From an optimization exercise on the open Yosys and OpenROAD flow, aimed at small area and a short achievable clock period; shortcuts taken in it are not production practice.
Where RTL was checked, it was by simulation tests only, not by an equivalence proof against the original.
The series may have gaps, and a smaller design here may also do less where the tests do not look.
No functional check of the RTL was part of runs 7, 11 and 12.
Power figures rest on the tool's default switching activity, not on a simulated workload.

==> design.v <==
module PipeIF(input clk, input reset,
    input [1:0] io_pcsource,
    input [31:0] io_bpc,
    input [31:0] io_jpc,
    input [31:0] io_jrpc,
    input  io_stall,
    input  io_brt,
    input [31:0] io_imem,
    output[31:0] io_inst,
    output[31:0] io_pc
);
  reg [31:0] pc_r;
  wire[31:0] T12;
  wire[31:0] T0;
  wire[31:0] next_pc;
  wire[31:0] T1;
  wire[31:0] T2;
  wire[31:0] T3;
  wire[31:0] T4;
  wire T5;
  wire T6;
  wire T7;
  wire[31:0] pc_plus_4;
  wire T8;
  wire T9;
  wire[31:0] T10;
  reg [31:0] inst_r;
  wire[31:0] T13;
  wire[31:0] T11;
  assign io_pc = pc_r;
  assign T12 = reset ? 32'h0 : T0;
  assign T0 = T9 ? next_pc : pc_r;
  assign next_pc = T1;
  assign T1 = T8 ? pc_plus_4 : T2;
  assign T2 = T7 ? io_jpc : T3;
  assign T3 = T6 ? io_bpc : T4;
  assign T4 = T5 ? io_jrpc : pc_plus_4;
  assign T5 = io_pcsource == 2'h3;
  assign T6 = io_pcsource == 2'h1;
  assign T7 = io_pcsource == 2'h2;
  assign pc_plus_4 = pc_r + 32'h4;
  assign T8 = io_pcsource == 2'h0;
  assign T9 = io_stall ^ 1'h1;
  assign io_inst = T10;
  assign T10 = io_brt ? 32'h0 : inst_r;
  assign T13 = reset ? 32'h0 : T11;
  assign T11 = T9 ? io_imem : inst_r;
  always @(posedge clk) begin
    if(reset) begin
      pc_r <= 32'h0;
    end else if(T9) begin
      pc_r <= next_pc;
    end
    if(reset) begin
      inst_r <= 32'h0;
    end else if(T9) begin
      inst_r <= io_imem;
    end
  end
endmodule
module RegisterFile(input clk, input reset,
    input [4:0] io_addr_a,
    output[31:0] io_data_a,
    input [4:0] io_addr_b,
    output[31:0] io_data_b,
    input [4:0] io_addr_t,
    output[31:0] io_data_t,
    input [4:0] io_addr_w,
    input [31:0] io_data_w,
    input  io_wen,
    output[1023:0] io_regs
);
  wire[1023:0] T0;
  wire[1023:0] T1;
  wire[511:0] T2;
  wire[255:0] T3;
  wire[127:0] T4;
  wire[63:0] T5;
  reg [31:0] regfile_0;
  wire[31:0] T325;
  wire[31:0] T6;
  wire T7;
  wire T8;
  wire[31:0] T9;
  wire[4:0] T10;
  wire T11;
  wire T12;
  reg [31:0] regfile_1;
  wire[31:0] T326;
  wire[31:0] T13;
  wire T14;
  wire T15;
  wire[63:0] T16;
  reg [31:0] regfile_2;
  wire[31:0] T327;
  wire[31:0] T17;
  wire T18;
  wire T19;
  reg [31:0] regfile_3;
  wire[31:0] T328;
  wire[31:0] T20;
  wire T21;
  wire T22;
  wire[127:0] T23;
  wire[63:0] T24;
  reg [31:0] regfile_4;
  wire[31:0] T329;
  wire[31:0] T25;
  wire T26;
  wire T27;
  reg [31:0] regfile_5;
  wire[31:0] T330;
  wire[31:0] T28;
  wire T29;
  wire T30;
  wire[63:0] T31;
  reg [31:0] regfile_6;
  wire[31:0] T331;
  wire[31:0] T32;
  wire T33;
  wire T34;
  reg [31:0] regfile_7;
  wire[31:0] T332;
  wire[31:0] T35;
  wire T36;
  wire T37;
  wire[255:0] T38;
  wire[127:0] T39;
  wire[63:0] T40;
  reg [31:0] regfile_8;
  wire[31:0] T333;
  wire[31:0] T41;
  wire T42;
  wire T43;
  reg [31:0] regfile_9;
  wire[31:0] T334;
  wire[31:0] T44;
  wire T45;
  wire T46;
  wire[63:0] T47;
  reg [31:0] regfile_10;
  wire[31:0] T335;
  wire[31:0] T48;
  wire T49;
  wire T50;
  reg [31:0] regfile_11;
  wire[31:0] T336;
  wire[31:0] T51;
  wire T52;
  wire T53;
  wire[127:0] T54;
  wire[63:0] T55;
  reg [31:0] regfile_12;
  wire[31:0] T337;
  wire[31:0] T56;
  wire T57;
  wire T58;
  reg [31:0] regfile_13;
  wire[31:0] T338;
  wire[31:0] T59;
  wire T60;
  wire T61;
  wire[63:0] T62;
  reg [31:0] regfile_14;
  wire[31:0] T339;
  wire[31:0] T63;
  wire T64;
  wire T65;
  reg [31:0] regfile_15;
  wire[31:0] T340;
  wire[31:0] T66;
  wire T67;
  wire T68;
  wire[511:0] T69;
  wire[255:0] T70;
  wire[127:0] T71;
  wire[63:0] T72;
  reg [31:0] regfile_16;
  wire[31:0] T341;
  wire[31:0] T73;
  wire T74;
  wire T75;
  reg [31:0] regfile_17;
  wire[31:0] T342;
  wire[31:0] T76;
  wire T77;
  wire T78;
  wire[63:0] T79;
  reg [31:0] regfile_18;
  wire[31:0] T343;
  wire[31:0] T80;
  wire T81;
  wire T82;
  reg [31:0] regfile_19;
  wire[31:0] T344;
  wire[31:0] T83;
  wire T84;
  wire T85;
  wire[127:0] T86;
  wire[63:0] T87;
  reg [31:0] regfile_20;
  wire[31:0] T345;
  wire[31:0] T88;
  wire T89;
  wire T90;
  reg [31:0] regfile_21;
  wire[31:0] T346;
  wire[31:0] T91;
  wire T92;
  wire T93;
  wire[63:0] T94;
  reg [31:0] regfile_22;
  wire[31:0] T347;
  wire[31:0] T95;
  wire T96;
  wire T97;
  reg [31:0] regfile_23;
  wire[31:0] T348;
  wire[31:0] T98;
  wire T99;
  wire T100;
  wire[255:0] T101;
  wire[127:0] T102;
  wire[63:0] T103;
  reg [31:0] regfile_24;
  wire[31:0] T349;
  wire[31:0] T104;
  wire T105;
  wire T106;
  reg [31:0] regfile_25;
  wire[31:0] T350;
  wire[31:0] T107;
  wire T108;
  wire T109;
  wire[63:0] T110;
  reg [31:0] regfile_26;
  wire[31:0] T351;
  wire[31:0] T111;
  wire T112;
  wire T113;
  reg [31:0] regfile_27;
  wire[31:0] T352;
  wire[31:0] T114;
  wire T115;
  wire T116;
  wire[127:0] T117;
  wire[63:0] T118;
  reg [31:0] regfile_28;
  wire[31:0] T353;
  wire[31:0] T119;
  wire T120;
  wire T121;
  reg [31:0] regfile_29;
  wire[31:0] T354;
  wire[31:0] T122;
  wire T123;
  wire T124;
  wire[63:0] T125;
  reg [31:0] regfile_30;
  wire[31:0] T355;
  wire[31:0] T126;
  wire T127;
  wire T128;
  reg [31:0] regfile_31;
  wire[31:0] T356;
  wire[31:0] T129;
  wire T130;
  wire T131;
  wire[31:0] T132;
  wire[31:0] T133;
  wire[31:0] T134;
  wire[31:0] T135;
  wire[31:0] T136;
  wire T137;
  wire[4:0] T138;
  wire[31:0] T139;
  wire T140;
  wire T141;
  wire[31:0] T142;
  wire[31:0] T143;
  wire T144;
  wire[31:0] T145;
  wire T146;
  wire T147;
  wire T148;
  wire[31:0] T149;
  wire[31:0] T150;
  wire[31:0] T151;
  wire T152;
  wire[31:0] T153;
  wire T154;
  wire T155;
  wire[31:0] T156;
  wire[31:0] T157;
  wire T158;
  wire[31:0] T159;
  wire T160;
  wire T161;
  wire T162;
  wire T163;
  wire[31:0] T164;
  wire[31:0] T165;
  wire[31:0] T166;
  wire[31:0] T167;
  wire T168;
  wire[31:0] T169;
  wire T170;
  wire T171;
  wire[31:0] T172;
  wire[31:0] T173;
  wire T174;
  wire[31:0] T175;
  wire T176;
  wire T177;
  wire T178;
  wire[31:0] T179;
  wire[31:0] T180;
  wire[31:0] T181;
  wire T182;
  wire[31:0] T183;
  wire T184;
  wire T185;
  wire[31:0] T186;
  wire[31:0] T187;
  wire T188;
  wire[31:0] T189;
  wire T190;
  wire T191;
  wire T192;
  wire T193;
  wire T194;
  wire[31:0] T195;
  wire[31:0] T196;
  wire[31:0] T197;
  wire[31:0] T198;
  wire[31:0] T199;
  wire[31:0] T200;
  wire T201;
  wire[4:0] T202;
  wire[31:0] T203;
  wire T204;
  wire T205;
  wire[31:0] T206;
  wire[31:0] T207;
  wire T208;
  wire[31:0] T209;
  wire T210;
  wire T211;
  wire T212;
  wire[31:0] T213;
  wire[31:0] T214;
  wire[31:0] T215;
  wire T216;
  wire[31:0] T217;
  wire T218;
  wire T219;
  wire[31:0] T220;
  wire[31:0] T221;
  wire T222;
  wire[31:0] T223;
  wire T224;
  wire T225;
  wire T226;
  wire T227;
  wire[31:0] T228;
  wire[31:0] T229;
  wire[31:0] T230;
  wire[31:0] T231;
  wire T232;
  wire[31:0] T233;
  wire T234;
  wire T235;
  wire[31:0] T236;
  wire[31:0] T237;
  wire T238;
  wire[31:0] T239;
  wire T240;
  wire T241;
  wire T242;
  wire[31:0] T243;
  wire[31:0] T244;
  wire[31:0] T245;
  wire T246;
  wire[31:0] T247;
  wire T248;
  wire T249;
  wire[31:0] T250;
  wire[31:0] T251;
  wire T252;
  wire[31:0] T253;
  wire T254;
  wire T255;
  wire T256;
  wire T257;
  wire T258;
  wire T259;
  wire[31:0] T260;
  wire[31:0] T261;
  wire[31:0] T262;
  wire[31:0] T263;
  wire[31:0] T264;
  wire[31:0] T265;
  wire T266;
  wire[4:0] T267;
  wire[31:0] T268;
  wire T269;
  wire T270;
  wire[31:0] T271;
  wire[31:0] T272;
  wire T273;
  wire[31:0] T274;
  wire T275;
  wire T276;
  wire T277;
  wire[31:0] T278;
  wire[31:0] T279;
  wire[31:0] T280;
  wire T281;
  wire[31:0] T282;
  wire T283;
  wire T284;
  wire[31:0] T285;
  wire[31:0] T286;
  wire T287;
  wire[31:0] T288;
  wire T289;
  wire T290;
  wire T291;
  wire T292;
  wire[31:0] T293;
  wire[31:0] T294;
  wire[31:0] T295;
  wire[31:0] T296;
  wire T297;
  wire[31:0] T298;
  wire T299;
  wire T300;
  wire[31:0] T301;
  wire[31:0] T302;
  wire T303;
  wire[31:0] T304;
  wire T305;
  wire T306;
  wire T307;
  wire[31:0] T308;
  wire[31:0] T309;
  wire[31:0] T310;
  wire T311;
  wire[31:0] T312;
  wire T313;
  wire T314;
  wire[31:0] T315;
  wire[31:0] T316;
  wire T317;
  wire[31:0] T318;
  wire T319;
  wire T320;
  wire T321;
  wire T322;
  wire T323;
  wire T324;
  assign io_regs = T0;
  assign T0 = T1;
  assign T1 = {T69, T2};
  assign T2 = {T38, T3};
  assign T3 = {T23, T4};
  assign T4 = {T16, T5};
  assign T5 = {regfile_1, regfile_0};
  assign T325 = reset ? 32'h0 : T6;
  assign T6 = T7 ? io_data_w : regfile_0;
  assign T7 = T11 & T8;
  assign T8 = T9[1'h0:1'h0];
  assign T9 = 1'h1 << T10;
  assign T10 = io_addr_w;
  assign T11 = io_wen & T12;
  assign T12 = io_addr_w != 5'h0;
  assign T326 = reset ? 32'h0 : T13;
  assign T13 = T14 ? io_data_w : regfile_1;
  assign T14 = T11 & T15;
  assign T15 = T9[1'h1:1'h1];
  assign T16 = {regfile_3, regfile_2};
  assign T327 = reset ? 32'h0 : T17;
  assign T17 = T18 ? io_data_w : regfile_2;
  assign T18 = T11 & T19;
  assign T19 = T9[2'h2:2'h2];
  assign T328 = reset ? 32'h0 : T20;
  assign T20 = T21 ? io_data_w : regfile_3;
  assign T21 = T11 & T22;
  assign T22 = T9[2'h3:2'h3];
  assign T23 = {T31, T24};
  assign T24 = {regfile_5, regfile_4};
  assign T329 = reset ? 32'h0 : T25;
  assign T25 = T26 ? io_data_w : regfile_4;
  assign T26 = T11 & T27;
  assign T27 = T9[3'h4:3'h4];
  assign T330 = reset ? 32'h0 : T28;
  assign T28 = T29 ? io_data_w : regfile_5;
  assign T29 = T11 & T30;
  assign T30 = T9[3'h5:3'h5];
  assign T31 = {regfile_7, regfile_6};
  assign T331 = reset ? 32'h0 : T32;
  assign T32 = T33 ? io_data_w : regfile_6;
  assign T33 = T11 & T34;
  assign T34 = T9[3'h6:3'h6];
  assign T332 = reset ? 32'h0 : T35;
  assign T35 = T36 ? io_data_w : regfile_7;
  assign T36 = T11 & T37;
  assign T37 = T9[3'h7:3'h7];
  assign T38 = {T54, T39};
  assign T39 = {T47, T40};
  assign T40 = {regfile_9, regfile_8};
  assign T333 = reset ? 32'h0 : T41;
  assign T41 = T42 ? io_data_w : regfile_8;
  assign T42 = T11 & T43;
  assign T43 = T9[4'h8:4'h8];
  assign T334 = reset ? 32'h0 : T44;
  assign T44 = T45 ? io_data_w : regfile_9;
  assign T45 = T11 & T46;
  assign T46 = T9[4'h9:4'h9];
  assign T47 = {regfile_11, regfile_10};
  assign T335 = reset ? 32'h0 : T48;
  assign T48 = T49 ? io_data_w : regfile_10;
  assign T49 = T11 & T50;
  assign T50 = T9[4'ha:4'ha];
  assign T336 = reset ? 32'h0 : T51;
  assign T51 = T52 ? io_data_w : regfile_11;
  assign T52 = T11 & T53;
  assign T53 = T9[4'hb:4'hb];
  assign T54 = {T62, T55};
  assign T55 = {regfile_13, regfile_12};
  assign T337 = reset ? 32'h0 : T56;
  assign T56 = T57 ? io_data_w : regfile_12;
  assign T57 = T11 & T58;
  assign T58 = T9[4'hc:4'hc];
  assign T338 = reset ? 32'h0 : T59;
  assign T59 = T60 ? io_data_w : regfile_13;
  assign T60 = T11 & T61;
  assign T61 = T9[4'hd:4'hd];
  assign T62 = {regfile_15, regfile_14};
  assign T339 = reset ? 32'h0 : T63;
  assign T63 = T64 ? io_data_w : regfile_14;
  assign T64 = T11 & T65;
  assign T65 = T9[4'he:4'he];
  assign T340 = reset ? 32'h0 : T66;
  assign T66 = T67 ? io_data_w : regfile_15;
  assign T67 = T11 & T68;
  assign T68 = T9[4'hf:4'hf];
  assign T69 = {T101, T70};
  assign T70 = {T86, T71};
  assign T71 = {T79, T72};
  assign T72 = {regfile_17, regfile_16};
  assign T341 = reset ? 32'h0 : T73;
  assign T73 = T74 ? io_data_w : regfile_16;
  assign T74 = T11 & T75;
  assign T75 = T9[5'h10:5'h10];
  assign T342 = reset ? 32'h0 : T76;
  assign T76 = T77 ? io_data_w : regfile_17;
  assign T77 = T11 & T78;
  assign T78 = T9[5'h11:5'h11];
  assign T79 = {regfile_19, regfile_18};
  assign T343 = reset ? 32'h0 : T80;
  assign T80 = T81 ? io_data_w : regfile_18;
  assign T81 = T11 & T82;
  assign T82 = T9[5'h12:5'h12];
  assign T344 = reset ? 32'h0 : T83;
  assign T83 = T84 ? io_data_w : regfile_19;
  assign T84 = T11 & T85;
  assign T85 = T9[5'h13:5'h13];
  assign T86 = {T94, T87};
  assign T87 = {regfile_21, regfile_20};
  assign T345 = reset ? 32'h0 : T88;
  assign T88 = T89 ? io_data_w : regfile_20;
  assign T89 = T11 & T90;
  assign T90 = T9[5'h14:5'h14];
  assign T346 = reset ? 32'h0 : T91;
  assign T91 = T92 ? io_data_w : regfile_21;
  assign T92 = T11 & T93;
  assign T93 = T9[5'h15:5'h15];
  assign T94 = {regfile_23, regfile_22};
  assign T347 = reset ? 32'h0 : T95;
  assign T95 = T96 ? io_data_w : regfile_22;
  assign T96 = T11 & T97;
  assign T97 = T9[5'h16:5'h16];
  assign T348 = reset ? 32'h0 : T98;
  assign T98 = T99 ? io_data_w : regfile_23;
  assign T99 = T11 & T100;
  assign T100 = T9[5'h17:5'h17];
  assign T101 = {T117, T102};
  assign T102 = {T110, T103};
  assign T103 = {regfile_25, regfile_24};
  assign T349 = reset ? 32'h0 : T104;
  assign T104 = T105 ? io_data_w : regfile_24;
  assign T105 = T11 & T106;
  assign T106 = T9[5'h18:5'h18];
  assign T350 = reset ? 32'h0 : T107;
  assign T107 = T108 ? io_data_w : regfile_25;
  assign T108 = T11 & T109;
  assign T109 = T9[5'h19:5'h19];
  assign T110 = {regfile_27, regfile_26};
  assign T351 = reset ? 32'h0 : T111;
  assign T111 = T112 ? io_data_w : regfile_26;
  assign T112 = T11 & T113;
  assign T113 = T9[5'h1a:5'h1a];
  assign T352 = reset ? 32'h0 : T114;
  assign T114 = T115 ? io_data_w : regfile_27;
  assign T115 = T11 & T116;
  assign T116 = T9[5'h1b:5'h1b];
  assign T117 = {T125, T118};
  assign T118 = {regfile_29, regfile_28};
  assign T353 = reset ? 32'h0 : T119;
  assign T119 = T120 ? io_data_w : regfile_28;
  assign T120 = T11 & T121;
  assign T121 = T9[5'h1c:5'h1c];
  assign T354 = reset ? 32'h0 : T122;
  assign T122 = T123 ? io_data_w : regfile_29;
  assign T123 = T11 & T124;
  assign T124 = T9[5'h1d:5'h1d];
  assign T125 = {regfile_31, regfile_30};
  assign T355 = reset ? 32'h0 : T126;
  assign T126 = T127 ? io_data_w : regfile_30;
  assign T127 = T11 & T128;
  assign T128 = T9[5'h1e:5'h1e];
  assign T356 = reset ? 32'h0 : T129;
  assign T129 = T130 ? io_data_w : regfile_31;
  assign T130 = T11 & T131;
  assign T131 = T9[5'h1f:5'h1f];
  assign io_data_t = T132;
  assign T132 = T194 ? T164 : T133;
  assign T133 = T163 ? T149 : T134;
  assign T134 = T148 ? T142 : T135;
  assign T135 = T141 ? T139 : T136;
  assign T136 = T137 ? regfile_1 : regfile_0;
  assign T137 = T138[1'h0:1'h0];
  assign T138 = io_addr_t;
  assign T139 = T140 ? regfile_3 : regfile_2;
  assign T140 = T138[1'h0:1'h0];
  assign T141 = T138[1'h1:1'h1];
  assign T142 = T147 ? T145 : T143;
  assign T143 = T144 ? regfile_5 : regfile_4;
  assign T144 = T138[1'h0:1'h0];
  assign T145 = T146 ? regfile_7 : regfile_6;
  assign T146 = T138[1'h0:1'h0];
  assign T147 = T138[1'h1:1'h1];
  assign T148 = T138[2'h2:2'h2];
  assign T149 = T162 ? T156 : T150;
  assign T150 = T155 ? T153 : T151;
  assign T151 = T152 ? regfile_9 : regfile_8;
  assign T152 = T138[1'h0:1'h0];
  assign T153 = T154 ? regfile_11 : regfile_10;
  assign T154 = T138[1'h0:1'h0];
  assign T155 = T138[1'h1:1'h1];
  assign T156 = T161 ? T159 : T157;
  assign T157 = T158 ? regfile_13 : regfile_12;
  assign T158 = T138[1'h0:1'h0];
  assign T159 = T160 ? regfile_15 : regfile_14;
  assign T160 = T138[1'h0:1'h0];
  assign T161 = T138[1'h1:1'h1];
  assign T162 = T138[2'h2:2'h2];
  assign T163 = T138[2'h3:2'h3];
  assign T164 = T193 ? T179 : T165;
  assign T165 = T178 ? T172 : T166;
  assign T166 = T171 ? T169 : T167;
  assign T167 = T168 ? regfile_17 : regfile_16;
  assign T168 = T138[1'h0:1'h0];
  assign T169 = T170 ? regfile_19 : regfile_18;
  assign T170 = T138[1'h0:1'h0];
  assign T171 = T138[1'h1:1'h1];
  assign T172 = T177 ? T175 : T173;
  assign T173 = T174 ? regfile_21 : regfile_20;
  assign T174 = T138[1'h0:1'h0];
  assign T175 = T176 ? regfile_23 : regfile_22;
  assign T176 = T138[1'h0:1'h0];
  assign T177 = T138[1'h1:1'h1];
  assign T178 = T138[2'h2:2'h2];
  assign T179 = T192 ? T186 : T180;
  assign T180 = T185 ? T183 : T181;
  assign T181 = T182 ? regfile_25 : regfile_24;
  assign T182 = T138[1'h0:1'h0];
  assign T183 = T184 ? regfile_27 : regfile_26;
  assign T184 = T138[1'h0:1'h0];
  assign T185 = T138[1'h1:1'h1];
  assign T186 = T191 ? T189 : T187;
  assign T187 = T188 ? regfile_29 : regfile_28;
  assign T188 = T138[1'h0:1'h0];
  assign T189 = T190 ? regfile_31 : regfile_30;
  assign T190 = T138[1'h0:1'h0];
  assign T191 = T138[1'h1:1'h1];
  assign T192 = T138[2'h2:2'h2];
  assign T193 = T138[2'h3:2'h3];
  assign T194 = T138[3'h4:3'h4];
  assign io_data_b = T195;
  assign T195 = T259 ? io_data_w : T196;
  assign T196 = T258 ? T228 : T197;
  assign T197 = T227 ? T213 : T198;
  assign T198 = T212 ? T206 : T199;
  assign T199 = T205 ? T203 : T200;
  assign T200 = T201 ? regfile_1 : regfile_0;
  assign T201 = T202[1'h0:1'h0];
  assign T202 = io_addr_b;
  assign T203 = T204 ? regfile_3 : regfile_2;
  assign T204 = T202[1'h0:1'h0];
  assign T205 = T202[1'h1:1'h1];
  assign T206 = T211 ? T209 : T207;
  assign T207 = T208 ? regfile_5 : regfile_4;
  assign T208 = T202[1'h0:1'h0];
  assign T209 = T210 ? regfile_7 : regfile_6;
  assign T210 = T202[1'h0:1'h0];
  assign T211 = T202[1'h1:1'h1];
  assign T212 = T202[2'h2:2'h2];
  assign T213 = T226 ? T220 : T214;
  assign T214 = T219 ? T217 : T215;
  assign T215 = T216 ? regfile_9 : regfile_8;
  assign T216 = T202[1'h0:1'h0];
  assign T217 = T218 ? regfile_11 : regfile_10;
  assign T218 = T202[1'h0:1'h0];
  assign T219 = T202[1'h1:1'h1];
  assign T220 = T225 ? T223 : T221;
  assign T221 = T222 ? regfile_13 : regfile_12;
  assign T222 = T202[1'h0:1'h0];
  assign T223 = T224 ? regfile_15 : regfile_14;
  assign T224 = T202[1'h0:1'h0];
  assign T225 = T202[1'h1:1'h1];
  assign T226 = T202[2'h2:2'h2];
  assign T227 = T202[2'h3:2'h3];
  assign T228 = T257 ? T243 : T229;
  assign T229 = T242 ? T236 : T230;
  assign T230 = T235 ? T233 : T231;
  assign T231 = T232 ? regfile_17 : regfile_16;
  assign T232 = T202[1'h0:1'h0];
  assign T233 = T234 ? regfile_19 : regfile_18;
  assign T234 = T202[1'h0:1'h0];
  assign T235 = T202[1'h1:1'h1];
  assign T236 = T241 ? T239 : T237;
  assign T237 = T238 ? regfile_21 : regfile_20;
  assign T238 = T202[1'h0:1'h0];
  assign T239 = T240 ? regfile_23 : regfile_22;
  assign T240 = T202[1'h0:1'h0];
  assign T241 = T202[1'h1:1'h1];
  assign T242 = T202[2'h2:2'h2];
  assign T243 = T256 ? T250 : T244;
  assign T244 = T249 ? T247 : T245;
  assign T245 = T246 ? regfile_25 : regfile_24;
  assign T246 = T202[1'h0:1'h0];
  assign T247 = T248 ? regfile_27 : regfile_26;
  assign T248 = T202[1'h0:1'h0];
  assign T249 = T202[1'h1:1'h1];
  assign T250 = T255 ? T253 : T251;
  assign T251 = T252 ? regfile_29 : regfile_28;
  assign T252 = T202[1'h0:1'h0];
  assign T253 = T254 ? regfile_31 : regfile_30;
  assign T254 = T202[1'h0:1'h0];
  assign T255 = T202[1'h1:1'h1];
  assign T256 = T202[2'h2:2'h2];
  assign T257 = T202[2'h3:2'h3];
  assign T258 = T202[3'h4:3'h4];
  assign T259 = io_addr_b == io_addr_w;
  assign io_data_a = T260;
  assign T260 = T324 ? io_data_w : T261;
  assign T261 = T323 ? T293 : T262;
  assign T262 = T292 ? T278 : T263;
  assign T263 = T277 ? T271 : T264;
  assign T264 = T270 ? T268 : T265;
  assign T265 = T266 ? regfile_1 : regfile_0;
  assign T266 = T267[1'h0:1'h0];
  assign T267 = io_addr_a;
  assign T268 = T269 ? regfile_3 : regfile_2;
  assign T269 = T267[1'h0:1'h0];
  assign T270 = T267[1'h1:1'h1];
  assign T271 = T276 ? T274 : T272;
  assign T272 = T273 ? regfile_5 : regfile_4;
  assign T273 = T267[1'h0:1'h0];
  assign T274 = T275 ? regfile_7 : regfile_6;
  assign T275 = T267[1'h0:1'h0];
  assign T276 = T267[1'h1:1'h1];
  assign T277 = T267[2'h2:2'h2];
  assign T278 = T291 ? T285 : T279;
  assign T279 = T284 ? T282 : T280;
  assign T280 = T281 ? regfile_9 : regfile_8;
  assign T281 = T267[1'h0:1'h0];
  assign T282 = T283 ? regfile_11 : regfile_10;
  assign T283 = T267[1'h0:1'h0];
  assign T284 = T267[1'h1:1'h1];
  assign T285 = T290 ? T288 : T286;
  assign T286 = T287 ? regfile_13 : regfile_12;
  assign T287 = T267[1'h0:1'h0];
  assign T288 = T289 ? regfile_15 : regfile_14;
  assign T289 = T267[1'h0:1'h0];
  assign T290 = T267[1'h1:1'h1];
  assign T291 = T267[2'h2:2'h2];
  assign T292 = T267[2'h3:2'h3];
  assign T293 = T322 ? T308 : T294;
  assign T294 = T307 ? T301 : T295;
  assign T295 = T300 ? T298 : T296;
  assign T296 = T297 ? regfile_17 : regfile_16;
  assign T297 = T267[1'h0:1'h0];
  assign T298 = T299 ? regfile_19 : regfile_18;
  assign T299 = T267[1'h0:1'h0];
  assign T300 = T267[1'h1:1'h1];
  assign T301 = T306 ? T304 : T302;
  assign T302 = T303 ? regfile_21 : regfile_20;
  assign T303 = T267[1'h0:1'h0];
  assign T304 = T305 ? regfile_23 : regfile_22;
  assign T305 = T267[1'h0:1'h0];
  assign T306 = T267[1'h1:1'h1];
  assign T307 = T267[2'h2:2'h2];
  assign T308 = T321 ? T315 : T309;
  assign T309 = T314 ? T312 : T310;
  assign T310 = T311 ? regfile_25 : regfile_24;
  assign T311 = T267[1'h0:1'h0];
  assign T312 = T313 ? regfile_27 : regfile_26;
  assign T313 = T267[1'h0:1'h0];
  assign T314 = T267[1'h1:1'h1];
  assign T315 = T320 ? T318 : T316;
  assign T316 = T317 ? regfile_29 : regfile_28;
  assign T317 = T267[1'h0:1'h0];
  assign T318 = T319 ? regfile_31 : regfile_30;
  assign T319 = T267[1'h0:1'h0];
  assign T320 = T267[1'h1:1'h1];
  assign T321 = T267[2'h2:2'h2];
  assign T322 = T267[2'h3:2'h3];
  assign T323 = T267[3'h4:3'h4];
  assign T324 = io_addr_a == io_addr_w;
  always @(posedge clk) begin
    if(reset) begin
      regfile_0 <= 32'h0;
    end else if(T7) begin
      regfile_0 <= io_data_w;
    end
    if(reset) begin
      regfile_1 <= 32'h0;
    end else if(T14) begin
      regfile_1 <= io_data_w;
    end
    if(reset) begin
      regfile_2 <= 32'h0;
    end else if(T18) begin
      regfile_2 <= io_data_w;
    end
    if(reset) begin
      regfile_3 <= 32'h0;
    end else if(T21) begin
      regfile_3 <= io_data_w;
    end
    if(reset) begin
      regfile_4 <= 32'h0;
    end else if(T26) begin
      regfile_4 <= io_data_w;
    end
    if(reset) begin
      regfile_5 <= 32'h0;
    end else if(T29) begin
      regfile_5 <= io_data_w;
    end
    if(reset) begin
      regfile_6 <= 32'h0;
    end else if(T33) begin
      regfile_6 <= io_data_w;
    end
    if(reset) begin
      regfile_7 <= 32'h0;
    end else if(T36) begin
      regfile_7 <= io_data_w;
    end
    if(reset) begin
      regfile_8 <= 32'h0;
    end else if(T42) begin
      regfile_8 <= io_data_w;
    end
    if(reset) begin
      regfile_9 <= 32'h0;
    end else if(T45) begin
      regfile_9 <= io_data_w;
    end
    if(reset) begin
      regfile_10 <= 32'h0;
    end else if(T49) begin
      regfile_10 <= io_data_w;
    end
    if(reset) begin
      regfile_11 <= 32'h0;
    end else if(T52) begin
      regfile_11 <= io_data_w;
    end
    if(reset) begin
      regfile_12 <= 32'h0;
    end else if(T57) begin
      regfile_12 <= io_data_w;
    end
    if(reset) begin
      regfile_13 <= 32'h0;
    end else if(T60) begin
      regfile_13 <= io_data_w;
    end
    if(reset) begin
      regfile_14 <= 32'h0;
    end else if(T64) begin
      regfile_14 <= io_data_w;
    end
    if(reset) begin
      regfile_15 <= 32'h0;
    end else if(T67) begin
      regfile_15 <= io_data_w;
    end
    if(reset) begin
      regfile_16 <= 32'h0;
    end else if(T74) begin
      regfile_16 <= io_data_w;
    end
    if(reset) begin
      regfile_17 <= 32'h0;
    end else if(T77) begin
      regfile_17 <= io_data_w;
    end
    if(reset) begin
      regfile_18 <= 32'h0;
    end else if(T81) begin
      regfile_18 <= io_data_w;
    end
    if(reset) begin
      regfile_19 <= 32'h0;
    end else if(T84) begin
      regfile_19 <= io_data_w;
    end
    if(reset) begin
      regfile_20 <= 32'h0;
    end else if(T89) begin
      regfile_20 <= io_data_w;
    end
    if(reset) begin
      regfile_21 <= 32'h0;
    end else if(T92) begin
      regfile_21 <= io_data_w;
    end
    if(reset) begin
      regfile_22 <= 32'h0;
    end else if(T96) begin
      regfile_22 <= io_data_w;
    end
    if(reset) begin
      regfile_23 <= 32'h0;
    end else if(T99) begin
      regfile_23 <= io_data_w;
    end
    if(reset) begin
      regfile_24 <= 32'h0;
    end else if(T105) begin
      regfile_24 <= io_data_w;
    end
    if(reset) begin
      regfile_25 <= 32'h0;
    end else if(T108) begin
      regfile_25 <= io_data_w;
    end
    if(reset) begin
      regfile_26 <= 32'h0;
    end else if(T112) begin
      regfile_26 <= io_data_w;
    end
    if(reset) begin
      regfile_27 <= 32'h0;
    end else if(T115) begin
      regfile_27 <= io_data_w;
    end
    if(reset) begin
      regfile_28 <= 32'h0;
    end else if(T120) begin
      regfile_28 <= io_data_w;
    end
    if(reset) begin
      regfile_29 <= 32'h0;
    end else if(T123) begin
      regfile_29 <= io_data_w;
    end
    if(reset) begin
      regfile_30 <= 32'h0;
    end else if(T127) begin
      regfile_30 <= io_data_w;
    end
    if(reset) begin
      regfile_31 <= 32'h0;
    end else if(T130) begin
      regfile_31 <= io_data_w;
    end
  end
endmodule
module PipeID(input clk, input reset,
    input [31:0] io_inst,
    input [31:0] io_pc4,
    output[1:0] io_pcsource,
    output[31:0] io_bpc,
    output[31:0] io_jpc,
    output[31:0] io_jrpc,
    input  io_stall,
    output[4:0] io_rs,
    output[4:0] io_rt,
    input  io_wb_rf_wen,
    input [4:0] io_wb_rf_addr,
    input [31:0] io_wb_rf_data,
    output[31:0] io_ctrl_inst,
    output[31:0] io_ctrl_data_a,
    output[31:0] io_ctrl_data_b,
    output[31:0] io_ctrl_imm,
    output[4:0] io_ctrl_shamt,
    output[31:0] io_ctrl_pc4,
    output[3:0] io_ctrl_alu_op,
    output io_ctrl_op1_sel,
    output io_ctrl_op2_sel,
    output[1:0] io_ctrl_wb_sel,
    output[4:0] io_ctrl_wb_dst,
    output[2:0] io_ctrl_br_type,
    output io_ctrl_rf_wen,
    output io_ctrl_mem_ren,
    output io_ctrl_mem_wen,
    output io_ctrl_brt,
    output[4:0] io_ctrl_rs,
    output[4:0] io_ctrl_rt,
    input [4:0] io_rf_addr_t,
    output[31:0] io_rf_data_t,
    output[1023:0] io_regs,
    input [31:0] io_exe_out,
    input [31:0] io_mem_out,
    input [4:0] io_mem_dst
);
  wire[4:0] rt;
  wire[4:0] rs;
  reg [4:0] reg_irt;
  wire[4:0] T386;
  wire[4:0] T0;
  reg [4:0] reg_irs;
  wire[4:0] T387;
  wire[4:0] T1;
  reg  reg_brt;
  wire T388;
  wire brt;
  wire T2;
  wire T3;
  wire T4;
  wire T5;
  wire[4:0] br_type;
  wire[4:0] T6;
  wire[4:0] T7;
  wire[4:0] T8;
  wire[4:0] T9;
  wire[4:0] T10;
  wire[4:0] T11;
  wire[4:0] T12;
  wire[4:0] T13;
  wire[4:0] T14;
  wire[4:0] T15;
  wire[4:0] T16;
  wire[4:0] T17;
  wire[4:0] T18;
  wire[4:0] T19;
  wire[4:0] T20;
  wire[4:0] T21;
  wire[4:0] T22;
  wire[4:0] T23;
  wire[4:0] T24;
  wire[4:0] T25;
  wire[4:0] T26;
  wire[4:0] T27;
  wire[4:0] T28;
  wire[4:0] T29;
  wire[4:0] T30;
  wire[4:0] T31;
  wire[4:0] T32;
  wire[4:0] T33;
  wire[4:0] T34;
  wire[4:0] T35;
  wire[4:0] T36;
  wire[4:0] T37;
  wire T38;
  wire[31:0] T39;
  wire[31:0] inst;
  wire T40;
  wire[31:0] T41;
  wire T42;
  wire[31:0] T43;
  wire T44;
  wire[31:0] T45;
  wire T46;
  wire[31:0] T47;
  wire T48;
  wire[31:0] T49;
  wire T50;
  wire[31:0] T51;
  wire T52;
  wire[31:0] T53;
  wire T54;
  wire[31:0] T55;
  wire T56;
  wire[31:0] T57;
  wire T58;
  wire[31:0] T59;
  wire T60;
  wire[31:0] T61;
  wire T62;
  wire[31:0] T63;
  wire T64;
  wire[31:0] T65;
  wire T66;
  wire[31:0] T67;
  wire T68;
  wire[31:0] T69;
  wire T70;
  wire[31:0] T71;
  wire T72;
  wire[31:0] T73;
  wire T74;
  wire[31:0] T75;
  wire T76;
  wire[31:0] T77;
  wire T78;
  wire[31:0] T79;
  wire T80;
  wire[31:0] T81;
  wire T82;
  wire[31:0] T83;
  wire T84;
  wire[31:0] T85;
  wire T86;
  wire[31:0] T87;
  wire T88;
  wire[31:0] T89;
  wire T90;
  wire[31:0] T91;
  wire T92;
  wire[31:0] T93;
  wire T94;
  wire[31:0] T95;
  wire T96;
  wire[31:0] T97;
  wire T98;
  wire[31:0] T99;
  wire T100;
  wire[31:0] T101;
  wire T102;
  wire T103;
  wire T104;
  wire T105;
  wire equ;
  wire[31:0] op2;
  wire[31:0] T106;
  wire[31:0] T107;
  wire T108;
  wire T109;
  reg [4:0] reg_wb_dst;
  wire[4:0] T389;
  wire[4:0] id_wb_addr;
  wire[4:0] T110;
  wire[4:0] T111;
  wire[4:0] rd;
  wire T112;
  wire[3:0] reg_dst;
  wire[3:0] T113;
  wire[3:0] T114;
  wire[3:0] T115;
  wire[3:0] T116;
  wire[3:0] T117;
  wire[3:0] T118;
  wire[3:0] T119;
  wire[3:0] T120;
  wire[3:0] T121;
  wire[3:0] T122;
  wire[3:0] T123;
  wire[3:0] T124;
  wire[3:0] T125;
  wire[3:0] T126;
  wire[3:0] T127;
  wire[3:0] T128;
  wire[3:0] T129;
  wire[3:0] T130;
  wire[3:0] T131;
  wire[3:0] T132;
  wire[3:0] T133;
  wire[3:0] T134;
  wire[3:0] T135;
  wire[3:0] T136;
  wire[3:0] T137;
  wire[3:0] T138;
  wire[3:0] T139;
  wire[3:0] T140;
  wire[3:0] T141;
  wire[3:0] T142;
  wire[3:0] T143;
  wire[3:0] T144;
  wire T145;
  wire T146;
  wire T147;
  wire T148;
  wire T149;
  wire T150;
  wire T151;
  wire[31:0] op1;
  wire[31:0] T152;
  wire[31:0] T153;
  wire T154;
  wire T155;
  wire T156;
  wire T157;
  wire T158;
  wire T159;
  wire T160;
  wire T161;
  wire T162;
  reg  reg_mem_wen;
  wire T390;
  wire mem_wen;
  wire T163;
  wire T164;
  wire T165;
  wire T166;
  wire T167;
  wire T168;
  wire T169;
  wire T170;
  wire T171;
  wire T172;
  wire T173;
  wire T174;
  wire T175;
  wire T176;
  wire T177;
  wire T178;
  wire T179;
  wire T180;
  wire T181;
  wire T182;
  wire T183;
  wire T184;
  wire T185;
  wire T186;
  wire T187;
  wire T188;
  reg  reg_mem_ren;
  wire T391;
  wire mem_ren;
  wire T189;
  wire T190;
  wire T191;
  wire T192;
  wire T193;
  wire T194;
  wire T195;
  wire T196;
  wire T197;
  wire T198;
  wire T199;
  wire T200;
  wire T201;
  wire T202;
  wire T203;
  wire T204;
  wire T205;
  wire T206;
  wire T207;
  wire T208;
  wire T209;
  wire T210;
  wire T211;
  wire T212;
  wire T213;
  reg  reg_rf_wen;
  wire T392;
  wire rf_wen;
  wire T214;
  wire T215;
  wire T216;
  wire T217;
  wire T218;
  wire T219;
  wire T220;
  wire T221;
  wire T222;
  wire T223;
  wire T224;
  wire T225;
  wire T226;
  wire T227;
  wire T228;
  wire T229;
  wire T230;
  wire T231;
  wire T232;
  wire T233;
  wire T234;
  wire T235;
  wire T236;
  wire T237;
  wire T238;
  wire T239;
  wire T240;
  wire T241;
  wire T242;
  wire T243;
  wire T244;
  wire[2:0] T393;
  reg [4:0] reg_br_type;
  wire[4:0] T394;
  wire[1:0] T395;
  reg [2:0] reg_wb_sel;
  wire[2:0] T396;
  wire[2:0] wb_sel;
  wire[2:0] T245;
  wire[2:0] T246;
  wire[2:0] T247;
  wire[2:0] T248;
  wire[2:0] T249;
  wire[2:0] T250;
  wire[2:0] T251;
  wire[2:0] T252;
  wire[2:0] T253;
  wire[2:0] T254;
  wire[2:0] T255;
  wire[2:0] T256;
  wire[2:0] T257;
  wire[2:0] T258;
  wire[2:0] T259;
  wire[2:0] T260;
  wire[2:0] T261;
  wire[2:0] T262;
  wire[2:0] T263;
  wire[2:0] T264;
  wire[2:0] T265;
  wire[2:0] T266;
  wire[2:0] T267;
  wire[2:0] T268;
  wire[2:0] T269;
  wire[2:0] T270;
  wire[2:0] T271;
  wire[2:0] T272;
  wire[2:0] T273;
  wire[2:0] T274;
  wire[2:0] T275;
  wire[2:0] T276;
  reg  reg_op2_sel;
  wire T397;
  wire op2_sel;
  wire T277;
  wire T278;
  wire T279;
  wire T280;
  wire T281;
  wire T282;
  wire T283;
  wire T284;
  wire T285;
  wire T286;
  wire T287;
  wire T288;
  wire T289;
  wire T290;
  wire T291;
  wire T292;
  wire T293;
  wire T294;
  wire T295;
  wire T296;
  wire T297;
  wire T298;
  wire T299;
  wire T300;
  wire T301;
  wire T302;
  wire T303;
  wire T304;
  wire T305;
  reg  reg_op1_sel;
  reg [3:0] reg_alu_op;
  wire[3:0] T398;
  wire[3:0] alu_op;
  wire[3:0] T306;
  wire[3:0] T307;
  wire[3:0] T308;
  wire[3:0] T309;
  wire[3:0] T310;
  wire[3:0] T311;
  wire[3:0] T312;
  wire[3:0] T313;
  wire[3:0] T314;
  wire[3:0] T315;
  wire[3:0] T316;
  wire[3:0] T317;
  wire[3:0] T318;
  wire[3:0] T319;
  wire[3:0] T320;
  wire[3:0] T321;
  wire[3:0] T322;
  wire[3:0] T323;
  wire[3:0] T324;
  wire[3:0] T325;
  wire[3:0] T326;
  wire[3:0] T327;
  wire[3:0] T328;
  wire[3:0] T329;
  wire[3:0] T330;
  wire[3:0] T331;
  wire[3:0] T332;
  wire[3:0] T333;
  wire[3:0] T334;
  wire[3:0] T335;
  reg [31:0] reg_pc4;
  wire[31:0] T399;
  reg [4:0] reg_shamt;
  wire[4:0] T400;
  wire[4:0] sa;
  reg [31:0] reg_imm;
  wire[31:0] T401;
  wire[31:0] id_ext_imm;
  wire[31:0] T336;
  wire[31:0] zero_imm;
  wire[15:0] imm;
  wire T337;
  wire extend_type;
  wire T338;
  wire T339;
  wire T340;
  wire T341;
  wire T342;
  wire T343;
  wire T344;
  wire T345;
  wire T346;
  wire T347;
  wire T348;
  wire T349;
  wire T350;
  wire T351;
  wire T352;
  wire T353;
  wire T354;
  wire T355;
  wire T356;
  wire T357;
  wire T358;
  wire T359;
  wire T360;
  wire T361;
  wire T362;
  wire T363;
  wire T364;
  wire T365;
  wire[31:0] sign_imm;
  wire[15:0] T366;
  wire[15:0] T402;
  wire sign;
  wire T367;
  reg [31:0] reg_data_b;
  wire[31:0] T403;
  reg [31:0] reg_data_a;
  wire[31:0] T404;
  reg [31:0] reg_inst;
  wire[31:0] T405;
  wire[4:0] T368;
  wire[4:0] T369;
  wire[31:0] T370;
  wire[27:0] T371;
  wire[25:0] addr;
  wire[3:0] T372;
  wire[31:0] T406;
  wire[33:0] T373;
  wire[33:0] T374;
  wire[33:0] T407;
  wire[1:0] T375;
  wire[1:0] T376;
  wire[1:0] T377;
  wire[1:0] T378;
  wire[1:0] T379;
  wire[1:0] T380;
  wire T381;
  wire T382;
  wire T383;
  wire T384;
  wire T385;
  wire[31:0] RegisterFile_io_data_a;
  wire[31:0] RegisterFile_io_data_b;
  wire[31:0] RegisterFile_io_data_t;
  wire[1023:0] RegisterFile_io_regs;
  assign rt = io_inst[5'h14:5'h10];
  assign rs = io_inst[5'h19:5'h15];
  assign io_regs = RegisterFile_io_regs;
  assign io_rf_data_t = RegisterFile_io_data_t;
  assign io_ctrl_rt = reg_irt;
  assign T386 = reset ? 5'h0 : T0;
  assign T0 = io_stall ? 5'h0 : rt;
  assign io_ctrl_rs = reg_irs;
  assign T387 = reset ? 5'h0 : T1;
  assign T1 = io_stall ? 5'h0 : rs;
  assign io_ctrl_brt = reg_brt;
  assign T388 = reset ? 1'h0 : brt;
  assign brt = T162 ? 1'h0 : T2;
  assign T2 = T161 ? equ : T3;
  assign T3 = T105 ? T104 : T4;
  assign T4 = T103 ? 1'h1 : T5;
  assign T5 = br_type == 5'h3;
  assign br_type = T102 ? 5'h0 : T6;
  assign T6 = T100 ? 5'h0 : T7;
  assign T7 = T98 ? 5'h0 : T8;
  assign T8 = T96 ? 5'h0 : T9;
  assign T9 = T94 ? 5'h0 : T10;
  assign T10 = T92 ? 5'h0 : T11;
  assign T11 = T90 ? 5'h0 : T12;
  assign T12 = T88 ? 5'h0 : T13;
  assign T13 = T86 ? 5'h0 : T14;
  assign T14 = T84 ? 5'h0 : T15;
  assign T15 = T82 ? 5'h0 : T16;
  assign T16 = T80 ? 5'h0 : T17;
  assign T17 = T78 ? 5'h0 : T18;
  assign T18 = T76 ? 5'h0 : T19;
  assign T19 = T74 ? 5'h0 : T20;
  assign T20 = T72 ? 5'h0 : T21;
  assign T21 = T70 ? 5'h0 : T22;
  assign T22 = T68 ? 5'h3 : T23;
  assign T23 = T66 ? 5'h3 : T24;
  assign T24 = T64 ? 5'h0 : T25;
  assign T25 = T62 ? 5'h0 : T26;
  assign T26 = T60 ? 5'h0 : T27;
  assign T27 = T58 ? 5'h0 : T28;
  assign T28 = T56 ? 5'h0 : T29;
  assign T29 = T54 ? 5'h0 : T30;
  assign T30 = T52 ? 5'h0 : T31;
  assign T31 = T50 ? 5'h0 : T32;
  assign T32 = T48 ? 5'h0 : T33;
  assign T33 = T46 ? 5'h1 : T34;
  assign T34 = T44 ? 5'h2 : T35;
  assign T35 = T42 ? 5'h0 : T36;
  assign T36 = T40 ? 5'h4 : T37;
  assign T37 = T38 ? 5'h4 : 5'h0;
  assign T38 = T39 == 32'hc000000;
  assign T39 = inst & 32'hfc000000;
  assign inst = io_stall ? 32'h0 : io_inst;
  assign T40 = T41 == 32'h8000000;
  assign T41 = inst & 32'hfc000000;
  assign T42 = T43 == 32'h3c000000;
  assign T43 = inst & 32'hfc000000;
  assign T44 = T45 == 32'h14000000;
  assign T45 = inst & 32'hfc000000;
  assign T46 = T47 == 32'h10000000;
  assign T47 = inst & 32'hfc000000;
  assign T48 = T49 == 32'hac000000;
  assign T49 = inst & 32'hfc000000;
  assign T50 = T51 == 32'h8c000000;
  assign T51 = inst & 32'hfc000000;
  assign T52 = T53 == 32'h24000000;
  assign T53 = inst & 32'hfc000000;
  assign T54 = T55 == 32'h2c000000;
  assign T55 = inst & 32'hfc000000;
  assign T56 = T57 == 32'h28000000;
  assign T57 = inst & 32'hfc000000;
  assign T58 = T59 == 32'h38000000;
  assign T59 = inst & 32'hfc000000;
  assign T60 = T61 == 32'h34000000;
  assign T61 = inst & 32'hfc000000;
  assign T62 = T63 == 32'h30000000;
  assign T63 = inst & 32'hfc000000;
  assign T64 = T65 == 32'h20000000;
  assign T65 = inst & 32'hfc000000;
  assign T66 = T67 == 32'h9;
  assign T67 = inst & 32'hfc00003f;
  assign T68 = T69 == 32'h8;
  assign T69 = inst & 32'hfc00003f;
  assign T70 = T71 == 32'h7;
  assign T71 = inst & 32'hfc00003f;
  assign T72 = T73 == 32'h6;
  assign T73 = inst & 32'hfc00003f;
  assign T74 = T75 == 32'h4;
  assign T75 = inst & 32'hfc00003f;
  assign T76 = T77 == 32'h2b;
  assign T77 = inst & 32'hfc00003f;
  assign T78 = T79 == 32'h3;
  assign T79 = inst & 32'hfc00003f;
  assign T80 = T81 == 32'h2;
  assign T81 = inst & 32'hfc00003f;
  assign T82 = T83 == 32'h0;
  assign T83 = inst & 32'hfc00003f;
  assign T84 = T85 == 32'h2a;
  assign T85 = inst & 32'hfc00003f;
  assign T86 = T87 == 32'h26;
  assign T87 = inst & 32'hfc00003f;
  assign T88 = T89 == 32'h27;
  assign T89 = inst & 32'hfc00003f;
  assign T90 = T91 == 32'h25;
  assign T91 = inst & 32'hfc00003f;
  assign T92 = T93 == 32'h24;
  assign T93 = inst & 32'hfc00003f;
  assign T94 = T95 == 32'h23;
  assign T95 = inst & 32'hfc00003f;
  assign T96 = T97 == 32'h21;
  assign T97 = inst & 32'hfc00003f;
  assign T98 = T99 == 32'h22;
  assign T99 = inst & 32'hfc00003f;
  assign T100 = T101 == 32'h20;
  assign T101 = inst & 32'hfc00003f;
  assign T102 = inst == 32'h0;
  assign T103 = br_type == 5'h4;
  assign T104 = equ ^ 1'h1;
  assign T105 = br_type == 5'h2;
  assign equ = op1 == op2;
  assign op2 = T106;
  assign T106 = T148 ? io_mem_out : T107;
  assign T107 = T108 ? io_exe_out : RegisterFile_io_data_b;
  assign T108 = T147 & T109;
  assign T109 = rt == reg_wb_dst;
  assign T389 = reset ? 5'h0 : id_wb_addr;
  assign id_wb_addr = T146 ? 5'h1f : T110;
  assign T110 = T145 ? rt : T111;
  assign T111 = T112 ? rd : 5'h0;
  assign rd = io_inst[4'hf:4'hb];
  assign T112 = reg_dst == 4'h2;
  assign reg_dst = T102 ? 4'h0 : T113;
  assign T113 = T100 ? 4'h2 : T114;
  assign T114 = T98 ? 4'h2 : T115;
  assign T115 = T96 ? 4'h2 : T116;
  assign T116 = T94 ? 4'h2 : T117;
  assign T117 = T92 ? 4'h2 : T118;
  assign T118 = T90 ? 4'h2 : T119;
  assign T119 = T88 ? 4'h2 : T120;
  assign T120 = T86 ? 4'h2 : T121;
  assign T121 = T84 ? 4'h2 : T122;
  assign T122 = T82 ? 4'h2 : T123;
  assign T123 = T80 ? 4'h2 : T124;
  assign T124 = T78 ? 4'h2 : T125;
  assign T125 = T76 ? 4'h2 : T126;
  assign T126 = T74 ? 4'h2 : T127;
  assign T127 = T72 ? 4'h2 : T128;
  assign T128 = T70 ? 4'h2 : T129;
  assign T129 = T68 ? 4'h0 : T130;
  assign T130 = T66 ? 4'h3 : T131;
  assign T131 = T64 ? 4'h1 : T132;
  assign T132 = T62 ? 4'h1 : T133;
  assign T133 = T60 ? 4'h1 : T134;
  assign T134 = T58 ? 4'h1 : T135;
  assign T135 = T56 ? 4'h1 : T136;
  assign T136 = T54 ? 4'h1 : T137;
  assign T137 = T52 ? 4'h1 : T138;
  assign T138 = T50 ? 4'h1 : T139;
  assign T139 = T48 ? 4'h0 : T140;
  assign T140 = T46 ? 4'h1 : T141;
  assign T141 = T44 ? 4'h1 : T142;
  assign T142 = T42 ? 4'h1 : T143;
  assign T143 = T40 ? 4'h0 : T144;
  assign T144 = T38 ? 4'h3 : 4'h0;
  assign T145 = reg_dst == 4'h1;
  assign T146 = reg_dst == 4'h3;
  assign T147 = rt != 5'h0;
  assign T148 = T147 & T149;
  assign T149 = T151 & T150;
  assign T150 = rt == io_mem_dst;
  assign T151 = T109 ^ 1'h1;
  assign op1 = T152;
  assign T152 = T157 ? io_mem_out : T153;
  assign T153 = T154 ? io_exe_out : RegisterFile_io_data_a;
  assign T154 = T156 & T155;
  assign T155 = rs == reg_wb_dst;
  assign T156 = rs != 5'h0;
  assign T157 = T156 & T158;
  assign T158 = T160 & T159;
  assign T159 = rs == io_mem_dst;
  assign T160 = T155 ^ 1'h1;
  assign T161 = br_type == 5'h1;
  assign T162 = br_type == 5'h0;
  assign io_ctrl_mem_wen = reg_mem_wen;
  assign T390 = reset ? 1'h0 : mem_wen;
  assign mem_wen = T102 ? 1'h0 : T163;
  assign T163 = T100 ? 1'h0 : T164;
  assign T164 = T98 ? 1'h0 : T165;
  assign T165 = T96 ? 1'h0 : T166;
  assign T166 = T94 ? 1'h0 : T167;
  assign T167 = T92 ? 1'h0 : T168;
  assign T168 = T90 ? 1'h0 : T169;
  assign T169 = T88 ? 1'h0 : T170;
  assign T170 = T86 ? 1'h0 : T171;
  assign T171 = T84 ? 1'h0 : T172;
  assign T172 = T82 ? 1'h0 : T173;
  assign T173 = T80 ? 1'h0 : T174;
  assign T174 = T78 ? 1'h0 : T175;
  assign T175 = T76 ? 1'h0 : T176;
  assign T176 = T74 ? 1'h0 : T177;
  assign T177 = T72 ? 1'h0 : T178;
  assign T178 = T70 ? 1'h0 : T179;
  assign T179 = T68 ? 1'h0 : T180;
  assign T180 = T66 ? 1'h0 : T181;
  assign T181 = T64 ? 1'h0 : T182;
  assign T182 = T62 ? 1'h0 : T183;
  assign T183 = T60 ? 1'h0 : T184;
  assign T184 = T58 ? 1'h0 : T185;
  assign T185 = T56 ? 1'h0 : T186;
  assign T186 = T54 ? 1'h0 : T187;
  assign T187 = T52 ? 1'h0 : T188;
  assign T188 = T50 ? 1'h0 : T48;
  assign io_ctrl_mem_ren = reg_mem_ren;
  assign T391 = reset ? 1'h0 : mem_ren;
  assign mem_ren = T102 ? 1'h0 : T189;
  assign T189 = T100 ? 1'h0 : T190;
  assign T190 = T98 ? 1'h0 : T191;
  assign T191 = T96 ? 1'h0 : T192;
  assign T192 = T94 ? 1'h0 : T193;
  assign T193 = T92 ? 1'h0 : T194;
  assign T194 = T90 ? 1'h0 : T195;
  assign T195 = T88 ? 1'h0 : T196;
  assign T196 = T86 ? 1'h0 : T197;
  assign T197 = T84 ? 1'h0 : T198;
  assign T198 = T82 ? 1'h0 : T199;
  assign T199 = T80 ? 1'h0 : T200;
  assign T200 = T78 ? 1'h0 : T201;
  assign T201 = T76 ? 1'h0 : T202;
  assign T202 = T74 ? 1'h0 : T203;
  assign T203 = T72 ? 1'h0 : T204;
  assign T204 = T70 ? 1'h0 : T205;
  assign T205 = T68 ? 1'h0 : T206;
  assign T206 = T66 ? 1'h0 : T207;
  assign T207 = T64 ? 1'h0 : T208;
  assign T208 = T62 ? 1'h0 : T209;
  assign T209 = T60 ? 1'h0 : T210;
  assign T210 = T58 ? 1'h0 : T211;
  assign T211 = T56 ? 1'h0 : T212;
  assign T212 = T54 ? 1'h0 : T213;
  assign T213 = T52 ? 1'h0 : T50;
  assign io_ctrl_rf_wen = reg_rf_wen;
  assign T392 = reset ? 1'h0 : rf_wen;
  assign rf_wen = T102 ? 1'h0 : T214;
  assign T214 = T100 ? 1'h1 : T215;
  assign T215 = T98 ? 1'h1 : T216;
  assign T216 = T96 ? 1'h1 : T217;
  assign T217 = T94 ? 1'h1 : T218;
  assign T218 = T92 ? 1'h1 : T219;
  assign T219 = T90 ? 1'h1 : T220;
  assign T220 = T88 ? 1'h1 : T221;
  assign T221 = T86 ? 1'h1 : T222;
  assign T222 = T84 ? 1'h1 : T223;
  assign T223 = T82 ? 1'h1 : T224;
  assign T224 = T80 ? 1'h1 : T225;
  assign T225 = T78 ? 1'h1 : T226;
  assign T226 = T76 ? 1'h1 : T227;
  assign T227 = T74 ? 1'h1 : T228;
  assign T228 = T72 ? 1'h1 : T229;
  assign T229 = T70 ? 1'h1 : T230;
  assign T230 = T68 ? 1'h0 : T231;
  assign T231 = T66 ? 1'h1 : T232;
  assign T232 = T64 ? 1'h1 : T233;
  assign T233 = T62 ? 1'h1 : T234;
  assign T234 = T60 ? 1'h1 : T235;
  assign T235 = T58 ? 1'h1 : T236;
  assign T236 = T56 ? 1'h1 : T237;
  assign T237 = T54 ? 1'h1 : T238;
  assign T238 = T52 ? 1'h1 : T239;
  assign T239 = T50 ? 1'h1 : T240;
  assign T240 = T48 ? 1'h0 : T241;
  assign T241 = T46 ? 1'h0 : T242;
  assign T242 = T44 ? 1'h0 : T243;
  assign T243 = T42 ? 1'h1 : T244;
  assign T244 = T40 ? 1'h0 : T38;
  assign io_ctrl_br_type = T393;
  assign T393 = reg_br_type[2'h2:1'h0];
  assign T394 = reset ? 5'h0 : br_type;
  assign io_ctrl_wb_dst = reg_wb_dst;
  assign io_ctrl_wb_sel = T395;
  assign T395 = reg_wb_sel[1'h1:1'h0];
  assign T396 = reset ? 3'h0 : wb_sel;
  assign wb_sel = T102 ? 3'h0 : T245;
  assign T245 = T100 ? 3'h0 : T246;
  assign T246 = T98 ? 3'h0 : T247;
  assign T247 = T96 ? 3'h0 : T248;
  assign T248 = T94 ? 3'h0 : T249;
  assign T249 = T92 ? 3'h0 : T250;
  assign T250 = T90 ? 3'h0 : T251;
  assign T251 = T88 ? 3'h0 : T252;
  assign T252 = T86 ? 3'h0 : T253;
  assign T253 = T84 ? 3'h0 : T254;
  assign T254 = T82 ? 3'h0 : T255;
  assign T255 = T80 ? 3'h0 : T256;
  assign T256 = T78 ? 3'h0 : T257;
  assign T257 = T76 ? 3'h0 : T258;
  assign T258 = T74 ? 3'h0 : T259;
  assign T259 = T72 ? 3'h0 : T260;
  assign T260 = T70 ? 3'h0 : T261;
  assign T261 = T68 ? 3'h0 : T262;
  assign T262 = T66 ? 3'h1 : T263;
  assign T263 = T64 ? 3'h0 : T264;
  assign T264 = T62 ? 3'h0 : T265;
  assign T265 = T60 ? 3'h0 : T266;
  assign T266 = T58 ? 3'h0 : T267;
  assign T267 = T56 ? 3'h0 : T268;
  assign T268 = T54 ? 3'h0 : T269;
  assign T269 = T52 ? 3'h0 : T270;
  assign T270 = T50 ? 3'h2 : T271;
  assign T271 = T48 ? 3'h2 : T272;
  assign T272 = T46 ? 3'h0 : T273;
  assign T273 = T44 ? 3'h0 : T274;
  assign T274 = T42 ? 3'h0 : T275;
  assign T275 = T40 ? 3'h0 : T276;
  assign T276 = T38 ? 3'h1 : 3'h0;
  assign io_ctrl_op2_sel = reg_op2_sel;
  assign T397 = reset ? 1'h0 : op2_sel;
  assign op2_sel = T102 ? 1'h0 : T277;
  assign T277 = T100 ? 1'h0 : T278;
  assign T278 = T98 ? 1'h0 : T279;
  assign T279 = T96 ? 1'h0 : T280;
  assign T280 = T94 ? 1'h0 : T281;
  assign T281 = T92 ? 1'h0 : T282;
  assign T282 = T90 ? 1'h0 : T283;
  assign T283 = T88 ? 1'h0 : T284;
  assign T284 = T86 ? 1'h0 : T285;
  assign T285 = T84 ? 1'h0 : T286;
  assign T286 = T82 ? 1'h0 : T287;
  assign T287 = T80 ? 1'h0 : T288;
  assign T288 = T78 ? 1'h0 : T289;
  assign T289 = T76 ? 1'h0 : T290;
  assign T290 = T74 ? 1'h0 : T291;
  assign T291 = T72 ? 1'h0 : T292;
  assign T292 = T70 ? 1'h0 : T293;
  assign T293 = T68 ? 1'h0 : T294;
  assign T294 = T66 ? 1'h0 : T295;
  assign T295 = T64 ? 1'h1 : T296;
  assign T296 = T62 ? 1'h1 : T297;
  assign T297 = T60 ? 1'h1 : T298;
  assign T298 = T58 ? 1'h1 : T299;
  assign T299 = T56 ? 1'h1 : T300;
  assign T300 = T54 ? 1'h1 : T301;
  assign T301 = T52 ? 1'h1 : T302;
  assign T302 = T50 ? 1'h1 : T303;
  assign T303 = T48 ? 1'h1 : T304;
  assign T304 = T46 ? 1'h1 : T305;
  assign T305 = T44 ? 1'h1 : T42;
  assign io_ctrl_op1_sel = reg_op1_sel;
  assign io_ctrl_alu_op = reg_alu_op;
  assign T398 = reset ? 4'h0 : alu_op;
  assign alu_op = T102 ? 4'h0 : T306;
  assign T306 = T100 ? 4'h0 : T307;
  assign T307 = T98 ? 4'h1 : T308;
  assign T308 = T96 ? 4'h0 : T309;
  assign T309 = T94 ? 4'h1 : T310;
  assign T310 = T92 ? 4'h3 : T311;
  assign T311 = T90 ? 4'h2 : T312;
  assign T312 = T88 ? 4'hb : T313;
  assign T313 = T86 ? 4'h4 : T314;
  assign T314 = T84 ? 4'h5 : T315;
  assign T315 = T82 ? 4'h7 : T316;
  assign T316 = T80 ? 4'h8 : T317;
  assign T317 = T78 ? 4'h9 : T318;
  assign T318 = T76 ? 4'h6 : T319;
  assign T319 = T74 ? 4'hc : T320;
  assign T320 = T72 ? 4'hd : T321;
  assign T321 = T70 ? 4'he : T322;
  assign T322 = T68 ? 4'h0 : T323;
  assign T323 = T66 ? 4'h0 : T324;
  assign T324 = T64 ? 4'h0 : T325;
  assign T325 = T62 ? 4'h3 : T326;
  assign T326 = T60 ? 4'h2 : T327;
  assign T327 = T58 ? 4'h4 : T328;
  assign T328 = T56 ? 4'h5 : T329;
  assign T329 = T54 ? 4'h6 : T330;
  assign T330 = T52 ? 4'h0 : T331;
  assign T331 = T50 ? 4'h0 : T332;
  assign T332 = T48 ? 4'h0 : T333;
  assign T333 = T46 ? 4'h0 : T334;
  assign T334 = T44 ? 4'h3 : T335;
  assign T335 = T42 ? 4'ha : 4'h0;
  assign io_ctrl_pc4 = reg_pc4;
  assign T399 = reset ? 32'h0 : io_pc4;
  assign io_ctrl_shamt = reg_shamt;
  assign T400 = reset ? 5'h0 : sa;
  assign sa = io_inst[4'ha:3'h6];
  assign io_ctrl_imm = reg_imm;
  assign T401 = reset ? 32'h0 : id_ext_imm;
  assign id_ext_imm = T367 ? sign_imm : T336;
  assign T336 = T337 ? zero_imm : sign_imm;
  assign zero_imm = {16'h0, imm};
  assign imm = io_inst[4'hf:1'h0];
  assign T337 = extend_type == 1'h0;
  assign extend_type = T102 ? 1'h0 : T338;
  assign T338 = T100 ? 1'h0 : T339;
  assign T339 = T98 ? 1'h0 : T340;
  assign T340 = T96 ? 1'h0 : T341;
  assign T341 = T94 ? 1'h0 : T342;
  assign T342 = T92 ? 1'h0 : T343;
  assign T343 = T90 ? 1'h0 : T344;
  assign T344 = T88 ? 1'h0 : T345;
  assign T345 = T86 ? 1'h0 : T346;
  assign T346 = T84 ? 1'h0 : T347;
  assign T347 = T82 ? 1'h0 : T348;
  assign T348 = T80 ? 1'h0 : T349;
  assign T349 = T78 ? 1'h0 : T350;
  assign T350 = T76 ? 1'h0 : T351;
  assign T351 = T74 ? 1'h0 : T352;
  assign T352 = T72 ? 1'h0 : T353;
  assign T353 = T70 ? 1'h0 : T354;
  assign T354 = T68 ? 1'h0 : T355;
  assign T355 = T66 ? 1'h0 : T356;
  assign T356 = T64 ? 1'h1 : T357;
  assign T357 = T62 ? 1'h0 : T358;
  assign T358 = T60 ? 1'h0 : T359;
  assign T359 = T58 ? 1'h0 : T360;
  assign T360 = T56 ? 1'h1 : T361;
  assign T361 = T54 ? 1'h1 : T362;
  assign T362 = T52 ? 1'h0 : T363;
  assign T363 = T50 ? 1'h1 : T364;
  assign T364 = T48 ? 1'h1 : T365;
  assign T365 = T46 ? 1'h1 : T44;
  assign sign_imm = {T366, imm};
  assign T366 = 16'h0 - T402;
  assign T402 = {15'h0, sign};
  assign sign = io_inst[4'hf:4'hf];
  assign T367 = extend_type == 1'h1;
  assign io_ctrl_data_b = reg_data_b;
  assign T403 = reset ? 32'h0 : op2;
  assign io_ctrl_data_a = reg_data_a;
  assign T404 = reset ? 32'h0 : op1;
  assign io_ctrl_inst = reg_inst;
  assign T405 = reset ? 32'h0 : inst;
  assign io_rt = T368;
  assign T368 = io_inst[5'h14:5'h10];
  assign io_rs = T369;
  assign T369 = io_inst[5'h19:5'h15];
  assign io_jrpc = op1;
  assign io_jpc = T370;
  assign T370 = {T372, T371};
  assign T371 = {addr, 2'h0};
  assign addr = io_inst[5'h19:1'h0];
  assign T372 = io_pc4[5'h1f:5'h1c];
  assign io_bpc = T406;
  assign T406 = T373[5'h1f:1'h0];
  assign T373 = T407 + T374;
  assign T374 = sign_imm << 2'h2;
  assign T407 = {2'h0, io_pc4};
  assign io_pcsource = T375;
  assign T375 = brt ? T376 : 2'h0;
  assign T376 = T385 ? 2'h1 : T377;
  assign T377 = T384 ? 2'h1 : T378;
  assign T378 = T383 ? 2'h2 : T379;
  assign T379 = T382 ? 2'h0 : T380;
  assign T380 = T381 ? 2'h3 : 2'h0;
  assign T381 = br_type == 5'h3;
  assign T382 = br_type == 5'h0;
  assign T383 = br_type == 5'h4;
  assign T384 = br_type == 5'h2;
  assign T385 = br_type == 5'h1;
  RegisterFile RegisterFile(.clk(clk), .reset(reset),
       .io_addr_a( rs ),
       .io_data_a( RegisterFile_io_data_a ),
       .io_addr_b( rt ),
       .io_data_b( RegisterFile_io_data_b ),
       .io_addr_t( io_rf_addr_t ),
       .io_data_t( RegisterFile_io_data_t ),
       .io_addr_w( io_wb_rf_addr ),
       .io_data_w( io_wb_rf_data ),
       .io_wen( io_wb_rf_wen ),
       .io_regs( RegisterFile_io_regs )
  );
  always @(posedge clk) begin
    if(reset) begin
      reg_irt <= 5'h0;
    end else if(io_stall) begin
      reg_irt <= 5'h0;
    end else begin
      reg_irt <= rt;
    end
    if(reset) begin
      reg_irs <= 5'h0;
    end else if(io_stall) begin
      reg_irs <= 5'h0;
    end else begin
      reg_irs <= rs;
    end
    if(reset) begin
      reg_brt <= 1'h0;
    end else if(T162) begin
      reg_brt <= 1'h0;
    end else if(T161) begin
      reg_brt <= equ;
    end else if(T105) begin
      reg_brt <= T104;
    end else if(T103) begin
      reg_brt <= 1'h1;
    end else begin
      reg_brt <= T5;
    end
    if(reset) begin
      reg_wb_dst <= 5'h0;
    end else if(T146) begin
      reg_wb_dst <= 5'h1f;
    end else if(T145) begin
      reg_wb_dst <= rt;
    end else if(T112) begin
      reg_wb_dst <= rd;
    end else begin
      reg_wb_dst <= 5'h0;
    end
    if(reset) begin
      reg_mem_wen <= 1'h0;
    end else if(T102) begin
      reg_mem_wen <= 1'h0;
    end else if(T100) begin
      reg_mem_wen <= 1'h0;
    end else if(T98) begin
      reg_mem_wen <= 1'h0;
    end else if(T96) begin
      reg_mem_wen <= 1'h0;
    end else if(T94) begin
      reg_mem_wen <= 1'h0;
    end else if(T92) begin
      reg_mem_wen <= 1'h0;
    end else if(T90) begin
      reg_mem_wen <= 1'h0;
    end else if(T88) begin
      reg_mem_wen <= 1'h0;
    end else if(T86) begin
      reg_mem_wen <= 1'h0;
    end else if(T84) begin
      reg_mem_wen <= 1'h0;
    end else if(T82) begin
      reg_mem_wen <= 1'h0;
    end else if(T80) begin
      reg_mem_wen <= 1'h0;
    end else if(T78) begin
      reg_mem_wen <= 1'h0;
    end else if(T76) begin
      reg_mem_wen <= 1'h0;
    end else if(T74) begin
      reg_mem_wen <= 1'h0;
    end else if(T72) begin
      reg_mem_wen <= 1'h0;
    end else if(T70) begin
      reg_mem_wen <= 1'h0;
    end else if(T68) begin
      reg_mem_wen <= 1'h0;
    end else if(T66) begin
      reg_mem_wen <= 1'h0;
    end else if(T64) begin
      reg_mem_wen <= 1'h0;
    end else if(T62) begin
      reg_mem_wen <= 1'h0;
    end else if(T60) begin
      reg_mem_wen <= 1'h0;
    end else if(T58) begin
      reg_mem_wen <= 1'h0;
    end else if(T56) begin
      reg_mem_wen <= 1'h0;
    end else if(T54) begin
      reg_mem_wen <= 1'h0;
    end else if(T52) begin
      reg_mem_wen <= 1'h0;
    end else if(T50) begin
      reg_mem_wen <= 1'h0;
    end else begin
      reg_mem_wen <= T48;
    end
    if(reset) begin
      reg_mem_ren <= 1'h0;
    end else if(T102) begin
      reg_mem_ren <= 1'h0;
    end else if(T100) begin
      reg_mem_ren <= 1'h0;
    end else if(T98) begin
      reg_mem_ren <= 1'h0;
    end else if(T96) begin
      reg_mem_ren <= 1'h0;
    end else if(T94) begin
      reg_mem_ren <= 1'h0;
    end else if(T92) begin
      reg_mem_ren <= 1'h0;
    end else if(T90) begin
      reg_mem_ren <= 1'h0;
    end else if(T88) begin
      reg_mem_ren <= 1'h0;
    end else if(T86) begin
      reg_mem_ren <= 1'h0;
    end else if(T84) begin
      reg_mem_ren <= 1'h0;
    end else if(T82) begin
      reg_mem_ren <= 1'h0;
    end else if(T80) begin
      reg_mem_ren <= 1'h0;
    end else if(T78) begin
      reg_mem_ren <= 1'h0;
    end else if(T76) begin
      reg_mem_ren <= 1'h0;
    end else if(T74) begin
      reg_mem_ren <= 1'h0;
    end else if(T72) begin
      reg_mem_ren <= 1'h0;
    end else if(T70) begin
      reg_mem_ren <= 1'h0;
    end else if(T68) begin
      reg_mem_ren <= 1'h0;
    end else if(T66) begin
      reg_mem_ren <= 1'h0;
    end else if(T64) begin
      reg_mem_ren <= 1'h0;
    end else if(T62) begin
      reg_mem_ren <= 1'h0;
    end else if(T60) begin
      reg_mem_ren <= 1'h0;
    end else if(T58) begin
      reg_mem_ren <= 1'h0;
    end else if(T56) begin
      reg_mem_ren <= 1'h0;
    end else if(T54) begin
      reg_mem_ren <= 1'h0;
    end else if(T52) begin
      reg_mem_ren <= 1'h0;
    end else begin
      reg_mem_ren <= T50;
    end
    if(reset) begin
      reg_rf_wen <= 1'h0;
    end else if(T102) begin
      reg_rf_wen <= 1'h0;
    end else if(T100) begin
      reg_rf_wen <= 1'h1;
    end else if(T98) begin
      reg_rf_wen <= 1'h1;
    end else if(T96) begin
      reg_rf_wen <= 1'h1;
    end else if(T94) begin
      reg_rf_wen <= 1'h1;
    end else if(T92) begin
      reg_rf_wen <= 1'h1;
    end else if(T90) begin
      reg_rf_wen <= 1'h1;
    end else if(T88) begin
      reg_rf_wen <= 1'h1;
    end else if(T86) begin
      reg_rf_wen <= 1'h1;
    end else if(T84) begin
      reg_rf_wen <= 1'h1;
    end else if(T82) begin
      reg_rf_wen <= 1'h1;
    end else if(T80) begin
      reg_rf_wen <= 1'h1;
    end else if(T78) begin
      reg_rf_wen <= 1'h1;
    end else if(T76) begin
      reg_rf_wen <= 1'h1;
    end else if(T74) begin
      reg_rf_wen <= 1'h1;
    end else if(T72) begin
      reg_rf_wen <= 1'h1;
    end else if(T70) begin
      reg_rf_wen <= 1'h1;
    end else if(T68) begin
      reg_rf_wen <= 1'h0;
    end else if(T66) begin
      reg_rf_wen <= 1'h1;
    end else if(T64) begin
      reg_rf_wen <= 1'h1;
    end else if(T62) begin
      reg_rf_wen <= 1'h1;
    end else if(T60) begin
      reg_rf_wen <= 1'h1;
    end else if(T58) begin
      reg_rf_wen <= 1'h1;
    end else if(T56) begin
      reg_rf_wen <= 1'h1;
    end else if(T54) begin
      reg_rf_wen <= 1'h1;
    end else if(T52) begin
      reg_rf_wen <= 1'h1;
    end else if(T50) begin
      reg_rf_wen <= 1'h1;
    end else if(T48) begin
      reg_rf_wen <= 1'h0;
    end else if(T46) begin
      reg_rf_wen <= 1'h0;
    end else if(T44) begin
      reg_rf_wen <= 1'h0;
    end else if(T42) begin
      reg_rf_wen <= 1'h1;
    end else if(T40) begin
      reg_rf_wen <= 1'h0;
    end else begin
      reg_rf_wen <= T38;
    end
    if(reset) begin
      reg_br_type <= 5'h0;
    end else if(T102) begin
      reg_br_type <= 5'h0;
    end else if(T100) begin
      reg_br_type <= 5'h0;
    end else if(T98) begin
      reg_br_type <= 5'h0;
    end else if(T96) begin
      reg_br_type <= 5'h0;
    end else if(T94) begin
      reg_br_type <= 5'h0;
    end else if(T92) begin
      reg_br_type <= 5'h0;
    end else if(T90) begin
      reg_br_type <= 5'h0;
    end else if(T88) begin
      reg_br_type <= 5'h0;
    end else if(T86) begin
      reg_br_type <= 5'h0;
    end else if(T84) begin
      reg_br_type <= 5'h0;
    end else if(T82) begin
      reg_br_type <= 5'h0;
    end else if(T80) begin
      reg_br_type <= 5'h0;
    end else if(T78) begin
      reg_br_type <= 5'h0;
    end else if(T76) begin
      reg_br_type <= 5'h0;
    end else if(T74) begin
      reg_br_type <= 5'h0;
    end else if(T72) begin
      reg_br_type <= 5'h0;
    end else if(T70) begin
      reg_br_type <= 5'h0;
    end else if(T68) begin
      reg_br_type <= 5'h3;
    end else if(T66) begin
      reg_br_type <= 5'h3;
    end else if(T64) begin
      reg_br_type <= 5'h0;
    end else if(T62) begin
      reg_br_type <= 5'h0;
    end else if(T60) begin
      reg_br_type <= 5'h0;
    end else if(T58) begin
      reg_br_type <= 5'h0;
    end else if(T56) begin
      reg_br_type <= 5'h0;
    end else if(T54) begin
      reg_br_type <= 5'h0;
    end else if(T52) begin
      reg_br_type <= 5'h0;
    end else if(T50) begin
      reg_br_type <= 5'h0;
    end else if(T48) begin
      reg_br_type <= 5'h0;
    end else if(T46) begin
      reg_br_type <= 5'h1;
    end else if(T44) begin
      reg_br_type <= 5'h2;
    end else if(T42) begin
      reg_br_type <= 5'h0;
    end else if(T40) begin
      reg_br_type <= 5'h4;
    end else if(T38) begin
      reg_br_type <= 5'h4;
    end else begin
      reg_br_type <= 5'h0;
    end
    if(reset) begin
      reg_wb_sel <= 3'h0;
    end else if(T102) begin
      reg_wb_sel <= 3'h0;
    end else if(T100) begin
      reg_wb_sel <= 3'h0;
    end else if(T98) begin
      reg_wb_sel <= 3'h0;
    end else if(T96) begin
      reg_wb_sel <= 3'h0;
    end else if(T94) begin
      reg_wb_sel <= 3'h0;
    end else if(T92) begin
      reg_wb_sel <= 3'h0;
    end else if(T90) begin
      reg_wb_sel <= 3'h0;
    end else if(T88) begin
      reg_wb_sel <= 3'h0;
    end else if(T86) begin
      reg_wb_sel <= 3'h0;
    end else if(T84) begin
      reg_wb_sel <= 3'h0;
    end else if(T82) begin
      reg_wb_sel <= 3'h0;
    end else if(T80) begin
      reg_wb_sel <= 3'h0;
    end else if(T78) begin
      reg_wb_sel <= 3'h0;
    end else if(T76) begin
      reg_wb_sel <= 3'h0;
    end else if(T74) begin
      reg_wb_sel <= 3'h0;
    end else if(T72) begin
      reg_wb_sel <= 3'h0;
    end else if(T70) begin
      reg_wb_sel <= 3'h0;
    end else if(T68) begin
      reg_wb_sel <= 3'h0;
    end else if(T66) begin
      reg_wb_sel <= 3'h1;
    end else if(T64) begin
      reg_wb_sel <= 3'h0;
    end else if(T62) begin
      reg_wb_sel <= 3'h0;
    end else if(T60) begin
      reg_wb_sel <= 3'h0;
    end else if(T58) begin
      reg_wb_sel <= 3'h0;
    end else if(T56) begin
      reg_wb_sel <= 3'h0;
    end else if(T54) begin
      reg_wb_sel <= 3'h0;
    end else if(T52) begin
      reg_wb_sel <= 3'h0;
    end else if(T50) begin
      reg_wb_sel <= 3'h2;
    end else if(T48) begin
      reg_wb_sel <= 3'h2;
    end else if(T46) begin
      reg_wb_sel <= 3'h0;
    end else if(T44) begin
      reg_wb_sel <= 3'h0;
    end else if(T42) begin
      reg_wb_sel <= 3'h0;
    end else if(T40) begin
      reg_wb_sel <= 3'h0;
    end else if(T38) begin
      reg_wb_sel <= 3'h1;
    end else begin
      reg_wb_sel <= 3'h0;
    end
    if(reset) begin
      reg_op2_sel <= 1'h0;
    end else if(T102) begin
      reg_op2_sel <= 1'h0;
    end else if(T100) begin
      reg_op2_sel <= 1'h0;
    end else if(T98) begin
      reg_op2_sel <= 1'h0;
    end else if(T96) begin
      reg_op2_sel <= 1'h0;
    end else if(T94) begin
      reg_op2_sel <= 1'h0;
    end else if(T92) begin
      reg_op2_sel <= 1'h0;
    end else if(T90) begin
      reg_op2_sel <= 1'h0;
    end else if(T88) begin
      reg_op2_sel <= 1'h0;
    end else if(T86) begin
      reg_op2_sel <= 1'h0;
    end else if(T84) begin
      reg_op2_sel <= 1'h0;
    end else if(T82) begin
      reg_op2_sel <= 1'h0;
    end else if(T80) begin
      reg_op2_sel <= 1'h0;
    end else if(T78) begin
      reg_op2_sel <= 1'h0;
    end else if(T76) begin
      reg_op2_sel <= 1'h0;
    end else if(T74) begin
      reg_op2_sel <= 1'h0;
    end else if(T72) begin
      reg_op2_sel <= 1'h0;
    end else if(T70) begin
      reg_op2_sel <= 1'h0;
    end else if(T68) begin
      reg_op2_sel <= 1'h0;
    end else if(T66) begin
      reg_op2_sel <= 1'h0;
    end else if(T64) begin
      reg_op2_sel <= 1'h1;
    end else if(T62) begin
      reg_op2_sel <= 1'h1;
    end else if(T60) begin
      reg_op2_sel <= 1'h1;
    end else if(T58) begin
      reg_op2_sel <= 1'h1;
    end else if(T56) begin
      reg_op2_sel <= 1'h1;
    end else if(T54) begin
      reg_op2_sel <= 1'h1;
    end else if(T52) begin
      reg_op2_sel <= 1'h1;
    end else if(T50) begin
      reg_op2_sel <= 1'h1;
    end else if(T48) begin
      reg_op2_sel <= 1'h1;
    end else if(T46) begin
      reg_op2_sel <= 1'h1;
    end else if(T44) begin
      reg_op2_sel <= 1'h1;
    end else begin
      reg_op2_sel <= T42;
    end
    reg_op1_sel <= 1'h0;
    if(reset) begin
      reg_alu_op <= 4'h0;
    end else if(T102) begin
      reg_alu_op <= 4'h0;
    end else if(T100) begin
      reg_alu_op <= 4'h0;
    end else if(T98) begin
      reg_alu_op <= 4'h1;
    end else if(T96) begin
      reg_alu_op <= 4'h0;
    end else if(T94) begin
      reg_alu_op <= 4'h1;
    end else if(T92) begin
      reg_alu_op <= 4'h3;
    end else if(T90) begin
      reg_alu_op <= 4'h2;
    end else if(T88) begin
      reg_alu_op <= 4'hb;
    end else if(T86) begin
      reg_alu_op <= 4'h4;
    end else if(T84) begin
      reg_alu_op <= 4'h5;
    end else if(T82) begin
      reg_alu_op <= 4'h7;
    end else if(T80) begin
      reg_alu_op <= 4'h8;
    end else if(T78) begin
      reg_alu_op <= 4'h9;
    end else if(T76) begin
      reg_alu_op <= 4'h6;
    end else if(T74) begin
      reg_alu_op <= 4'hc;
    end else if(T72) begin
      reg_alu_op <= 4'hd;
    end else if(T70) begin
      reg_alu_op <= 4'he;
    end else if(T68) begin
      reg_alu_op <= 4'h0;
    end else if(T66) begin
      reg_alu_op <= 4'h0;
    end else if(T64) begin
      reg_alu_op <= 4'h0;
    end else if(T62) begin
      reg_alu_op <= 4'h3;
    end else if(T60) begin
      reg_alu_op <= 4'h2;
    end else if(T58) begin
      reg_alu_op <= 4'h4;
    end else if(T56) begin
      reg_alu_op <= 4'h5;
    end else if(T54) begin
      reg_alu_op <= 4'h6;
    end else if(T52) begin
      reg_alu_op <= 4'h0;
    end else if(T50) begin
      reg_alu_op <= 4'h0;
    end else if(T48) begin
      reg_alu_op <= 4'h0;
    end else if(T46) begin
      reg_alu_op <= 4'h0;
    end else if(T44) begin
      reg_alu_op <= 4'h3;
    end else if(T42) begin
      reg_alu_op <= 4'ha;
    end else begin
      reg_alu_op <= 4'h0;
    end
    if(reset) begin
      reg_pc4 <= 32'h0;
    end else begin
      reg_pc4 <= io_pc4;
    end
    if(reset) begin
      reg_shamt <= 5'h0;
    end else begin
      reg_shamt <= sa;
    end
    if(reset) begin
      reg_imm <= 32'h0;
    end else if(T367) begin
      reg_imm <= sign_imm;
    end else if(T337) begin
      reg_imm <= zero_imm;
    end else begin
      reg_imm <= sign_imm;
    end
    if(reset) begin
      reg_data_b <= 32'h0;
    end else begin
      reg_data_b <= op2;
    end
    if(reset) begin
      reg_data_a <= 32'h0;
    end else begin
      reg_data_a <= op1;
    end
    if(reset) begin
      reg_inst <= 32'h0;
    end else if(io_stall) begin
      reg_inst <= 32'h0;
    end else begin
      reg_inst <= io_inst;
    end
  end
endmodule
module PipeEXE(input clk, input reset,
    input [31:0] io_id_inst,
    input [31:0] io_id_data_a,
    input [31:0] io_id_data_b,
    input [31:0] io_id_imm,
    input [4:0] io_id_shamt,
    input [31:0] io_id_pc4,
    input [3:0] io_id_alu_op,
    input  io_id_op1_sel,
    input  io_id_op2_sel,
    input [1:0] io_id_wb_sel,
    input [4:0] io_id_wb_dst,
    input [2:0] io_id_br_type,
    input  io_id_rf_wen,
    input  io_id_mem_ren,
    input  io_id_mem_wen,
    input  io_id_brt,
    input [4:0] io_id_rs,
    input [4:0] io_id_rt,
    output[31:0] io_ctrl_inst,
    output[31:0] io_ctrl_pc4,
    output[31:0] io_ctrl_alu_out,
    output[31:0] io_ctrl_data_b,
    output[4:0] io_ctrl_wb_dst,
    output[4:0] io_ctrl_rs,
    output[4:0] io_ctrl_rt,
    output[1:0] io_ctrl_wb_sel,
    output io_ctrl_rf_wen,
    output io_ctrl_mem_ren,
    output io_ctrl_mem_wen,
    output[4:0] io_rd,
    output io_wreg,
    output[31:0] io_exe_out
);
  wire[31:0] exec_alu_out;
  wire[31:0] T0;
  wire[31:0] T1;
  wire[31:0] T2;
  wire[31:0] T3;
  wire[31:0] T4;
  wire[31:0] T5;
  wire[31:0] T6;
  wire[31:0] T7;
  wire[31:0] T8;
  wire[31:0] T9;
  wire[31:0] T10;
  wire[31:0] T11;
  wire[31:0] T12;
  wire[31:0] T13;
  wire[31:0] T14;
  wire[31:0] T15;
  wire[15:0] T16;
  wire[31:0] op2;
  wire[31:0] T17;
  wire T18;
  wire T19;
  wire T20;
  wire[31:0] T21;
  wire[31:0] T22;
  wire[31:0] op1;
  wire T23;
  wire[31:0] T24;
  wire T25;
  wire[31:0] T26;
  wire[31:0] T27;
  wire[31:0] T28;
  wire T29;
  wire[31:0] T30;
  wire[31:0] T31;
  wire[31:0] T32;
  wire T33;
  wire[31:0] T34;
  wire[31:0] T35;
  wire[31:0] T36;
  wire T37;
  wire[31:0] T38;
  wire[31:0] T39;
  wire[31:0] T40;
  wire T41;
  wire[31:0] T42;
  wire[31:0] T43;
  wire[62:0] T44;
  wire T45;
  wire[31:0] T68;
  wire T46;
  wire T47;
  wire T48;
  wire[31:0] T69;
  wire T49;
  wire T50;
  wire[31:0] T51;
  wire[31:0] T52;
  wire T53;
  wire[31:0] T54;
  wire[31:0] T55;
  wire T56;
  wire[31:0] T57;
  wire T58;
  wire[31:0] T59;
  wire T60;
  wire[31:0] T61;
  wire T62;
  wire[31:0] T63;
  wire T64;
  wire[31:0] T65;
  wire[31:0] T66;
  wire T67;
  reg  reg_mem_wen;
  wire T70;
  reg  reg_mem_ren;
  wire T71;
  reg  reg_rf_wen;
  wire T72;
  reg [1:0] reg_wb_sel;
  wire[1:0] T73;
  reg [4:0] reg_rt;
  wire[4:0] T74;
  reg [4:0] reg_rs;
  wire[4:0] T75;
  reg [4:0] reg_wb_dst;
  wire[4:0] T76;
  reg [31:0] reg_data_b;
  wire[31:0] T77;
  reg [31:0] reg_exec_out;
  wire[31:0] T78;
  reg [31:0] reg_pc4;
  wire[31:0] T79;
  reg [31:0] reg_inst;
  wire[31:0] T80;
  assign io_exe_out = exec_alu_out;
  assign exec_alu_out = T0;
  assign T0 = T67 ? T65 : T1;
  assign T1 = T64 ? T63 : T2;
  assign T2 = T62 ? T61 : T3;
  assign T3 = T60 ? T59 : T4;
  assign T4 = T58 ? T57 : T5;
  assign T5 = T56 ? T54 : T6;
  assign T6 = T53 ? T69 : T7;
  assign T7 = T48 ? T68 : T8;
  assign T8 = T45 ? T42 : T9;
  assign T9 = T41 ? T38 : T10;
  assign T10 = T37 ? T34 : T11;
  assign T11 = T33 ? T30 : T12;
  assign T12 = T29 ? T26 : T13;
  assign T13 = T25 ? T21 : T14;
  assign T14 = T20 ? T15 : 32'h0;
  assign T15 = {T16, 16'h0};
  assign T16 = op2[4'hf:1'h0];
  assign op2 = T19 ? io_id_data_b : T17;
  assign T17 = T18 ? io_id_imm : 32'h0;
  assign T18 = io_id_op2_sel == 1'h1;
  assign T19 = io_id_op2_sel == 1'h0;
  assign T20 = io_id_alu_op == 4'ha;
  assign T21 = T22;
  assign T22 = $signed(T24) >>> op1;
  assign op1 = T23 ? io_id_data_a : 32'h0;
  assign T23 = io_id_op1_sel == 1'h0;
  assign T24 = op2;
  assign T25 = io_id_alu_op == 4'he;
  assign T26 = T27;
  assign T27 = T28[5'h1f:1'h0];
  assign T28 = op2 >> op1;
  assign T29 = io_id_alu_op == 4'hd;
  assign T30 = T31;
  assign T31 = T32[5'h1f:1'h0];
  assign T32 = op2 << op1;
  assign T33 = io_id_alu_op == 4'hc;
  assign T34 = T35;
  assign T35 = $signed(T36) >>> io_id_shamt;
  assign T36 = op2;
  assign T37 = io_id_alu_op == 4'h9;
  assign T38 = T39;
  assign T39 = T40[5'h1f:1'h0];
  assign T40 = op2 >> io_id_shamt;
  assign T41 = io_id_alu_op == 4'h8;
  assign T42 = T43;
  assign T43 = T44[5'h1f:1'h0];
  assign T44 = op2 << io_id_shamt;
  assign T45 = io_id_alu_op == 4'h7;
  assign T68 = {31'h0, T46};
  assign T46 = T47;
  assign T47 = op1 < op2;
  assign T48 = io_id_alu_op == 4'h6;
  assign T69 = {31'h0, T49};
  assign T49 = T50;
  assign T50 = $signed(T52) < $signed(T51);
  assign T51 = op2;
  assign T52 = op1;
  assign T53 = io_id_alu_op == 4'h5;
  assign T54 = ~ T55;
  assign T55 = op1 | op2;
  assign T56 = io_id_alu_op == 4'hb;
  assign T57 = op1 ^ op2;
  assign T58 = io_id_alu_op == 4'h4;
  assign T59 = op1 | op2;
  assign T60 = io_id_alu_op == 4'h2;
  assign T61 = op1 & op2;
  assign T62 = io_id_alu_op == 4'h3;
  assign T63 = op1 - op2;
  assign T64 = io_id_alu_op == 4'h1;
  assign T65 = T66[5'h1f:1'h0];
  assign T66 = op1 + op2;
  assign T67 = io_id_alu_op == 4'h0;
  assign io_wreg = io_id_rf_wen;
  assign io_rd = io_id_wb_dst;
  assign io_ctrl_mem_wen = reg_mem_wen;
  assign T70 = reset ? 1'h0 : io_id_mem_wen;
  assign io_ctrl_mem_ren = reg_mem_ren;
  assign T71 = reset ? 1'h0 : io_id_mem_ren;
  assign io_ctrl_rf_wen = reg_rf_wen;
  assign T72 = reset ? 1'h0 : io_id_rf_wen;
  assign io_ctrl_wb_sel = reg_wb_sel;
  assign T73 = reset ? 2'h0 : io_id_wb_sel;
  assign io_ctrl_rt = reg_rt;
  assign T74 = reset ? 5'h0 : io_id_rt;
  assign io_ctrl_rs = reg_rs;
  assign T75 = reset ? 5'h0 : io_id_rs;
  assign io_ctrl_wb_dst = reg_wb_dst;
  assign T76 = reset ? 5'h0 : io_id_wb_dst;
  assign io_ctrl_data_b = reg_data_b;
  assign T77 = reset ? 32'h0 : io_id_data_b;
  assign io_ctrl_alu_out = reg_exec_out;
  assign T78 = reset ? 32'h0 : exec_alu_out;
  assign io_ctrl_pc4 = reg_pc4;
  assign T79 = reset ? 32'h0 : io_id_pc4;
  assign io_ctrl_inst = reg_inst;
  assign T80 = reset ? 32'h0 : io_id_inst;
  always @(posedge clk) begin
    if(reset) begin
      reg_mem_wen <= 1'h0;
    end else begin
      reg_mem_wen <= io_id_mem_wen;
    end
    if(reset) begin
      reg_mem_ren <= 1'h0;
    end else begin
      reg_mem_ren <= io_id_mem_ren;
    end
    if(reset) begin
      reg_rf_wen <= 1'h0;
    end else begin
      reg_rf_wen <= io_id_rf_wen;
    end
    if(reset) begin
      reg_wb_sel <= 2'h0;
    end else begin
      reg_wb_sel <= io_id_wb_sel;
    end
    if(reset) begin
      reg_rt <= 5'h0;
    end else begin
      reg_rt <= io_id_rt;
    end
    if(reset) begin
      reg_rs <= 5'h0;
    end else begin
      reg_rs <= io_id_rs;
    end
    if(reset) begin
      reg_wb_dst <= 5'h0;
    end else begin
      reg_wb_dst <= io_id_wb_dst;
    end
    if(reset) begin
      reg_data_b <= 32'h0;
    end else begin
      reg_data_b <= io_id_data_b;
    end
    if(reset) begin
      reg_exec_out <= 32'h0;
    end else begin
      reg_exec_out <= exec_alu_out;
    end
    if(reset) begin
      reg_pc4 <= 32'h0;
    end else begin
      reg_pc4 <= io_id_pc4;
    end
    if(reset) begin
      reg_inst <= 32'h0;
    end else begin
      reg_inst <= io_id_inst;
    end
  end
endmodule
module PipeMEM(input clk, input reset,
    input [31:0] io_exe_inst,
    input [31:0] io_exe_pc4,
    input [31:0] io_exe_alu_out,
    input [31:0] io_exe_data_b,
    input [4:0] io_exe_wb_dst,
    input [4:0] io_exe_rs,
    input [4:0] io_exe_rt,
    input [1:0] io_exe_wb_sel,
    input  io_exe_rf_wen,
    input  io_exe_mem_ren,
    input  io_exe_mem_wen,
    output io_mem_wen,
    output[31:0] io_mem_addr,
    output[31:0] io_mem_data_a,
    input [31:0] io_mem_data_b,
    output[31:0] io_ctrl_inst,
    output[31:0] io_ctrl_pc4,
    output[31:0] io_ctrl_mem_data,
    output io_ctrl_mem_ren,
    output[4:0] io_ctrl_wb_dst,
    output[1:0] io_ctrl_wb_sel,
    output io_ctrl_rf_wen,
    output[4:0] io_rd,
    output io_wreg,
    output[31:0] io_mem_out,
    output[4:0] io_mem_dst
);
  wire[31:0] mem_out;
  wire[31:0] T0;
  wire[31:0] T1;
  wire T2;
  wire[2:0] T10;
  wire[31:0] T3;
  wire T4;
  wire[2:0] T11;
  wire T5;
  wire[2:0] T12;
  reg  reg_rf_wen;
  wire T13;
  reg [1:0] reg_wb_sel;
  wire[1:0] T14;
  reg [4:0] reg_wb_dst;
  wire[4:0] T15;
  reg  reg_mem_ren;
  wire T16;
  reg [31:0] reg_mem_out;
  wire[31:0] T17;
  reg [31:0] reg_pc4;
  wire[31:0] T18;
  reg [31:0] reg_inst;
  wire[31:0] T19;
  wire[31:0] T6;
  wire T7;
  wire T8;
  reg [4:0] reg_rd;
  wire[4:0] T20;
  wire[31:0] T21;
  wire[29:0] T9;
  assign io_mem_dst = io_exe_wb_dst;
  assign io_mem_out = mem_out;
  assign mem_out = T5 ? io_exe_alu_out : T0;
  assign T0 = T4 ? T3 : T1;
  assign T1 = T2 ? io_exe_pc4 : 32'h0;
  assign T2 = T10 == 3'h1;
  assign T10 = {1'h0, io_exe_wb_sel};
  assign T3 = io_exe_mem_wen ? io_exe_data_b : io_mem_data_b;
  assign T4 = T11 == 3'h2;
  assign T11 = {1'h0, io_exe_wb_sel};
  assign T5 = T12 == 3'h0;
  assign T12 = {1'h0, io_exe_wb_sel};
  assign io_wreg = io_exe_rf_wen;
  assign io_rd = io_exe_wb_dst;
  assign io_ctrl_rf_wen = reg_rf_wen;
  assign T13 = reset ? 1'h0 : io_exe_rf_wen;
  assign io_ctrl_wb_sel = reg_wb_sel;
  assign T14 = reset ? 2'h0 : io_exe_wb_sel;
  assign io_ctrl_wb_dst = reg_wb_dst;
  assign T15 = reset ? 5'h0 : io_exe_wb_dst;
  assign io_ctrl_mem_ren = reg_mem_ren;
  assign T16 = reset ? 1'h0 : io_exe_mem_ren;
  assign io_ctrl_mem_data = reg_mem_out;
  assign T17 = reset ? 32'h0 : mem_out;
  assign io_ctrl_pc4 = reg_pc4;
  assign T18 = reset ? 32'h0 : io_exe_pc4;
  assign io_ctrl_inst = reg_inst;
  assign T19 = reset ? 32'h0 : io_exe_inst;
  assign io_mem_data_a = T6;
  assign T6 = T7 ? reg_mem_out : io_exe_data_b;
  assign T7 = reg_mem_ren & T8;
  assign T8 = io_exe_rt == reg_rd;
  assign T20 = reset ? 5'h0 : io_exe_wb_dst;
  assign io_mem_addr = T21;
  assign T21 = {2'h0, T9};
  assign T9 = io_exe_alu_out >> 2'h2;
  assign io_mem_wen = io_exe_mem_wen;
  always @(posedge clk) begin
    if(reset) begin
      reg_rf_wen <= 1'h0;
    end else begin
      reg_rf_wen <= io_exe_rf_wen;
    end
    if(reset) begin
      reg_wb_sel <= 2'h0;
    end else begin
      reg_wb_sel <= io_exe_wb_sel;
    end
    if(reset) begin
      reg_wb_dst <= 5'h0;
    end else begin
      reg_wb_dst <= io_exe_wb_dst;
    end
    if(reset) begin
      reg_mem_ren <= 1'h0;
    end else begin
      reg_mem_ren <= io_exe_mem_ren;
    end
    if(reset) begin
      reg_mem_out <= 32'h0;
    end else if(T5) begin
      reg_mem_out <= io_exe_alu_out;
    end else if(T4) begin
      reg_mem_out <= T3;
    end else if(T2) begin
      reg_mem_out <= io_exe_pc4;
    end else begin
      reg_mem_out <= 32'h0;
    end
    if(reset) begin
      reg_pc4 <= 32'h0;
    end else begin
      reg_pc4 <= io_exe_pc4;
    end
    if(reset) begin
      reg_inst <= 32'h0;
    end else begin
      reg_inst <= io_exe_inst;
    end
    if(reset) begin
      reg_rd <= 5'h0;
    end else begin
      reg_rd <= io_exe_wb_dst;
    end
  end
endmodule
module PipeWB(input clk, input reset,
    input [31:0] io_mem_inst,
    input [31:0] io_mem_pc4,
    input [31:0] io_mem_mem_data,
    input  io_mem_mem_ren,
    input [4:0] io_mem_wb_dst,
    input [1:0] io_mem_wb_sel,
    input  io_mem_rf_wen,
    output io_ctrl_rf_wen,
    output[4:0] io_ctrl_rf_addr,
    output[31:0] io_ctrl_rf_data,
    output[31:0] io_inst,
    output[4:0] io_rd,
    output io_wreg
);
  reg [31:0] reg_inst;
  wire[31:0] T0;
  assign io_wreg = io_mem_rf_wen;
  assign io_rd = io_mem_wb_dst;
  assign io_inst = reg_inst;
  assign T0 = reset ? 32'h0 : io_mem_inst;
  assign io_ctrl_rf_data = io_mem_mem_data;
  assign io_ctrl_rf_addr = io_mem_wb_dst;
  assign io_ctrl_rf_wen = io_mem_rf_wen;
  always @(posedge clk) begin
    if(reset) begin
      reg_inst <= 32'h0;
    end else begin
      reg_inst <= io_mem_inst;
    end
  end
endmodule
module PipeStall(
    input [4:0] io_rs_id,
    input [4:0] io_rt_id,
    input [4:0] io_rd_mem,
    input [4:0] io_rd_exe,
    input [4:0] io_rd_wb,
    input  io_wreg_mem,
    input  io_wreg_exe,
    input  io_wreg_wb,
    input  io_exe_mem_ren,
    input [31:0] io_inst,
    output io_stall
);
  wire T0;
  wire T1;
  wire T2;
  wire T3;
  wire T4;
  wire T5;
  wire T6;
  wire T7;
  wire T8;
  wire[31:0] T9;
  assign io_stall = T0;
  assign T0 = T7 & T1;
  assign T1 = T3 & T2;
  assign T2 = io_rd_exe != 5'h0;
  assign T3 = io_exe_mem_ren & T4;
  assign T4 = T6 | T5;
  assign T5 = io_rt_id == io_rd_exe;
  assign T6 = io_rs_id == io_rd_exe;
  assign T7 = T8 == 1'h0;
  assign T8 = T9 == 32'hac000000;
  assign T9 = io_inst & 32'hfc000000;
endmodule
module CoreCPU(input clk, input reset,
    output io_mem_wen,
    output[31:0] io_mem_addr,
    output[31:0] io_mem_data_a,
    input [31:0] io_mem_data_b,
    output[31:0] io_pc,
    input [31:0] io_inst,
    output[1023:0] io_debug_regs,
    output[31:0] io_debug_if_inst,
    output[31:0] io_debug_id_inst,
    output[31:0] io_debug_exe_inst,
    output[31:0] io_debug_mem_inst,
    output[31:0] io_debug_wb_inst
);
  wire[31:0] PipeIF_io_inst;
  wire[31:0] PipeIF_io_pc;
  wire[31:0] PipeEXE_io_ctrl_inst;
  wire[31:0] PipeEXE_io_ctrl_pc4;
  wire[31:0] PipeEXE_io_ctrl_alu_out;
  wire[31:0] PipeEXE_io_ctrl_data_b;
  wire[4:0] PipeEXE_io_ctrl_wb_dst;
  wire[4:0] PipeEXE_io_ctrl_rs;
  wire[4:0] PipeEXE_io_ctrl_rt;
  wire[1:0] PipeEXE_io_ctrl_wb_sel;
  wire PipeEXE_io_ctrl_rf_wen;
  wire PipeEXE_io_ctrl_mem_ren;
  wire PipeEXE_io_ctrl_mem_wen;
  wire[4:0] PipeEXE_io_rd;
  wire PipeEXE_io_wreg;
  wire[31:0] PipeEXE_io_exe_out;
  wire PipeMEM_io_mem_wen;
  wire[31:0] PipeMEM_io_mem_addr;
  wire[31:0] PipeMEM_io_mem_data_a;
  wire[31:0] PipeMEM_io_ctrl_inst;
  wire[31:0] PipeMEM_io_ctrl_pc4;
  wire[31:0] PipeMEM_io_ctrl_mem_data;
  wire PipeMEM_io_ctrl_mem_ren;
  wire[4:0] PipeMEM_io_ctrl_wb_dst;
  wire[1:0] PipeMEM_io_ctrl_wb_sel;
  wire PipeMEM_io_ctrl_rf_wen;
  wire[4:0] PipeMEM_io_rd;
  wire PipeMEM_io_wreg;
  wire[31:0] PipeMEM_io_mem_out;
  wire[4:0] PipeMEM_io_mem_dst;
  wire PipeWB_io_ctrl_rf_wen;
  wire[4:0] PipeWB_io_ctrl_rf_addr;
  wire[31:0] PipeWB_io_ctrl_rf_data;
  wire[31:0] PipeWB_io_inst;
  wire[4:0] PipeWB_io_rd;
  wire PipeWB_io_wreg;
  wire PipeStall_io_stall;
  wire[1:0] PipeID_io_pcsource;
  wire[31:0] PipeID_io_bpc;
  wire[31:0] PipeID_io_jpc;
  wire[31:0] PipeID_io_jrpc;
  wire[4:0] PipeID_io_rs;
  wire[4:0] PipeID_io_rt;
  wire[31:0] PipeID_io_ctrl_inst;
  wire[31:0] PipeID_io_ctrl_data_a;
  wire[31:0] PipeID_io_ctrl_data_b;
  wire[31:0] PipeID_io_ctrl_imm;
  wire[4:0] PipeID_io_ctrl_shamt;
  wire[31:0] PipeID_io_ctrl_pc4;
  wire[3:0] PipeID_io_ctrl_alu_op;
  wire PipeID_io_ctrl_op1_sel;
  wire PipeID_io_ctrl_op2_sel;
  wire[1:0] PipeID_io_ctrl_wb_sel;
  wire[4:0] PipeID_io_ctrl_wb_dst;
  wire[2:0] PipeID_io_ctrl_br_type;
  wire PipeID_io_ctrl_rf_wen;
  wire PipeID_io_ctrl_mem_ren;
  wire PipeID_io_ctrl_mem_wen;
  wire PipeID_io_ctrl_brt;
  wire[4:0] PipeID_io_ctrl_rs;
  wire[4:0] PipeID_io_ctrl_rt;
  wire[1023:0] PipeID_io_regs;
  assign io_debug_wb_inst = PipeWB_io_inst;
  assign io_debug_mem_inst = PipeMEM_io_ctrl_inst;
  assign io_debug_exe_inst = PipeEXE_io_ctrl_inst;
  assign io_debug_id_inst = PipeID_io_ctrl_inst;
  assign io_debug_if_inst = PipeIF_io_inst;
  assign io_debug_regs = PipeID_io_regs;
  assign io_pc = PipeIF_io_pc;
  assign io_mem_data_a = PipeMEM_io_mem_data_a;
  assign io_mem_addr = PipeMEM_io_mem_addr;
  assign io_mem_wen = PipeMEM_io_mem_wen;
  PipeIF PipeIF(.clk(clk), .reset(reset),
       .io_pcsource( PipeID_io_pcsource ),
       .io_bpc( PipeID_io_bpc ),
       .io_jpc( PipeID_io_jpc ),
       .io_jrpc( PipeID_io_jrpc ),
       .io_stall( PipeStall_io_stall ),
       .io_brt( PipeID_io_ctrl_brt ),
       .io_imem( io_inst ),
       .io_inst( PipeIF_io_inst ),
       .io_pc( PipeIF_io_pc )
  );
  PipeID PipeID(.clk(clk), .reset(reset),
       .io_inst( PipeIF_io_inst ),
       .io_pc4( PipeIF_io_pc ),
       .io_pcsource( PipeID_io_pcsource ),
       .io_bpc( PipeID_io_bpc ),
       .io_jpc( PipeID_io_jpc ),
       .io_jrpc( PipeID_io_jrpc ),
       .io_stall( PipeStall_io_stall ),
       .io_rs( PipeID_io_rs ),
       .io_rt( PipeID_io_rt ),
       .io_wb_rf_wen( PipeWB_io_ctrl_rf_wen ),
       .io_wb_rf_addr( PipeWB_io_ctrl_rf_addr ),
       .io_wb_rf_data( PipeWB_io_ctrl_rf_data ),
       .io_ctrl_inst( PipeID_io_ctrl_inst ),
       .io_ctrl_data_a( PipeID_io_ctrl_data_a ),
       .io_ctrl_data_b( PipeID_io_ctrl_data_b ),
       .io_ctrl_imm( PipeID_io_ctrl_imm ),
       .io_ctrl_shamt( PipeID_io_ctrl_shamt ),
       .io_ctrl_pc4( PipeID_io_ctrl_pc4 ),
       .io_ctrl_alu_op( PipeID_io_ctrl_alu_op ),
       .io_ctrl_op1_sel( PipeID_io_ctrl_op1_sel ),
       .io_ctrl_op2_sel( PipeID_io_ctrl_op2_sel ),
       .io_ctrl_wb_sel( PipeID_io_ctrl_wb_sel ),
       .io_ctrl_wb_dst( PipeID_io_ctrl_wb_dst ),
       .io_ctrl_br_type( PipeID_io_ctrl_br_type ),
       .io_ctrl_rf_wen( PipeID_io_ctrl_rf_wen ),
       .io_ctrl_mem_ren( PipeID_io_ctrl_mem_ren ),
       .io_ctrl_mem_wen( PipeID_io_ctrl_mem_wen ),
       .io_ctrl_brt( PipeID_io_ctrl_brt ),
       .io_ctrl_rs( PipeID_io_ctrl_rs ),
       .io_ctrl_rt( PipeID_io_ctrl_rt ),
       .io_regs( PipeID_io_regs ),
       .io_exe_out( PipeEXE_io_exe_out ),
       .io_mem_out( PipeMEM_io_mem_out ),
       .io_mem_dst( PipeMEM_io_mem_dst )
  );
  PipeEXE PipeEXE(.clk(clk), .reset(reset),
       .io_id_inst( PipeID_io_ctrl_inst ),
       .io_id_data_a( PipeID_io_ctrl_data_a ),
       .io_id_data_b( PipeID_io_ctrl_data_b ),
       .io_id_imm( PipeID_io_ctrl_imm ),
       .io_id_shamt( PipeID_io_ctrl_shamt ),
       .io_id_pc4( PipeID_io_ctrl_pc4 ),
       .io_id_alu_op( PipeID_io_ctrl_alu_op ),
       .io_id_op1_sel( PipeID_io_ctrl_op1_sel ),
       .io_id_op2_sel( PipeID_io_ctrl_op2_sel ),
       .io_id_wb_sel( PipeID_io_ctrl_wb_sel ),
       .io_id_wb_dst( PipeID_io_ctrl_wb_dst ),
       .io_id_br_type( PipeID_io_ctrl_br_type ),
       .io_id_rf_wen( PipeID_io_ctrl_rf_wen ),
       .io_id_mem_ren( PipeID_io_ctrl_mem_ren ),
       .io_id_mem_wen( PipeID_io_ctrl_mem_wen ),
       .io_id_brt( PipeID_io_ctrl_brt ),
       .io_id_rs( PipeID_io_ctrl_rs ),
       .io_id_rt( PipeID_io_ctrl_rt ),
       .io_ctrl_inst( PipeEXE_io_ctrl_inst ),
       .io_ctrl_pc4( PipeEXE_io_ctrl_pc4 ),
       .io_ctrl_alu_out( PipeEXE_io_ctrl_alu_out ),
       .io_ctrl_data_b( PipeEXE_io_ctrl_data_b ),
       .io_ctrl_wb_dst( PipeEXE_io_ctrl_wb_dst ),
       .io_ctrl_rs( PipeEXE_io_ctrl_rs ),
       .io_ctrl_rt( PipeEXE_io_ctrl_rt ),
       .io_ctrl_wb_sel( PipeEXE_io_ctrl_wb_sel ),
       .io_ctrl_rf_wen( PipeEXE_io_ctrl_rf_wen ),
       .io_ctrl_mem_ren( PipeEXE_io_ctrl_mem_ren ),
       .io_ctrl_mem_wen( PipeEXE_io_ctrl_mem_wen ),
       .io_rd( PipeEXE_io_rd ),
       .io_wreg( PipeEXE_io_wreg ),
       .io_exe_out( PipeEXE_io_exe_out )
  );
  PipeMEM PipeMEM(.clk(clk), .reset(reset),
       .io_exe_inst( PipeEXE_io_ctrl_inst ),
       .io_exe_pc4( PipeEXE_io_ctrl_pc4 ),
       .io_exe_alu_out( PipeEXE_io_ctrl_alu_out ),
       .io_exe_data_b( PipeEXE_io_ctrl_data_b ),
       .io_exe_wb_dst( PipeEXE_io_ctrl_wb_dst ),
       .io_exe_rs( PipeEXE_io_ctrl_rs ),
       .io_exe_rt( PipeEXE_io_ctrl_rt ),
       .io_exe_wb_sel( PipeEXE_io_ctrl_wb_sel ),
       .io_exe_rf_wen( PipeEXE_io_ctrl_rf_wen ),
       .io_exe_mem_ren( PipeEXE_io_ctrl_mem_ren ),
       .io_exe_mem_wen( PipeEXE_io_ctrl_mem_wen ),
       .io_mem_wen( PipeMEM_io_mem_wen ),
       .io_mem_addr( PipeMEM_io_mem_addr ),
       .io_mem_data_a( PipeMEM_io_mem_data_a ),
       .io_mem_data_b( io_mem_data_b ),
       .io_ctrl_inst( PipeMEM_io_ctrl_inst ),
       .io_ctrl_pc4( PipeMEM_io_ctrl_pc4 ),
       .io_ctrl_mem_data( PipeMEM_io_ctrl_mem_data ),
       .io_ctrl_mem_ren( PipeMEM_io_ctrl_mem_ren ),
       .io_ctrl_wb_dst( PipeMEM_io_ctrl_wb_dst ),
       .io_ctrl_wb_sel( PipeMEM_io_ctrl_wb_sel ),
       .io_ctrl_rf_wen( PipeMEM_io_ctrl_rf_wen ),
       .io_rd( PipeMEM_io_rd ),
       .io_wreg( PipeMEM_io_wreg ),
       .io_mem_out( PipeMEM_io_mem_out ),
       .io_mem_dst( PipeMEM_io_mem_dst )
  );
  PipeWB PipeWB(.clk(clk), .reset(reset),
       .io_mem_inst( PipeMEM_io_ctrl_inst ),
       .io_mem_pc4( PipeMEM_io_ctrl_pc4 ),
       .io_mem_mem_data( PipeMEM_io_ctrl_mem_data ),
       .io_mem_mem_ren( PipeMEM_io_ctrl_mem_ren ),
       .io_mem_wb_dst( PipeMEM_io_ctrl_wb_dst ),
       .io_mem_wb_sel( PipeMEM_io_ctrl_wb_sel ),
       .io_mem_rf_wen( PipeMEM_io_ctrl_rf_wen ),
       .io_ctrl_rf_wen( PipeWB_io_ctrl_rf_wen ),
       .io_ctrl_rf_addr( PipeWB_io_ctrl_rf_addr ),
       .io_ctrl_rf_data( PipeWB_io_ctrl_rf_data ),
       .io_inst( PipeWB_io_inst ),
       .io_rd( PipeWB_io_rd ),
       .io_wreg( PipeWB_io_wreg )
  );
  PipeStall PipeStall(
       .io_rs_id( PipeID_io_rs ),
       .io_rt_id( PipeID_io_rt ),
       .io_rd_mem( PipeMEM_io_rd ),
       .io_rd_exe( PipeEXE_io_rd ),
       .io_rd_wb( PipeWB_io_rd ),
       .io_wreg_mem( PipeMEM_io_wreg ),
       .io_wreg_exe( PipeEXE_io_wreg ),
       .io_wreg_wb( PipeWB_io_wreg ),
       .io_exe_mem_ren( PipeID_io_ctrl_mem_ren ),
       .io_inst( PipeIF_io_inst ),
       .io_stall( PipeStall_io_stall )
  );
endmodule
module Memory(input clk, input reset,
    input  io_wen,
    input [31:0] io_addr,
    input [31:0] io_data_a,
    output[31:0] io_data_b
);
  wire[31:0] T0;
  wire[31:0] T1;
  wire[31:0] T2;
  wire[31:0] T3;
  wire[31:0] T4;
  wire[31:0] T5;
  reg [31:0] memory_0;
  wire[31:0] T163;
  wire[31:0] T6;
  wire T7;
  wire T8;
  wire[31:0] T9;
  wire[4:0] T10;
  wire[4:0] T164;
  reg [31:0] memory_1;
  wire[31:0] T165;
  wire[31:0] T11;
  wire T12;
  wire T13;
  wire T14;
  wire[31:0] T15;
  reg [31:0] memory_2;
  wire[31:0] T166;
  wire[31:0] T16;
  wire T17;
  wire T18;
  reg [31:0] memory_3;
  wire[31:0] T167;
  wire[31:0] T19;
  wire T20;
  wire T21;
  wire T22;
  wire T23;
  wire[31:0] T24;
  wire[31:0] T25;
  reg [31:0] memory_4;
  wire[31:0] T168;
  wire[31:0] T26;
  wire T27;
  wire T28;
  reg [31:0] memory_5;
  wire T31;
  wire T32;
  wire T33;
  wire[31:0] T34;
  reg [31:0] memory_6;
  wire T37;
  wire T38;
  reg [31:0] memory_7;
  wire[31:0] T173;
  wire[31:0] T39;
  wire T40;
  wire T41;
  wire T42;
  wire T43;
  wire T44;
  wire[31:0] T45;
  wire[31:0] T46;
  wire[31:0] T47;
  reg [31:0] memory_8;
  wire[31:0] T174;
  wire[31:0] T48;
  wire T49;
  wire T50;
  reg [31:0] memory_9;
  wire[31:0] T175;
  wire[31:0] T51;
  wire T52;
  wire T53;
  wire T54;
  wire[31:0] T55;
  reg [31:0] memory_10;
  wire[31:0] T176;
  wire[31:0] T56;
  wire T57;
  wire T58;
  reg [31:0] memory_11;
  wire[31:0] T177;
  wire[31:0] T59;
  wire T60;
  wire T61;
  wire T62;
  wire T63;
  wire[31:0] T64;
  wire[31:0] T65;
  reg [31:0] memory_12;
  wire[31:0] T178;
  wire[31:0] T66;
  wire T67;
  wire T68;
  reg [31:0] memory_13;
  wire[31:0] T179;
  wire[31:0] T69;
  wire T70;
  wire T71;
  wire T72;
  wire[31:0] T73;
  reg [31:0] memory_14;
  wire[31:0] T180;
  wire[31:0] T74;
  wire T75;
  wire T76;
  reg [31:0] memory_15;
  wire[31:0] T181;
  wire[31:0] T77;
  wire T78;
  wire T79;
  wire T80;
  wire T81;
  wire T82;
  wire T83;
  wire[31:0] T84;
  wire[31:0] T85;
  wire[31:0] T86;
  wire[31:0] T87;
  reg [31:0] memory_16;
  wire[31:0] T182;
  wire[31:0] T88;
  wire T89;
  wire T90;
  reg [31:0] memory_17;
  wire[31:0] T183;
  wire[31:0] T91;
  wire T92;
  wire T93;
  wire T94;
  wire[31:0] T95;
  reg [31:0] memory_18;
  wire[31:0] T184;
  wire[31:0] T96;
  wire T97;
  wire T98;
  reg [31:0] memory_19;
  wire[31:0] T185;
  wire[31:0] T99;
  wire T100;
  wire T101;
  wire T102;
  wire T103;
  wire[31:0] T104;
  wire[31:0] T105;
  reg [31:0] memory_20;
  wire[31:0] T186;
  wire[31:0] T106;
  wire T107;
  wire T108;
  reg [31:0] memory_21;
  wire[31:0] T187;
  wire[31:0] T109;
  wire T110;
  wire T111;
  wire T112;
  wire[31:0] T113;
  reg [31:0] memory_22;
  wire[31:0] T188;
  wire[31:0] T114;
  wire T115;
  wire T116;
  reg [31:0] memory_23;
  wire[31:0] T189;
  wire[31:0] T117;
  wire T118;
  wire T119;
  wire T120;
  wire T121;
  wire T122;
  wire[31:0] T123;
  wire[31:0] T124;
  wire[31:0] T125;
  reg [31:0] memory_24;
  wire[31:0] T190;
  wire[31:0] T126;
  wire T127;
  wire T128;
  reg [31:0] memory_25;
  wire[31:0] T191;
  wire[31:0] T129;
  wire T130;
  wire T131;
  wire T132;
  wire[31:0] T133;
  reg [31:0] memory_26;
  wire[31:0] T192;
  wire[31:0] T134;
  wire T135;
  wire T136;
  reg [31:0] memory_27;
  wire[31:0] T193;
  wire[31:0] T137;
  wire T138;
  wire T139;
  wire T140;
  wire T141;
  wire[31:0] T142;
  wire[31:0] T143;
  reg [31:0] memory_28;
  wire[31:0] T194;
  wire[31:0] T144;
  wire T145;
  wire T146;
  reg [31:0] memory_29;
  wire[31:0] T195;
  wire[31:0] T147;
  wire T148;
  wire T149;
  wire T150;
  wire[31:0] T151;
  reg [31:0] memory_30;
  wire[31:0] T196;
  wire[31:0] T152;
  wire T153;
  wire T154;
  reg [31:0] memory_31;
  wire[31:0] T197;
  wire[31:0] T155;
  wire T156;
  wire T157;
  wire T158;
  wire T159;
  wire T160;
  wire T161;
  wire T162;
  assign io_data_b = T0;
  assign T0 = io_wen ? 32'h0 : T1;
  assign T1 = T162 ? T84 : T2;
  assign T2 = T83 ? T45 : T3;
  assign T3 = T44 ? T24 : T4;
  assign T4 = T23 ? T15 : T5;
  assign T5 = T14 ? memory_1 : memory_0;
  assign T163 = reset ? 32'h0 : T6;
  assign T6 = T7 ? io_data_a : memory_0;
  assign T7 = io_wen & T8;
  assign T8 = T9[1'h0:1'h0];
  assign T9 = 1'h1 << T10;
  assign T10 = T164;
  assign T164 = io_addr[3'h4:1'h0];
  assign T165 = reset ? 32'h0 : T11;
  assign T11 = T12 ? io_data_a : memory_1;
  assign T12 = io_wen & T13;
  assign T13 = T9[1'h1:1'h1];
  assign T14 = T10[1'h0:1'h0];
  assign T15 = T22 ? memory_3 : memory_2;
  assign T166 = reset ? 32'h0 : T16;
  assign T16 = T17 ? io_data_a : memory_2;
  assign T17 = io_wen & T18;
  assign T18 = T9[2'h2:2'h2];
  assign T167 = reset ? 32'h0 : T19;
  assign T19 = T20 ? io_data_a : memory_3;
  assign T20 = io_wen & T21;
  assign T21 = T9[2'h3:2'h3];
  assign T22 = T10[1'h0:1'h0];
  assign T23 = T10[1'h1:1'h1];
  assign T24 = T43 ? T34 : T25;
  assign T25 = T33 ? memory_5 : memory_4;
  assign T168 = reset ? 32'h0 : T26;
  assign T26 = T27 ? io_data_a : memory_4;
  assign T27 = io_wen & T28;
  assign T28 = T9[3'h4:3'h4];
  assign T31 = io_wen & T32;
  assign T32 = T9[3'h5:3'h5];
  assign T33 = T10[1'h0:1'h0];
  assign T34 = T42 ? memory_7 : memory_6;
  assign T37 = io_wen & T38;
  assign T38 = T9[3'h6:3'h6];
  assign T173 = reset ? 32'h0 : T39;
  assign T39 = T40 ? io_data_a : memory_7;
  assign T40 = io_wen & T41;
  assign T41 = T9[3'h7:3'h7];
  assign T42 = T10[1'h0:1'h0];
  assign T43 = T10[1'h1:1'h1];
  assign T44 = T10[2'h2:2'h2];
  assign T45 = T82 ? T64 : T46;
  assign T46 = T63 ? T55 : T47;
  assign T47 = T54 ? memory_9 : memory_8;
  assign T174 = reset ? 32'h0 : T48;
  assign T48 = T49 ? io_data_a : memory_8;
  assign T49 = io_wen & T50;
  assign T50 = T9[4'h8:4'h8];
  assign T175 = reset ? 32'h0 : T51;
  assign T51 = T52 ? io_data_a : memory_9;
  assign T52 = io_wen & T53;
  assign T53 = T9[4'h9:4'h9];
  assign T54 = T10[1'h0:1'h0];
  assign T55 = T62 ? memory_11 : memory_10;
  assign T176 = reset ? 32'h0 : T56;
  assign T56 = T57 ? io_data_a : memory_10;
  assign T57 = io_wen & T58;
  assign T58 = T9[4'ha:4'ha];
  assign T177 = reset ? 32'h0 : T59;
  assign T59 = T60 ? io_data_a : memory_11;
  assign T60 = io_wen & T61;
  assign T61 = T9[4'hb:4'hb];
  assign T62 = T10[1'h0:1'h0];
  assign T63 = T10[1'h1:1'h1];
  assign T64 = T81 ? T73 : T65;
  assign T65 = T72 ? memory_13 : memory_12;
  assign T178 = reset ? 32'h0 : T66;
  assign T66 = T67 ? io_data_a : memory_12;
  assign T67 = io_wen & T68;
  assign T68 = T9[4'hc:4'hc];
  assign T179 = reset ? 32'h0 : T69;
  assign T69 = T70 ? io_data_a : memory_13;
  assign T70 = io_wen & T71;
  assign T71 = T9[4'hd:4'hd];
  assign T72 = T10[1'h0:1'h0];
  assign T73 = T80 ? memory_15 : memory_14;
  assign T180 = reset ? 32'h0 : T74;
  assign T74 = T75 ? io_data_a : memory_14;
  assign T75 = io_wen & T76;
  assign T76 = T9[4'he:4'he];
  assign T181 = reset ? 32'h0 : T77;
  assign T77 = T78 ? io_data_a : memory_15;
  assign T78 = io_wen & T79;
  assign T79 = T9[4'hf:4'hf];
  assign T80 = T10[1'h0:1'h0];
  assign T81 = T10[1'h1:1'h1];
  assign T82 = T10[2'h2:2'h2];
  assign T83 = T10[2'h3:2'h3];
  assign T84 = T161 ? T123 : T85;
  assign T85 = T122 ? T104 : T86;
  assign T86 = T103 ? T95 : T87;
  assign T87 = T94 ? memory_17 : memory_16;
  assign T182 = reset ? 32'h0 : T88;
  assign T88 = T89 ? io_data_a : memory_16;
  assign T89 = io_wen & T90;
  assign T90 = T9[5'h10:5'h10];
  assign T183 = reset ? 32'h0 : T91;
  assign T91 = T92 ? io_data_a : memory_17;
  assign T92 = io_wen & T93;
  assign T93 = T9[5'h11:5'h11];
  assign T94 = T10[1'h0:1'h0];
  assign T95 = T102 ? memory_19 : memory_18;
  assign T184 = reset ? 32'h0 : T96;
  assign T96 = T97 ? io_data_a : memory_18;
  assign T97 = io_wen & T98;
  assign T98 = T9[5'h12:5'h12];
  assign T185 = reset ? 32'h0 : T99;
  assign T99 = T100 ? io_data_a : memory_19;
  assign T100 = io_wen & T101;
  assign T101 = T9[5'h13:5'h13];
  assign T102 = T10[1'h0:1'h0];
  assign T103 = T10[1'h1:1'h1];
  assign T104 = T121 ? T113 : T105;
  assign T105 = T112 ? memory_21 : memory_20;
  assign T186 = reset ? 32'h0 : T106;
  assign T106 = T107 ? io_data_a : memory_20;
  assign T107 = io_wen & T108;
  assign T108 = T9[5'h14:5'h14];
  assign T187 = reset ? 32'h0 : T109;
  assign T109 = T110 ? io_data_a : memory_21;
  assign T110 = io_wen & T111;
  assign T111 = T9[5'h15:5'h15];
  assign T112 = T10[1'h0:1'h0];
  assign T113 = T120 ? memory_23 : memory_22;
  assign T188 = reset ? 32'h0 : T114;
  assign T114 = T115 ? io_data_a : memory_22;
  assign T115 = io_wen & T116;
  assign T116 = T9[5'h16:5'h16];
  assign T189 = reset ? 32'h0 : T117;
  assign T117 = T118 ? io_data_a : memory_23;
  assign T118 = io_wen & T119;
  assign T119 = T9[5'h17:5'h17];
  assign T120 = T10[1'h0:1'h0];
  assign T121 = T10[1'h1:1'h1];
  assign T122 = T10[2'h2:2'h2];
  assign T123 = T160 ? T142 : T124;
  assign T124 = T141 ? T133 : T125;
  assign T125 = T132 ? memory_25 : memory_24;
  assign T190 = reset ? 32'h0 : T126;
  assign T126 = T127 ? io_data_a : memory_24;
  assign T127 = io_wen & T128;
  assign T128 = T9[5'h18:5'h18];
  assign T191 = reset ? 32'h0 : T129;
  assign T129 = T130 ? io_data_a : memory_25;
  assign T130 = io_wen & T131;
  assign T131 = T9[5'h19:5'h19];
  assign T132 = T10[1'h0:1'h0];
  assign T133 = T140 ? memory_27 : memory_26;
  assign T192 = reset ? 32'h0 : T134;
  assign T134 = T135 ? io_data_a : memory_26;
  assign T135 = io_wen & T136;
  assign T136 = T9[5'h1a:5'h1a];
  assign T193 = reset ? 32'h0 : T137;
  assign T137 = T138 ? io_data_a : memory_27;
  assign T138 = io_wen & T139;
  assign T139 = T9[5'h1b:5'h1b];
  assign T140 = T10[1'h0:1'h0];
  assign T141 = T10[1'h1:1'h1];
  assign T142 = T159 ? T151 : T143;
  assign T143 = T150 ? memory_29 : memory_28;
  assign T194 = reset ? 32'h0 : T144;
  assign T144 = T145 ? io_data_a : memory_28;
  assign T145 = io_wen & T146;
  assign T146 = T9[5'h1c:5'h1c];
  assign T195 = reset ? 32'h0 : T147;
  assign T147 = T148 ? io_data_a : memory_29;
  assign T148 = io_wen & T149;
  assign T149 = T9[5'h1d:5'h1d];
  assign T150 = T10[1'h0:1'h0];
  assign T151 = T158 ? memory_31 : memory_30;
  assign T196 = reset ? 32'h0 : T152;
  assign T152 = T153 ? io_data_a : memory_30;
  assign T153 = io_wen & T154;
  assign T154 = T9[5'h1e:5'h1e];
  assign T197 = reset ? 32'h0 : T155;
  assign T155 = T156 ? io_data_a : memory_31;
  assign T156 = io_wen & T157;
  assign T157 = T9[5'h1f:5'h1f];
  assign T158 = T10[1'h0:1'h0];
  assign T159 = T10[1'h1:1'h1];
  assign T160 = T10[2'h2:2'h2];
  assign T161 = T10[2'h3:2'h3];
  assign T162 = T10[3'h4:3'h4];
  always @(posedge clk) begin
    if(reset) begin
      memory_0 <= 32'h0;
    end else if(T7) begin
      memory_0 <= io_data_a;
    end
    if(reset) begin
      memory_1 <= 32'h0;
    end else if(T12) begin
      memory_1 <= io_data_a;
    end
    if(reset) begin
      memory_2 <= 32'h0;
    end else if(T17) begin
      memory_2 <= io_data_a;
    end
    if(reset) begin
      memory_3 <= 32'h0;
    end else if(T20) begin
      memory_3 <= io_data_a;
    end
    if(reset) begin
      memory_4 <= 32'h0;
    end else if(T27) begin
      memory_4 <= io_data_a;
    end
    if(reset) begin
      memory_5 <= 32'h4;
    end else if(T31) begin
      memory_5 <= io_data_a;
    end
    if(reset) begin
      memory_6 <= 32'h10;
    end else if(T37) begin
      memory_6 <= io_data_a;
    end
    if(reset) begin
      memory_7 <= 32'h0;
    end else if(T40) begin
      memory_7 <= io_data_a;
    end
    if(reset) begin
      memory_8 <= 32'h0;
    end else if(T49) begin
      memory_8 <= io_data_a;
    end
    if(reset) begin
      memory_9 <= 32'h0;
    end else if(T52) begin
      memory_9 <= io_data_a;
    end
    if(reset) begin
      memory_10 <= 32'h0;
    end else if(T57) begin
      memory_10 <= io_data_a;
    end
    if(reset) begin
      memory_11 <= 32'h0;
    end else if(T60) begin
      memory_11 <= io_data_a;
    end
    if(reset) begin
      memory_12 <= 32'h0;
    end else if(T67) begin
      memory_12 <= io_data_a;
    end
    if(reset) begin
      memory_13 <= 32'h0;
    end else if(T70) begin
      memory_13 <= io_data_a;
    end
    if(reset) begin
      memory_14 <= 32'h0;
    end else if(T75) begin
      memory_14 <= io_data_a;
    end
    if(reset) begin
      memory_15 <= 32'h0;
    end else if(T78) begin
      memory_15 <= io_data_a;
    end
    if(reset) begin
      memory_16 <= 32'h0;
    end else if(T89) begin
      memory_16 <= io_data_a;
    end
    if(reset) begin
      memory_17 <= 32'h0;
    end else if(T92) begin
      memory_17 <= io_data_a;
    end
    if(reset) begin
      memory_18 <= 32'h0;
    end else if(T97) begin
      memory_18 <= io_data_a;
    end
    if(reset) begin
      memory_19 <= 32'h0;
    end else if(T100) begin
      memory_19 <= io_data_a;
    end
    if(reset) begin
      memory_20 <= 32'h0;
    end else if(T107) begin
      memory_20 <= io_data_a;
    end
    if(reset) begin
      memory_21 <= 32'h0;
    end else if(T110) begin
      memory_21 <= io_data_a;
    end
    if(reset) begin
      memory_22 <= 32'h0;
    end else if(T115) begin
      memory_22 <= io_data_a;
    end
    if(reset) begin
      memory_23 <= 32'h0;
    end else if(T118) begin
      memory_23 <= io_data_a;
    end
    if(reset) begin
      memory_24 <= 32'h0;
    end else if(T127) begin
      memory_24 <= io_data_a;
    end
    if(reset) begin
      memory_25 <= 32'h0;
    end else if(T130) begin
      memory_25 <= io_data_a;
    end
    if(reset) begin
      memory_26 <= 32'h0;
    end else if(T135) begin
      memory_26 <= io_data_a;
    end
    if(reset) begin
      memory_27 <= 32'h0;
    end else if(T138) begin
      memory_27 <= io_data_a;
    end
    if(reset) begin
      memory_28 <= 32'h0;
    end else if(T145) begin
      memory_28 <= io_data_a;
    end
    if(reset) begin
      memory_29 <= 32'h0;
    end else if(T148) begin
      memory_29 <= io_data_a;
    end
    if(reset) begin
      memory_30 <= 32'h0;
    end else if(T153) begin
      memory_30 <= io_data_a;
    end
    if(reset) begin
      memory_31 <= 32'h0;
    end else if(T156) begin
      memory_31 <= io_data_a;
    end
  end
endmodule
module Main(input clk, input reset,
    output[31:0] io_pc,
    input [31:0] io_inst,
    output[1023:0] io_debug_regs,
    output[31:0] io_debug_if_inst,
    output[31:0] io_debug_id_inst,
    output[31:0] io_debug_exe_inst,
    output[31:0] io_debug_mem_inst,
    output[31:0] io_debug_wb_inst
);
  wire[31:0] Memory_io_data_b;
  wire CoreCPU_io_mem_wen;
  wire[31:0] CoreCPU_io_mem_addr;
  wire[31:0] CoreCPU_io_mem_data_a;
  wire[31:0] CoreCPU_io_pc;
  wire[1023:0] CoreCPU_io_debug_regs;
  wire[31:0] CoreCPU_io_debug_if_inst;
  wire[31:0] CoreCPU_io_debug_id_inst;
  wire[31:0] CoreCPU_io_debug_exe_inst;
  wire[31:0] CoreCPU_io_debug_mem_inst;
  wire[31:0] CoreCPU_io_debug_wb_inst;
  assign io_debug_wb_inst = CoreCPU_io_debug_wb_inst;
  assign io_debug_mem_inst = CoreCPU_io_debug_mem_inst;
  assign io_debug_exe_inst = CoreCPU_io_debug_exe_inst;
  assign io_debug_id_inst = CoreCPU_io_debug_id_inst;
  assign io_debug_if_inst = CoreCPU_io_debug_if_inst;
  assign io_debug_regs = CoreCPU_io_debug_regs;
  assign io_pc = CoreCPU_io_pc;
  CoreCPU CoreCPU(.clk(clk), .reset(reset),
       .io_mem_wen( CoreCPU_io_mem_wen ),
       .io_mem_addr( CoreCPU_io_mem_addr ),
       .io_mem_data_a( CoreCPU_io_mem_data_a ),
       .io_mem_data_b( Memory_io_data_b ),
       .io_pc( CoreCPU_io_pc ),
       .io_inst( io_inst ),
       .io_debug_regs( CoreCPU_io_debug_regs ),
       .io_debug_if_inst( CoreCPU_io_debug_if_inst ),
       .io_debug_id_inst( CoreCPU_io_debug_id_inst ),
       .io_debug_exe_inst( CoreCPU_io_debug_exe_inst ),
       .io_debug_mem_inst( CoreCPU_io_debug_mem_inst ),
       .io_debug_wb_inst( CoreCPU_io_debug_wb_inst )
  );
  Memory Memory(.clk(clk), .reset(reset),
       .io_wen( CoreCPU_io_mem_wen ),
       .io_addr( CoreCPU_io_mem_addr ),
       .io_data_a( CoreCPU_io_mem_data_a ),
       .io_data_b( Memory_io_data_b )
  );
endmodule
==> run.sh <==
#!/bin/bash
# synth_recipe.tcl (not shown) runs the flow's synth.tcl, then flattens the netlist and writes it again
# the make line also repeats each setting of config.mk as NAME=value (left out here)
make -C /OpenROAD-flow-scripts/flow DESIGN_CONFIG=/design/flow/config.mk WORK_HOME=/design/flow/orfs CLKGATE_MAP_FILE= SYNTH_SCRIPT=/design/flow/synth_recipe.tcl finish
==> config.mk <==
export PLATFORM = sky130hd
export DESIGN_NAME = Main
export DESIGN_NICKNAME = Main
export VERILOG_FILES = /design/flow/design.v
export SDC_FILE = /design/flow/constraint.sdc
export NUM_CORES = 8
export LEC_CHECK = 0
export CAP_MARGIN = 40
export CORE_MARGIN = 2
export CORE_UTILIZATION = 40
export SLEW_MARGIN = 40
==> constraint.sdc <==
create_clock -name core_clock -period 9.0 [get_ports {clk}]
set_input_delay 1.8000 -clock core_clock [delete_from_list [all_inputs] [get_ports {clk}]]
set_output_delay 1.8000 -clock core_clock [all_outputs]
set_load 0.01 [all_outputs]
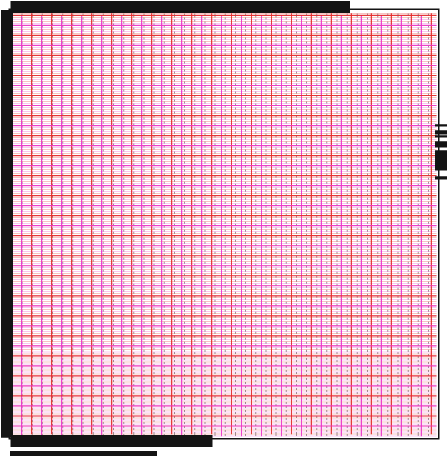
Fig. 1. Floorplan with the power grid (run 1).
Scale bar: 200 um. Pins as bars on the die edge. Tap cells in gray.
legend:
  VDD:
    color: red
  VSS:
    color: magenta
met1 rails: 212
met4 straps: 42
maximum vdd ir drop: 0.000162 V
Die Ht: 581 um
die width: 581 um

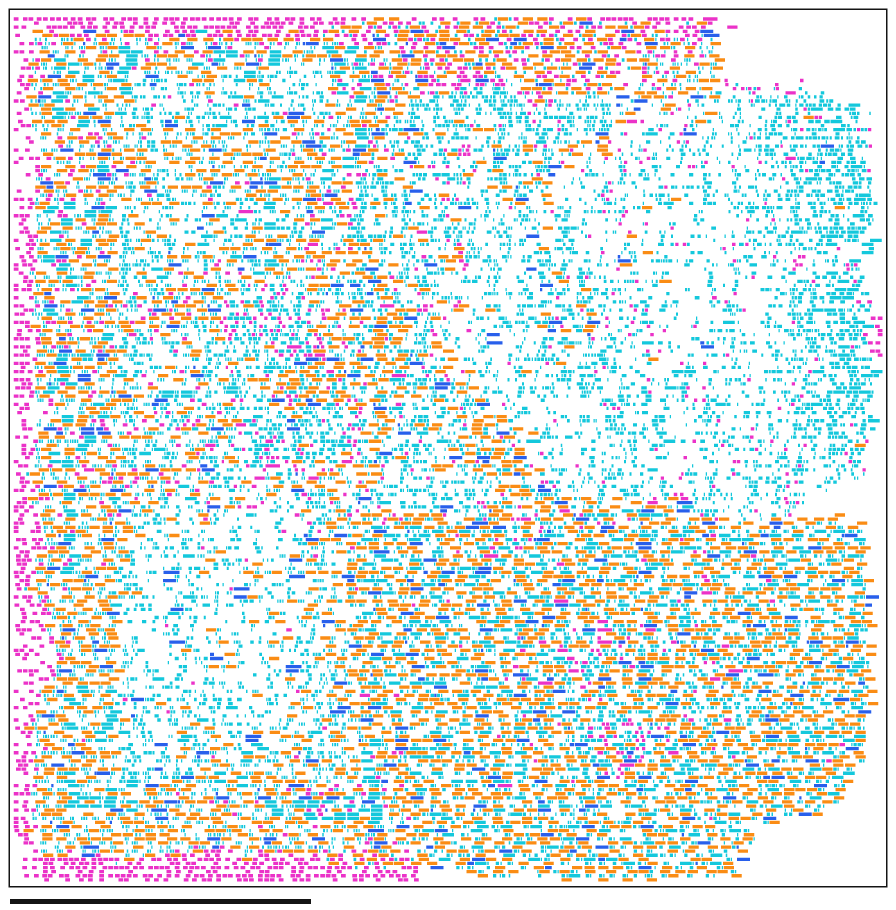
Fig. 2. Cell classes on the final placement (run 1).
Scale bar: 200 um.
legend:
  remaining buffers and delay cells:
    color: magenta
    cells: 1,830
    share_of_their_area: 11%
  sequential cells:
    color: orange
    cells: 2,524
    share_of_their_area: 33%
  clock drivers and dummy loads:
    color: blue
    cells: 520
    share_of_their_area: 6.4%
  remaining logic cells:
    color: cyan
    cells: 11,948
    share_of_their_area: 50%
register share of the cell area: 31.4%
Std-Cell Core Area: 0.331 sq mm

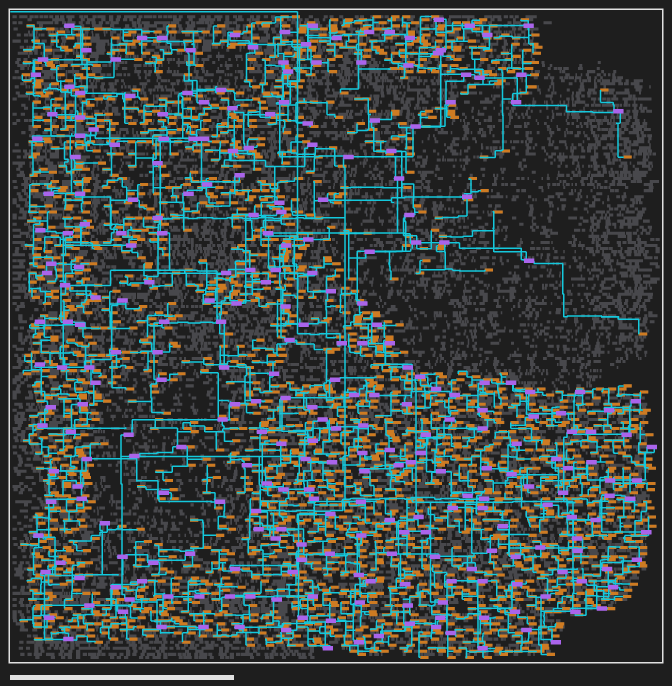
Fig. 3. Clock network drawn from the DEF (run 1).
Scale bar: 200 um.
legend:
  flip-flops:
    color: orange
    count: 2,524
  clock-net drivers:
    color: purple
    count: 291
  clock wires:
    color: cyan
    length: 35.7 mm
flops lie: all over the die
routed clock nets: 292
clock network power: 12.7 mW
Fin Clk Skew: 0.0565 ns

==> out/metrics.yaml, run 1 <==
status: "complete, no violations"
synth_common_cells: "2,950 x nand2_1, 2,524 x dfxtp_1, 1,723 x nor2_1"
yosysUniqueCellTypes: 117
cts_tree: "built"
area_delta_synth_final_pct: 21.1
n_sequential_cell: 2524
taps: 4366
yosysMostFrequentCell: "nand2_1"
clock_area_share_pct: 6.17
r2r_cells: 22
power_leakage_nw: 51.7
hold_viol_final: 0
cp_max_fo: 48
pwr_density_cell_mw_per_mm2: 201
slew_violations: 0
wirelength_um: 851000
synth_area_leader_cell: "dfxtp_1"
buf_share_pct: 10.9
final_nets: 16800
drive_gt1_share_pct: 12.5
relSlewSlack_pct: 32.9
syn-cell-area_sq_mm: 0.133
regToRegSetupSlack_ns: 0.97
inv_count: 179
seq_area_frac_synth_pct: 37.9
insertion_delay_ns: 0.96
fin_crit_ns: 8.03
multi_input_gates: 11800
cts-root-buf: "clkbuf_16"
finalHoldWorstSlack_ns: 0.413
hold_depth: 1
multiInputGateArea_sq_mm: 0.0769
seq_area_sq_mm: 0.0507
grt_pass1_wl_um: 1140000
drt-wirelength-per-cell_um: 40.1
final_area_sq_mm: 0.161
post_cts_buffers: 0
start_util_pct: 40.3
min_path_type: "flop to flop"
place_congestion: 1.10
r2r-end: "CoreCPU.PipeIF.pc_r[3]"
synth-simple-area-share_pct: 18.8
worstSetupEndpoint: "CoreCPU.PipeIF.pc_r[3]"
pin_count: 1250
multi_input_area_share_pct: 47.6
synthAdderAreaFrac_pct: 1.23
synthMuxAreaShare_pct: 12.6
dpl.hpwl_um: 616000
r2r_start: "CoreCPU.PipeID.reg_op2_sel"
async_flop_share_pct: 0
num_rows: 211
worstPathRequired_ns: 9.87
timing.max_cap.violations: 0
die_area_sq_mm: 0.338
yosys_warnings: 7
ys_ff_latch: 2524
grtUsageTotal_pct: 48.2
cp.arrival_ns: 8.90
clkbuf_count: 429
synth_top_area_share_pct: 37.9
cts_resized: 0
cts.clk_slew.worst_paths_ns: 0.06
==> run 1: worst max-delay path: stages, from the launching register on <==
cell and delay [ns]:
dfxtp_4 0.72, buf_4 0.59, clkinv_1 0.18, buf_4 0.26
a21oi_2 0.66, ha_1 0.63, a22oi_1 0.34, and3_1 0.28
o211ai_1 0.12, a2111oi_1 0.73, a211oi_1 0.33, nor3_1 0.25
o311ai_1 0.28, buf_4 0.28, mux2i_1 0.16, o221ai_1 0.16
and4bb_1 0.42, nand4_2 0.24, o21ai_1 0.23, nand3_1 0.12
buf_4 0.22, nor2_2 0.45, a32o_1 0.25
==> run 1: report_power, final <==
group	leakage [nW]	internal [mW]	switching, mW	total (mW)
clock network	4.91	7.37	5.32	12.7
registers	20.4	11.3	0.461	11.8
logic	26.4	2.26	5.68	7.93
==> run 1: layer usage <==
metal  wire length (um)  vias up  GRT usage, %
met3             111000     3009          17.3
met1             308000    69800          58.8
li1                   -    59300             -
met2             345000    11200          68.2
met5                622        -        0.0142
met4              85900       62          39.0
--- run 2 (changed files replaced; the others as in run 1) ---
removed: run.sh
==> design.v <==
module Main(input clk, input reset,
    output [31:0] io_pc,
    input  [31:0] io_inst,
    output [1023:0] io_debug_regs,
    output [31:0] io_debug_if_inst,
    output [31:0] io_debug_id_inst,
    output [31:0] io_debug_exe_inst,
    output [31:0] io_debug_mem_inst,
    output [31:0] io_debug_wb_inst
);
  reg  [31:0] pc_r, inst_r;
  reg         brt_r;
  reg  [31:0] ifo_r;              
  reg  [31:0] a_r, b_r;           
  reg  [4:0]  d_dst;
  reg         d_rf_wen, d_lw, d_sw, d_beq, d_bne, d_jmp, d_jr, d_link;
  reg         d_op2, d_immhi;
  reg         d_sub, d_and, d_or, d_xor, d_nor, d_slt, d_sltu, d_lui;
  reg         d_sh, d_shv, d_shl, d_sha;
  reg         fe_a, fm_a, fw_a, fr_a;
  reg         fe_b, fm_b, fw_b, fr_b;
  reg         ye, ym, yw, yr, yi;     
  reg         stall_p;
  reg         r_op2, r_sub, r_add, r_and, r_or, r_xor, r_nor, r_slt, r_sltu;
  reg         r_lui, r_sh, r_link, r_sw;
  reg  [31:0] e_inst, e_res;
  reg  [4:0]  e_dst, e_addr;
  reg         e_rf_wen, e_mem_ren, e_mem_wen;
  reg  [31:0] m_inst, m_out;
  reg  [4:0]  m_dst, m_addr;
  reg         m_rf_wen, m_mem_ren, m_mem_wen;
  reg  [31:0] w_inst, w_out;
  reg  [4:0]  w_dst;
  reg         w_rf_wen, w_mem_ren;
  reg  [31:0] x_inst;
  reg  [1023:32] rfv;
  reg  [1023:0]  dmv;
  wire [1023:0]  rf_all = {rfv, 32'h0};
  function [31:0] rd32(input [1023:0] v, input [4:0] a);
    integer k;
    begin
      rd32 = 32'h0;
      for (k = 0; k < 32; k = k + 1)
        rd32 = rd32 | (v[k*32 +: 32] & {32{a == k}});
    end
  endfunction
  wire stall = stall_p & ~brt_r;
  wire kill  = stall_p | brt_r;         
  wire go    = ~kill;
  wire [31:0] if_inst = brt_r ? 32'h0 : inst_r;
  wire [31:0] opa = ({32{fe_a}} & e_res) | ({32{fm_a}} & m_out) |
                    ({32{fw_a}} & w_out) | ({32{fr_a}} & a_r);
  wire [31:0] opb = ({32{fe_b}} & e_res) | ({32{fm_b}} & m_out) |
                    ({32{fw_b}} & w_out) | ({32{fr_b}} & b_r);
  wire wz = w_dst == 5'd0;
  wire c_op2 = r_op2;
  wire c_sub = r_sub;
  wire ok    = ~brt_r & ~reset;
  wire [31:0] x = opa;
  wire [31:0] y = ({32{ye}} & e_res) | ({32{ym}} & m_out) |
                  ({32{yw}} & w_out) | ({32{yr}} & b_r) |
                  ({32{yi}} & {{16{d_immhi}}, inst_r[15:0]});
  wire [4:0]  sa = inst_r[10:6];
  wire [31:0] ya = y ^ {32{c_sub}};
  wire [31:0] pp = x ^ ya;
  wire [31:0] gk [0:5];
  wire [31:0] pk [0:5];
  assign gk[0] = (x & ya) | {31'h0, pp[0] & c_sub};
  assign pk[0] = pp;
  genvar kl, kb;
  for (kl = 0; kl < 5; kl = kl + 1) begin : g_ks
    for (kb = 0; kb < 32; kb = kb + 1) begin : g_b
      if (kb >= (1 << kl)) begin : g_c
        assign gk[kl+1][kb] = gk[kl][kb] | (pk[kl][kb] & gk[kl][kb - (1 << kl)]);
        assign pk[kl+1][kb] = pk[kl][kb] & pk[kl][kb - (1 << kl)];
      end else begin : g_p
        assign gk[kl+1][kb] = gk[kl][kb];
        assign pk[kl+1][kb] = pk[kl][kb];
      end
    end
  end
  wire [32:0] cy   = {gk[5], c_sub};       
  wire [31:0] sum  = pp ^ cy[31:0];
  wire        lt_u = ~cy[32];
  wire        lt_s = (x[31] ^ y[31]) ? x[31] : sum[31];
  wire        sh_var   = d_shv;
  wire        sh_left  = d_shl;
  wire        sh_fill  = d_sha & y[31];
  wire [4:0]  sh_n     = sh_var ? x[4:0] : sa;
  wire [31:0] y_rev, sr_rev, sr;
  genvar ri;
  for (ri = 0; ri < 32; ri = ri + 1) begin : g_rev
    assign y_rev[ri]  = y[31-ri];
    assign sr_rev[ri] = sr[31-ri];
  end
  wire [31:0] sh_in  = sh_left ? y_rev : y;
  wire [63:0] sh_ext = {{32{sh_fill}}, sh_in} >> sh_n;
  assign sr = sh_ext[31:0];
  wire        sh_big = sh_var & (|x[31:5]);
  wire [31:0] shv = sh_big ? {32{sh_fill}} : (sh_left ? sr_rev : sr);
  wire nr = ~reset;
  wire [31:0] e_res_d =
      ({32{ok & r_add}}  & sum) |
      ({32{ok & r_and}}  & (x & y)) |
      ({32{ok & r_or}}   & (x | y)) |
      ({32{ok & r_xor}}  & (x ^ y)) |
      ({32{ok & r_nor}}  & ~(x | y)) |
      ({32{ok & r_slt}}  & {31'h0, lt_s}) |
      ({32{ok & r_sltu}} & {31'h0, lt_u}) |
      ({32{ok & r_sh}}   & shv) |
      ({32{ok & r_lui}}  & {y[15:0], 16'h0}) |
      ({32{ok & r_link}} & pc_r) |
      ({32{ok & r_sw}}   & opb) |
      ({32{nr & brt_r & wz}} & {w_out[30:0], 1'b0});
  wire [4:0] e_addr_d = sum[6:2];
  wire equ = opa == opb;
  wire brt = go & (d_jmp | d_jr | (d_beq & equ) | (d_bne & ~equ));
  wire [31:0] pc_plus4 = pc_r + 32'd4;
  wire [31:0] bpc = pc_r + {{14{inst_r[15]}}, inst_r[15:0], 2'b00};
  wire [31:0] jpc = {pc_r[31:28], inst_r[25:0], 2'b00};
  wire [31:0] tgt = (d_beq | d_bne) ? bpc : d_jmp ? jpc : opa;
  wire [31:0] next_pc = brt ? tgt : pc_plus4;
  wire [4:0] dst_now = go ? d_dst : 5'd0;
  wire [31:0] n = io_inst;
  wire [4:0]  n_rs = n[25:21], n_rt = n[20:16], n_rd = n[15:11];
  wire [5:0]  n_op = n[31:26], n_fn = n[5:0];
  wire n_r = n_op == 6'h00;
  wire n_nz = n != 32'h0;
  wire n_add  = n_r & n_fn == 6'h20, n_subi = n_r & n_fn == 6'h22;
  wire n_addu = n_r & n_fn == 6'h21, n_subu = n_r & n_fn == 6'h23;
  wire n_and  = n_r & n_fn == 6'h24, n_or   = n_r & n_fn == 6'h25;
  wire n_nor  = n_r & n_fn == 6'h27, n_xor  = n_r & n_fn == 6'h26;
  wire n_slt  = n_r & n_fn == 6'h2a, n_sltu = n_r & n_fn == 6'h2b;
  wire n_sll  = n_r & n_fn == 6'h00 & n_nz;
  wire n_srl  = n_r & n_fn == 6'h02, n_sra  = n_r & n_fn == 6'h03;
  wire n_sllv = n_r & n_fn == 6'h04, n_srlv = n_r & n_fn == 6'h06;
  wire n_srav = n_r & n_fn == 6'h07;
  wire n_jr   = n_r & n_fn == 6'h08, n_jalr = n_r & n_fn == 6'h09;
  wire n_addi = n_op == 6'h08, n_andi = n_op == 6'h0c, n_ori  = n_op == 6'h0d;
  wire n_xori = n_op == 6'h0e, n_slti = n_op == 6'h0a, n_sltiu = n_op == 6'h0b;
  wire n_addiu = n_op == 6'h09, n_lw = n_op == 6'h23, n_sw = n_op == 6'h2b;
  wire n_beq  = n_op == 6'h04, n_bne = n_op == 6'h05, n_lui = n_op == 6'h0f;
  wire n_j    = n_op == 6'h02, n_jal = n_op == 6'h03;
  wire n_ralu = n_add | n_subi | n_addu | n_subu | n_and | n_or | n_nor | n_xor |
                n_slt | n_sltu | n_sll | n_srl | n_sra | n_sllv | n_srlv | n_srav;
  wire n_ialu = n_addi | n_andi | n_ori | n_xori | n_slti | n_sltiu | n_addiu;
  wire n_sext = n_addi | n_slti | n_sltiu | n_lw | n_sw | n_beq | n_bne;
  wire [4:0] n_dst = (n_jalr | n_jal) ? 5'd31 :
                     (n_ialu | n_lw | n_beq | n_bne | n_lui) ? n_rt :
                     n_ralu ? n_rd : 5'd0;
  wire        snp_a = w_rf_wen & (w_dst == n_rs) & (n_rs != 5'd0);
  wire        snp_b = w_rf_wen & (w_dst == n_rt) & (n_rt != 5'd0);
  wire [31:0] pre_a = snp_a ? w_out : rd32(rf_all, n_rs);
  wire [31:0] pre_b = snp_b ? w_out : rd32(rf_all, n_rt);
  wire [4:0]  rs_h = inst_r[25:21], rt_h = inst_r[20:16];
  wire        hld_a = w_rf_wen & (w_dst == rs_h) & (rs_h != 5'd0);
  wire        hld_b = w_rf_wen & (w_dst == rt_h) & (rt_h != 5'd0);
  wire [4:0] rs_x = stall ? rs_h : n_rs;
  wire [4:0] rt_x = stall ? rt_h : n_rt;
  wire fe_a_n = (rs_x != 5'd0) & (rs_x == dst_now);
  wire fm_a_n = (rs_x != 5'd0) & (rs_x == e_dst) & ~fe_a_n;
  wire fw_a_n = (rs_x == m_dst) & ~fe_a_n & ~fm_a_n;
  wire fr_a_n = ~(fe_a_n | fm_a_n | fw_a_n);
  wire fe_b_n = (rt_x != 5'd0) & (rt_x == dst_now);
  wire fm_b_n = (rt_x != 5'd0) & (rt_x == e_dst) & ~fe_b_n;
  wire fw_b_n = (rt_x == m_dst) & ~fe_b_n & ~fm_b_n;
  wire fr_b_n = ~(fe_b_n | fm_b_n | fw_b_n);
  wire stall_n = go & d_lw & (d_dst != 5'd0) & (n_op != 6'h2b) &
                 ((n_rs == d_dst) | (n_rt == d_dst));
  wire x_op2  = n_ialu | n_lw | n_sw | n_beq | n_bne | n_lui;
  wire x_sub  = n_subi | n_subu | n_slt | n_slti | n_sltu | n_sltiu;
  wire x_and  = n_and | n_andi | n_bne;
  wire x_or   = n_or | n_ori, x_xor = n_xor | n_xori, x_nor = n_nor;
  wire x_slt  = n_slt | n_slti, x_sltu = n_sltu | n_sltiu, x_lui = n_lui;
  wire x_sh   = n_sll | n_srl | n_sra | n_sllv | n_srlv | n_srav;
  wire x_link = n_jal | n_jalr, x_sw = n_sw;
  wire q_op2  = stall ? d_op2 : x_op2;
  wire q_sub  = stall ? (d_sub | d_slt | d_sltu) : x_sub;
  wire q_and  = stall ? d_and : x_and;
  wire q_or   = stall ? d_or : x_or;
  wire q_xor  = stall ? d_xor : x_xor;
  wire q_nor  = stall ? d_nor : x_nor;
  wire q_slt  = stall ? d_slt : x_slt;
  wire q_sltu = stall ? d_sltu : x_sltu;
  wire q_lui  = stall ? d_lui : x_lui;
  wire q_sh   = stall ? d_sh : x_sh;
  wire q_link = stall ? d_link : x_link;
  wire q_sw   = stall ? d_sw : x_sw;
  wire q_add  = ~(q_and | q_or | q_xor | q_nor | q_slt | q_sltu | q_lui | q_sh |
                  q_link | q_sw);
  wire ns = ~stall_n;
  wire yi_n = ns & q_op2;
  wire [31:0] st_data = (w_mem_ren && m_inst[20:16] == w_dst) ? w_out : m_out;
  wire [31:0] dm_rd = (m_mem_wen && m_addr == e_addr) ? st_data : rd32(dmv, e_addr);
  wire [31:0] e_out = e_mem_ren ? dm_rd : e_res;
  always @(posedge clk) begin
    e_res <= e_res_d;
    if (reset) begin
      pc_r <= 32'h0; inst_r <= 32'h0; brt_r <= 1'b0; ifo_r <= 32'h0;
      d_dst <= 5'd0; d_rf_wen <= 1'b0; d_lw <= 1'b0; d_sw <= 1'b0;
      d_beq <= 1'b0; d_bne <= 1'b0; d_jmp <= 1'b0; d_jr <= 1'b0; d_link <= 1'b0;
      d_op2 <= 1'b0; d_immhi <= 1'b0;
      d_sub <= 1'b0; d_and <= 1'b0; d_or <= 1'b0; d_xor <= 1'b0; d_nor <= 1'b0;
      d_slt <= 1'b0; d_sltu <= 1'b0; d_lui <= 1'b0;
      d_sh <= 1'b0; d_shv <= 1'b0; d_shl <= 1'b0; d_sha <= 1'b0;
      fe_a <= 1'b0; fm_a <= 1'b0; fw_a <= 1'b1; fr_a <= 1'b0;
      fe_b <= 1'b0; fm_b <= 1'b0; fw_b <= 1'b1; fr_b <= 1'b0;
      ye <= 1'b0; ym <= 1'b0; yw <= 1'b1; yr <= 1'b0; yi <= 1'b0;
      stall_p <= 1'b0;
      r_op2 <= 1'b0; r_sub <= 1'b0; r_add <= 1'b1; r_and <= 1'b0; r_or <= 1'b0;
      r_xor <= 1'b0; r_nor <= 1'b0; r_slt <= 1'b0; r_sltu <= 1'b0; r_lui <= 1'b0;
      r_sh <= 1'b0; r_link <= 1'b0; r_sw <= 1'b0;
      e_inst <= 32'h0; e_addr <= 5'd0; e_dst <= 5'd0;
      e_rf_wen <= 1'b0; e_mem_ren <= 1'b0; e_mem_wen <= 1'b0;
      m_inst <= 32'h0; m_out <= 32'h0; m_dst <= 5'd0; m_addr <= 5'd0;
      m_rf_wen <= 1'b0; m_mem_ren <= 1'b0; m_mem_wen <= 1'b0;
      w_inst <= 32'h0; w_out <= 32'h0; w_dst <= 5'd0;
      w_rf_wen <= 1'b0; w_mem_ren <= 1'b0;
      x_inst <= 32'h0;
    end else begin
      if (!stall) begin
        pc_r <= next_pc;
        inst_r <= n;
        d_dst <= n_dst;
        d_rf_wen <= n_ralu | n_jalr | n_ialu | n_lw | n_lui | n_jal;
        d_lw <= n_lw; d_sw <= n_sw;
        d_beq <= n_beq; d_bne <= n_bne; d_jmp <= n_j | n_jal; d_jr <= n_jr | n_jalr;
        d_link <= n_jal | n_jalr;
        d_op2 <= n_ialu | n_lw | n_sw | n_beq | n_bne | n_lui;
        d_immhi <= n_sext & n[15];
        d_sub <= n_subi | n_subu;
        d_and <= n_and | n_andi | n_bne;
        d_or <= n_or | n_ori; d_xor <= n_xor | n_xori; d_nor <= n_nor;
        d_slt <= n_slt | n_slti; d_sltu <= n_sltu | n_sltiu; d_lui <= n_lui;
        d_sh <= n_sll | n_srl | n_sra | n_sllv | n_srlv | n_srav;
        d_shv <= n_sllv | n_srlv | n_srav;
        d_shl <= n_sll | n_sllv;
        d_sha <= n_sra | n_srav;
      end
      brt_r <= brt;
      ifo_r <= brt ? 32'h0 : stall ? inst_r : n;
      fe_a <= fe_a_n; fm_a <= fm_a_n; fw_a <= fw_a_n; fr_a <= fr_a_n;
      fe_b <= fe_b_n; fm_b <= fm_b_n; fw_b <= fw_b_n; fr_b <= fr_b_n;
      ye <= fe_b_n & ~yi_n; ym <= fm_b_n & ~yi_n; yw <= fw_b_n & ~yi_n;
      yr <= fr_b_n & ~yi_n; yi <= yi_n;
      stall_p <= stall_n;
      r_op2 <= ns & q_op2; r_sub <= ns & q_sub; r_add <= ~ns | q_add;
      r_and <= ns & q_and; r_or <= ns & q_or; r_xor <= ns & q_xor; r_nor <= ns & q_nor;
      r_slt <= ns & q_slt; r_sltu <= ns & q_sltu; r_lui <= ns & q_lui; r_sh <= ns & q_sh;
      r_link <= ns & q_link; r_sw <= ns & q_sw;
      e_inst <= go ? inst_r : 32'h0; e_addr <= e_addr_d; e_dst <= dst_now;
      e_rf_wen <= go & d_rf_wen; e_mem_ren <= go & d_lw; e_mem_wen <= go & d_sw;
      m_inst <= e_inst; m_out <= e_out; m_dst <= e_dst; m_addr <= e_addr;
      m_rf_wen <= e_rf_wen; m_mem_ren <= e_mem_ren; m_mem_wen <= e_mem_wen;
      w_inst <= m_inst; w_out <= m_out; w_dst <= m_dst;
      w_rf_wen <= m_rf_wen; w_mem_ren <= m_mem_ren;
      x_inst <= w_inst;
    end
  end
  always @(posedge clk) begin
    if (stall) begin
      if (hld_a) a_r <= w_out;
      if (hld_b) b_r <= w_out;
    end else begin
      a_r <= pre_a;
      b_r <= pre_b;
    end
  end
  wire [31:0] rf_wd = w_out & {32{nr}};
  wire [31:0] dm_wd = st_data & {32{nr}};
  genvar gi;
  generate
    for (gi = 1; gi < 32; gi = gi + 1) begin : g_rf
      wire we = reset | (w_rf_wen & (w_dst == gi));
      always @(posedge clk) if (we) rfv[gi*32 +: 32] <= rf_wd;
    end
    for (gi = 0; gi < 32; gi = gi + 1) begin : g_dm
      wire we = reset | (m_mem_wen & (m_addr == gi));
      wire [31:0] wd = (gi == 5) ? (reset ? 32'h4  : st_data) :
                       (gi == 6) ? (reset ? 32'h10 : st_data) : dm_wd;
      always @(posedge clk) if (we) dmv[gi*32 +: 32] <= wd;
    end
  endgenerate
  assign io_pc = pc_r;
  assign io_debug_regs     = rf_all;
  assign io_debug_if_inst  = ifo_r;
  assign io_debug_id_inst  = e_inst;
  assign io_debug_exe_inst = m_inst;
  assign io_debug_mem_inst = w_inst;
  assign io_debug_wb_inst  = x_inst;
endmodule
==> flow/run.sh <==
#!/bin/bash
# The standard layout (standard.sh, unchanged synthesis), with the
# smallest buffer, sky130_fd_sc_hd__buf_1, on the input and output ports.
# Each tool's output goes to standard.log in this folder.
export BUFFER_PORTS_ARGS="-buffer_cell sky130_fd_sc_hd__buf_1"
bash standard.sh > standard.log 2>&1
==> standard.sh <==
#!/bin/bash
# synth_recipe.tcl (not shown) runs the flow's synth.tcl, then flattens the netlist and writes it again
# the make line also repeats each setting of config.mk as NAME=value (left out here)
make -C /OpenROAD-flow-scripts/flow DESIGN_CONFIG=/design/flow/config.mk WORK_HOME=/design/flow/orfs CLKGATE_MAP_FILE= SYNTH_SCRIPT=/design/flow/synth_recipe.tcl "${@:-finish}"
==> config.mk <==
export PLATFORM = sky130hd
export DESIGN_NAME = Main
export DESIGN_NICKNAME = Main
export VERILOG_FILES = /design/flow/design.v
export SDC_FILE = /design/flow/constraint.sdc
export NUM_CORES = 8
export LEC_CHECK = 0
export CAP_MARGIN = 40
export CORE_MARGIN = 2
export CORE_UTILIZATION = 40
export CTS_BUF_LIST = sky130_fd_sc_hd__clkbuf_8
export SETUP_SLACK_MARGIN = 5.0
export SLEW_MARGIN = 40
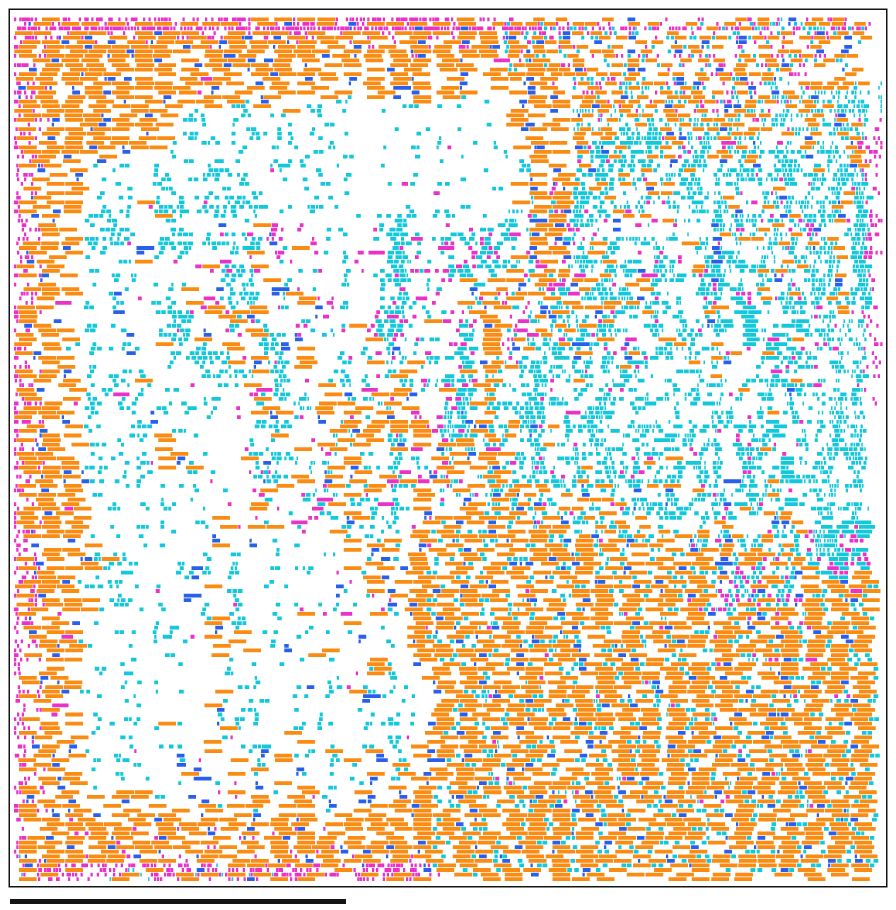
Fig. 4. Cell classes on the final placement (run 2).
Scale bar: 200 um.
legend:
  clock drivers and dummy loads:
    color: blue
    cells: 724
    share_of_their_area: 6.2%
  remaining logic cells:
    color: cyan
    cells: 4,925
    share_of_their_area: 29%
  sequential cells:
    color: orange
    cells: 2,487
    share_of_their_area: 57%
  remaining buffers and delay cells:
    color: magenta
    cells: 1,679
    share_of_their_area: 7.2%
# rows: 189
Std-Cell Core Area: 0.266 sq mm
register share of the cell area: 55.1%

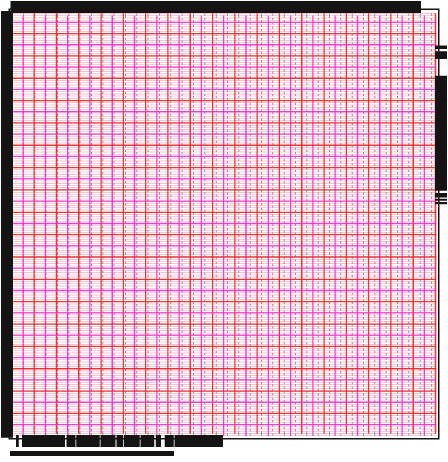
Fig. 5. Floorplan with the power grid (run 2).
Scale bar: 200 um. Pins as bars on the die edge. Tap cells in gray.
legend:
  VDD:
    color: red
  VSS:
    color: magenta
met5 straps: 37
met1 rails: 190
rows: 189
tap cells: 3,533
met4 straps: 38
die width: 521 um
maximum vdd ir drop: 0.000149 V
Die Ht: 521 um

==> run 2 against run 1 <==
Effect of this change: combinational power is 55% lower; largest cell class is now registers; critical path depth is 13 lower; clock power is 23% lower; register-to-register slack better by 3.9 ns; first-iteration DRC count is 17% lower; worst setup slack better by 3.8 ns; routed wire length is 11% lower.
==> out/metrics.yaml, run 2 <==
die_area_sq_mm: 0.271  # -20%
area_delta_synth_final_pct: 19.9
grt-busiest-layer: "met2"
start_util_pct: 40.3  # about the same
wirelength_um: 757000  # -11%
taps: 3533  # -19%
grtUsageTotal_pct: 53.9  # +5.7 points
fin_crit_ns: 4.28  # -3.75 ns
yosysMostFrequentCell: "edfxtp_1"
grt_pass1_vias: 88900
clock_area_share_pct: 5.98  # -0.19 points
inv_count: 97  # -46%
slew_violations: 0  # unchanged
pin_count: 1250  # unchanged
largest_registers: "dmv: 1024 flops, rfv: 992 flops"
clkbuf_count: 432  # +0.70%
pwr-share-seq_pct: 51.7  # +15 points
cts.clk_slew.worst_paths_ns: 0.06  # about the same
power.internal_mw: 18.8  # -10%
seq_area_frac_synth_pct: 66.0  # +28 points
multi_input_gates: 4828  # -59%
hold_depth: 1  # unchanged
r2r_cells: 14  # -36%
regToRegSetupSlack_ns: 4.87  # +3.90 ns
syn-cell-area_sq_mm: 0.107  # -20%
cp_max_fo: 15  # -69%
synth_top_area_share_pct: 58.4  # +21 points
skew_ns: 0.131  # +0.0747 ns
crit_start: "io_inst[20]"
path_common_cell: "buf_4"
r2r-end: "e_res[17]"
multi_input_area_share_pct: 28.1  # -20 points
wl_met2_um: 304000  # -12%
cts-root-buf: "clkbuf_8"
regMostFlops: "dmv"
seq_area_sq_mm: 0.0707  # +40%
slowest_delay_ns: 0.87  # +0.14 ns
clock_power_share_pct: 35.3  # -3.8 points
grt_pass1_wl_um: 954000  # -17%
place_congestion: 1.15  # +4.9%
cts_tree: "built"
n_sequential_cell: 2487  # -1.5%
slowest_stage: "nor2_4"
worstPathRequired_ns: 9.82  # -0.05 ns
wl_met1_um: 256000  # -17%
insertion_delay_ns: 1.19  # +0.23 ns
highest_layer: "met5"
pwr_density_cell_mw_per_mm2: 215  # +7.1%
power_leakage_nw: 45.4  # -12%
worstSetupEndpoint: "b_r[8]"
async_flop_share_pct: 0  # unchanged
wl_met3_um: 110000  # -0.70%
multiInputGateArea_sq_mm: 0.0360  # -53%
grtUsageMet1_pct: 64.4  # +5.6 points
cp.depth: 9  # -59%
hp-start: "m_mem_ren"
p_switching_mw: 8.78  # -23%
timing.max_cap.violations: 0  # unchanged
min_path_type: "flop to flop"
yosys_warnings: 1  # -6
synthFlopType: "edfxtp_1"
critPathTopFamily: "simple AND/OR/NAND/NOR gates"
switching_share_pct: 31.8  # -3.5 points
status: "complete, no violations"
hold_viol_final: 0  # unchanged
met2_usage_pct: 74.8  # +6.5 points
gr-usage-met3_pct: 21.5  # +4.2 points
relSlewSlack_pct: 29.6  # -3.3 points
final_nets: 9661  # -42%
ys_ff_latch: 2487  # -1.5%
top_area_cell_class: "registers"
path_cells: "buf_1 > buf_4 > nand3b_1 > nor2_4 > buf_4 > a222oi_1 > nand3_1 > nor4_4 > o21ai_1"
synth_common_cells: "2,080 x edfxtp_1, 571 x a221oi_1, 566 x a22o_1"
tns_ns: 0
yosysUniqueCellTypes: 89  # -24%
dpl.hpwl_um: 524000  # -15%
cp.arrival_ns: 5.10  # -3.80 ns
r2r_start: "fe_a"
pwr-share-comb_pct: 13.0  # -12 points
## run 2: logic make-up (layout without fill, tap and decap cells)
logic type,count (synthesis),after routing,synth area share (%)
mux,152,152,1.82
simple gates,1902,1902,8.74
flops,2487,2487,66.0
xor+xnor,172,172,1.41
compound gates,2442,2443,17.7
buf+inv,731,2500,2.75
other cells,1,77,0.00351
fa+ha+maj,127,127,1.50
## run 2: stage by stage
step	hold slack, ns	cell area [sq um]
after floorplan	0.414	107000
after global placement	0.433	117000
after detailed placement	0.427	118000
after CTS	0.442	127000
after global routing	0.456	128000
final	0.443	128000
## run 2: power by group through the flow
| stage | clock network [mW] | logic (mW) | registers (mW) |
|---|---|---|---|
| floorplan | 0 | 1.39 | 13.8 |
| global placement | 0 | 3.15 | 14.4 |
| detailed placement | 0 | 3.20 | 14.4 |
| CTS | 9.66 | 3.30 | 14.1 |
| global route | 10.2 | 3.56 | 14.2 |
| finish | 9.75 | 3.58 | 14.3 |
## run 2: timing repair
item | 4_1_cts | 5_1_grt
pin swaps | 34 | 40
resized for setup | 136 | 118
gates cloned | 1 | 2
setup buffers | 62 | 51
setup endpoints to repair | 202 | 70
hold endpoints to repair | 0 | 0
==> run 3: changes to the inputs <==
--- a/design.v
+++ b/design.v
@@ -150,11 +150,9 @@
                      n_ralu ? n_rd : 5'd0;
-  wire        snp_a = w_rf_wen & (w_dst == n_rs) & (n_rs != 5'd0);
-  wire        snp_b = w_rf_wen & (w_dst == n_rt) & (n_rt != 5'd0);
-  wire [31:0] pre_a = snp_a ? w_out : rd32(rf_all, n_rs);
-  wire [31:0] pre_b = snp_b ? w_out : rd32(rf_all, n_rt);
   wire [4:0]  rs_h = inst_r[25:21], rt_h = inst_r[20:16];
-  wire        hld_a = w_rf_wen & (w_dst == rs_h) & (rs_h != 5'd0);
-  wire        hld_b = w_rf_wen & (w_dst == rt_h) & (rt_h != 5'd0);
-  wire [4:0] rs_x = stall ? rs_h : n_rs;
-  wire [4:0] rt_x = stall ? rt_h : n_rt;
+  wire [4:0]  rs_x = stall ? rs_h : n_rs;
+  wire [4:0]  rt_x = stall ? rt_h : n_rt;
+  wire        snp_a = w_rf_wen & (w_dst == rs_x) & (rs_x != 5'd0);
+  wire        snp_b = w_rf_wen & (w_dst == rt_x) & (rt_x != 5'd0);
+  wire [31:0] pre_a = snp_a ? w_out : rd32(rf_all, rs_x);
+  wire [31:0] pre_b = snp_b ? w_out : rd32(rf_all, rt_x);
   wire fe_a_n = (rs_x != 5'd0) & (rs_x == dst_now);
@@ -260,9 +258,4 @@
   always @(posedge clk) begin
-    if (stall) begin
-      if (hld_a) a_r <= w_out;
-      if (hld_b) b_r <= w_out;
-    end else begin
-      a_r <= pre_a;
-      b_r <= pre_b;
-    end
+    a_r <= pre_a;
+    b_r <= pre_b;
   end
--- a/config.mk
+++ b/config.mk
@@ -10,3 +10,4 @@
 export CORE_UTILIZATION = 40
-export CTS_BUF_LIST = sky130_fd_sc_hd__clkbuf_8
+export CTS_CLUSTER_DIAMETER = 80
+export CTS_CLUSTER_SIZE = 24
 export SETUP_SLACK_MARGIN = 5.0
==> run 3 against run 2 <==
Effect of this change: cell count down 3.3%; power down 7.0%; synthesized cell count rose by 0.30%; sequential power barely moved; worst hold slack worse by 0.033 ns; final area fell by 2.0%; via count fell by 1.1%; first-iteration DRC count grew 1.5%; clock-buffer cell count down 256; critical path type is now flop to flop; largest power group unchanged.
==> out/metrics.yaml, run 3 <==
worstSetupEndpoint: "e_res[24]"
synthAdderAreaFrac_pct: 1.50  # +0.0040 points
slew_violations: 0  # unchanged
grt_max_degree: 156
fin_crit_ns: 4.28  # +0.00322 ns
grt-ovfl-total: 0
final_nets: 9429  # -2.4%
power_leakage_nw: 43.3  # -4.6%
dpl.hpwl_um: 515000  # -1.8%
slowest_stage: "a222oi_1"
start_util_pct: 40.2  # about the same
post_cts_buffers: 76  # +23%
worstMarginPinSlew_ns: 1.05
cp_max_fo: 21  # +6
pwr-share-comb_pct: 13.6  # +0.6 points
dp.cells: 12500
place_congestion: 1.11  # -3.1%
tns_ns: 0  # unchanged
crit_type: "flop to flop"
drive_gt1_share_pct: 13.1
finalHoldWorstSlack_ns: 0.410  # -0.0332 ns
hold_depth: 1  # unchanged
status: "complete, no violations"
synth-xor-area-share_pct: 1.33  # -0.078 points
grt_pass1_wl_um: 943000  # -1.2%
grt_pass1_vias: 87100  # -2.0%
skew_ns: 0.103  # -0.0284 ns
relSlewSlack_pct: 29.3  # -0.30 points
synthMuxAreaShare_pct: 1.95  # +0.13 points
clock_power_share_pct: 30.7  # -4.6 points
synth-simple-area-share_pct: 8.67  # -0.066 points
regToRegSetupSlack_ns: 4.72  # -0.15 ns
r2r-end: "e_res[24]"
htree_levels: 4
pwr_density_cell_mw_per_mm2: 204  # -5.1%
cts_resized: 229  # +68%
power.internal_mw: 17.5  # -7.2%
hp-start: "w_inst[13]"
cts-root-buf: "clkbuf_16"
cp.arrival_ns: 5.05  # -0.05 ns
regMostFlops: "dmv"
antenna_found_initial: 91
timing.max_cap.violations: 0  # unchanged
totalPowerFinal_mw: 25.7
synth_common_cells: "2,016 x edfxtp_1, 581 x a22oi_1, 543 x a221oi_1"
yosysMostFrequentCell: "edfxtp_1"
cts_tree: "built"
synth_top_area_share_pct: 56.8  # -1.6 points
p_comb_mw: 3.50  # -2%
cts_buffers: 149
hold_viol_final: 0  # unchanged
pwr-share-seq_pct: 55.7  # +4.0 points
pin_count: 1250  # unchanged
yosys_warnings: 1  # unchanged
min_path_type: "flop to flop"
synth_edf_count: 2016
seq_area_frac_synth_pct: 65.6  # -0.43 points
p_switching_mw: 8.21  # -6.5%
crit_start: "fr_a"
synth-compound-area-share_pct: 18.0  # +0.24 points
top_power_group: "registers"
power_clock_mw: 7.87  # -19%
path_cells: "buf_6 > a22oi_1 > nand2_1 > ha_1 > a222oi_1 > a41oi_4 > a41o_1 > a31o_2 > a21o_1 > a21oi_1 > xor2_1 > o211ai_1"
powerSeq_mw: 14.3  # about the same
r2r_start: "fr_a"
async_flop_share_pct: 0  # unchanged
worstPathRequired_ns: 9.77  # -0.05 ns
syn_inst: 8038
dpl_cell_area_sq_mm: 0.118  # -0.26%
clockBufferDepth: 3
grtUsageTotal_pct: 53.5  # -0.46 points
drt_first_iter_violations: 20300
switching_share_pct: 32.0  # +0.18 points
wirelength_um: 749000  # -1.1%
largest_registers: "dmv: 1024 flops, rfv: 992 flops"
die_area_sq_mm: 0.271  # -0.26%
num_rows: 189  # unchanged
drt_first_pass_iters: 12
numPortBuffers: 1217
cts.clk_slew.worst_paths_ns: 0.10  # +0.04 ns
area_delta_synth_final_pct: 17.8
yosysUniqueCellTypes: 96  # +7.9%
synthFlopType: "edfxtp_1"
vias: 98500
ys_ff_latch: 2487  # unchanged
setup_viol: 0
insertion_delay_ns: 0.96  # -0.23 ns
r2r_cells: 12  # -2
synth_top_family_by_area: "compound AO/OA/AOI/OAI gates"
slowest_delay_ns: 0.77  # -0.10 ns
syn-cell-area_sq_mm: 0.107  # -0.26%
[run 3: cell count changes in the layout (fill, tap and decap cells not counted), moves of 43 or more]
cell       previous run  this run
clkbuf_8            432         2
clkbuf_16             3       151
inv_1               208        86
clkinv_1             89         3
o21ai_0             184       102
nor2_1              334       415
a21oi_1             212       292
nand2_1             438       361
a22oi_1             503       574
edfxtp_1           2080      2016
a22o_1              565       510
dfxtp_1             375       430
clkinv_2             43         0
[run 3: critical path: cells and delay by family (launching register included)]
kind | cells | cell delay [ns]
compound gates | 8 | 2.53
flops | 1 | 0.44
buf+inv | 1 | 0.23
fa+ha+maj | 1 | 0.41
xor+xnor | 1 | 0.19
simple gates | 1 | 0.35
[run 3: area by class of cell]
cell class,instances,area [sq um]
flip-flops and latches,2487,70000
clock inverters,69,1220
well taps,3533,4420
inverters,99,380
fillers,23500,140000
clock buffers,176,3850
multi-input cells,4849,36200
repair buffers,1682,9300
diodes,56,140
[run 3: metal layers]
layer  vias up  global-route usage (%)  share of wire, %
met2     10900                    74.6                40
met4        30                    43.9                11
met3      2782                    22.8                15
met1     50100                    63.7                34
li1      34700                       -                 -
met5         -                    1.91              0.12
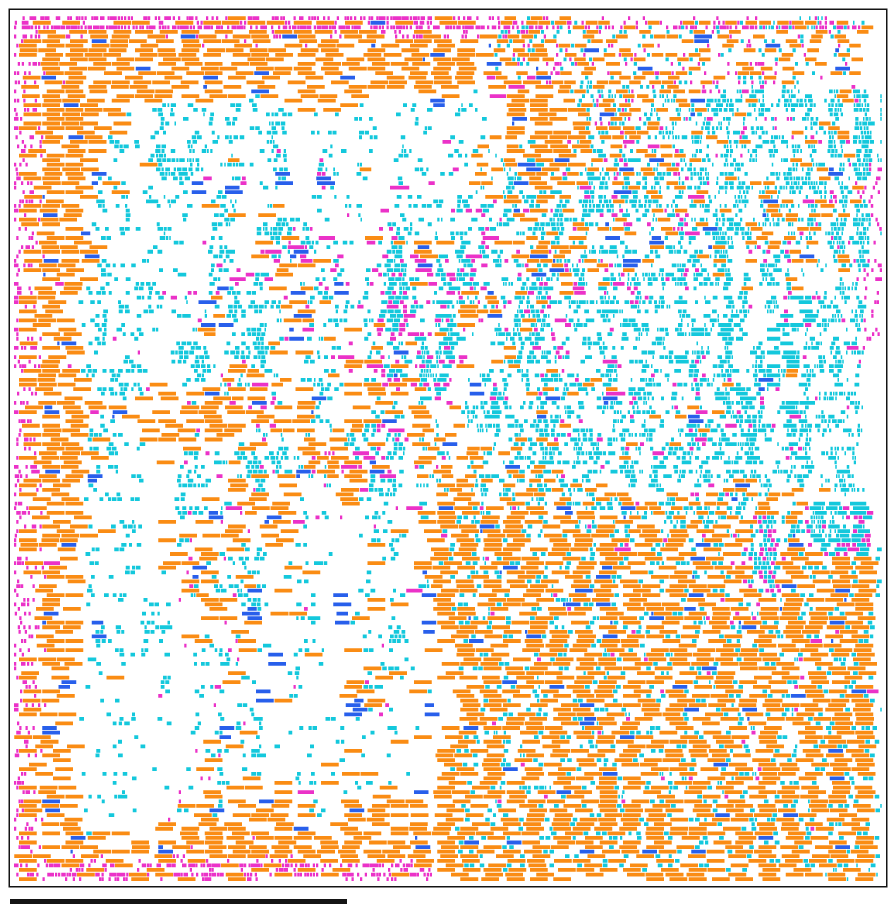
Fig. 6. Cell classes on the final placement (run 3).
Scale bar: 200 um.
legend:
  remaining logic cells:
    color: cyan
    cells: 4,948
    share_of_their_area: 30%
  clock drivers and dummy loads:
    color: blue
    cells: 245
    share_of_their_area: 4.2%
  remaining buffers and delay cells:
    color: magenta
    cells: 1,682
    share_of_their_area: 7.7%
  sequential cells:
    color: orange
    cells: 2,487
    share_of_their_area: 58%
Std-Cell Core Area: 0.265 sq mm
final design utilization: 47.4%
design area: 0.126 sq mm
register share of the cell area: 55.8%

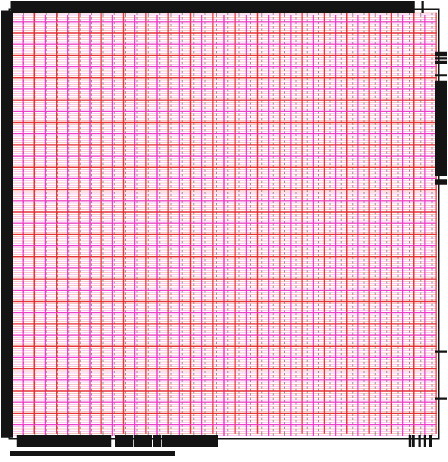
Fig. 7. Floorplan with the power grid (run 3).
Scale bar: 200 um. Pins as bars on the die edge. Tap cells in gray.
legend:
  VSS:
    color: magenta
  VDD:
    color: red
met5 straps: 37
tap cells: 3,533
signal pins: 1,250
met4 straps: 38
maximum vdd ir drop: 0.000245 V
die width: 520 um
Die Ht: 520 um

==> run 4: changes to the inputs <==
==> flow/run.sh (replaced) <==
#!/bin/bash
export BUFFER_PORTS_ARGS="-buffer_cell sky130_fd_sc_hd__buf_1"
bash standard.sh SETUP_SLACK_MARGIN=5.3 finish > standard.log 2>&1
--- a/config.mk
+++ b/config.mk
@@ -7,3 +7,3 @@
 export LEC_CHECK = 0
-export CAP_MARGIN = 40
+export CAP_MARGIN = 20
 export CORE_MARGIN = 2
@@ -13,2 +13,3 @@
 export SETUP_SLACK_MARGIN = 5.0
-export SLEW_MARGIN = 40
+export SLEW_MARGIN = 20
+export TNS_END_PERCENT = 10
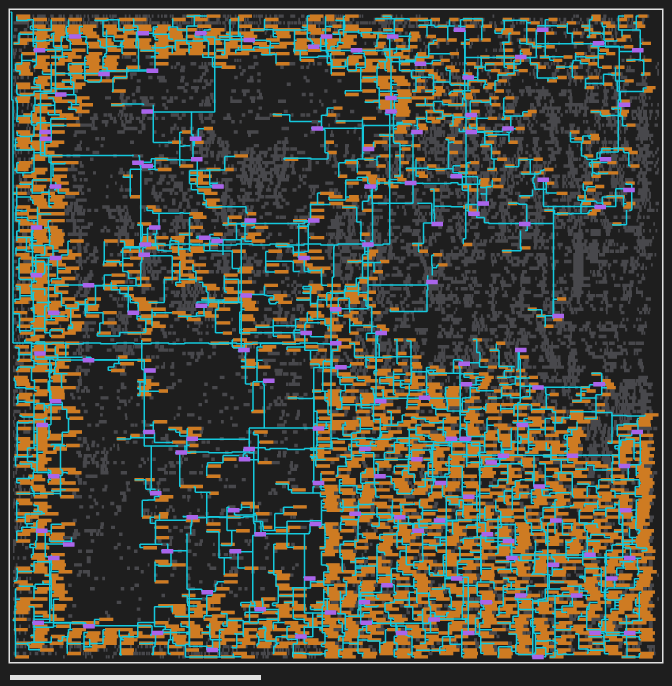
Fig. 8. Clock network drawn from the DEF (run 4).
Scale bar: 200 um.
legend:
  clock-net drivers:
    color: purple
    count: 153
  flip-flops:
    color: orange
    count: 2,487
  clock wires:
    color: cyan
    length: 28.0 mm
routed clock nets: 154
worst skew pair latency: 0.92 ns
clock network power share: 30.9%

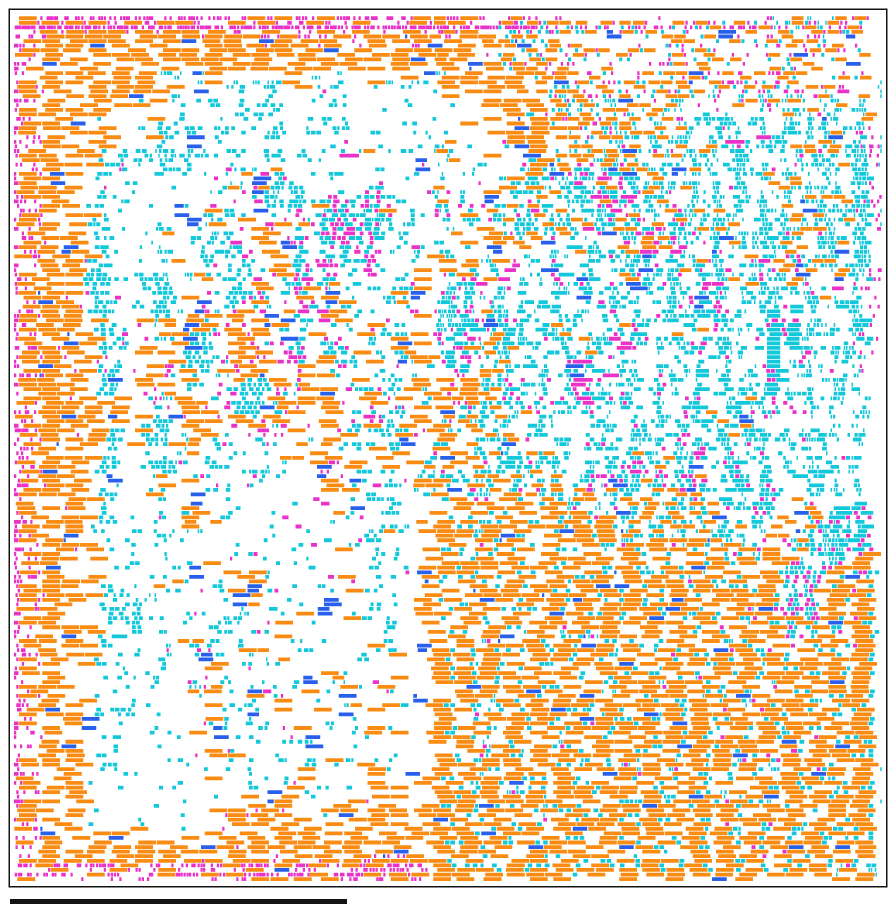
Fig. 9. Cell classes on the final placement (run 4).
Scale bar: 200 um.
design area: 0.127 sq mm
register share of the cell area: 55.3%

==> run 4 against run 3 <==
Effect of this change: final area grew 0.90%; utilization rose by 0.42 points; clock-buffer cell count fell by 4; global-route usage fell by 0.071 points; maximum frequency grew 1.0%; cell count grew 0.77%; worst setup slack better by 0.043 ns; combinational power increased by 4%; largest cell class unchanged.
==> out/metrics.yaml, run 4 <==
taps: 3533  # unchanged
fin_crit_ns: 4.24  # -0.0428 ns
worstPathRequired_ns: 9.78  # about the same
wl_met3_um: 115000  # +0.57%
buf_share_pct: 7.76  # +0.35 points
drive_gt1_share_pct: 15.3  # +2.2 points
chipWidth_um: 520  # unchanged
yosysMostFrequentCell: "edfxtp_1"
pwr_density_cell_mw_per_mm2: 204  # -0.15%
multi_input_area_share_pct: 29.0  # +0.12 points
synthAdderAreaFrac_pct: 1.50  # unchanged
grt_pass1_wl_um: 942000  # -0.15%
synthMuxAreaShare_pct: 1.95  # unchanged
cts_buffers: 153  # +2.7%
hold_viol_final: 0  # unchanged
path_cells: "buf_12 > buf_4 > buf_4 > nand2_1 > nand4_1 > inv_2 > xnor2_1 > ha_2 > and3_4 > o211ai_1 > a2111oi_4 > a211oi_4 > o211ai_4 > and2_4 > o22ai_4 > o41ai_4 > xnor2_2 > o211ai_1"
crit_type: "flop to flop"
grtUsageMet1_pct: 62.9  # -0.78 points
met2_usage_pct: 73.9  # -0.70 points
cp.depth: 18  # +6
crit_start: "yw"
htree_levels: 4  # unchanged
async_flop_share_pct: 0  # unchanged
clockBufferDepth: 3  # unchanged
final_nets: 9548  # +1.3%
cts.clk_slew.worst_paths_ns: 0.10  # about the same
power.internal_mw: 17.5  # +0.41%
synth_common_cells: "2,016 x edfxtp_1, 581 x a22oi_1, 543 x a221oi_1"
synth-compound-area-share_pct: 18.0  # unchanged
antennaDiodeCount: 43  # -23%
synth_edf_count: 2016  # unchanged
setup_viol: 0  # unchanged
tns_ns: 0  # unchanged
pwr-share-seq_pct: 55.0  # -0.7 points
synth_top_family_by_area: "compound AO/OA/AOI/OAI gates"
yosysUniqueCellTypes: 96  # unchanged
powerSeq_mw: 14.2  # about the same
regMostFlops: "dmv"
wirelength_um: 748000  # -0.12%
relSlewSlack_pct: 7.96  # -21 points
num_rows: 189  # unchanged
grtUsageTotal_pct: 53.4  # -0.071 points
multiInputGateArea_sq_mm: 0.0367  # +1.3%
numPortBuffers: 1217  # unchanged
r2r_cells: 18  # +6
timing.max_cap.violations: 0  # unchanged
slowest_delay_ns: 0.40  # -0.37 ns
regToRegSetupSlack_ns: 4.76  # +0.04 ns
grt_pass1_vias: 87100  # +0.053%
worstMarginPinSlew_ns: 1.38  # +0.331 ns
worstSetupEndpoint: "e_res[29]"
wl_met2_um: 299000  # -0.62%
top_power_group: "registers"
synth_top_area_share_pct: 56.8  # unchanged
gr-usage-met3_pct: 22.9  # +0.080 points
largest_registers: "dmv: 1024 flops, rfv: 992 flops"
cts-root-buf: "clkbuf_16"
finalHoldWorstSlack_ns: 0.449  # +0.0393 ns
ys_ff_latch: 2487  # unchanged
grt-busiest-layer: "met2"
dp.cells: 12500  # -0.032%
grt_max_degree: 84  # -46%
r2r-end: "e_res[29]"
syn-cell-area_sq_mm: 0.107  # unchanged
cp_max_fo: 5  # -76%
core_sq_mm: 0.265  # unchanged
cts_tree: "built"
hold_depth: 1  # unchanged
synthFlopType: "edfxtp_1"
synth-xor-area-share_pct: 1.33  # unchanged
n_sequential_cell: 2487  # unchanged
cp_num_buf_inv: 4  # +3
drt_first_iter_violations: 19700  # -3.1%
min_path_type: "flop to flop"
fillers: 23600  # +0.18%
seq_area_sq_mm: 0.0701  # about the same
antenna_found_initial: 75  # -18%
top_area_cell_class: "registers"
critPathTopFamily: "compound AO/OA/AOI/OAI gates"
drt_first_pass_iters: 14  # +2
synth-simple-area-share_pct: 8.67  # unchanged
multi_input_gates: 4850  # +0.021%
power_clock_mw: 7.98  # +1%
highest_layer: "met5"
p_switching_mw: 8.33  # +1.5%
syn_inst: 8038  # unchanged
inv_count: 99  # unchanged
r2r_start: "yw"
status: "complete, no violations"
wl_met1_um: 248000  # -1.3%
pwr-share-comb_pct: 14.1  # +0.5 points
cp.arrival_ns: 5.02  # -0.03 ns
area_delta_synth_final_pct: 18.8
clkbuf_count: 172  # -2.3%
p_comb_mw: 3.65  # +4%
grt-ovfl-total: 0  # unchanged
vdd_drop_max_v: 0.000229  # -6.5%
buffers: 1796  # +6.8%
skew_ns: 0.0733  # -0.0295 ns
==> run 4: cell types whose count changed in the layout (fill, tap and decap cells not counted), sizes merged <==
cell,previous run,this run
buf,1670,1775
bufbuf,2,4
bufinv,5,1
clkbuf,186,189
clkinv,22,32
clkinvlp,10,5
diode,56,43
inv,131,132
nand2b,33,32
nand3,153,156
nor2b,196,195
==> run 4: what timing repair did <==
item                       in CTS  in global routing
setup buffers                 147                 80
setup endpoints to repair     444                591
gates cloned                    9                  4
gates resized for setup       385                201
pin swaps                     124                 58
==> run 4: metrics by stage <==
step           utilization (%)  cell area (sq um)  total power [mW]
5_1_grt                   47.8             127000              26.1
4_1_cts                   47.1             125000              25.4
6_report                  47.8             127000              25.9
3_3_place_gp              44.1             117000              17.5
3_5_place_dp              44.1             117000              17.5
2_1_floorplan                -             107000              15.2
==> run 4: how the worst min path moves through the flow <==
stage               startpoint    endpoint
floorplan            e_mem_wen   m_mem_wen
global placement     m_mem_ren   w_mem_ren
detailed placement   m_mem_ren   w_mem_ren
CTS                 w_inst[28]  x_inst[28]
global route         m_mem_ren   w_mem_ren
finish              w_inst[28]  x_inst[28]
==> run 5: changes to the inputs <==
==> flow/run.sh (replaced) <==
#!/bin/bash
# The standard layout (standard.sh, unchanged synthesis), with the
# smallest buffer, sky130_fd_sc_hd__buf_1, on the input and output ports.
# Up to clock tree synthesis the timing repair aims at config.mk's 5 ns of
# setup slack; the repair after global routing aims at 5.8 ns, to leave room
# for what detailed routing loses.  Each run's output goes to its own log.
export BUFFER_PORTS_ARGS="-buffer_cell sky130_fd_sc_hd__buf_1"
bash standard.sh cts > standard_cts.log 2>&1
bash standard.sh SETUP_SLACK_MARGIN=5.8 finish > standard_finish.log 2>&1
==> run 5 against run 4 <==
Effect of this change: via count is 4.7% higher; register-to-register slack better by 0.14 ns; highest routed layer unchanged; critical endpoint is now e_res[21]; sequential power hardly changed; clock-buffer cell count stayed put; worst hold slack worse by 0.016 ns; still clean on timing, DRC and antenna.
==> out/metrics.yaml, run 5 <==
cp_max_fo: 10  # +5
worstSetupEndpoint: "e_res[21]"
dpl_cell_area_sq_mm: 0.117  # about the same
totalPowerFinal_mw: 26.1  # +1.0%
grt_pass1_vias: 86500  # -0.66%
wl_met2_um: 306000  # +2.4%
vdd_drop_max_v: 0.000235  # +2.5%
drt_first_iter_violations: 22000  # +12%
worstPathRequired_ns: 9.71  # -0.07 ns
relSlewSlack_pct: 18.9  # +11 points
met2_usage_pct: 73.6  # -0.35 points
hp-start: "m_inst[29]"
pwr-share-comb_pct: 15.0  # +0.9 points
fillers: 22800  # -3.4%
r2r_start: "ye"
hold_viol_final: 0  # unchanged
numPortBuffers: 1217  # unchanged
cp.arrival_ns: 4.81  # -0.21 ns
hold_depth: 1  # unchanged
chipWidth_um: 520  # unchanged
largest_registers: "dmv: 1024 flops, rfv: 992 flops"
min_path_type: "flop to flop"
grt_pass1_wl_um: 940000  # -0.22%
antenna_found_initial: 80  # +6.7%
utilization_pct: 50.8  # +3.0 points
gr-usage-met3_pct: 21.8  # -1.1 points
syn_inst: 8038  # unchanged
fin_crit_ns: 4.10  # -0.142 ns
synth_edf_count: 2016  # unchanged
highest_layer: "met5"
crit_start: "ye"
grt_max_degree: 118  # +40%
cp_num_buf_inv: 2  # -2
ys_ff_latch: 2487  # unchanged
area_delta_synth_final_pct: 26.3
wl_met1_um: 260000  # +4.7%
dp.cells: 12500  # -0.14%
grt-ovfl-total: 0  # unchanged
path_cells: "buf_12 > a22oi_1 > nand4_1 > inv_2 > xnor2_2 > ha_4 > and3_1 > o211ai_1 > a2111oi_4 > a211oi_4 > o211ai_4 > and2_4 > o22ai_4 > xor2_2 > o211ai_1"
critPathTopFamily: "compound AO/OA/AOI/OAI gates"
status: "complete, no violations"
worstMarginPinSlew_ns: 1.21  # -0.167 ns
synth_common_cells: "2,016 x edfxtp_1, 581 x a22oi_1, 543 x a221oi_1"
r2r_cells: 15  # -3
timing.max_cap.violations: 0  # unchanged
htree_levels: 4  # unchanged
finalHoldWorstSlack_ns: 0.432  # -0.0165 ns
clockBufferDepth: 3  # unchanged
final_area_sq_mm: 0.135  # +6.3%
synthFlopType: "edfxtp_1"
r2r-end: "e_res[21]"
grtUsageMet1_pct: 64.7  # +1.7 points
async_flop_share_pct: 0  # unchanged
yosysMostFrequentCell: "edfxtp_1"
regMostFlops: "dmv"
min_to: "w_inst[29]"
power.internal_mw: 17.7  # +0.93%
run 5: cell types whose count changed in the layout (fill, tap and decap cells not counted), sizes merged, moves of 3 or more:
cell,previous run,this run
buf,1775,2124
bufbuf,4,1
bufinv,1,5
clkbuf,189,224
inv,132,123
nor2,509,512
run 5: cell type report:
| class | count | area (sq um) | share of cell area (%) |
|---|---|---|---|
| flip-flops and latches | 2487 | 70100 | 52.1 |
| multi-input cells | 4858 | 39000 | 29.0 |
| repair buffers | 2177 | 15500 | 11.5 |
| well taps | 3533 | 4420 | 3.28 |
| clock buffers | 172 | 3800 | 2.82 |
| clock inverters | 67 | 1270 | 0.947 |
| inverters | 99 | 413 | 0.307 |
| diodes | 42 | 105 | 0.0781 |
run 5: logic make-up after synthesis:
kind of cell,Yosys count,synth area share (%)
compound gates,2468,18.0
other cells,1,0.00352
buf+inv,736,2.95
flops,2487,65.6
mux,163,1.95
xor+xnor,162,1.33
fa+ha+maj,127,1.50
simple gates,1894,8.67
run 5: power groups by stage:
stage               clock (mW)  sequential (mW)  combinational, mW
floorplan                    0             13.8               1.41
global placement             0             14.4               3.11
detailed placement           0             14.4               3.13
CTS                       7.82             14.1               3.23
global route              8.20             14.2               3.89
finish                    7.88             14.3               3.93
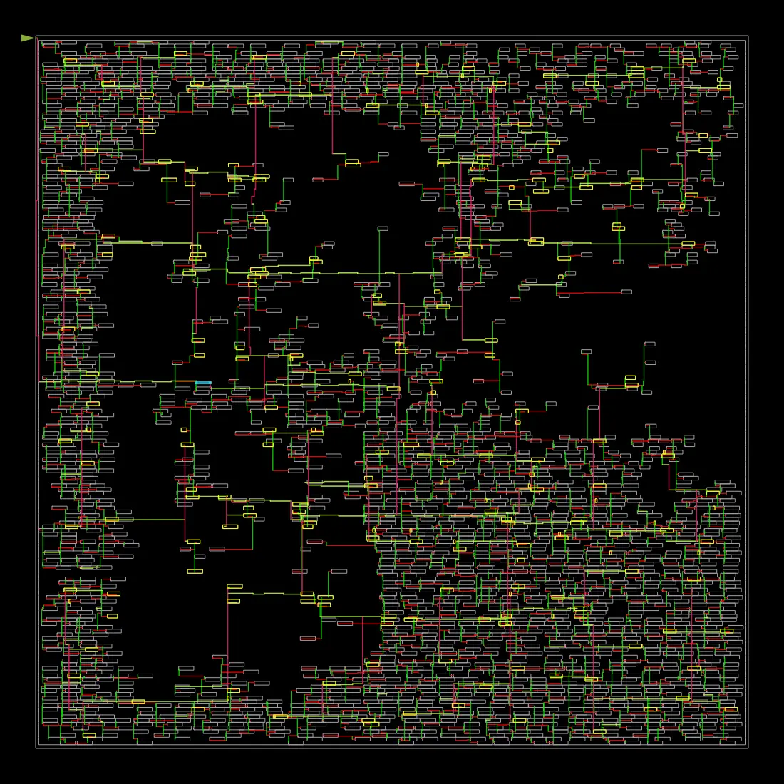
Fig. 10. Clock wiring as the flow saved it (run 5).
CTS buffer count: 148
CTS Sinks: 2,487
# clk buffers: 172
count of flip-flops and latches: 2,487
Fin Clk Skew: 0.106 ns

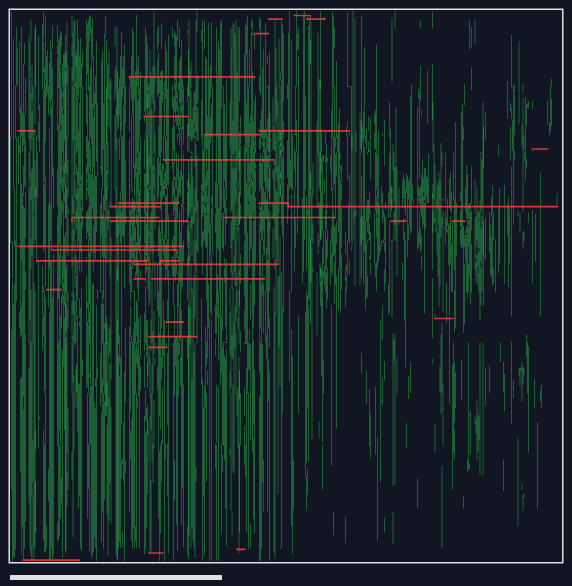
Fig. 11. Wiring by layer (run 5).
Scale bar: 200 um. Two of the layers only.
legend:
  M4:
    color: green
    wire_length: 88.5 mm
  M5:
    color: red
    wire_length: 1,990 um
GRT Util Overall: 53.3%
final wirelength: 778,000 um

==> run 6: changes to the inputs <==
==> flow/run.sh (replaced) <==
#!/bin/bash
# The standard layout (standard.sh, unchanged synthesis), with the
# smallest buffer, sky130_fd_sc_hd__buf_1, on the input and output ports.
# Up to clock tree synthesis the timing repair aims at config.mk's 5 ns of
# setup slack; the repair after global routing aims at 5.4 ns, to leave room
# for what detailed routing loses.  Each run's output goes to its own log.
export BUFFER_PORTS_ARGS="-buffer_cell sky130_fd_sc_hd__buf_1"
bash standard.sh cts > standard_cts.log 2>&1
bash standard.sh SETUP_SLACK_MARGIN=5.4 finish > standard_finish.log 2>&1
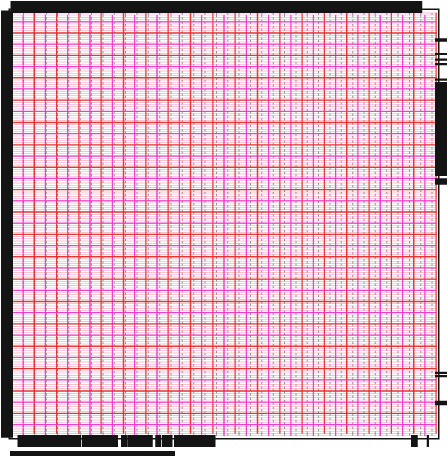
Fig. 12. Floorplan with the power grid (run 6).
Scale bar: 200 um. Pins as bars on the die edge. Tap cells in gray.
legend:
  VSS:
    color: magenta
  VDD:
    color: red
rows: 189
met5 straps: 37
met4 straps: 38
tap cells: 3,533
maximum vdd ir drop: 0.000230 V

==> run 6 against run 5 <==
Effect of this change: power decreased by 0.95%; global-route usage is the same; sequential share of layout area increased by 2.6 points; first-iteration DRC count shrank 2.2%; worst setup slack worse by 0.028 ns; area after synthesis did not move; register-to-register slack improved by 0.04 ns; final area fell by 4.8%; non-clock buffer count shrank 298; utilization is 2.4 points lower; largest cell class unchanged.
==> out/metrics.yaml, run 6 <==
status: "complete, no violations"
seq_area_sq_mm: 0.0701  # about the same
grt-busiest-layer: "met2"
totalPowerFinal_mw: 25.9  # -0.95%
worstSetupEndpointType: "primary output"
synth-xor-area-share_pct: 1.33  # unchanged
timing.max_cap.violations: 0  # unchanged
p_comb_mw: 3.69  # -6.1%
min_path_type: "flop to flop"
taps: 3533  # unchanged
power.internal_mw: 17.6  # -0.75%
ys_ff_latch: 2487  # unchanged
buffers: 1879  # -14%
regMostFlops: "dmv"
synth-compound-area-share_pct: 18.0  # unchanged
pwr_density_cell_mw_per_mm2: 202
multiInputGateArea_sq_mm: 0.0372  # -4.7%
path_cells: "buf_1"
antennaDiodeCount: 41  # -2.4%
dp.cells: 12500  # unchanged
grt_pass1_vias: 86500  # unchanged
clockBufferDepth: 3  # unchanged
syn_inst: 8038  # unchanged
highest_layer: "met5"
power_clock_mw: 7.88  # about the same
wl_met2_um: 300000  # -1.9%
top_area_cell_class: "registers"
grtUsageTotal_pct: 53.3  # unchanged
core_sq_mm: 0.265
cts_buffers: 148  # unchanged
multi_input_area_share_pct: 29.0  # +0.029 points
cp.depth: 1
cp_max_fo: 3  # -7
ant_nets: 0
synth_common_cells: "2,016 x edfxtp_1, 581 x a22oi_1, 543 x a221oi_1"
num_rows: 189
synth_top_family_by_area: "compound AO/OA/AOI/OAI gates"
fillers: 23300  # +2.4%
chipWidth_um: 520  # unchanged
top_power_group: "registers"
numPortBuffers: 1217  # unchanged
crit_type: "flop to primary output"
worstPathRequired_ns: 7.20  # -2.51 ns
yosysMostFrequentCell: "edfxtp_1"
async_flop_share_pct: 0  # unchanged
gr-usage-met3_pct: 21.8  # unchanged
dpl.hpwl_um: 510000
critPathTopFamily: "buffers and inverters"
worstMarginPinSlew_ns: 1.26  # +0.0459 ns
powerSeq_mw: 14.3  # about the same
finalHoldWorstSlack_ns: 0.439  # +0.00641 ns
clkbuf_count: 172  # unchanged
drt_first_iter_violations: 21500  # -2.2%
synth-simple-area-share_pct: 8.67  # unchanged
buf_share_pct: 8.53  # -3.0 points
r2r_cells: 15  # unchanged
multi_input_gates: 4853  # -0.10%
area_delta_synth_final_pct: 20.3
n_sequential_cell: 2487  # unchanged
place_congestion: 1.11
pwr-share-comb_pct: 14.3  # -0.7 points
inv_count: 99  # unchanged
fin_crit_ns: 4.12  # +0.0283 ns
relSlewSlack_pct: 16.0  # -2.9 points
grtUsageMet1_pct: 64.7  # unchanged
hold_depth: 1  # unchanged
largest_registers: "dmv: 1024 flops, rfv: 992 flops"
grt_pass1_wl_um: 940000  # unchanged
final_common_cell: "edfxtp_1"
clock-sinks: 2487  # unchanged
cp.arrival_ns: 2.32  # -2.49 ns
clock_area_share_pct: 3.96  # +0.19 points
power_leakage_nw: 44.6
hold_viol_final: 0  # unchanged
wirelength_um: 754000  # -3.1%
synthMuxAreaShare_pct: 1.95  # unchanged
synthFlopType: "edfxtp_1"
synthAdderAreaFrac_pct: 1.50  # unchanged
htree_levels: 4  # unchanged
antenna_found_initial: 82  # +2.5%
synth_edf_count: 2016  # unchanged
skew_ns: 0.106  # -0.000669 ns
cp_num_buf_inv: 1  # -1
met2_usage_pct: 73.6  # unchanged
grt-ovfl-total: 0  # unchanged
wl_met1_um: 256000  # -1.5%
grt_max_degree: 118  # unchanged
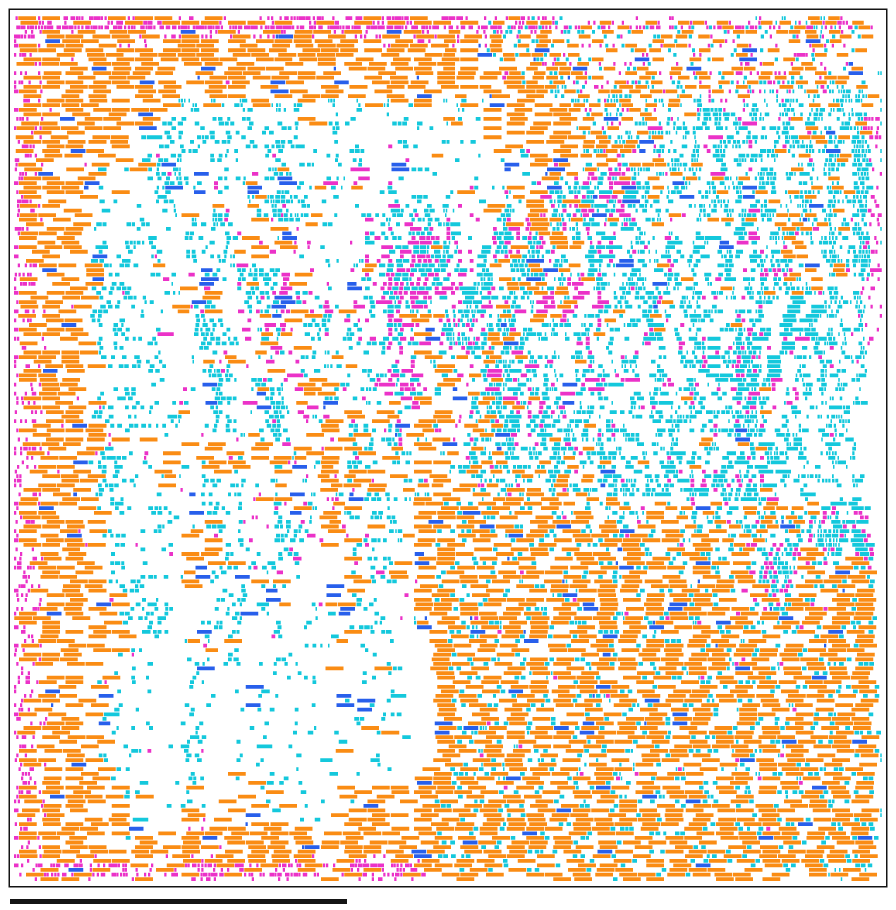
Fig. 13. Cell classes on the final placement (run 6).
Scale bar: 200 um.
design area: 0.128 sq mm
register share of the cell area: 54.7%
final design utilization: 48.4%

## run 6: cell types whose count changed in the layout (fill, tap and decap cells not counted), moves of 18 or more
cell	change
a221oi_2	-96
clkbuf_16	-31
nor3_1	+45
nor2_4	-18
buf_4	-109
buf_1	+31
a21oi_2	-18
nor3_2	-39
a21oi_1	+22
buf_12	-89
buf_6	-89
a221oi_1	+107
## run 6: path summary, 6_finish.rpt
kind | from | endpoint | slack [ns]
min | w_inst[28] | x_inst[28] | 0.44
min reg2reg | w_inst[28] | x_inst[28] | 0.44
max | rfv[768] | io_debug_regs[768] | 4.88
max reg2reg | ye | e_res[24] | 4.94
## run 6: per-stage QoR
stage | setup WS (ns) | instance area [sq um]
3_3_place_gp | 1.87 | 117000
5_1_grt | 4.93 | 128000
2_1_floorplan | 4.39 | 107000
4_1_cts | 4.85 | 124000
3_5_place_dp | 2.95 | 117000
6_report | 4.88 | 128000
## run 6: what timing repair did
item	in CTS	in global routing
endpoints found under the setup margin	1104	1605
pin swaps	74	167
resized for setup	230	550
gates cloned	6	22
setup buffers	86	230
hold buffers	0	0
==> run 7: changes to the inputs <==
--- a/design.v
+++ b/design.v
@@ -12,3 +12,3 @@
   reg         brt_r;
-  reg  [31:0] ifo_r;              
+  reg         nbrt_o;             
   reg  [31:0] a_r, b_r;           
@@ -196,3 +196,3 @@
     if (reset) begin
-      pc_r <= 32'h0; inst_r <= 32'h0; brt_r <= 1'b0; ifo_r <= 32'h0;
+      pc_r <= 32'h0; inst_r <= 32'h0; brt_r <= 1'b0; nbrt_o <= 1'b1;
       d_dst <= 5'd0; d_rf_wen <= 1'b0; d_lw <= 1'b0; d_sw <= 1'b0;
@@ -238,3 +238,3 @@
       brt_r <= brt;
-      ifo_r <= brt ? 32'h0 : stall ? inst_r : n;
+      nbrt_o <= ~brt;
       fe_a <= fe_a_n; fm_a <= fm_a_n; fw_a <= fw_a_n; fr_a <= fr_a_n;
@@ -278,3 +278,3 @@
   assign io_debug_regs     = rf_all;
-  assign io_debug_if_inst  = ifo_r;
+  assign io_debug_if_inst  = inst_r & {32{nbrt_o}};
   assign io_debug_id_inst  = e_inst;
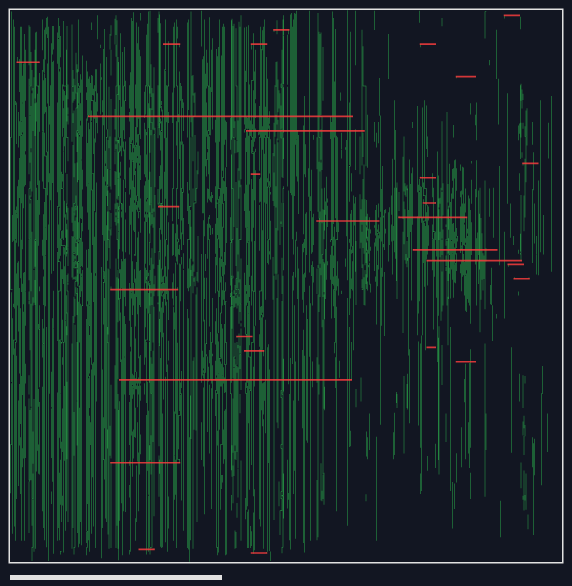
Fig. 14. Wiring by layer (run 7).
Scale bar: 200 um. Two of the layers only.
legend:
  M4:
    color: green
    wire_length: 86.7 mm
  M5:
    color: red
    wire_length: 1,270 um
DR vias: 101,000
DR WL/cell: 58.1 um
final wirelength: 766,000 um
GRT Util Overall: 54.0%

==> run 7 against run 6 <==
Effect of this change: register-to-register slack lost 0.10 ns; sequential cell count shrank 31; clock skew grew 0.0032 ns; utilization shrank 0.076 points; routed wire length grew 1.5%; via count grew 0.82%; global-route usage grew 0.78 points; worst hold slack lost 0.015 ns; combinational power grew 1%; sequential share of layout area shrank 0.36 points; critical path type is now flop to flop; critical endpoint is now e_res[26]; largest cell class unchanged.
==> out/metrics.yaml, run 7 <==
clock-sinks: 2456  # -1.2%
synthFlopType: "edfxtp_1"
hold_viol_final: 0  # unchanged
path_cells: "a22o_1 > or2_1 > ha_2 > nand3_2 > a21oi_2 > nor2_2 > or3_4 > a311o_1 > nand2b_1 > nand3_2 > mux2_4 > o211ai_1"
dpl.hpwl_um: 518000  # +1.6%
worstSetupEndpointType: "flop"
pre_cts_slack_ns: 3.07  # +0.115 ns
status: "complete, no violations"
top_power_group: "registers"
pin_count: 1250
drt_first_iter_violations: 21200  # -1.6%
ys_ff_latch: 2456  # -1.2%
synth_edf_count: 2016  # unchanged
powerSeq_mw: 14.2  # about the same
power.internal_mw: 17.5  # -0.57%
grtUsageMet1_pct: 63.7  # -0.94 points
yosysMostFrequentCell: "edfxtp_1"
setup_viol: 0
grt_pass1_vias: 87100  # +0.62%
crit_type: "flop to flop"
hp-start: "e_rf_wen"
antennaDiodeCount: 47  # +15%
cp_num_buf_inv: 0  # -1
yosysUniqueCellTypes: 99
sh_seq_area_pct: 54.3  # -0.36 points
place_congestion: 1.14  # +3.2%
regMostFlops: "dmv"
final_cell_mix: "2,016 x edfxtp_1, 1,206 x buf_1, 604 x a22oi_1, 522 x a22o_1, 469 x buf_4"
core_sq_mm: 0.265  # unchanged
final_area_sq_mm: 0.128  # -0.16%
wl_met2_um: 300000  # about the same
grt_pass1_wl_um: 952000  # +1.3%
critPathTopFamily: "compound AO/OA/AOI/OAI gates"
min_to: "m_rf_wen"
dpl_cell_area_sq_mm: 0.117  # about the same
rsz0062_at_grt: "true"
highest_layer: "met5"
r2r-end: "e_res[26]"
r2r_cells: 12  # -3
clock_area_share_pct: 4.01  # +0.044 points
relSlewSlack_pct: 12.3  # -3.7 points
fillers: 23500  # +0.52%
top_area_cell_class: "registers"
taps: 3533  # unchanged
totalPowerFinal_mw: 25.8  # -0.19%
multiInputGateArea_sq_mm: 0.0377  # +1.4%
async_flop_share_pct: 0  # unchanged
utilization_pct: 48.3  # -0.076 points
syn_inst: 8101  # +0.78%
pwr-share-comb_pct: 14.5  # +0.2 points
p_switching_mw: 8.36
vdd_drop_max_v: 0.000242  # +5.0%
chipWidth_um: 520  # about the same
wl_met1_um: 256000  # about the same
gr-usage-met3_pct: 25.5  # +3.7 points
clockBufferDepth: 3  # unchanged
insertion_delay_ns: 0.92
cts_buffers: 151  # +2.0%
synth_common_cells: "2,016 x edfxtp_1, 641 x a22oi_1, 525 x a22o_1"
slowest_delay_ns: 0.72
antenna_found_initial: 86  # +4.9%
cp.arrival_ns: 4.91  # +2.59 ns
hold_depth: 1  # unchanged
num_rows: 189  # unchanged
clkbuf_count: 165  # -4.1%
seq_area_sq_mm: 0.0695  # -0.82%
worstMarginPinSlew_ns: 1.31  # +0.0556 ns
r2r_start: "w_out[8]"
fin_crit_ns: 4.16  # +0.0361 ns
largest_registers: "dmv: 1024 flops, rfv: 992 flops"
buffers: 1851  # -1.5%
fmax_mhz: 240
ant_nets: 0  # unchanged
cp.depth: 12  # +11
grt-ovfl-total: 0  # unchanged
pwr_density_cell_mw_per_mm2: 202  # about the same
multi_input_gates: 4961  # +2.2%
buf_share_pct: 8.40  # -0.14 points
cp_max_fo: 8  # +5
n_sequential_cell: 2456  # -1.2%
timing.max_cap.violations: 0  # unchanged
htree_levels: 4  # unchanged
multi_input_area_share_pct: 29.5  # +0.45 points
inv_count: 99  # unchanged
hold_buffers: 0  # unchanged
regToRegSetupSlack_ns: 4.84  # -0.10 ns
numPortBuffers: 1217  # unchanged
p_comb_mw: 3.73  # +1%
dp.cells: 12600  # +0.66%
power_leakage_nw: 44.1  # -1.1%
area_delta_synth_final_pct: 20.1  # about the same
met2_usage_pct: 74.1  # +0.50 points
setup_ws_ns: 4.84  # -0.0361 ns
min_path_type: "flop to flop"
grt-busiest-layer: "met2"
final_common_cell: "edfxtp_1"
slowest_stage: "dfxtp_2"
grt_max_degree: 182  # +54%
worstPathRequired_ns: 9.75  # +2.55 ns
finalHoldWorstSlack_ns: 0.424  # -0.0150 ns
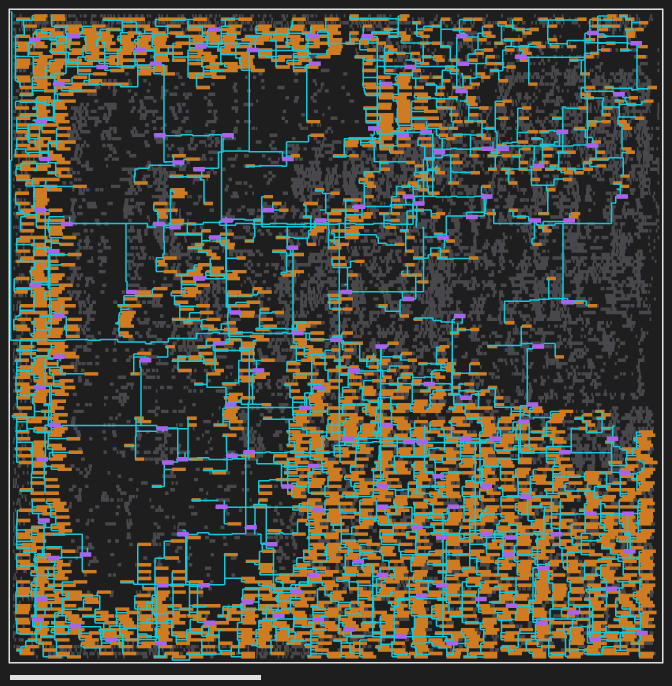
Fig. 15. Clock network drawn from the DEF (run 7).
Scale bar: 200 um.
legend:
  flip-flops:
    color: orange
    count: 2,456
  clock-net drivers:
    color: purple
    count: 151
  clock wires:
    color: cyan
    length: 27.3 mm
routed clock nets: 152
flops lie: all over the die
Fin Clk Skew: 0.109 ns
clock network power: 7.84 mW
clock network power share: 30.4%

==> run 7: cell count changes in the layout (fill, tap and decap cells not counted), sizes merged, moves of 30 or more <==
cell	change
a21oi	-46
a221oi	-70
a22oi	+62
buf	-33
dfxtp	-31
nand2	+30
nand3	+58
nand4	-34
nor3	-51
==> run 7: what timing repair did <==
item	in CTS	in global routing
endpoints found under the setup margin	1196	2594
hold endpoints to repair	0	0
pin swaps	60	158
gates resized for setup	228	585
cloned	1	21
setup buffers	92	196
==> run 7: logic make-up (layout without fill, tap and decap cells) <==
kind of cell,after synthesis,after routing,share of synthesized area (%)
mux,137,137,1.71
simple gates,1989,1990,9.26
flops,2456,2456,65.1
compound gates,2551,2553,18.6
other cells,1,79,0.00352
buf+inv,718,2184,2.87
xor+xnor,122,122,1.00
fa+ha+maj,127,127,1.51
==> run 7: worst max path at each step <==
stage                startpoint            endpoint
finish                 w_out[8]           e_res[26]
global route           rfv[932]  io_debug_regs[932]
CTS                        fe_a           e_res[13]
detailed placement  io_inst[21]             a_r[20]
global placement    io_inst[21]             a_r[23]
floorplan                 reset            rfv[640]
==> run 8: changes to the inputs <==
--- a/design.v
+++ b/design.v
@@ -12,3 +12,3 @@
   reg         brt_r;
-  reg         nbrt_o;             
+  reg  [31:0] ifo_r;              
   reg  [31:0] a_r, b_r;           
@@ -196,3 +196,3 @@
     if (reset) begin
-      pc_r <= 32'h0; inst_r <= 32'h0; brt_r <= 1'b0; nbrt_o <= 1'b1;
+      pc_r <= 32'h0; inst_r <= 32'h0; brt_r <= 1'b0; ifo_r <= 32'h0;
       d_dst <= 5'd0; d_rf_wen <= 1'b0; d_lw <= 1'b0; d_sw <= 1'b0;
@@ -238,3 +238,3 @@
       brt_r <= brt;
-      nbrt_o <= ~brt;
+      ifo_r <= brt ? 32'h0 : stall ? inst_r : n;
       fe_a <= fe_a_n; fm_a <= fm_a_n; fw_a <= fw_a_n; fr_a <= fr_a_n;
@@ -278,3 +278,3 @@
   assign io_debug_regs     = rf_all;
-  assign io_debug_if_inst  = inst_r & {32{nbrt_o}};
+  assign io_debug_if_inst  = ifo_r;
   assign io_debug_id_inst  = e_inst;
==> flow/run.sh (replaced) <==
#!/bin/bash
# The standard layout (standard.sh, unchanged synthesis), with the
# smallest buffer, sky130_fd_sc_hd__buf_1, on the input and output ports.
# Up to clock tree synthesis the timing repair aims at config.mk's 5 ns of
# setup slack; the repair after global routing aims at 5.2 ns, to leave room
# for what detailed routing loses.  Each run's output goes to its own log.
export BUFFER_PORTS_ARGS="-buffer_cell sky130_fd_sc_hd__buf_1"
bash standard.sh cts > standard_cts.log 2>&1
bash standard.sh SETUP_SLACK_MARGIN=5.2 finish > standard_finish.log 2>&1
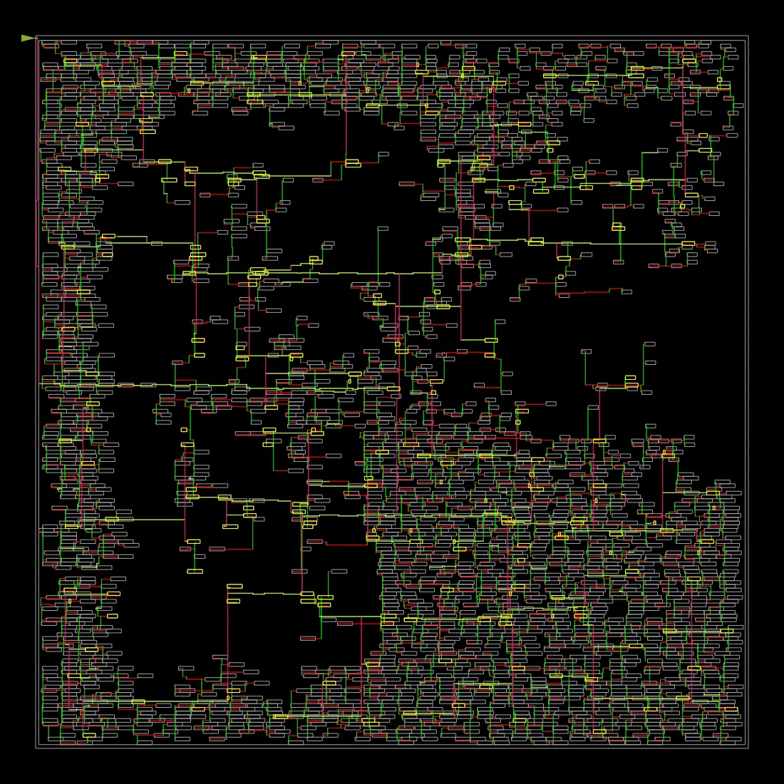
Fig. 16. Clock wiring as the flow saved it (run 8).
Fin Clk Skew: 0.108 ns
clock network power: 7.87 mW

==> run 8 against run 7 <==
Effect of this change: maximum frequency increased by 1.1%; sequential share of layout area rose by 1.4 points; combinational power fell by 5%; first-iteration DRC count rose by 1.2%; sequential power about the same; via count decreased by 1.6%; routed wire length decreased by 2.2%; critical endpoint is now io_debug_regs[768]; still clean on timing, DRC and antenna; largest power group unchanged; register-to-register slack improved by 0.05 ns; utilization shrank 0.82 points; worst hold slack gained 0.015 ns; global-route usage shrank 0.78 points; non-clock buffer count decreased by 94.
==> out/metrics.yaml, run 8 <==
dp.cells: 12500  # -0.66%
vias: 99100  # -1.6%
synthFlopType: "edfxtp_1"
powerSeq_mw: 14.3  # about the same
numPortBuffers: 1217  # unchanged
synth.area.top_cells: "edfxtp_1 57%, dfxtp_1 8.8%, a221oi_1 4.5%, a22o_1 4.2%, a22oi_1 4.1%"
drt-wirelength-per-cell_um: 57.6  # -0.91%
htree_levels: 4  # unchanged
pre_cts_slack_ns: 2.95  # -0.115 ns
inv_count: 99  # unchanged
top_area_cell_class: "registers"
cp_max_fo: 3  # -5
worstMarginPinSlew_ns: 1.26  # -0.0588 ns
yosysUniqueCellTypes: 96  # -3.0%
async_flop_share_pct: 0  # unchanged
synth-compound-area-share_pct: 18.0  # -0.59 points
ys_ff_latch: 2487  # +1.3%
pwr-share-seq_pct: 55.6
insertion_delay_ns: 0.92  # about the same
drt_first_iter_violations: 21500  # +1.2%
clock_area_share_pct: 4.04  # +0.030 points
antenna_found_initial: 85  # -1.2%
top_power_group: "registers"
area_delta_synth_final_pct: 18.0
power.internal_mw: 17.5  # about the same
grtUsageTotal_pct: 53.3  # -0.78 points
synth_edf_count: 2016  # unchanged
cp.arrival_ns: 2.31  # -2.60 ns
critPathTopFamily: "buffers and inverters"
pwr_density_cell_mw_per_mm2: 204  # +1.3%
fmax_mhz: 243  # +1.1%
final_common_cell: "edfxtp_1"
utilization_pct: 47.5  # -0.82 points
totalPowerFinal_mw: 25.7  # -0.45%
cts_buffers: 148  # -2.0%
clkbuf_count: 172  # +4.2%
syn_inst: 8038  # -0.78%
buf_share_pct: 7.56  # -0.84 points
yosysMostFrequentCell: "edfxtp_1"
status: "complete, no violations"
sh_seq_area_pct: 55.7  # +1.4 points
wirelength_um: 749000  # -2.2%
finalHoldWorstSlack_ns: 0.439  # +0.0150 ns
cp_num_buf_inv: 1  # +1
worstPathRequired_ns: 7.20  # -2.55 ns
slowest_stage: "buf_1"
clockBufferDepth: 3  # unchanged
multiInputGateArea_sq_mm: 0.0363  # -3.8%
fin_crit_ns: 4.11  # -0.0470 ns
multi_input_area_share_pct: 28.8  # -0.62 points
synth_top_family_by_area: "compound AO/OA/AOI/OAI gates"
vdd_drop_max_v: 0.000230  # -4.9%
num_rows: 189  # unchanged
hold_viol_final: 0  # unchanged
n_sequential_cell: 2487  # +1.3%
largest_reg_flops: 1024
pwr-share-comb_pct: 13.8  # -0.7 points
synth-xor-area-share_pct: 1.33  # +0.33 points
grt_pass1_wl_um: 940000  # -1.3%
relSlewSlack_pct: 16.3  # +3.9 points
taps: 3533  # unchanged
multi_input_gates: 4852  # -2.2%
fillers: 23500  # +0.33%
min_path_type: "flop to flop"
p_switching_mw: 8.23  # -1.5%
pin_count: 1250  # unchanged
buffers: 1757  # -5.1%
timing.max_cap.violations: 0  # unchanged
hold_buffers: 0  # unchanged
p_comb_mw: 3.54  # -5%
path_cells: "buf_1"
dpl.hpwl_um: 510000  # -1.6%
final_cell_mix: "2,016 x edfxtp_1, 1,207 x buf_1, 565 x a22oi_1, 526 x a221oi_1, 510 x a22o_1"
place_congestion: 1.11  # -3.1%
antennaDiodeCount: 44  # -6.4%
synthAdderAreaFrac_pct: 1.50  # about the same
seq_area_sq_mm: 0.0701  # +0.80%
final_area_sq_mm: 0.126  # -1.7%
grt-ovfl-total: 0  # unchanged
setup_ws_ns: 4.89  # +0.0470 ns
worstSetupEndpointType: "primary output"
core_sq_mm: 0.265  # unchanged
crit_type: "flop to primary output"
rsz0062_at_grt: "true"
dpl_cell_area_sq_mm: 0.117  # about the same
grt_pass1_vias: 86500  # -0.62%
synth_common_cells: "2,016 x edfxtp_1, 581 x a22oi_1, 543 x a221oi_1"
chipWidth_um: 520  # about the same
synth-simple-area-share_pct: 8.67  # -0.59 points
synthMuxAreaShare_pct: 1.95  # +0.24 points
switching_share_pct: 32.0
largest_registers: "dmv: 1024 flops, rfv: 992 flops"
slowest_delay_ns: 0.90  # +0.18 ns
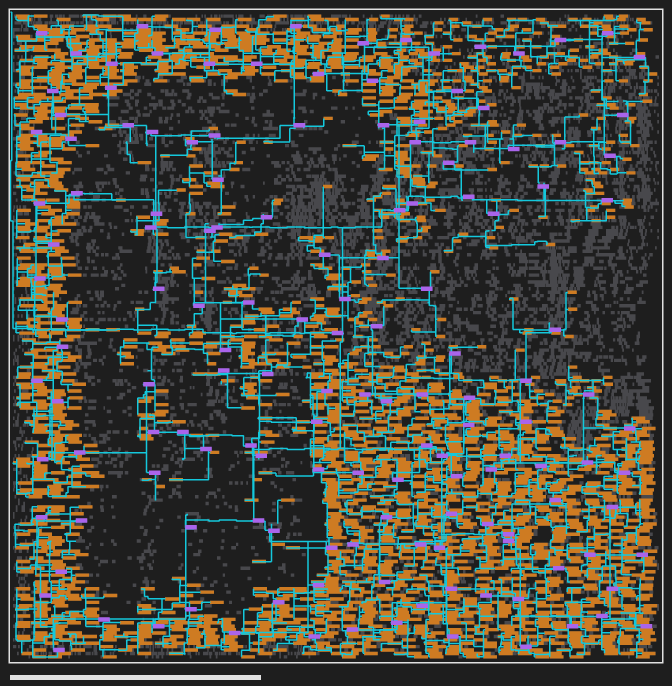
Fig. 17. Clock network drawn from the DEF (run 8).
Scale bar: 200 um.
clock network power share: 30.6%

run 8: cell types whose count changed in the layout (fill, tap and decap cells not counted), sizes merged, moves of 31 or more:
cell / previous run / this run
a21oi: 254 / 300
nand3: 213 / 155
nor3: 92 / 143
dfxtp: 440 / 471
nand4: 202 / 236
a221oi: 481 / 551
a22oi: 645 / 583
buf: 1824 / 1748
run 8: timing repair:
action | CTS | global route
setup buffers | 86 | 121
pin swaps | 74 | 82
cloned | 6 | 8
endpoints found under the setup margin | 1104 | 579
gates resized for setup | 230 | 266
run 8: worst paths after layout:
check                  start                  to  slack [ns]  depth (start not counted)
setup / recovery    rfv[768]  io_debug_regs[768]        4.89                          1
hold reg to reg   w_inst[28]          x_inst[28]        0.44                          1
hold / removal    w_inst[28]          x_inst[28]        0.44                          1
setup reg to reg     b_r[12]           e_res[21]        4.89                         14
run 8: metal layers:
layer	part of all wire [%]	up-vias	GRT usage (%)
li1	-	34900	-
met1	34	50600	64.7
met2	40	10800	73.6
met3	15	2789	21.8
met4	11	32	44.2
met5	0.091	-	0.930
==> run 9: changes to the inputs <==
==> flow/run.sh (replaced) <==
#!/bin/bash
# The standard layout (standard.sh, unchanged synthesis), with the
# smallest buffer, sky130_fd_sc_hd__buf_1, on the input and output ports.
# Up to clock tree synthesis the timing repair aims at 5.3 ns of
# setup slack; the repair after global routing aims at 5.6 ns, to leave room
# for what detailed routing loses.  Each run's output goes to its own log.
export BUFFER_PORTS_ARGS="-buffer_cell sky130_fd_sc_hd__buf_1"
bash standard.sh SETUP_SLACK_MARGIN=5.3 cts > standard_cts.log 2>&1
bash standard.sh SETUP_SLACK_MARGIN=5.6 finish > standard_finish.log 2>&1
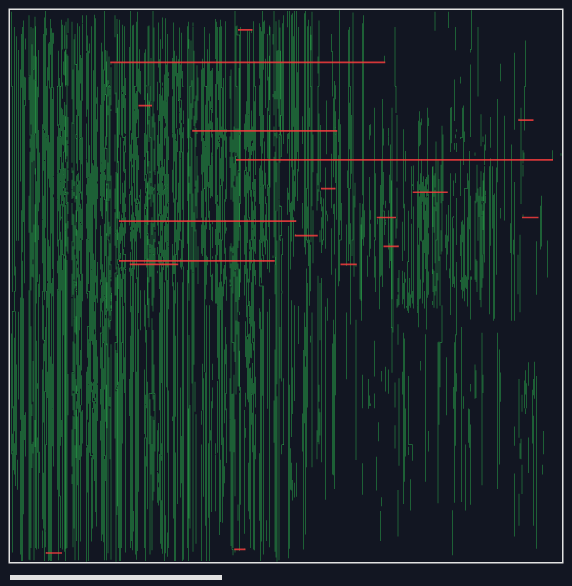
Fig. 18. Wiring by layer (run 9).
Scale bar: 200 um. Two of the layers only.
legend:
  M4:
    color: green
    wire_length: 89.4 mm
  M5:
    color: red
    wire_length: 1,220 um
final wirelength: 763,000 um
GRT Util Overall: 53.4%
DR vias: 101,000
DR WL/cell: 57.0 um

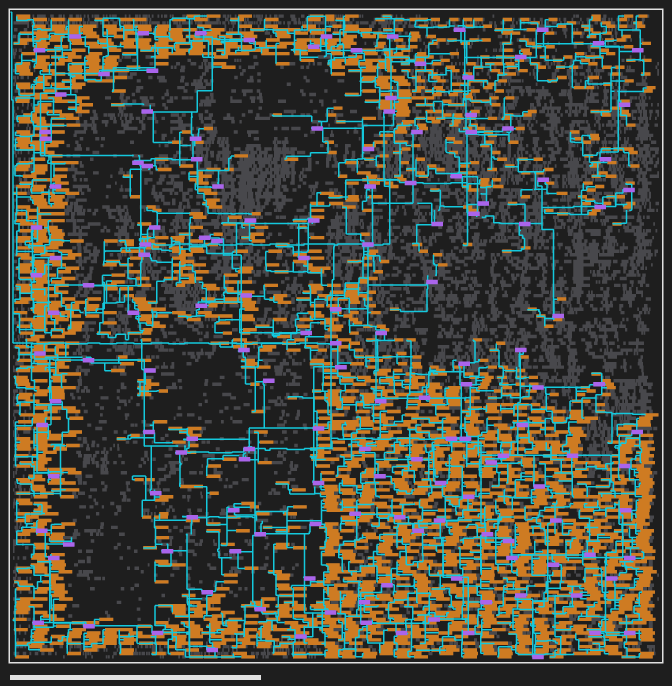
Fig. 19. Clock network drawn from the DEF (run 9).
Scale bar: 200 um.
legend:
  clock wires:
    color: cyan
    length: 28.0 mm
  clock-net drivers:
    color: purple
    count: 153
  flip-flops:
    color: orange
    count: 2,487
flops lie: all over the die
routed clock nets: 154
Fin Clk Skew: 0.0707 ns
clock network power share: 30.5%
clock network power: 7.98 mW

==> run 9 against run 8 <==
Effect of this change: sequential cell count unchanged; utilization grew 2.7 points; still clean on timing, DRC and antenna; critical path type is now flop to flop; clock skew shrank 0.038 ns; routed wire length is 1.9% higher; critical path depth is 19 higher; first-iteration DRC count decreased by 3.8%; power rose by 1.7%; area after synthesis is the same; largest cell class unchanged; cell count increased by 3.0%.
==> out/metrics.yaml, run 9 <==
status: "complete, no violations"
fmax_mhz: 237  # -2.6%
totalPowerFinal_mw: 26.1  # +1.7%
largest_registers: "dmv: 1024 flops, rfv: 992 flops"
r2r_start: "yw"
yosysMostFrequentCell: "edfxtp_1"
top_area_cell_class: "registers"
slowest_stage: "a211oi_2"
cp_max_fo: 5  # +2
hold_viol_final: 0  # unchanged
hold_buffers: 0  # unchanged
core_sq_mm: 0.265  # unchanged
synthFlopType: "edfxtp_1"
switching_share_pct: 32.3  # +0.27 points
top_power_group: "registers"
p_switching_mw: 8.44  # +2.6%
power.internal_mw: 17.7  # +1.3%
worstPathRequired_ns: 9.71  # +2.51 ns
num_rows: 189  # unchanged
critPathTopFamily: "compound AO/OA/AOI/OAI gates"
synth_edf_count: 2016  # unchanged
r2r_cells: 20  # +6
relSlewSlack_pct: 8.03  # -8.2 points
regToRegSetupSlack_ns: 4.78  # -0.11 ns
pwr-share-comb_pct: 15.2  # +1.4 points
worstSetupEndpointType: "flop"
clockBufferDepth: 3  # unchanged
fin_crit_ns: 4.22  # +0.109 ns
synth.area.top_cells: "edfxtp_1 57%, dfxtp_1 8.8%, a221oi_1 4.5%, a22o_1 4.2%, a22oi_1 4.1%"
multi_input_gates: 4853  # +0.021%
cts_buffers: 153  # +3.4%
drt_first_iter_violations: 20600  # -3.8%
pwr-share-seq_pct: 54.3  # -1.3 points
numPortBuffers: 1217  # unchanged
grt-busiest-layer: "met2"
antenna_found_initial: 69  # -19%
finalHoldWorstSlack_ns: 0.446  # +0.00699 ns
crit_start: "yw"
min_path_type: "flop to flop"
grtUsageMet1_pct: 62.9  # -1.7 points
gr-usage-met3_pct: 22.9  # +1.1 points
post_cts_buffers: 147  # +71%
taps: 3533  # unchanged
timing.max_cap.violations: 0  # unchanged
place_congestion: 1.13  # +2.5%
powerSeq_mw: 14.2  # about the same
htree_levels: 4  # unchanged
buffers: 2145  # +22%
inv_count: 99  # unchanged
multiInputGateArea_sq_mm: 0.0384  # +5.7%
grt_pass1_wl_um: 942000  # +0.22%
dpl.hpwl_um: 514000  # +0.89%
met2_usage_pct: 73.9  # +0.35 points
worstSetupEndpoint: "e_res[18]"
n_sequential_cell: 2487  # unchanged
largest_reg_flops: 1024  # unchanged
sh_seq_area_pct: 52.7  # -3.0 points
cp_num_buf_inv: 7  # +6
clock_area_share_pct: 3.91  # -0.13 points
antennaDiodeCount: 35  # -20%
area_delta_synth_final_pct: 24.7
multi_input_area_share_pct: 28.9  # about the same
buf_share_pct: 10.8  # +3.3 points
vdd_drop_max_v: 0.000232  # +0.77%
-- run 9: logic make-up after synthesis --
| kind of cell | Yosys count | synth area share, % |
|---|---|---|
| fa+ha+maj | 127 | 1.50 |
| compound gates | 2468 | 18.0 |
| buf+inv | 736 | 2.95 |
| simple gates | 1894 | 8.67 |
| xor+xnor | 162 | 1.33 |
| other cells | 1 | 0.00352 |
| flops | 2487 | 65.6 |
| mux | 163 | 1.95 |
-- run 9: per-stage QoR --
stage          std cells  cell area, sq um  setup slack, ns  utilization (%)
3_5_place_dp       12500            117000             2.85             44.1
6_report           13400            133000             4.78             50.2
4_1_cts            12900            125000             5.04             47.1
5_1_grt            13400            133000             4.82             50.1
2_1_floorplan       8069            107000             4.94                -
3_3_place_gp       12500            117000             2.86             44.1
-- run 9: layer usage --
metal | up-vias | wire length (um) | share of wire, %
met3 | 3080 | 118000 | 15
met1 | 50900 | 251000 | 33
li1 | 35700 | - | -
met2 | 11200 | 303000 | 40
met4 | 36 | 89400 | 12
met5 | - | 1220 | 0.16
Fig. 20: run 9, floorplan with the power grid
Scale bar: 200 um. Pins as bars on the die edge. Tap cells in gray.
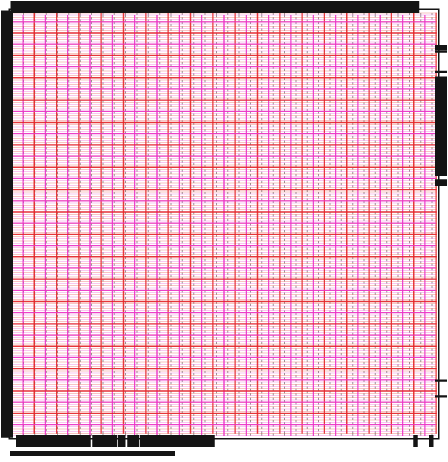

==> run 10: changes to the inputs <==
==> flow/run.sh (replaced) <==
#!/bin/bash
# The standard layout (standard.sh, unchanged synthesis), with the
# smallest buffer, sky130_fd_sc_hd__buf_1, on the input and output ports.
# Up to clock tree synthesis the timing repair aims at 4.8 ns of
# setup slack; the repair after global routing aims at 5.3 ns, to leave room
# for what detailed routing loses.  Each run's output goes to its own log.
export BUFFER_PORTS_ARGS="-buffer_cell sky130_fd_sc_hd__buf_1"
bash standard.sh SETUP_SLACK_MARGIN=4.8 cts > standard_cts.log 2>&1
bash standard.sh SETUP_SLACK_MARGIN=5.3 finish > standard_finish.log 2>&1
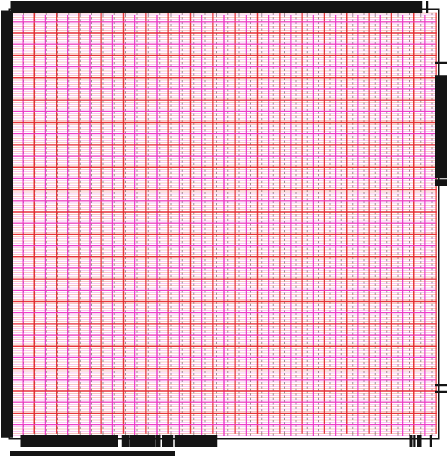
Fig. 21. Floorplan with the power grid (run 10).
Scale bar: 200 um. Pins as bars on the die edge. Tap cells in gray.
legend:
  VSS:
    color: magenta
  VDD:
    color: red
met1 rails: 190
signal pins: 1,250
rows: 189
maximum vdd ir drop: 0.000160 V

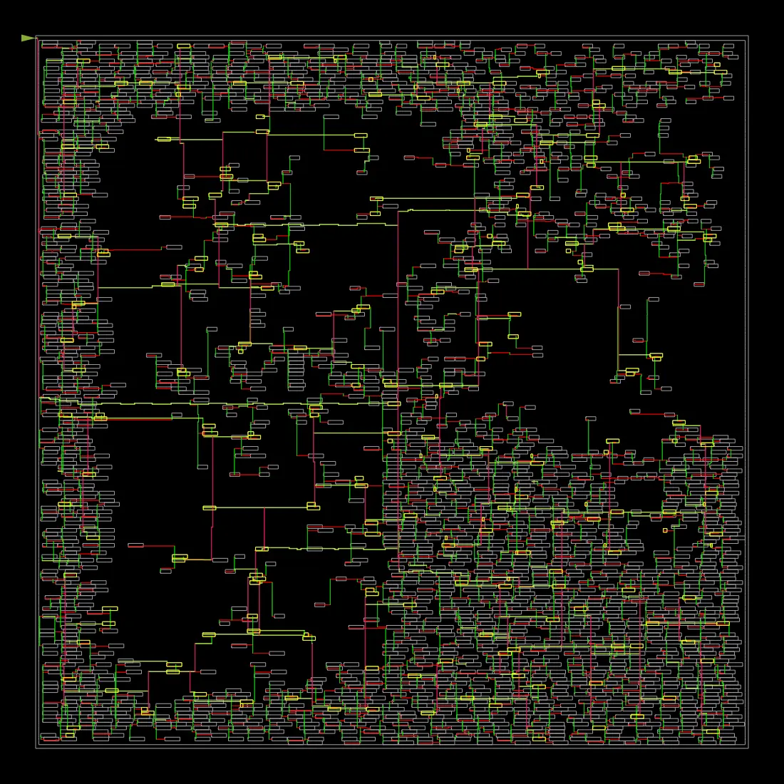
Fig. 22. Clock wiring as the flow saved it (run 10).
# clk buffers: 181
CTS buffer count: 161
worst skew pair latency: 0.93 ns
Fin Clk Skew: 0.0942 ns

==> run 10 against run 9 <==
Effect of this change: die area unchanged; sequential share of layout area grew 2.6 points; final area fell by 4.7%; maximum frequency decreased by 0.56%; cell count down 2.6%; clock power barely moved; clock-buffer cell count rose by 9; first-iteration DRC count fell by 1.8%; via count shrank 2.4%; synthesized cell count did not move; combinational power fell by 9.6%; worst setup slack lost 0.024 ns; largest cell class unchanged; highest routed layer unchanged.
==> out/metrics.yaml, run 10 <==
fin_crit_ns: 4.25  # +0.0237 ns
power.internal_mw: 17.7  # -0.23%
clock-sinks: 2487
pwr-share-comb_pct: 13.8  # -1.4 points
top_area_cell_class: "registers"
fillers: 23400
finalHoldWorstSlack_ns: 0.444  # -0.00144 ns
timing.max_cap.violations: 0  # unchanged
tns_ns: 0
antennaDiodeCount: 45  # +29%
antenna_found_initial: 76  # +10%
grt_pass1_wl_um: 937000  # -0.52%
clock_power_share_pct: 30.8  # +0.3 points
multiInputGateArea_sq_mm: 0.0367  # -4.3%
utilization_pct: 47.8  # -2.4 points
status: "complete, no violations"
buffers: 1794  # -16%
fmax_mhz: 236  # -0.56%
drt-wirelength-per-cell_um: 57.6  # +1.0%
ys_ff_latch: 2487
taps: 3533  # unchanged
switching_share_pct: 31.8  # -0.48 points
cp.arrival_ns: 4.98
power_clock_mw: 7.98  # about the same
synth.area.top_cells: "edfxtp_1 57%, dfxtp_1 8.8%, a221oi_1 4.5%, a22o_1 4.2%, a22oi_1 4.1%"
powerSeq_mw: 14.3  # about the same
grt_pass1_vias: 86300
cp_max_fo: 5  # unchanged
worstMarginPinSlew_ns: 1.33
htree_levels: 4  # unchanged
r2r_cells: 16  # -20%
min_path_type: "flop to flop"
cp_num_buf_inv: 2  # -5
core_sq_mm: 0.265  # unchanged
r2r_start: "yw"
multi_input_gates: 4848  # -0.10%
async_flop_share_pct: 0
hold_viol_final: 0  # unchanged
place_congestion: 1.12  # -1.4%
sh_seq_area_pct: 55.3  # +2.6 points
area_delta_synth_final_pct: 18.8
hold_buffers: 0  # unchanged
clock_area_share_pct: 4.02  # +0.11 points
pre_cts_slack_ns: 2.69  # -0.161 ns
die_area_sq_mm: 0.271
pwr_density_cell_mw_per_mm2: 204
totalPowerFinal_mw: 25.9  # -0.93%
n_sequential_cell: 2487  # unchanged
worstSetupEndpointType: "flop"
p_comb_mw: 3.58
dpl.hpwl_um: 527000  # +2.5%
slowest_stage: "a222oi_1"
final_area_sq_mm: 0.127  # -4.7%
largest_reg_flops: 1024  # unchanged
power_leakage_nw: 43.9
p_switching_mw: 8.24  # -2.4%
syn_inst: 8038
syn-cell-area_sq_mm: 0.107
relSlewSlack_pct: 11.0  # +3.0 points
setup_viol: 0
yosysMostFrequentCell: "edfxtp_1"
post_cts_buffers: 57  # -61%
regToRegSetupSlack_ns: 4.75  # -0.02 ns
buf_share_pct: 7.79  # -3.0 points
seq_area_sq_mm: 0.0700
synthFlopType: "edfxtp_1"
seq_area_frac_synth_pct: 65.6
grtUsageTotal_pct: 53.1  # -0.26 points
worstPathRequired_ns: 9.74  # +0.03 ns
clockBufferDepth: 4  # +1
multi_input_area_share_pct: 29.0  # +0.14 points
yosys_warnings: 1
drt_first_iter_violations: 20300  # -1.8%
rsz0062_at_grt: "true"
vias: 98400  # -2.4%
numPortBuffers: 1217  # unchanged
largest_registers: "dmv: 1024 flops, rfv: 992 flops"
synth_edf_count: 2016  # unchanged
pwr-share-seq_pct: 55.4  # +1.1 points
synth_top_area_share_pct: 56.8
dpl_cell_area_sq_mm: 0.117  # about the same
chipHeight_um: 520
setup_ws_ns: 4.75  # -0.0237 ns
fin_cells: 13000  # -2.6%
min_to: "w_mem_ren"
hold_depth: 1
inv_count: 99  # unchanged
critPathTopFamily: "compound AO/OA/AOI/OAI gates"
dp.cells: 12500  # -0.11%
wirelength_um: 751000  # -1.6%
top_power_group: "registers"
drc_errors: 0
pin_count: 1250
slew_violations: 0
final_nets: 9552
cts-root-buf: "clkbuf_16"
final_cell_mix: "2,016 x edfxtp_1, 1,206 x buf_1, 560 x a22oi_1, 515 x a221oi_1, 510 x a22o_1"
num_rows: 189  # unchanged
final.period_utilization_pct: 47.2
cts_resized: 124
grt-ovfl-total: 0
crit_type: "flop to flop"
## run 10: cell count changes in the layout (fill, tap and decap cells not counted), moves of 14 or more
cell      delta
buf_1       +72
buf_4      -226
a22oi_1     +16
a21oi_2     -16
nor3_1      +21
buf_12      -56
a21oi_1     +24
a22oi_2     -16
a221oi_2    -49
buf_16      -14
buf_6       -96
a221oi_1    +54
## run 10: worst max path at each step
stage,cells past startpoint,to,startpoint
detailed placement,12,b_r[29],io_inst[19]
floorplan,3,rfv[576],w_dst[1]
global placement,12,b_r[22],io_inst[19]
finish,16,e_res[0],yw
global route,16,e_res[0],yw
CTS,12,a_r[1],io_inst[25]
## run 10: routing by layer
layer | global-route usage [%] | vias to the layer above | share of wire (%)
met4 | 44.7 | 28 | 11
met3 | 19.9 | 2746 | 15
met1 | 64.7 | 50000 | 34
met5 | 1.00 | - | 0.054
li1 | - | 35000 | -
met2 | 74.2 | 10700 | 40
## run 10: cells by family after synthesis
group,share of synthesized area [%]
buffers and inverters,2.95
other,0.00352
DFF,65.6
AOI/OAI and AO/OA,18.0
adders and majority gates,1.50
muxes,1.95
and+or+nand+nor,8.67
xor gates and xnor gates,1.33
==> run 11: changes to the inputs <==
--- a/design.v
+++ b/design.v
@@ -19,5 +19,4 @@
   reg         d_sh, d_shv, d_shl, d_sha;
-  reg         fe_a, fm_a, fw_a, fr_a;
-  reg         fe_b, fm_b, fw_b, fr_b;
-  reg         ye, ym, yw, yr, yi;     
+  reg         fe_a, fe_b;
+  reg         ye, yr, yi;             
   reg         stall_p;
@@ -50,6 +49,4 @@
   wire [31:0] if_inst = brt_r ? 32'h0 : inst_r;
-  wire [31:0] opa = ({32{fe_a}} & e_res) | ({32{fm_a}} & m_out) |
-                    ({32{fw_a}} & w_out) | ({32{fr_a}} & a_r);
-  wire [31:0] opb = ({32{fe_b}} & e_res) | ({32{fm_b}} & m_out) |
-                    ({32{fw_b}} & w_out) | ({32{fr_b}} & b_r);
+  wire [31:0] opa = fe_a ? e_res : a_r;
+  wire [31:0] opb = fe_b ? e_res : b_r;
   wire wz = w_dst == 5'd0;
@@ -59,4 +56,3 @@
   wire [31:0] x = opa;
-  wire [31:0] y = ({32{ye}} & e_res) | ({32{ym}} & m_out) |
-                  ({32{yw}} & w_out) | ({32{yr}} & b_r) |
+  wire [31:0] y = ({32{ye}} & e_res) | ({32{yr}} & b_r) |
                   ({32{yi}} & {{16{d_immhi}}, inst_r[15:0]});
@@ -158,9 +154,9 @@
   wire fe_a_n = (rs_x != 5'd0) & (rs_x == dst_now);
-  wire fm_a_n = (rs_x != 5'd0) & (rs_x == e_dst) & ~fe_a_n;
-  wire fw_a_n = (rs_x == m_dst) & ~fe_a_n & ~fm_a_n;
-  wire fr_a_n = ~(fe_a_n | fm_a_n | fw_a_n);
+  wire fm_a_n = (rs_x != 5'd0) & (rs_x == e_dst);
+  wire fw_a_n = (rs_x == m_dst);
   wire fe_b_n = (rt_x != 5'd0) & (rt_x == dst_now);
-  wire fm_b_n = (rt_x != 5'd0) & (rt_x == e_dst) & ~fe_b_n;
-  wire fw_b_n = (rt_x == m_dst) & ~fe_b_n & ~fm_b_n;
-  wire fr_b_n = ~(fe_b_n | fm_b_n | fw_b_n);
+  wire fm_b_n = (rt_x != 5'd0) & (rt_x == e_dst);
+  wire fw_b_n = (rt_x == m_dst);
+  wire [31:0] a_n = fm_a_n ? e_out : fw_a_n ? m_out : pre_a;
+  wire [31:0] b_n = fm_b_n ? e_out : fw_b_n ? m_out : pre_b;
   wire stall_n = go & d_lw & (d_dst != 5'd0) & (n_op != 6'h2b) &
@@ -203,5 +199,4 @@
       d_sh <= 1'b0; d_shv <= 1'b0; d_shl <= 1'b0; d_sha <= 1'b0;
-      fe_a <= 1'b0; fm_a <= 1'b0; fw_a <= 1'b1; fr_a <= 1'b0;
-      fe_b <= 1'b0; fm_b <= 1'b0; fw_b <= 1'b1; fr_b <= 1'b0;
-      ye <= 1'b0; ym <= 1'b0; yw <= 1'b1; yr <= 1'b0; yi <= 1'b0;
+      fe_a <= 1'b0; fe_b <= 1'b0;
+      ye <= 1'b0; yr <= 1'b1; yi <= 1'b0;
       stall_p <= 1'b0;
@@ -239,6 +234,4 @@
       ifo_r <= brt ? 32'h0 : stall ? inst_r : n;
-      fe_a <= fe_a_n; fm_a <= fm_a_n; fw_a <= fw_a_n; fr_a <= fr_a_n;
-      fe_b <= fe_b_n; fm_b <= fm_b_n; fw_b <= fw_b_n; fr_b <= fr_b_n;
-      ye <= fe_b_n & ~yi_n; ym <= fm_b_n & ~yi_n; yw <= fw_b_n & ~yi_n;
-      yr <= fr_b_n & ~yi_n; yi <= yi_n;
+      fe_a <= fe_a_n; fe_b <= fe_b_n;
+      ye <= fe_b_n & ~yi_n; yr <= ~fe_b_n & ~yi_n; yi <= yi_n;
       stall_p <= stall_n;
@@ -258,4 +251,4 @@
   always @(posedge clk) begin
-    a_r <= pre_a;
-    b_r <= pre_b;
+    a_r <= reset ? 32'h0 : a_n;
+    b_r <= reset ? 32'h0 : b_n;
   end
==> flow/run.sh (replaced) <==
#!/bin/bash
# The standard layout (standard.sh, unchanged synthesis), with the
# smallest buffer, sky130_fd_sc_hd__buf_1, on the input and output ports.
# Each tool's output goes to standard.log in this folder.
export BUFFER_PORTS_ARGS="-buffer_cell sky130_fd_sc_hd__buf_1"
bash standard.sh > standard.log 2>&1
--- a/config.mk
+++ b/config.mk
@@ -7,3 +7,3 @@
 export LEC_CHECK = 0
-export CAP_MARGIN = 20
+export CAP_MARGIN = 40
 export CORE_MARGIN = 2
@@ -13,3 +13,2 @@
 export SETUP_SLACK_MARGIN = 5.0
-export SLEW_MARGIN = 20
-export TNS_END_PERCENT = 10
+export SLEW_MARGIN = 40
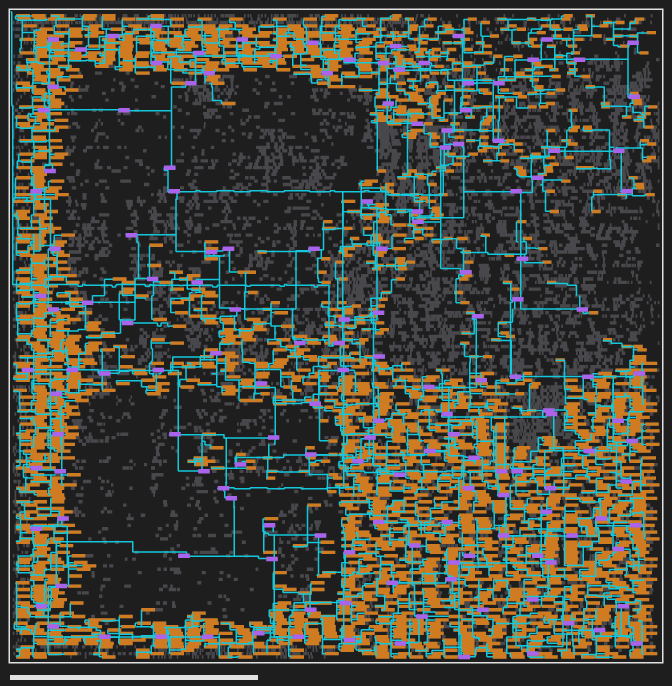
Fig. 23. Clock network drawn from the DEF (run 11).
Scale bar: 200 um.
legend:
  flip-flops:
    color: orange
    count: 2,479
  clock wires:
    color: cyan
    length: 28.0 mm
  clock-net drivers:
    color: purple
    count: 156
routed clock nets: 157
clock network power: 7.69 mW
clock network power share: 30.4%

==> run 11 against run 10 <==
Effect of this change: sequential share of layout area down 0.60 points; maximum frequency down 6.0%; register-to-register slack worse by 0.18 ns; still clean on timing, DRC and antenna; synthesized cell count up 5.9%; clock skew up 0.0066 ns.
==> out/metrics.yaml, run 11 <==
synth-xor-area-share_pct: 1.27  # -0.059 points
post_cts_buffers: 82  # +44%
vias_per_cell: 7.61
critPathTopFamily: "simple AND/OR/NAND/NOR gates"
fmax_mhz: 221  # -6.0%
final.period_utilization_pct: 50.2  # +3.0 points
hold_viol_final: 0  # unchanged
place_congestion: 1.11  # -1.1%
start_kind: "primary input"
wirelength_um: 759000  # +1.1%
slowest_stage: "nand4_1"
dp.cells: 13000  # +3.7%
cts-root-buf: "clkbuf_16"
grtUsageTotal_pct: 52.9  # -0.23 points
p_comb_mw: 3.50  # -2%
slew_violations: 0  # unchanged
rsz0062_at_grt: "true"
crit_type: "primary input to flop"
synth.area.top_cells: "edfxtp_1 56%, dfxtp_1 8.5%, a22oi_1 5.9%, a221oi_1 2.6%, a22o_1 2.3%"
worstSetupEndpointType: "flop"
async_flop_share_pct: 0  # unchanged
crit_start: "io_inst[20]"
synth-compound-area-share_pct: 17.2  # -0.82 points
timing.max_cap.violations: 0  # unchanged
min_to: "w_mem_ren"
cp.depth: 11  # -5
synthFlopType: "edfxtp_1"
grtUsageMet1_pct: 64.3  # -0.40 points
synthMuxAreaShare_pct: 2.38  # +0.44 points
synth_top_family_by_area: "compound AO/OA/AOI/OAI gates"
final_nets: 9884  # +3.5%
pre_cts_slack_ns: 2.79  # +0.102 ns
yosys_warnings: 1  # unchanged
power.internal_mw: 17.3  # -1.9%
drt_first_iter_violations: 21400  # +5.6%
cts_resized: 303  # +140%
fin_cells: 13400  # +2.8%
final_cell_mix: "2,016 x edfxtp_1, 1,199 x buf_1, 846 x a22oi_1, 467 x nand2_1, 454 x nor2_1"
synthAdderAreaFrac_pct: 1.47  # -0.030 points
chipHeight_um: 526  # +1.0%
setup_viol: 0  # unchanged
worstMarginPinSlew_ns: 1.07  # -0.259 ns
min_path_type: "flop to flop"
finalHoldWorstSlack_ns: 0.460  # +0.0156 ns
r2r_start: "stall_p"
syn-cell-area_sq_mm: 0.109  # +2.0%
met2_usage_pct: 73.6  # -0.65 points
die_area_sq_mm: 0.276  # +2.0%
drc_errors: 0  # unchanged
synth-simple-area-share_pct: 10.4  # +1.7 points
insertion_delay_ns: 0.93  # about the same
grt-busiest-layer: "met2"
ys_ff_latch: 2479  # -0.32%
cp.arrival_ns: 5.29  # +0.31 ns
seq_area_frac_synth_pct: 64.2  # -1.5 points
skew_ns: 0.101  # +0.00656 ns
pwr_density_cell_mw_per_mm2: 198  # -3.2%
setup_ws_ns: 4.48  # -0.271 ns
largest_reg_flops: 1024  # unchanged
numPortBuffers: 1217  # unchanged
htree_levels: 4  # unchanged
hold_buffers: 0  # unchanged
clockBufferDepth: 4  # unchanged
yosysMostFrequentCell: "edfxtp_1"
cp_max_fo: 48  # +43
status: "complete, no violations"
top_power_group: "registers"
grt-ovfl-total: 0  # unchanged
switching_share_pct: 31.4  # -0.41 points
antenna_found_initial: 75  # -1.3%
fin_crit_ns: 4.52  # +0.271 ns
cp_num_buf_inv: 3  # +1
vias: 102000  # +3.7%
grt_pass1_wl_um: 960000  # +2.5%
p_switching_mw: 7.93  # -3.7%
cts_buffers: 156  # -3.1%
gr-usage-met3_pct: 19.8  # -0.17 points
pin_count: 1250  # unchanged
pwr-share-comb_pct: 13.8  # about the same
power_leakage_nw: 44.5  # +1.3%
drt_first_pass_iters: 11
tns_ns: 0  # unchanged
largest_registers: "dmv: 1024 flops, rfv: 992 flops"
synth_edf_count: 2016  # unchanged
drt-wirelength-per-cell_um: 56.6  # -1.7%
synth_area_leader_cell: "edfxtp_1"
regToRegSetupSlack_ns: 4.57  # -0.18 ns
num_rows: 191  # +1.1%
core_sq_mm: 0.271  # +2.1%
worstPathRequired_ns: 9.77  # +0.03 ns
dpl.hpwl_um: 520000  # -1.4%
vdd_drop_max_v: 0.000215  # +35%
syn_inst: 8515  # +5.9%
path_cells: "buf_6 > mux2i_4 > buf_12 > and3_4 > buf_8 > a22oi_1 > nand4_1 > a21oi_4 > nand4_1 > o211ai_1 > a31oi_1"
grt_pass1_vias: 90100  # +4.3%
hold_depth: 1  # unchanged
synth.avg_cell_area_sq_um: 12.8
fillers: 24100  # +2.9%
powerSeq_mw: 14.1  # about the same
area_delta_synth_final_pct: 17.3
relSlewSlack_pct: 28.8  # +18 points
worstSetupEndpoint: "b_r[11]"
pwr-share-seq_pct: 55.7  # +0.3 points
r2r_cells: 11  # -5
synth_top_area_share_pct: 55.6  # -1.1 points
ant_nets: 0
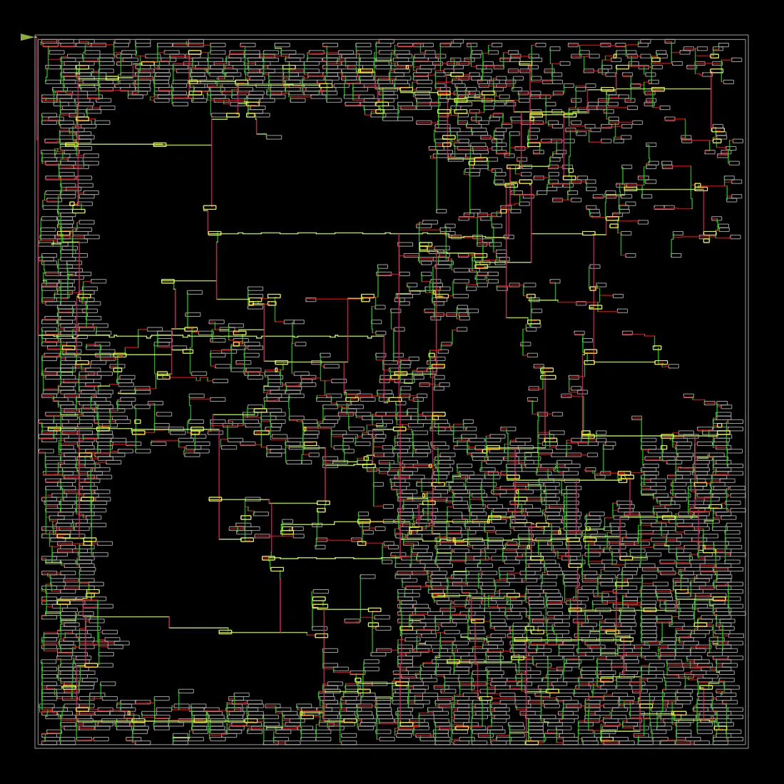
Fig. 24. Clock wiring as the flow saved it (run 11).
CTS Sinks: 2,479
count of flip-flops and latches: 2,479

run 11: routing by layer:
layer  share of wire [%]  wire [um]
met2                  40     304000
met4                  11      85200
met3                  15     111000
met5               0.038        288
met1                  34     258000
run 11: metrics by stage:
stage / utilization [%] / power, mW / cell area (sq um)
floorplan: - / 15.1 / 109000
global placement: 43.8 / 17.3 / 119000
detailed placement: 44.1 / 17.3 / 119000
CTS: 46.7 / 24.8 / 126000
global route: 47.1 / 25.5 / 128000
finish: 47.2 / 25.3 / 128000
run 11: worst reg2reg max path, delay by kind of cell (launching register included):
kind                   cells  cell delay (ns)
AO/OA/AOI/OAI              4             1.28
buffers and inverters      2             0.46
flip-flops                 1             0.55
multiplexers               1             0.48
AND/OR/NAND/NOR            4             1.58
run 11: layout make-up:
cell class / instances / area, sq um / share of cell area, %
Inverter: 159 / 643 / 0.504
Antenna cell: 54 / 135 / 0.106
Clock inverter: 54 / 788 / 0.617
Timing Repair Buffer: 1716 / 9740 / 7.63
Multi-Input combinational cell: 5211 / 38000 / 29.8
Sequential cell: 2479 / 69900 / 54.7
Tap cell: 3570 / 4470 / 3.50
Clock buffer: 173 / 4010 / 3.14
==> run 12: changes to the inputs <==
--- a/design.v
+++ b/design.v
@@ -22,3 +22,3 @@
   reg         stall_p;
-  reg         r_op2, r_sub, r_add, r_and, r_or, r_xor, r_nor, r_slt, r_sltu;
+  reg         r_sub, r_add, r_and, r_or, r_xor, r_nor, r_slt, r_sltu;
   reg         r_lui, r_sh, r_link, r_sw;
@@ -52,3 +52,2 @@
   wire wz = w_dst == 5'd0;
-  wire c_op2 = r_op2;
   wire c_sub = r_sub;
@@ -192,18 +191,6 @@
     if (reset) begin
-      pc_r <= 32'h0; inst_r <= 32'h0; brt_r <= 1'b0; ifo_r <= 32'h0;
-      d_dst <= 5'd0; d_rf_wen <= 1'b0; d_lw <= 1'b0; d_sw <= 1'b0;
-      d_beq <= 1'b0; d_bne <= 1'b0; d_jmp <= 1'b0; d_jr <= 1'b0; d_link <= 1'b0;
-      d_op2 <= 1'b0; d_immhi <= 1'b0;
-      d_sub <= 1'b0; d_and <= 1'b0; d_or <= 1'b0; d_xor <= 1'b0; d_nor <= 1'b0;
-      d_slt <= 1'b0; d_sltu <= 1'b0; d_lui <= 1'b0;
-      d_sh <= 1'b0; d_shv <= 1'b0; d_shl <= 1'b0; d_sha <= 1'b0;
-      fe_a <= 1'b0; fe_b <= 1'b0;
-      ye <= 1'b0; yr <= 1'b1; yi <= 1'b0;
-      stall_p <= 1'b0;
-      r_op2 <= 1'b0; r_sub <= 1'b0; r_add <= 1'b1; r_and <= 1'b0; r_or <= 1'b0;
-      r_xor <= 1'b0; r_nor <= 1'b0; r_slt <= 1'b0; r_sltu <= 1'b0; r_lui <= 1'b0;
-      r_sh <= 1'b0; r_link <= 1'b0; r_sw <= 1'b0;
-      e_inst <= 32'h0; e_addr <= 5'd0; e_dst <= 5'd0;
+      pc_r <= 32'h0; inst_r <= 32'h0; brt_r <= 1'b1; ifo_r <= 32'h0;
+      e_inst <= 32'h0; e_dst <= 5'd0;
       e_rf_wen <= 1'b0; e_mem_ren <= 1'b0; e_mem_wen <= 1'b0;
-      m_inst <= 32'h0; m_out <= 32'h0; m_dst <= 5'd0; m_addr <= 5'd0;
+      m_inst <= 32'h0; m_out <= 32'h0; m_dst <= 5'd0;
       m_rf_wen <= 1'b0; m_mem_ren <= 1'b0; m_mem_wen <= 1'b0;
@@ -216,17 +203,2 @@
         inst_r <= n;
-        d_dst <= n_dst;
-        d_rf_wen <= n_ralu | n_jalr | n_ialu | n_lw | n_lui | n_jal;
-        d_lw <= n_lw; d_sw <= n_sw;
-        d_beq <= n_beq; d_bne <= n_bne; d_jmp <= n_j | n_jal; d_jr <= n_jr | n_jalr;
-        d_link <= n_jal | n_jalr;
-        d_op2 <= n_ialu | n_lw | n_sw | n_beq | n_bne | n_lui;
-        d_immhi <= n_sext & n[15];
-        d_sub <= n_subi | n_subu;
-        d_and <= n_and | n_andi | n_bne;
-        d_or <= n_or | n_ori; d_xor <= n_xor | n_xori; d_nor <= n_nor;
-        d_slt <= n_slt | n_slti; d_sltu <= n_sltu | n_sltiu; d_lui <= n_lui;
-        d_sh <= n_sll | n_srl | n_sra | n_sllv | n_srlv | n_srav;
-        d_shv <= n_sllv | n_srlv | n_srav;
-        d_shl <= n_sll | n_sllv;
-        d_sha <= n_sra | n_srav;
       end
@@ -234,12 +206,5 @@
       ifo_r <= brt ? 32'h0 : stall ? inst_r : n;
-      fe_a <= fe_a_n; fe_b <= fe_b_n;
-      ye <= fe_b_n & ~yi_n; yr <= ~fe_b_n & ~yi_n; yi <= yi_n;
-      stall_p <= stall_n;
-      r_op2 <= ns & q_op2; r_sub <= ns & q_sub; r_add <= ~ns | q_add;
-      r_and <= ns & q_and; r_or <= ns & q_or; r_xor <= ns & q_xor; r_nor <= ns & q_nor;
-      r_slt <= ns & q_slt; r_sltu <= ns & q_sltu; r_lui <= ns & q_lui; r_sh <= ns & q_sh;
-      r_link <= ns & q_link; r_sw <= ns & q_sw;
-      e_inst <= go ? inst_r : 32'h0; e_addr <= e_addr_d; e_dst <= dst_now;
+      e_inst <= go ? inst_r : 32'h0; e_dst <= dst_now;
       e_rf_wen <= go & d_rf_wen; e_mem_ren <= go & d_lw; e_mem_wen <= go & d_sw;
-      m_inst <= e_inst; m_out <= e_out; m_dst <= e_dst; m_addr <= e_addr;
+      m_inst <= e_inst; m_out <= e_out; m_dst <= e_dst;
       m_rf_wen <= e_rf_wen; m_mem_ren <= e_mem_ren; m_mem_wen <= e_mem_wen;
@@ -251,4 +216,29 @@
   always @(posedge clk) begin
-    a_r <= reset ? 32'h0 : a_n;
-    b_r <= reset ? 32'h0 : b_n;
+    if (!stall) begin
+      d_dst <= n_dst;
+      d_rf_wen <= n_ralu | n_jalr | n_ialu | n_lw | n_lui | n_jal;
+      d_lw <= n_lw; d_sw <= n_sw;
+      d_beq <= n_beq; d_bne <= n_bne; d_jmp <= n_j | n_jal; d_jr <= n_jr | n_jalr;
+      d_link <= n_jal | n_jalr;
+      d_op2 <= n_ialu | n_lw | n_sw | n_beq | n_bne | n_lui;
+      d_immhi <= n_sext & n[15];
+      d_sub <= n_subi | n_subu;
+      d_and <= n_and | n_andi | n_bne;
+      d_or <= n_or | n_ori; d_xor <= n_xor | n_xori; d_nor <= n_nor;
+      d_slt <= n_slt | n_slti; d_sltu <= n_sltu | n_sltiu; d_lui <= n_lui;
+      d_sh <= n_sll | n_srl | n_sra | n_sllv | n_srlv | n_srav;
+      d_shv <= n_sllv | n_srlv | n_srav;
+      d_shl <= n_sll | n_sllv;
+      d_sha <= n_sra | n_srav;
+    end
+    fe_a <= fe_a_n; fe_b <= fe_b_n;
+    ye <= fe_b_n & ~yi_n; yr <= ~fe_b_n & ~yi_n; yi <= yi_n;
+    stall_p <= stall_n;
+    r_sub <= ns & q_sub; r_add <= ~ns | q_add;
+    r_and <= ns & q_and; r_or <= ns & q_or; r_xor <= ns & q_xor; r_nor <= ns & q_nor;
+    r_slt <= ns & q_slt; r_sltu <= ns & q_sltu; r_lui <= ns & q_lui; r_sh <= ns & q_sh;
+    r_link <= ns & q_link; r_sw <= ns & q_sw;
+    e_addr <= e_addr_d; m_addr <= e_addr;
+    a_r <= a_n;
+    b_r <= b_n;
   end
==> flow/run.sh (replaced) <==
#!/bin/bash
export BUFFER_PORTS_ARGS="-buffer_cell sky130_fd_sc_hd__buf_1"
bash standard.sh SETUP_SLACK_MARGIN=5.3 finish > standard.log 2>&1
--- a/config.mk
+++ b/config.mk
@@ -7,3 +7,3 @@
 export LEC_CHECK = 0
-export CAP_MARGIN = 40
+export CAP_MARGIN = 20
 export CORE_MARGIN = 2
@@ -13,2 +13,3 @@
 export SETUP_SLACK_MARGIN = 5.0
-export SLEW_MARGIN = 40
+export SLEW_MARGIN = 20
+export TNS_END_PERCENT = 10
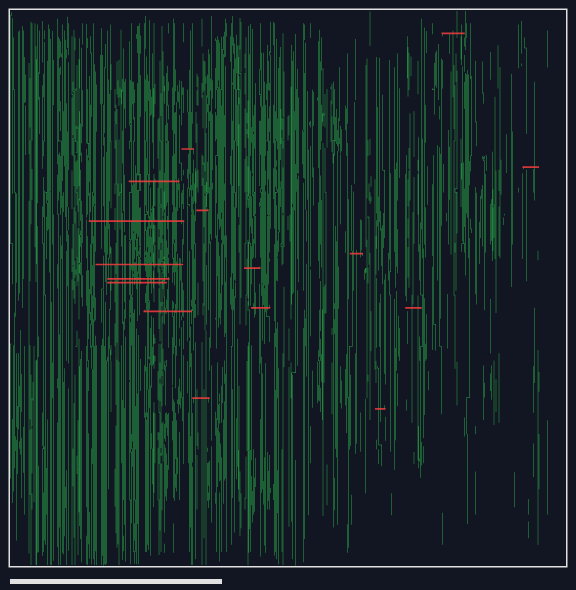
Fig. 25. Wiring by layer (run 12).
Scale bar: 200 um. Two of the layers only.
legend:
  M5:
    color: red
    wire_length: 503 um
  M4:
    color: green
    wire_length: 84.3 mm
DR vias: 99,900
final wirelength: 761,000 um
GRT Util Overall: 53.1%

==> run 12 against run 11 <==
Effect of this change: die area shrank 0.76%; non-clock buffer count grew 220; utilization grew 1.7 points; clock skew shrank 0.016 ns; still clean on timing, DRC and antenna; critical endpoint is now b_r[3]; largest power group unchanged.
==> out/metrics.yaml, run 12 <==
dp.cells: 12700  # -2.0%
synth.avg_cell_area_sq_um: 13.3  # +3.8%
status: "complete, no violations"
seq_area_frac_synth_pct: 64.8  # +0.64 points
pwr_density_cell_mw_per_mm2: 223  # +13%
fillers: 23700  # -1.8%
synth-simple-area-share_pct: 8.43  # -1.9 points
cp.arrival_ns: 4.87  # -0.42 ns
synth_top_family_by_area: "compound AO/OA/AOI/OAI gates"
synth-compound-area-share_pct: 17.1  # -0.087 points
r2r_cells: 13  # +2
syn-cell-area_sq_mm: 0.108  # -0.76%
synth_edf_count: 2032  # +0.79%
die_area_sq_mm: 0.274  # -0.76%
yosysMostFrequentCell: "edfxtp_1"
clock-sinks: 2479  # unchanged
highest_layer: "met5"
totalPowerFinal_mw: 29.2  # +15%
power_leakage_nw: 46.4  # +4.2%
timing.max_cap.violations: 0  # unchanged
seq_area_sq_mm: 0.0700  # +0.23%
wl_met2_um: 305000  # +0.20%
setup_viol: 0  # unchanged
inv_count: 172  # +8.2%
taps: 3552  # -0.50%
final_nets: 9821  # -0.64%
yosys_warnings: 1  # unchanged
buf_share_pct: 9.72  # +2.1 points
hold_buffers: 0  # unchanged
clock_area_share_pct: 3.67  # -0.083 points
rsz0062_at_grt: "true"
dpl_cell_area_sq_mm: 0.119  # -0.54%
hold_depth: 1  # unchanged
fmax_mhz: 248  # +12%
ys_ff_latch: 2479  # unchanged
clockBufferDepth: 3  # -1
syn_inst: 8139  # -4.4%
pin_count: 1250  # unchanged
regToRegSetupSlack_ns: 4.96  # +0.39 ns
fin_crit_ns: 4.04  # -0.480 ns
hold_viol_final: 0  # unchanged
final.period_utilization_pct: 44.8  # -5.3 points
relSlewSlack_pct: 12.6  # -16 points
insertion_delay_ns: 0.92  # about the same
finalHoldWorstSlack_ns: 0.434  # -0.0257 ns
tns_ns: 0  # unchanged
largest_reg_flops: 1024  # unchanged
start_kind: "flop"
num_rows: 190  # -0.52%
drc_errors: 0  # unchanged
ant_nets: 0  # unchanged
setup_ws_ns: 4.96  # +0.480 ns
skew_ns: 0.0848  # -0.0160 ns
cts-root-buf: "clkbuf_16"
numPortBuffers: 1217  # unchanged
multi_input_gates: 4924  # -5.5%
dpl.hpwl_um: 522000  # +0.38%
drt_first_iter_violations: 20000  # -6.8%
area_delta_synth_final_pct: 21.2
sh_seq_area_pct: 53.5  # -1.2 points
antennaDiodeCount: 47  # -13%
synth.area.top_cells: "edfxtp_1 57%, dfxtp_1 8.3%, a22oi_1 4.9%, a221oi_1 3.6%, a22o_1 2.9%"
antenna_found_initial: 59  # -21%
grt-busiest-layer: "met2"
min_path_type: "flop to flop"
grt_pass1_wl_um: 943000  # -1.7%
synthAdderAreaFrac_pct: 1.49  # +0.011 points
crit_type: "flop to flop"
grtUsageMet1_pct: 65.3  # +0.93 points
cts_buffers: 147  # -5.8%
buffers: 1936  # +13%
final_area_sq_mm: 0.131  # +2.5%
fin_cells: 13300  # -0.51%
cp_max_fo: 16  # -67%
worstPathRequired_ns: 9.83  # +0.06 ns
synth_top_area_share_pct: 56.5  # +0.87 points
top_area_cell_class: "registers"
worstMarginPinSlew_ns: 1.31  # +0.237 ns
wl_met3_um: 110000  # -0.90%
drt-wirelength-per-cell_um: 57.0  # +0.74%
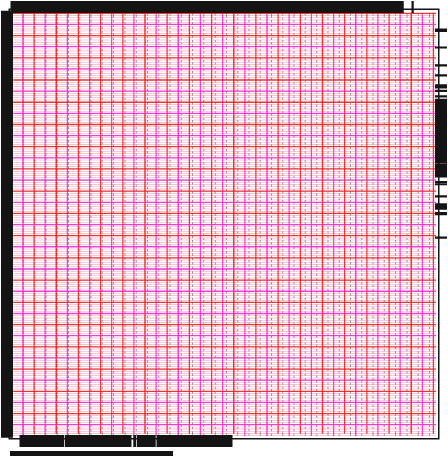
Fig. 26. Floorplan with the power grid (run 12).
Scale bar: 200 um. Pins as bars on the die edge. Tap cells in gray.
legend:
  VSS:
    color: magenta
  VDD:
    color: red
met4 straps: 38
met1 rails: 191
tap cells: 3,552
Std-Cell Core Area: 0.268 sq mm
Die Ht: 524 um
die width: 524 um
maximum vdd ir drop: 0.000234 V

## run 12: cell count changes after synthesis, sizes merged, moves of 69 or more
cell	before	now
nand4	391	168
clkbuf	534	358
mux2i	150	302
a22oi	849	709
a221oi	327	444
a21oi	181	274
nand2	505	419
a22o	289	363
buf	173	242
## run 12: where the power goes
part           switching (mW)  total, mW  internal (mW)
clock                    4.35       7.57           3.23
combinational            4.51       6.36           1.85
sequential               1.74       15.2           13.5
## run 12: worst max-delay path, cell delays in order (launching register included)
cell and delay [ns]:
dfxtp_1 0.76, nor4bb_1 0.69, a31oi_4 0.06, buf_6 0.18, buf_4 0.14, nor3_4 0.25
buf_12 0.17, buf_6 0.40, a22o_1 0.23, a221oi_1 0.05, and4_1 0.23, a31oi_2 0.43
mux2i_1 0.16, mux2i_1 0.17
## run 12: final timing paths
kind	from	end
setup / recovery	inst_r[19]	b_r[3]
hold / removal	m_mem_ren	w_mem_ren
setup reg to reg	inst_r[19]	b_r[3]
hold reg to reg	m_mem_ren	w_mem_ren
## run 12: what timing repair did
action / 4_1_cts / 5_1_grt
gates resized for setup: 543 / 228
endpoints found under the setup margin: 2077 / 239
setup buffers: 162 / 164
cloned: 17 / 15
pin swaps: 91 / 91

==> re-timing with driven ports <==
In the flow no input, the clock included, has a driving cell. The finished layouts below were timed again as built, in two steps.
Step 1: set_driving_cell puts a clkbuf_16 on clk and a buf_2 on each other input, an assumption about the parent block.
Step 2 times the ports against the registers' clock, not the clock port: input delays grow and output delays shrink by t, the midpoint of the rising clock arrivals with the driver on.
Slacks: ideal ports / drivers / drivers and shift; pairs: ideal ports / drivers.
run | t (ns) | setup slack, ns | hold WS [ns] | pins driven straight from the clock port
run 1 | 1.060 | 0.972 / 0.972 / 0.972 | 0.413 / 0.413 / 0.413 | 1
run 2 | 1.240 | 4.723 / 4.777 / 3.567 | 0.443 / 0.443 / 0.443 | 1
run 3 | 1.023 | 4.720 / 4.720 / 3.755 | 0.410 / 0.410 / 0.410 | 1
run 4 | 1.012 | 4.763 / 4.763 / 3.979 | 0.449 / 0.449 / 0.449 | 1
run 5 | 1.002 | 4.905 / 4.905 / 4.129 | 0.432 / 0.432 / 0.432 | 1
run 6 | 0.999 | 4.877 / 4.752 / 4.299 | 0.439 / 0.439 / 0.439 | 1
run 7 | 0.999 | 4.840 / 4.724 / 3.961 | 0.424 / 0.424 / 0.424 | 1
run 8 | 0.993 | 4.887 / 4.764 / 4.078 | 0.439 / 0.439 / 0.439 | 1
run 9 | 1.018 | 4.779 / 4.779 / 4.246 | 0.446 / 0.446 / 0.446 | 1
run 10 | 1.027 | 4.755 / 4.755 / 4.039 | 0.444 / 0.444 / 0.444 | 1
run 11 | 1.010 | 4.484 / 4.560 / 3.550 | 0.460 / 0.460 / 0.460 | 1
run 12 | 1.000 | 4.964 / 4.892 / 4.127 | 0.434 / 0.434 / 0.434 | 1
After both steps setup and hold are still met in every run listed. For run 2, which loses most, drivers alone change the setup slack by +0.054 ns; drivers and shift together by -1.156 ns.
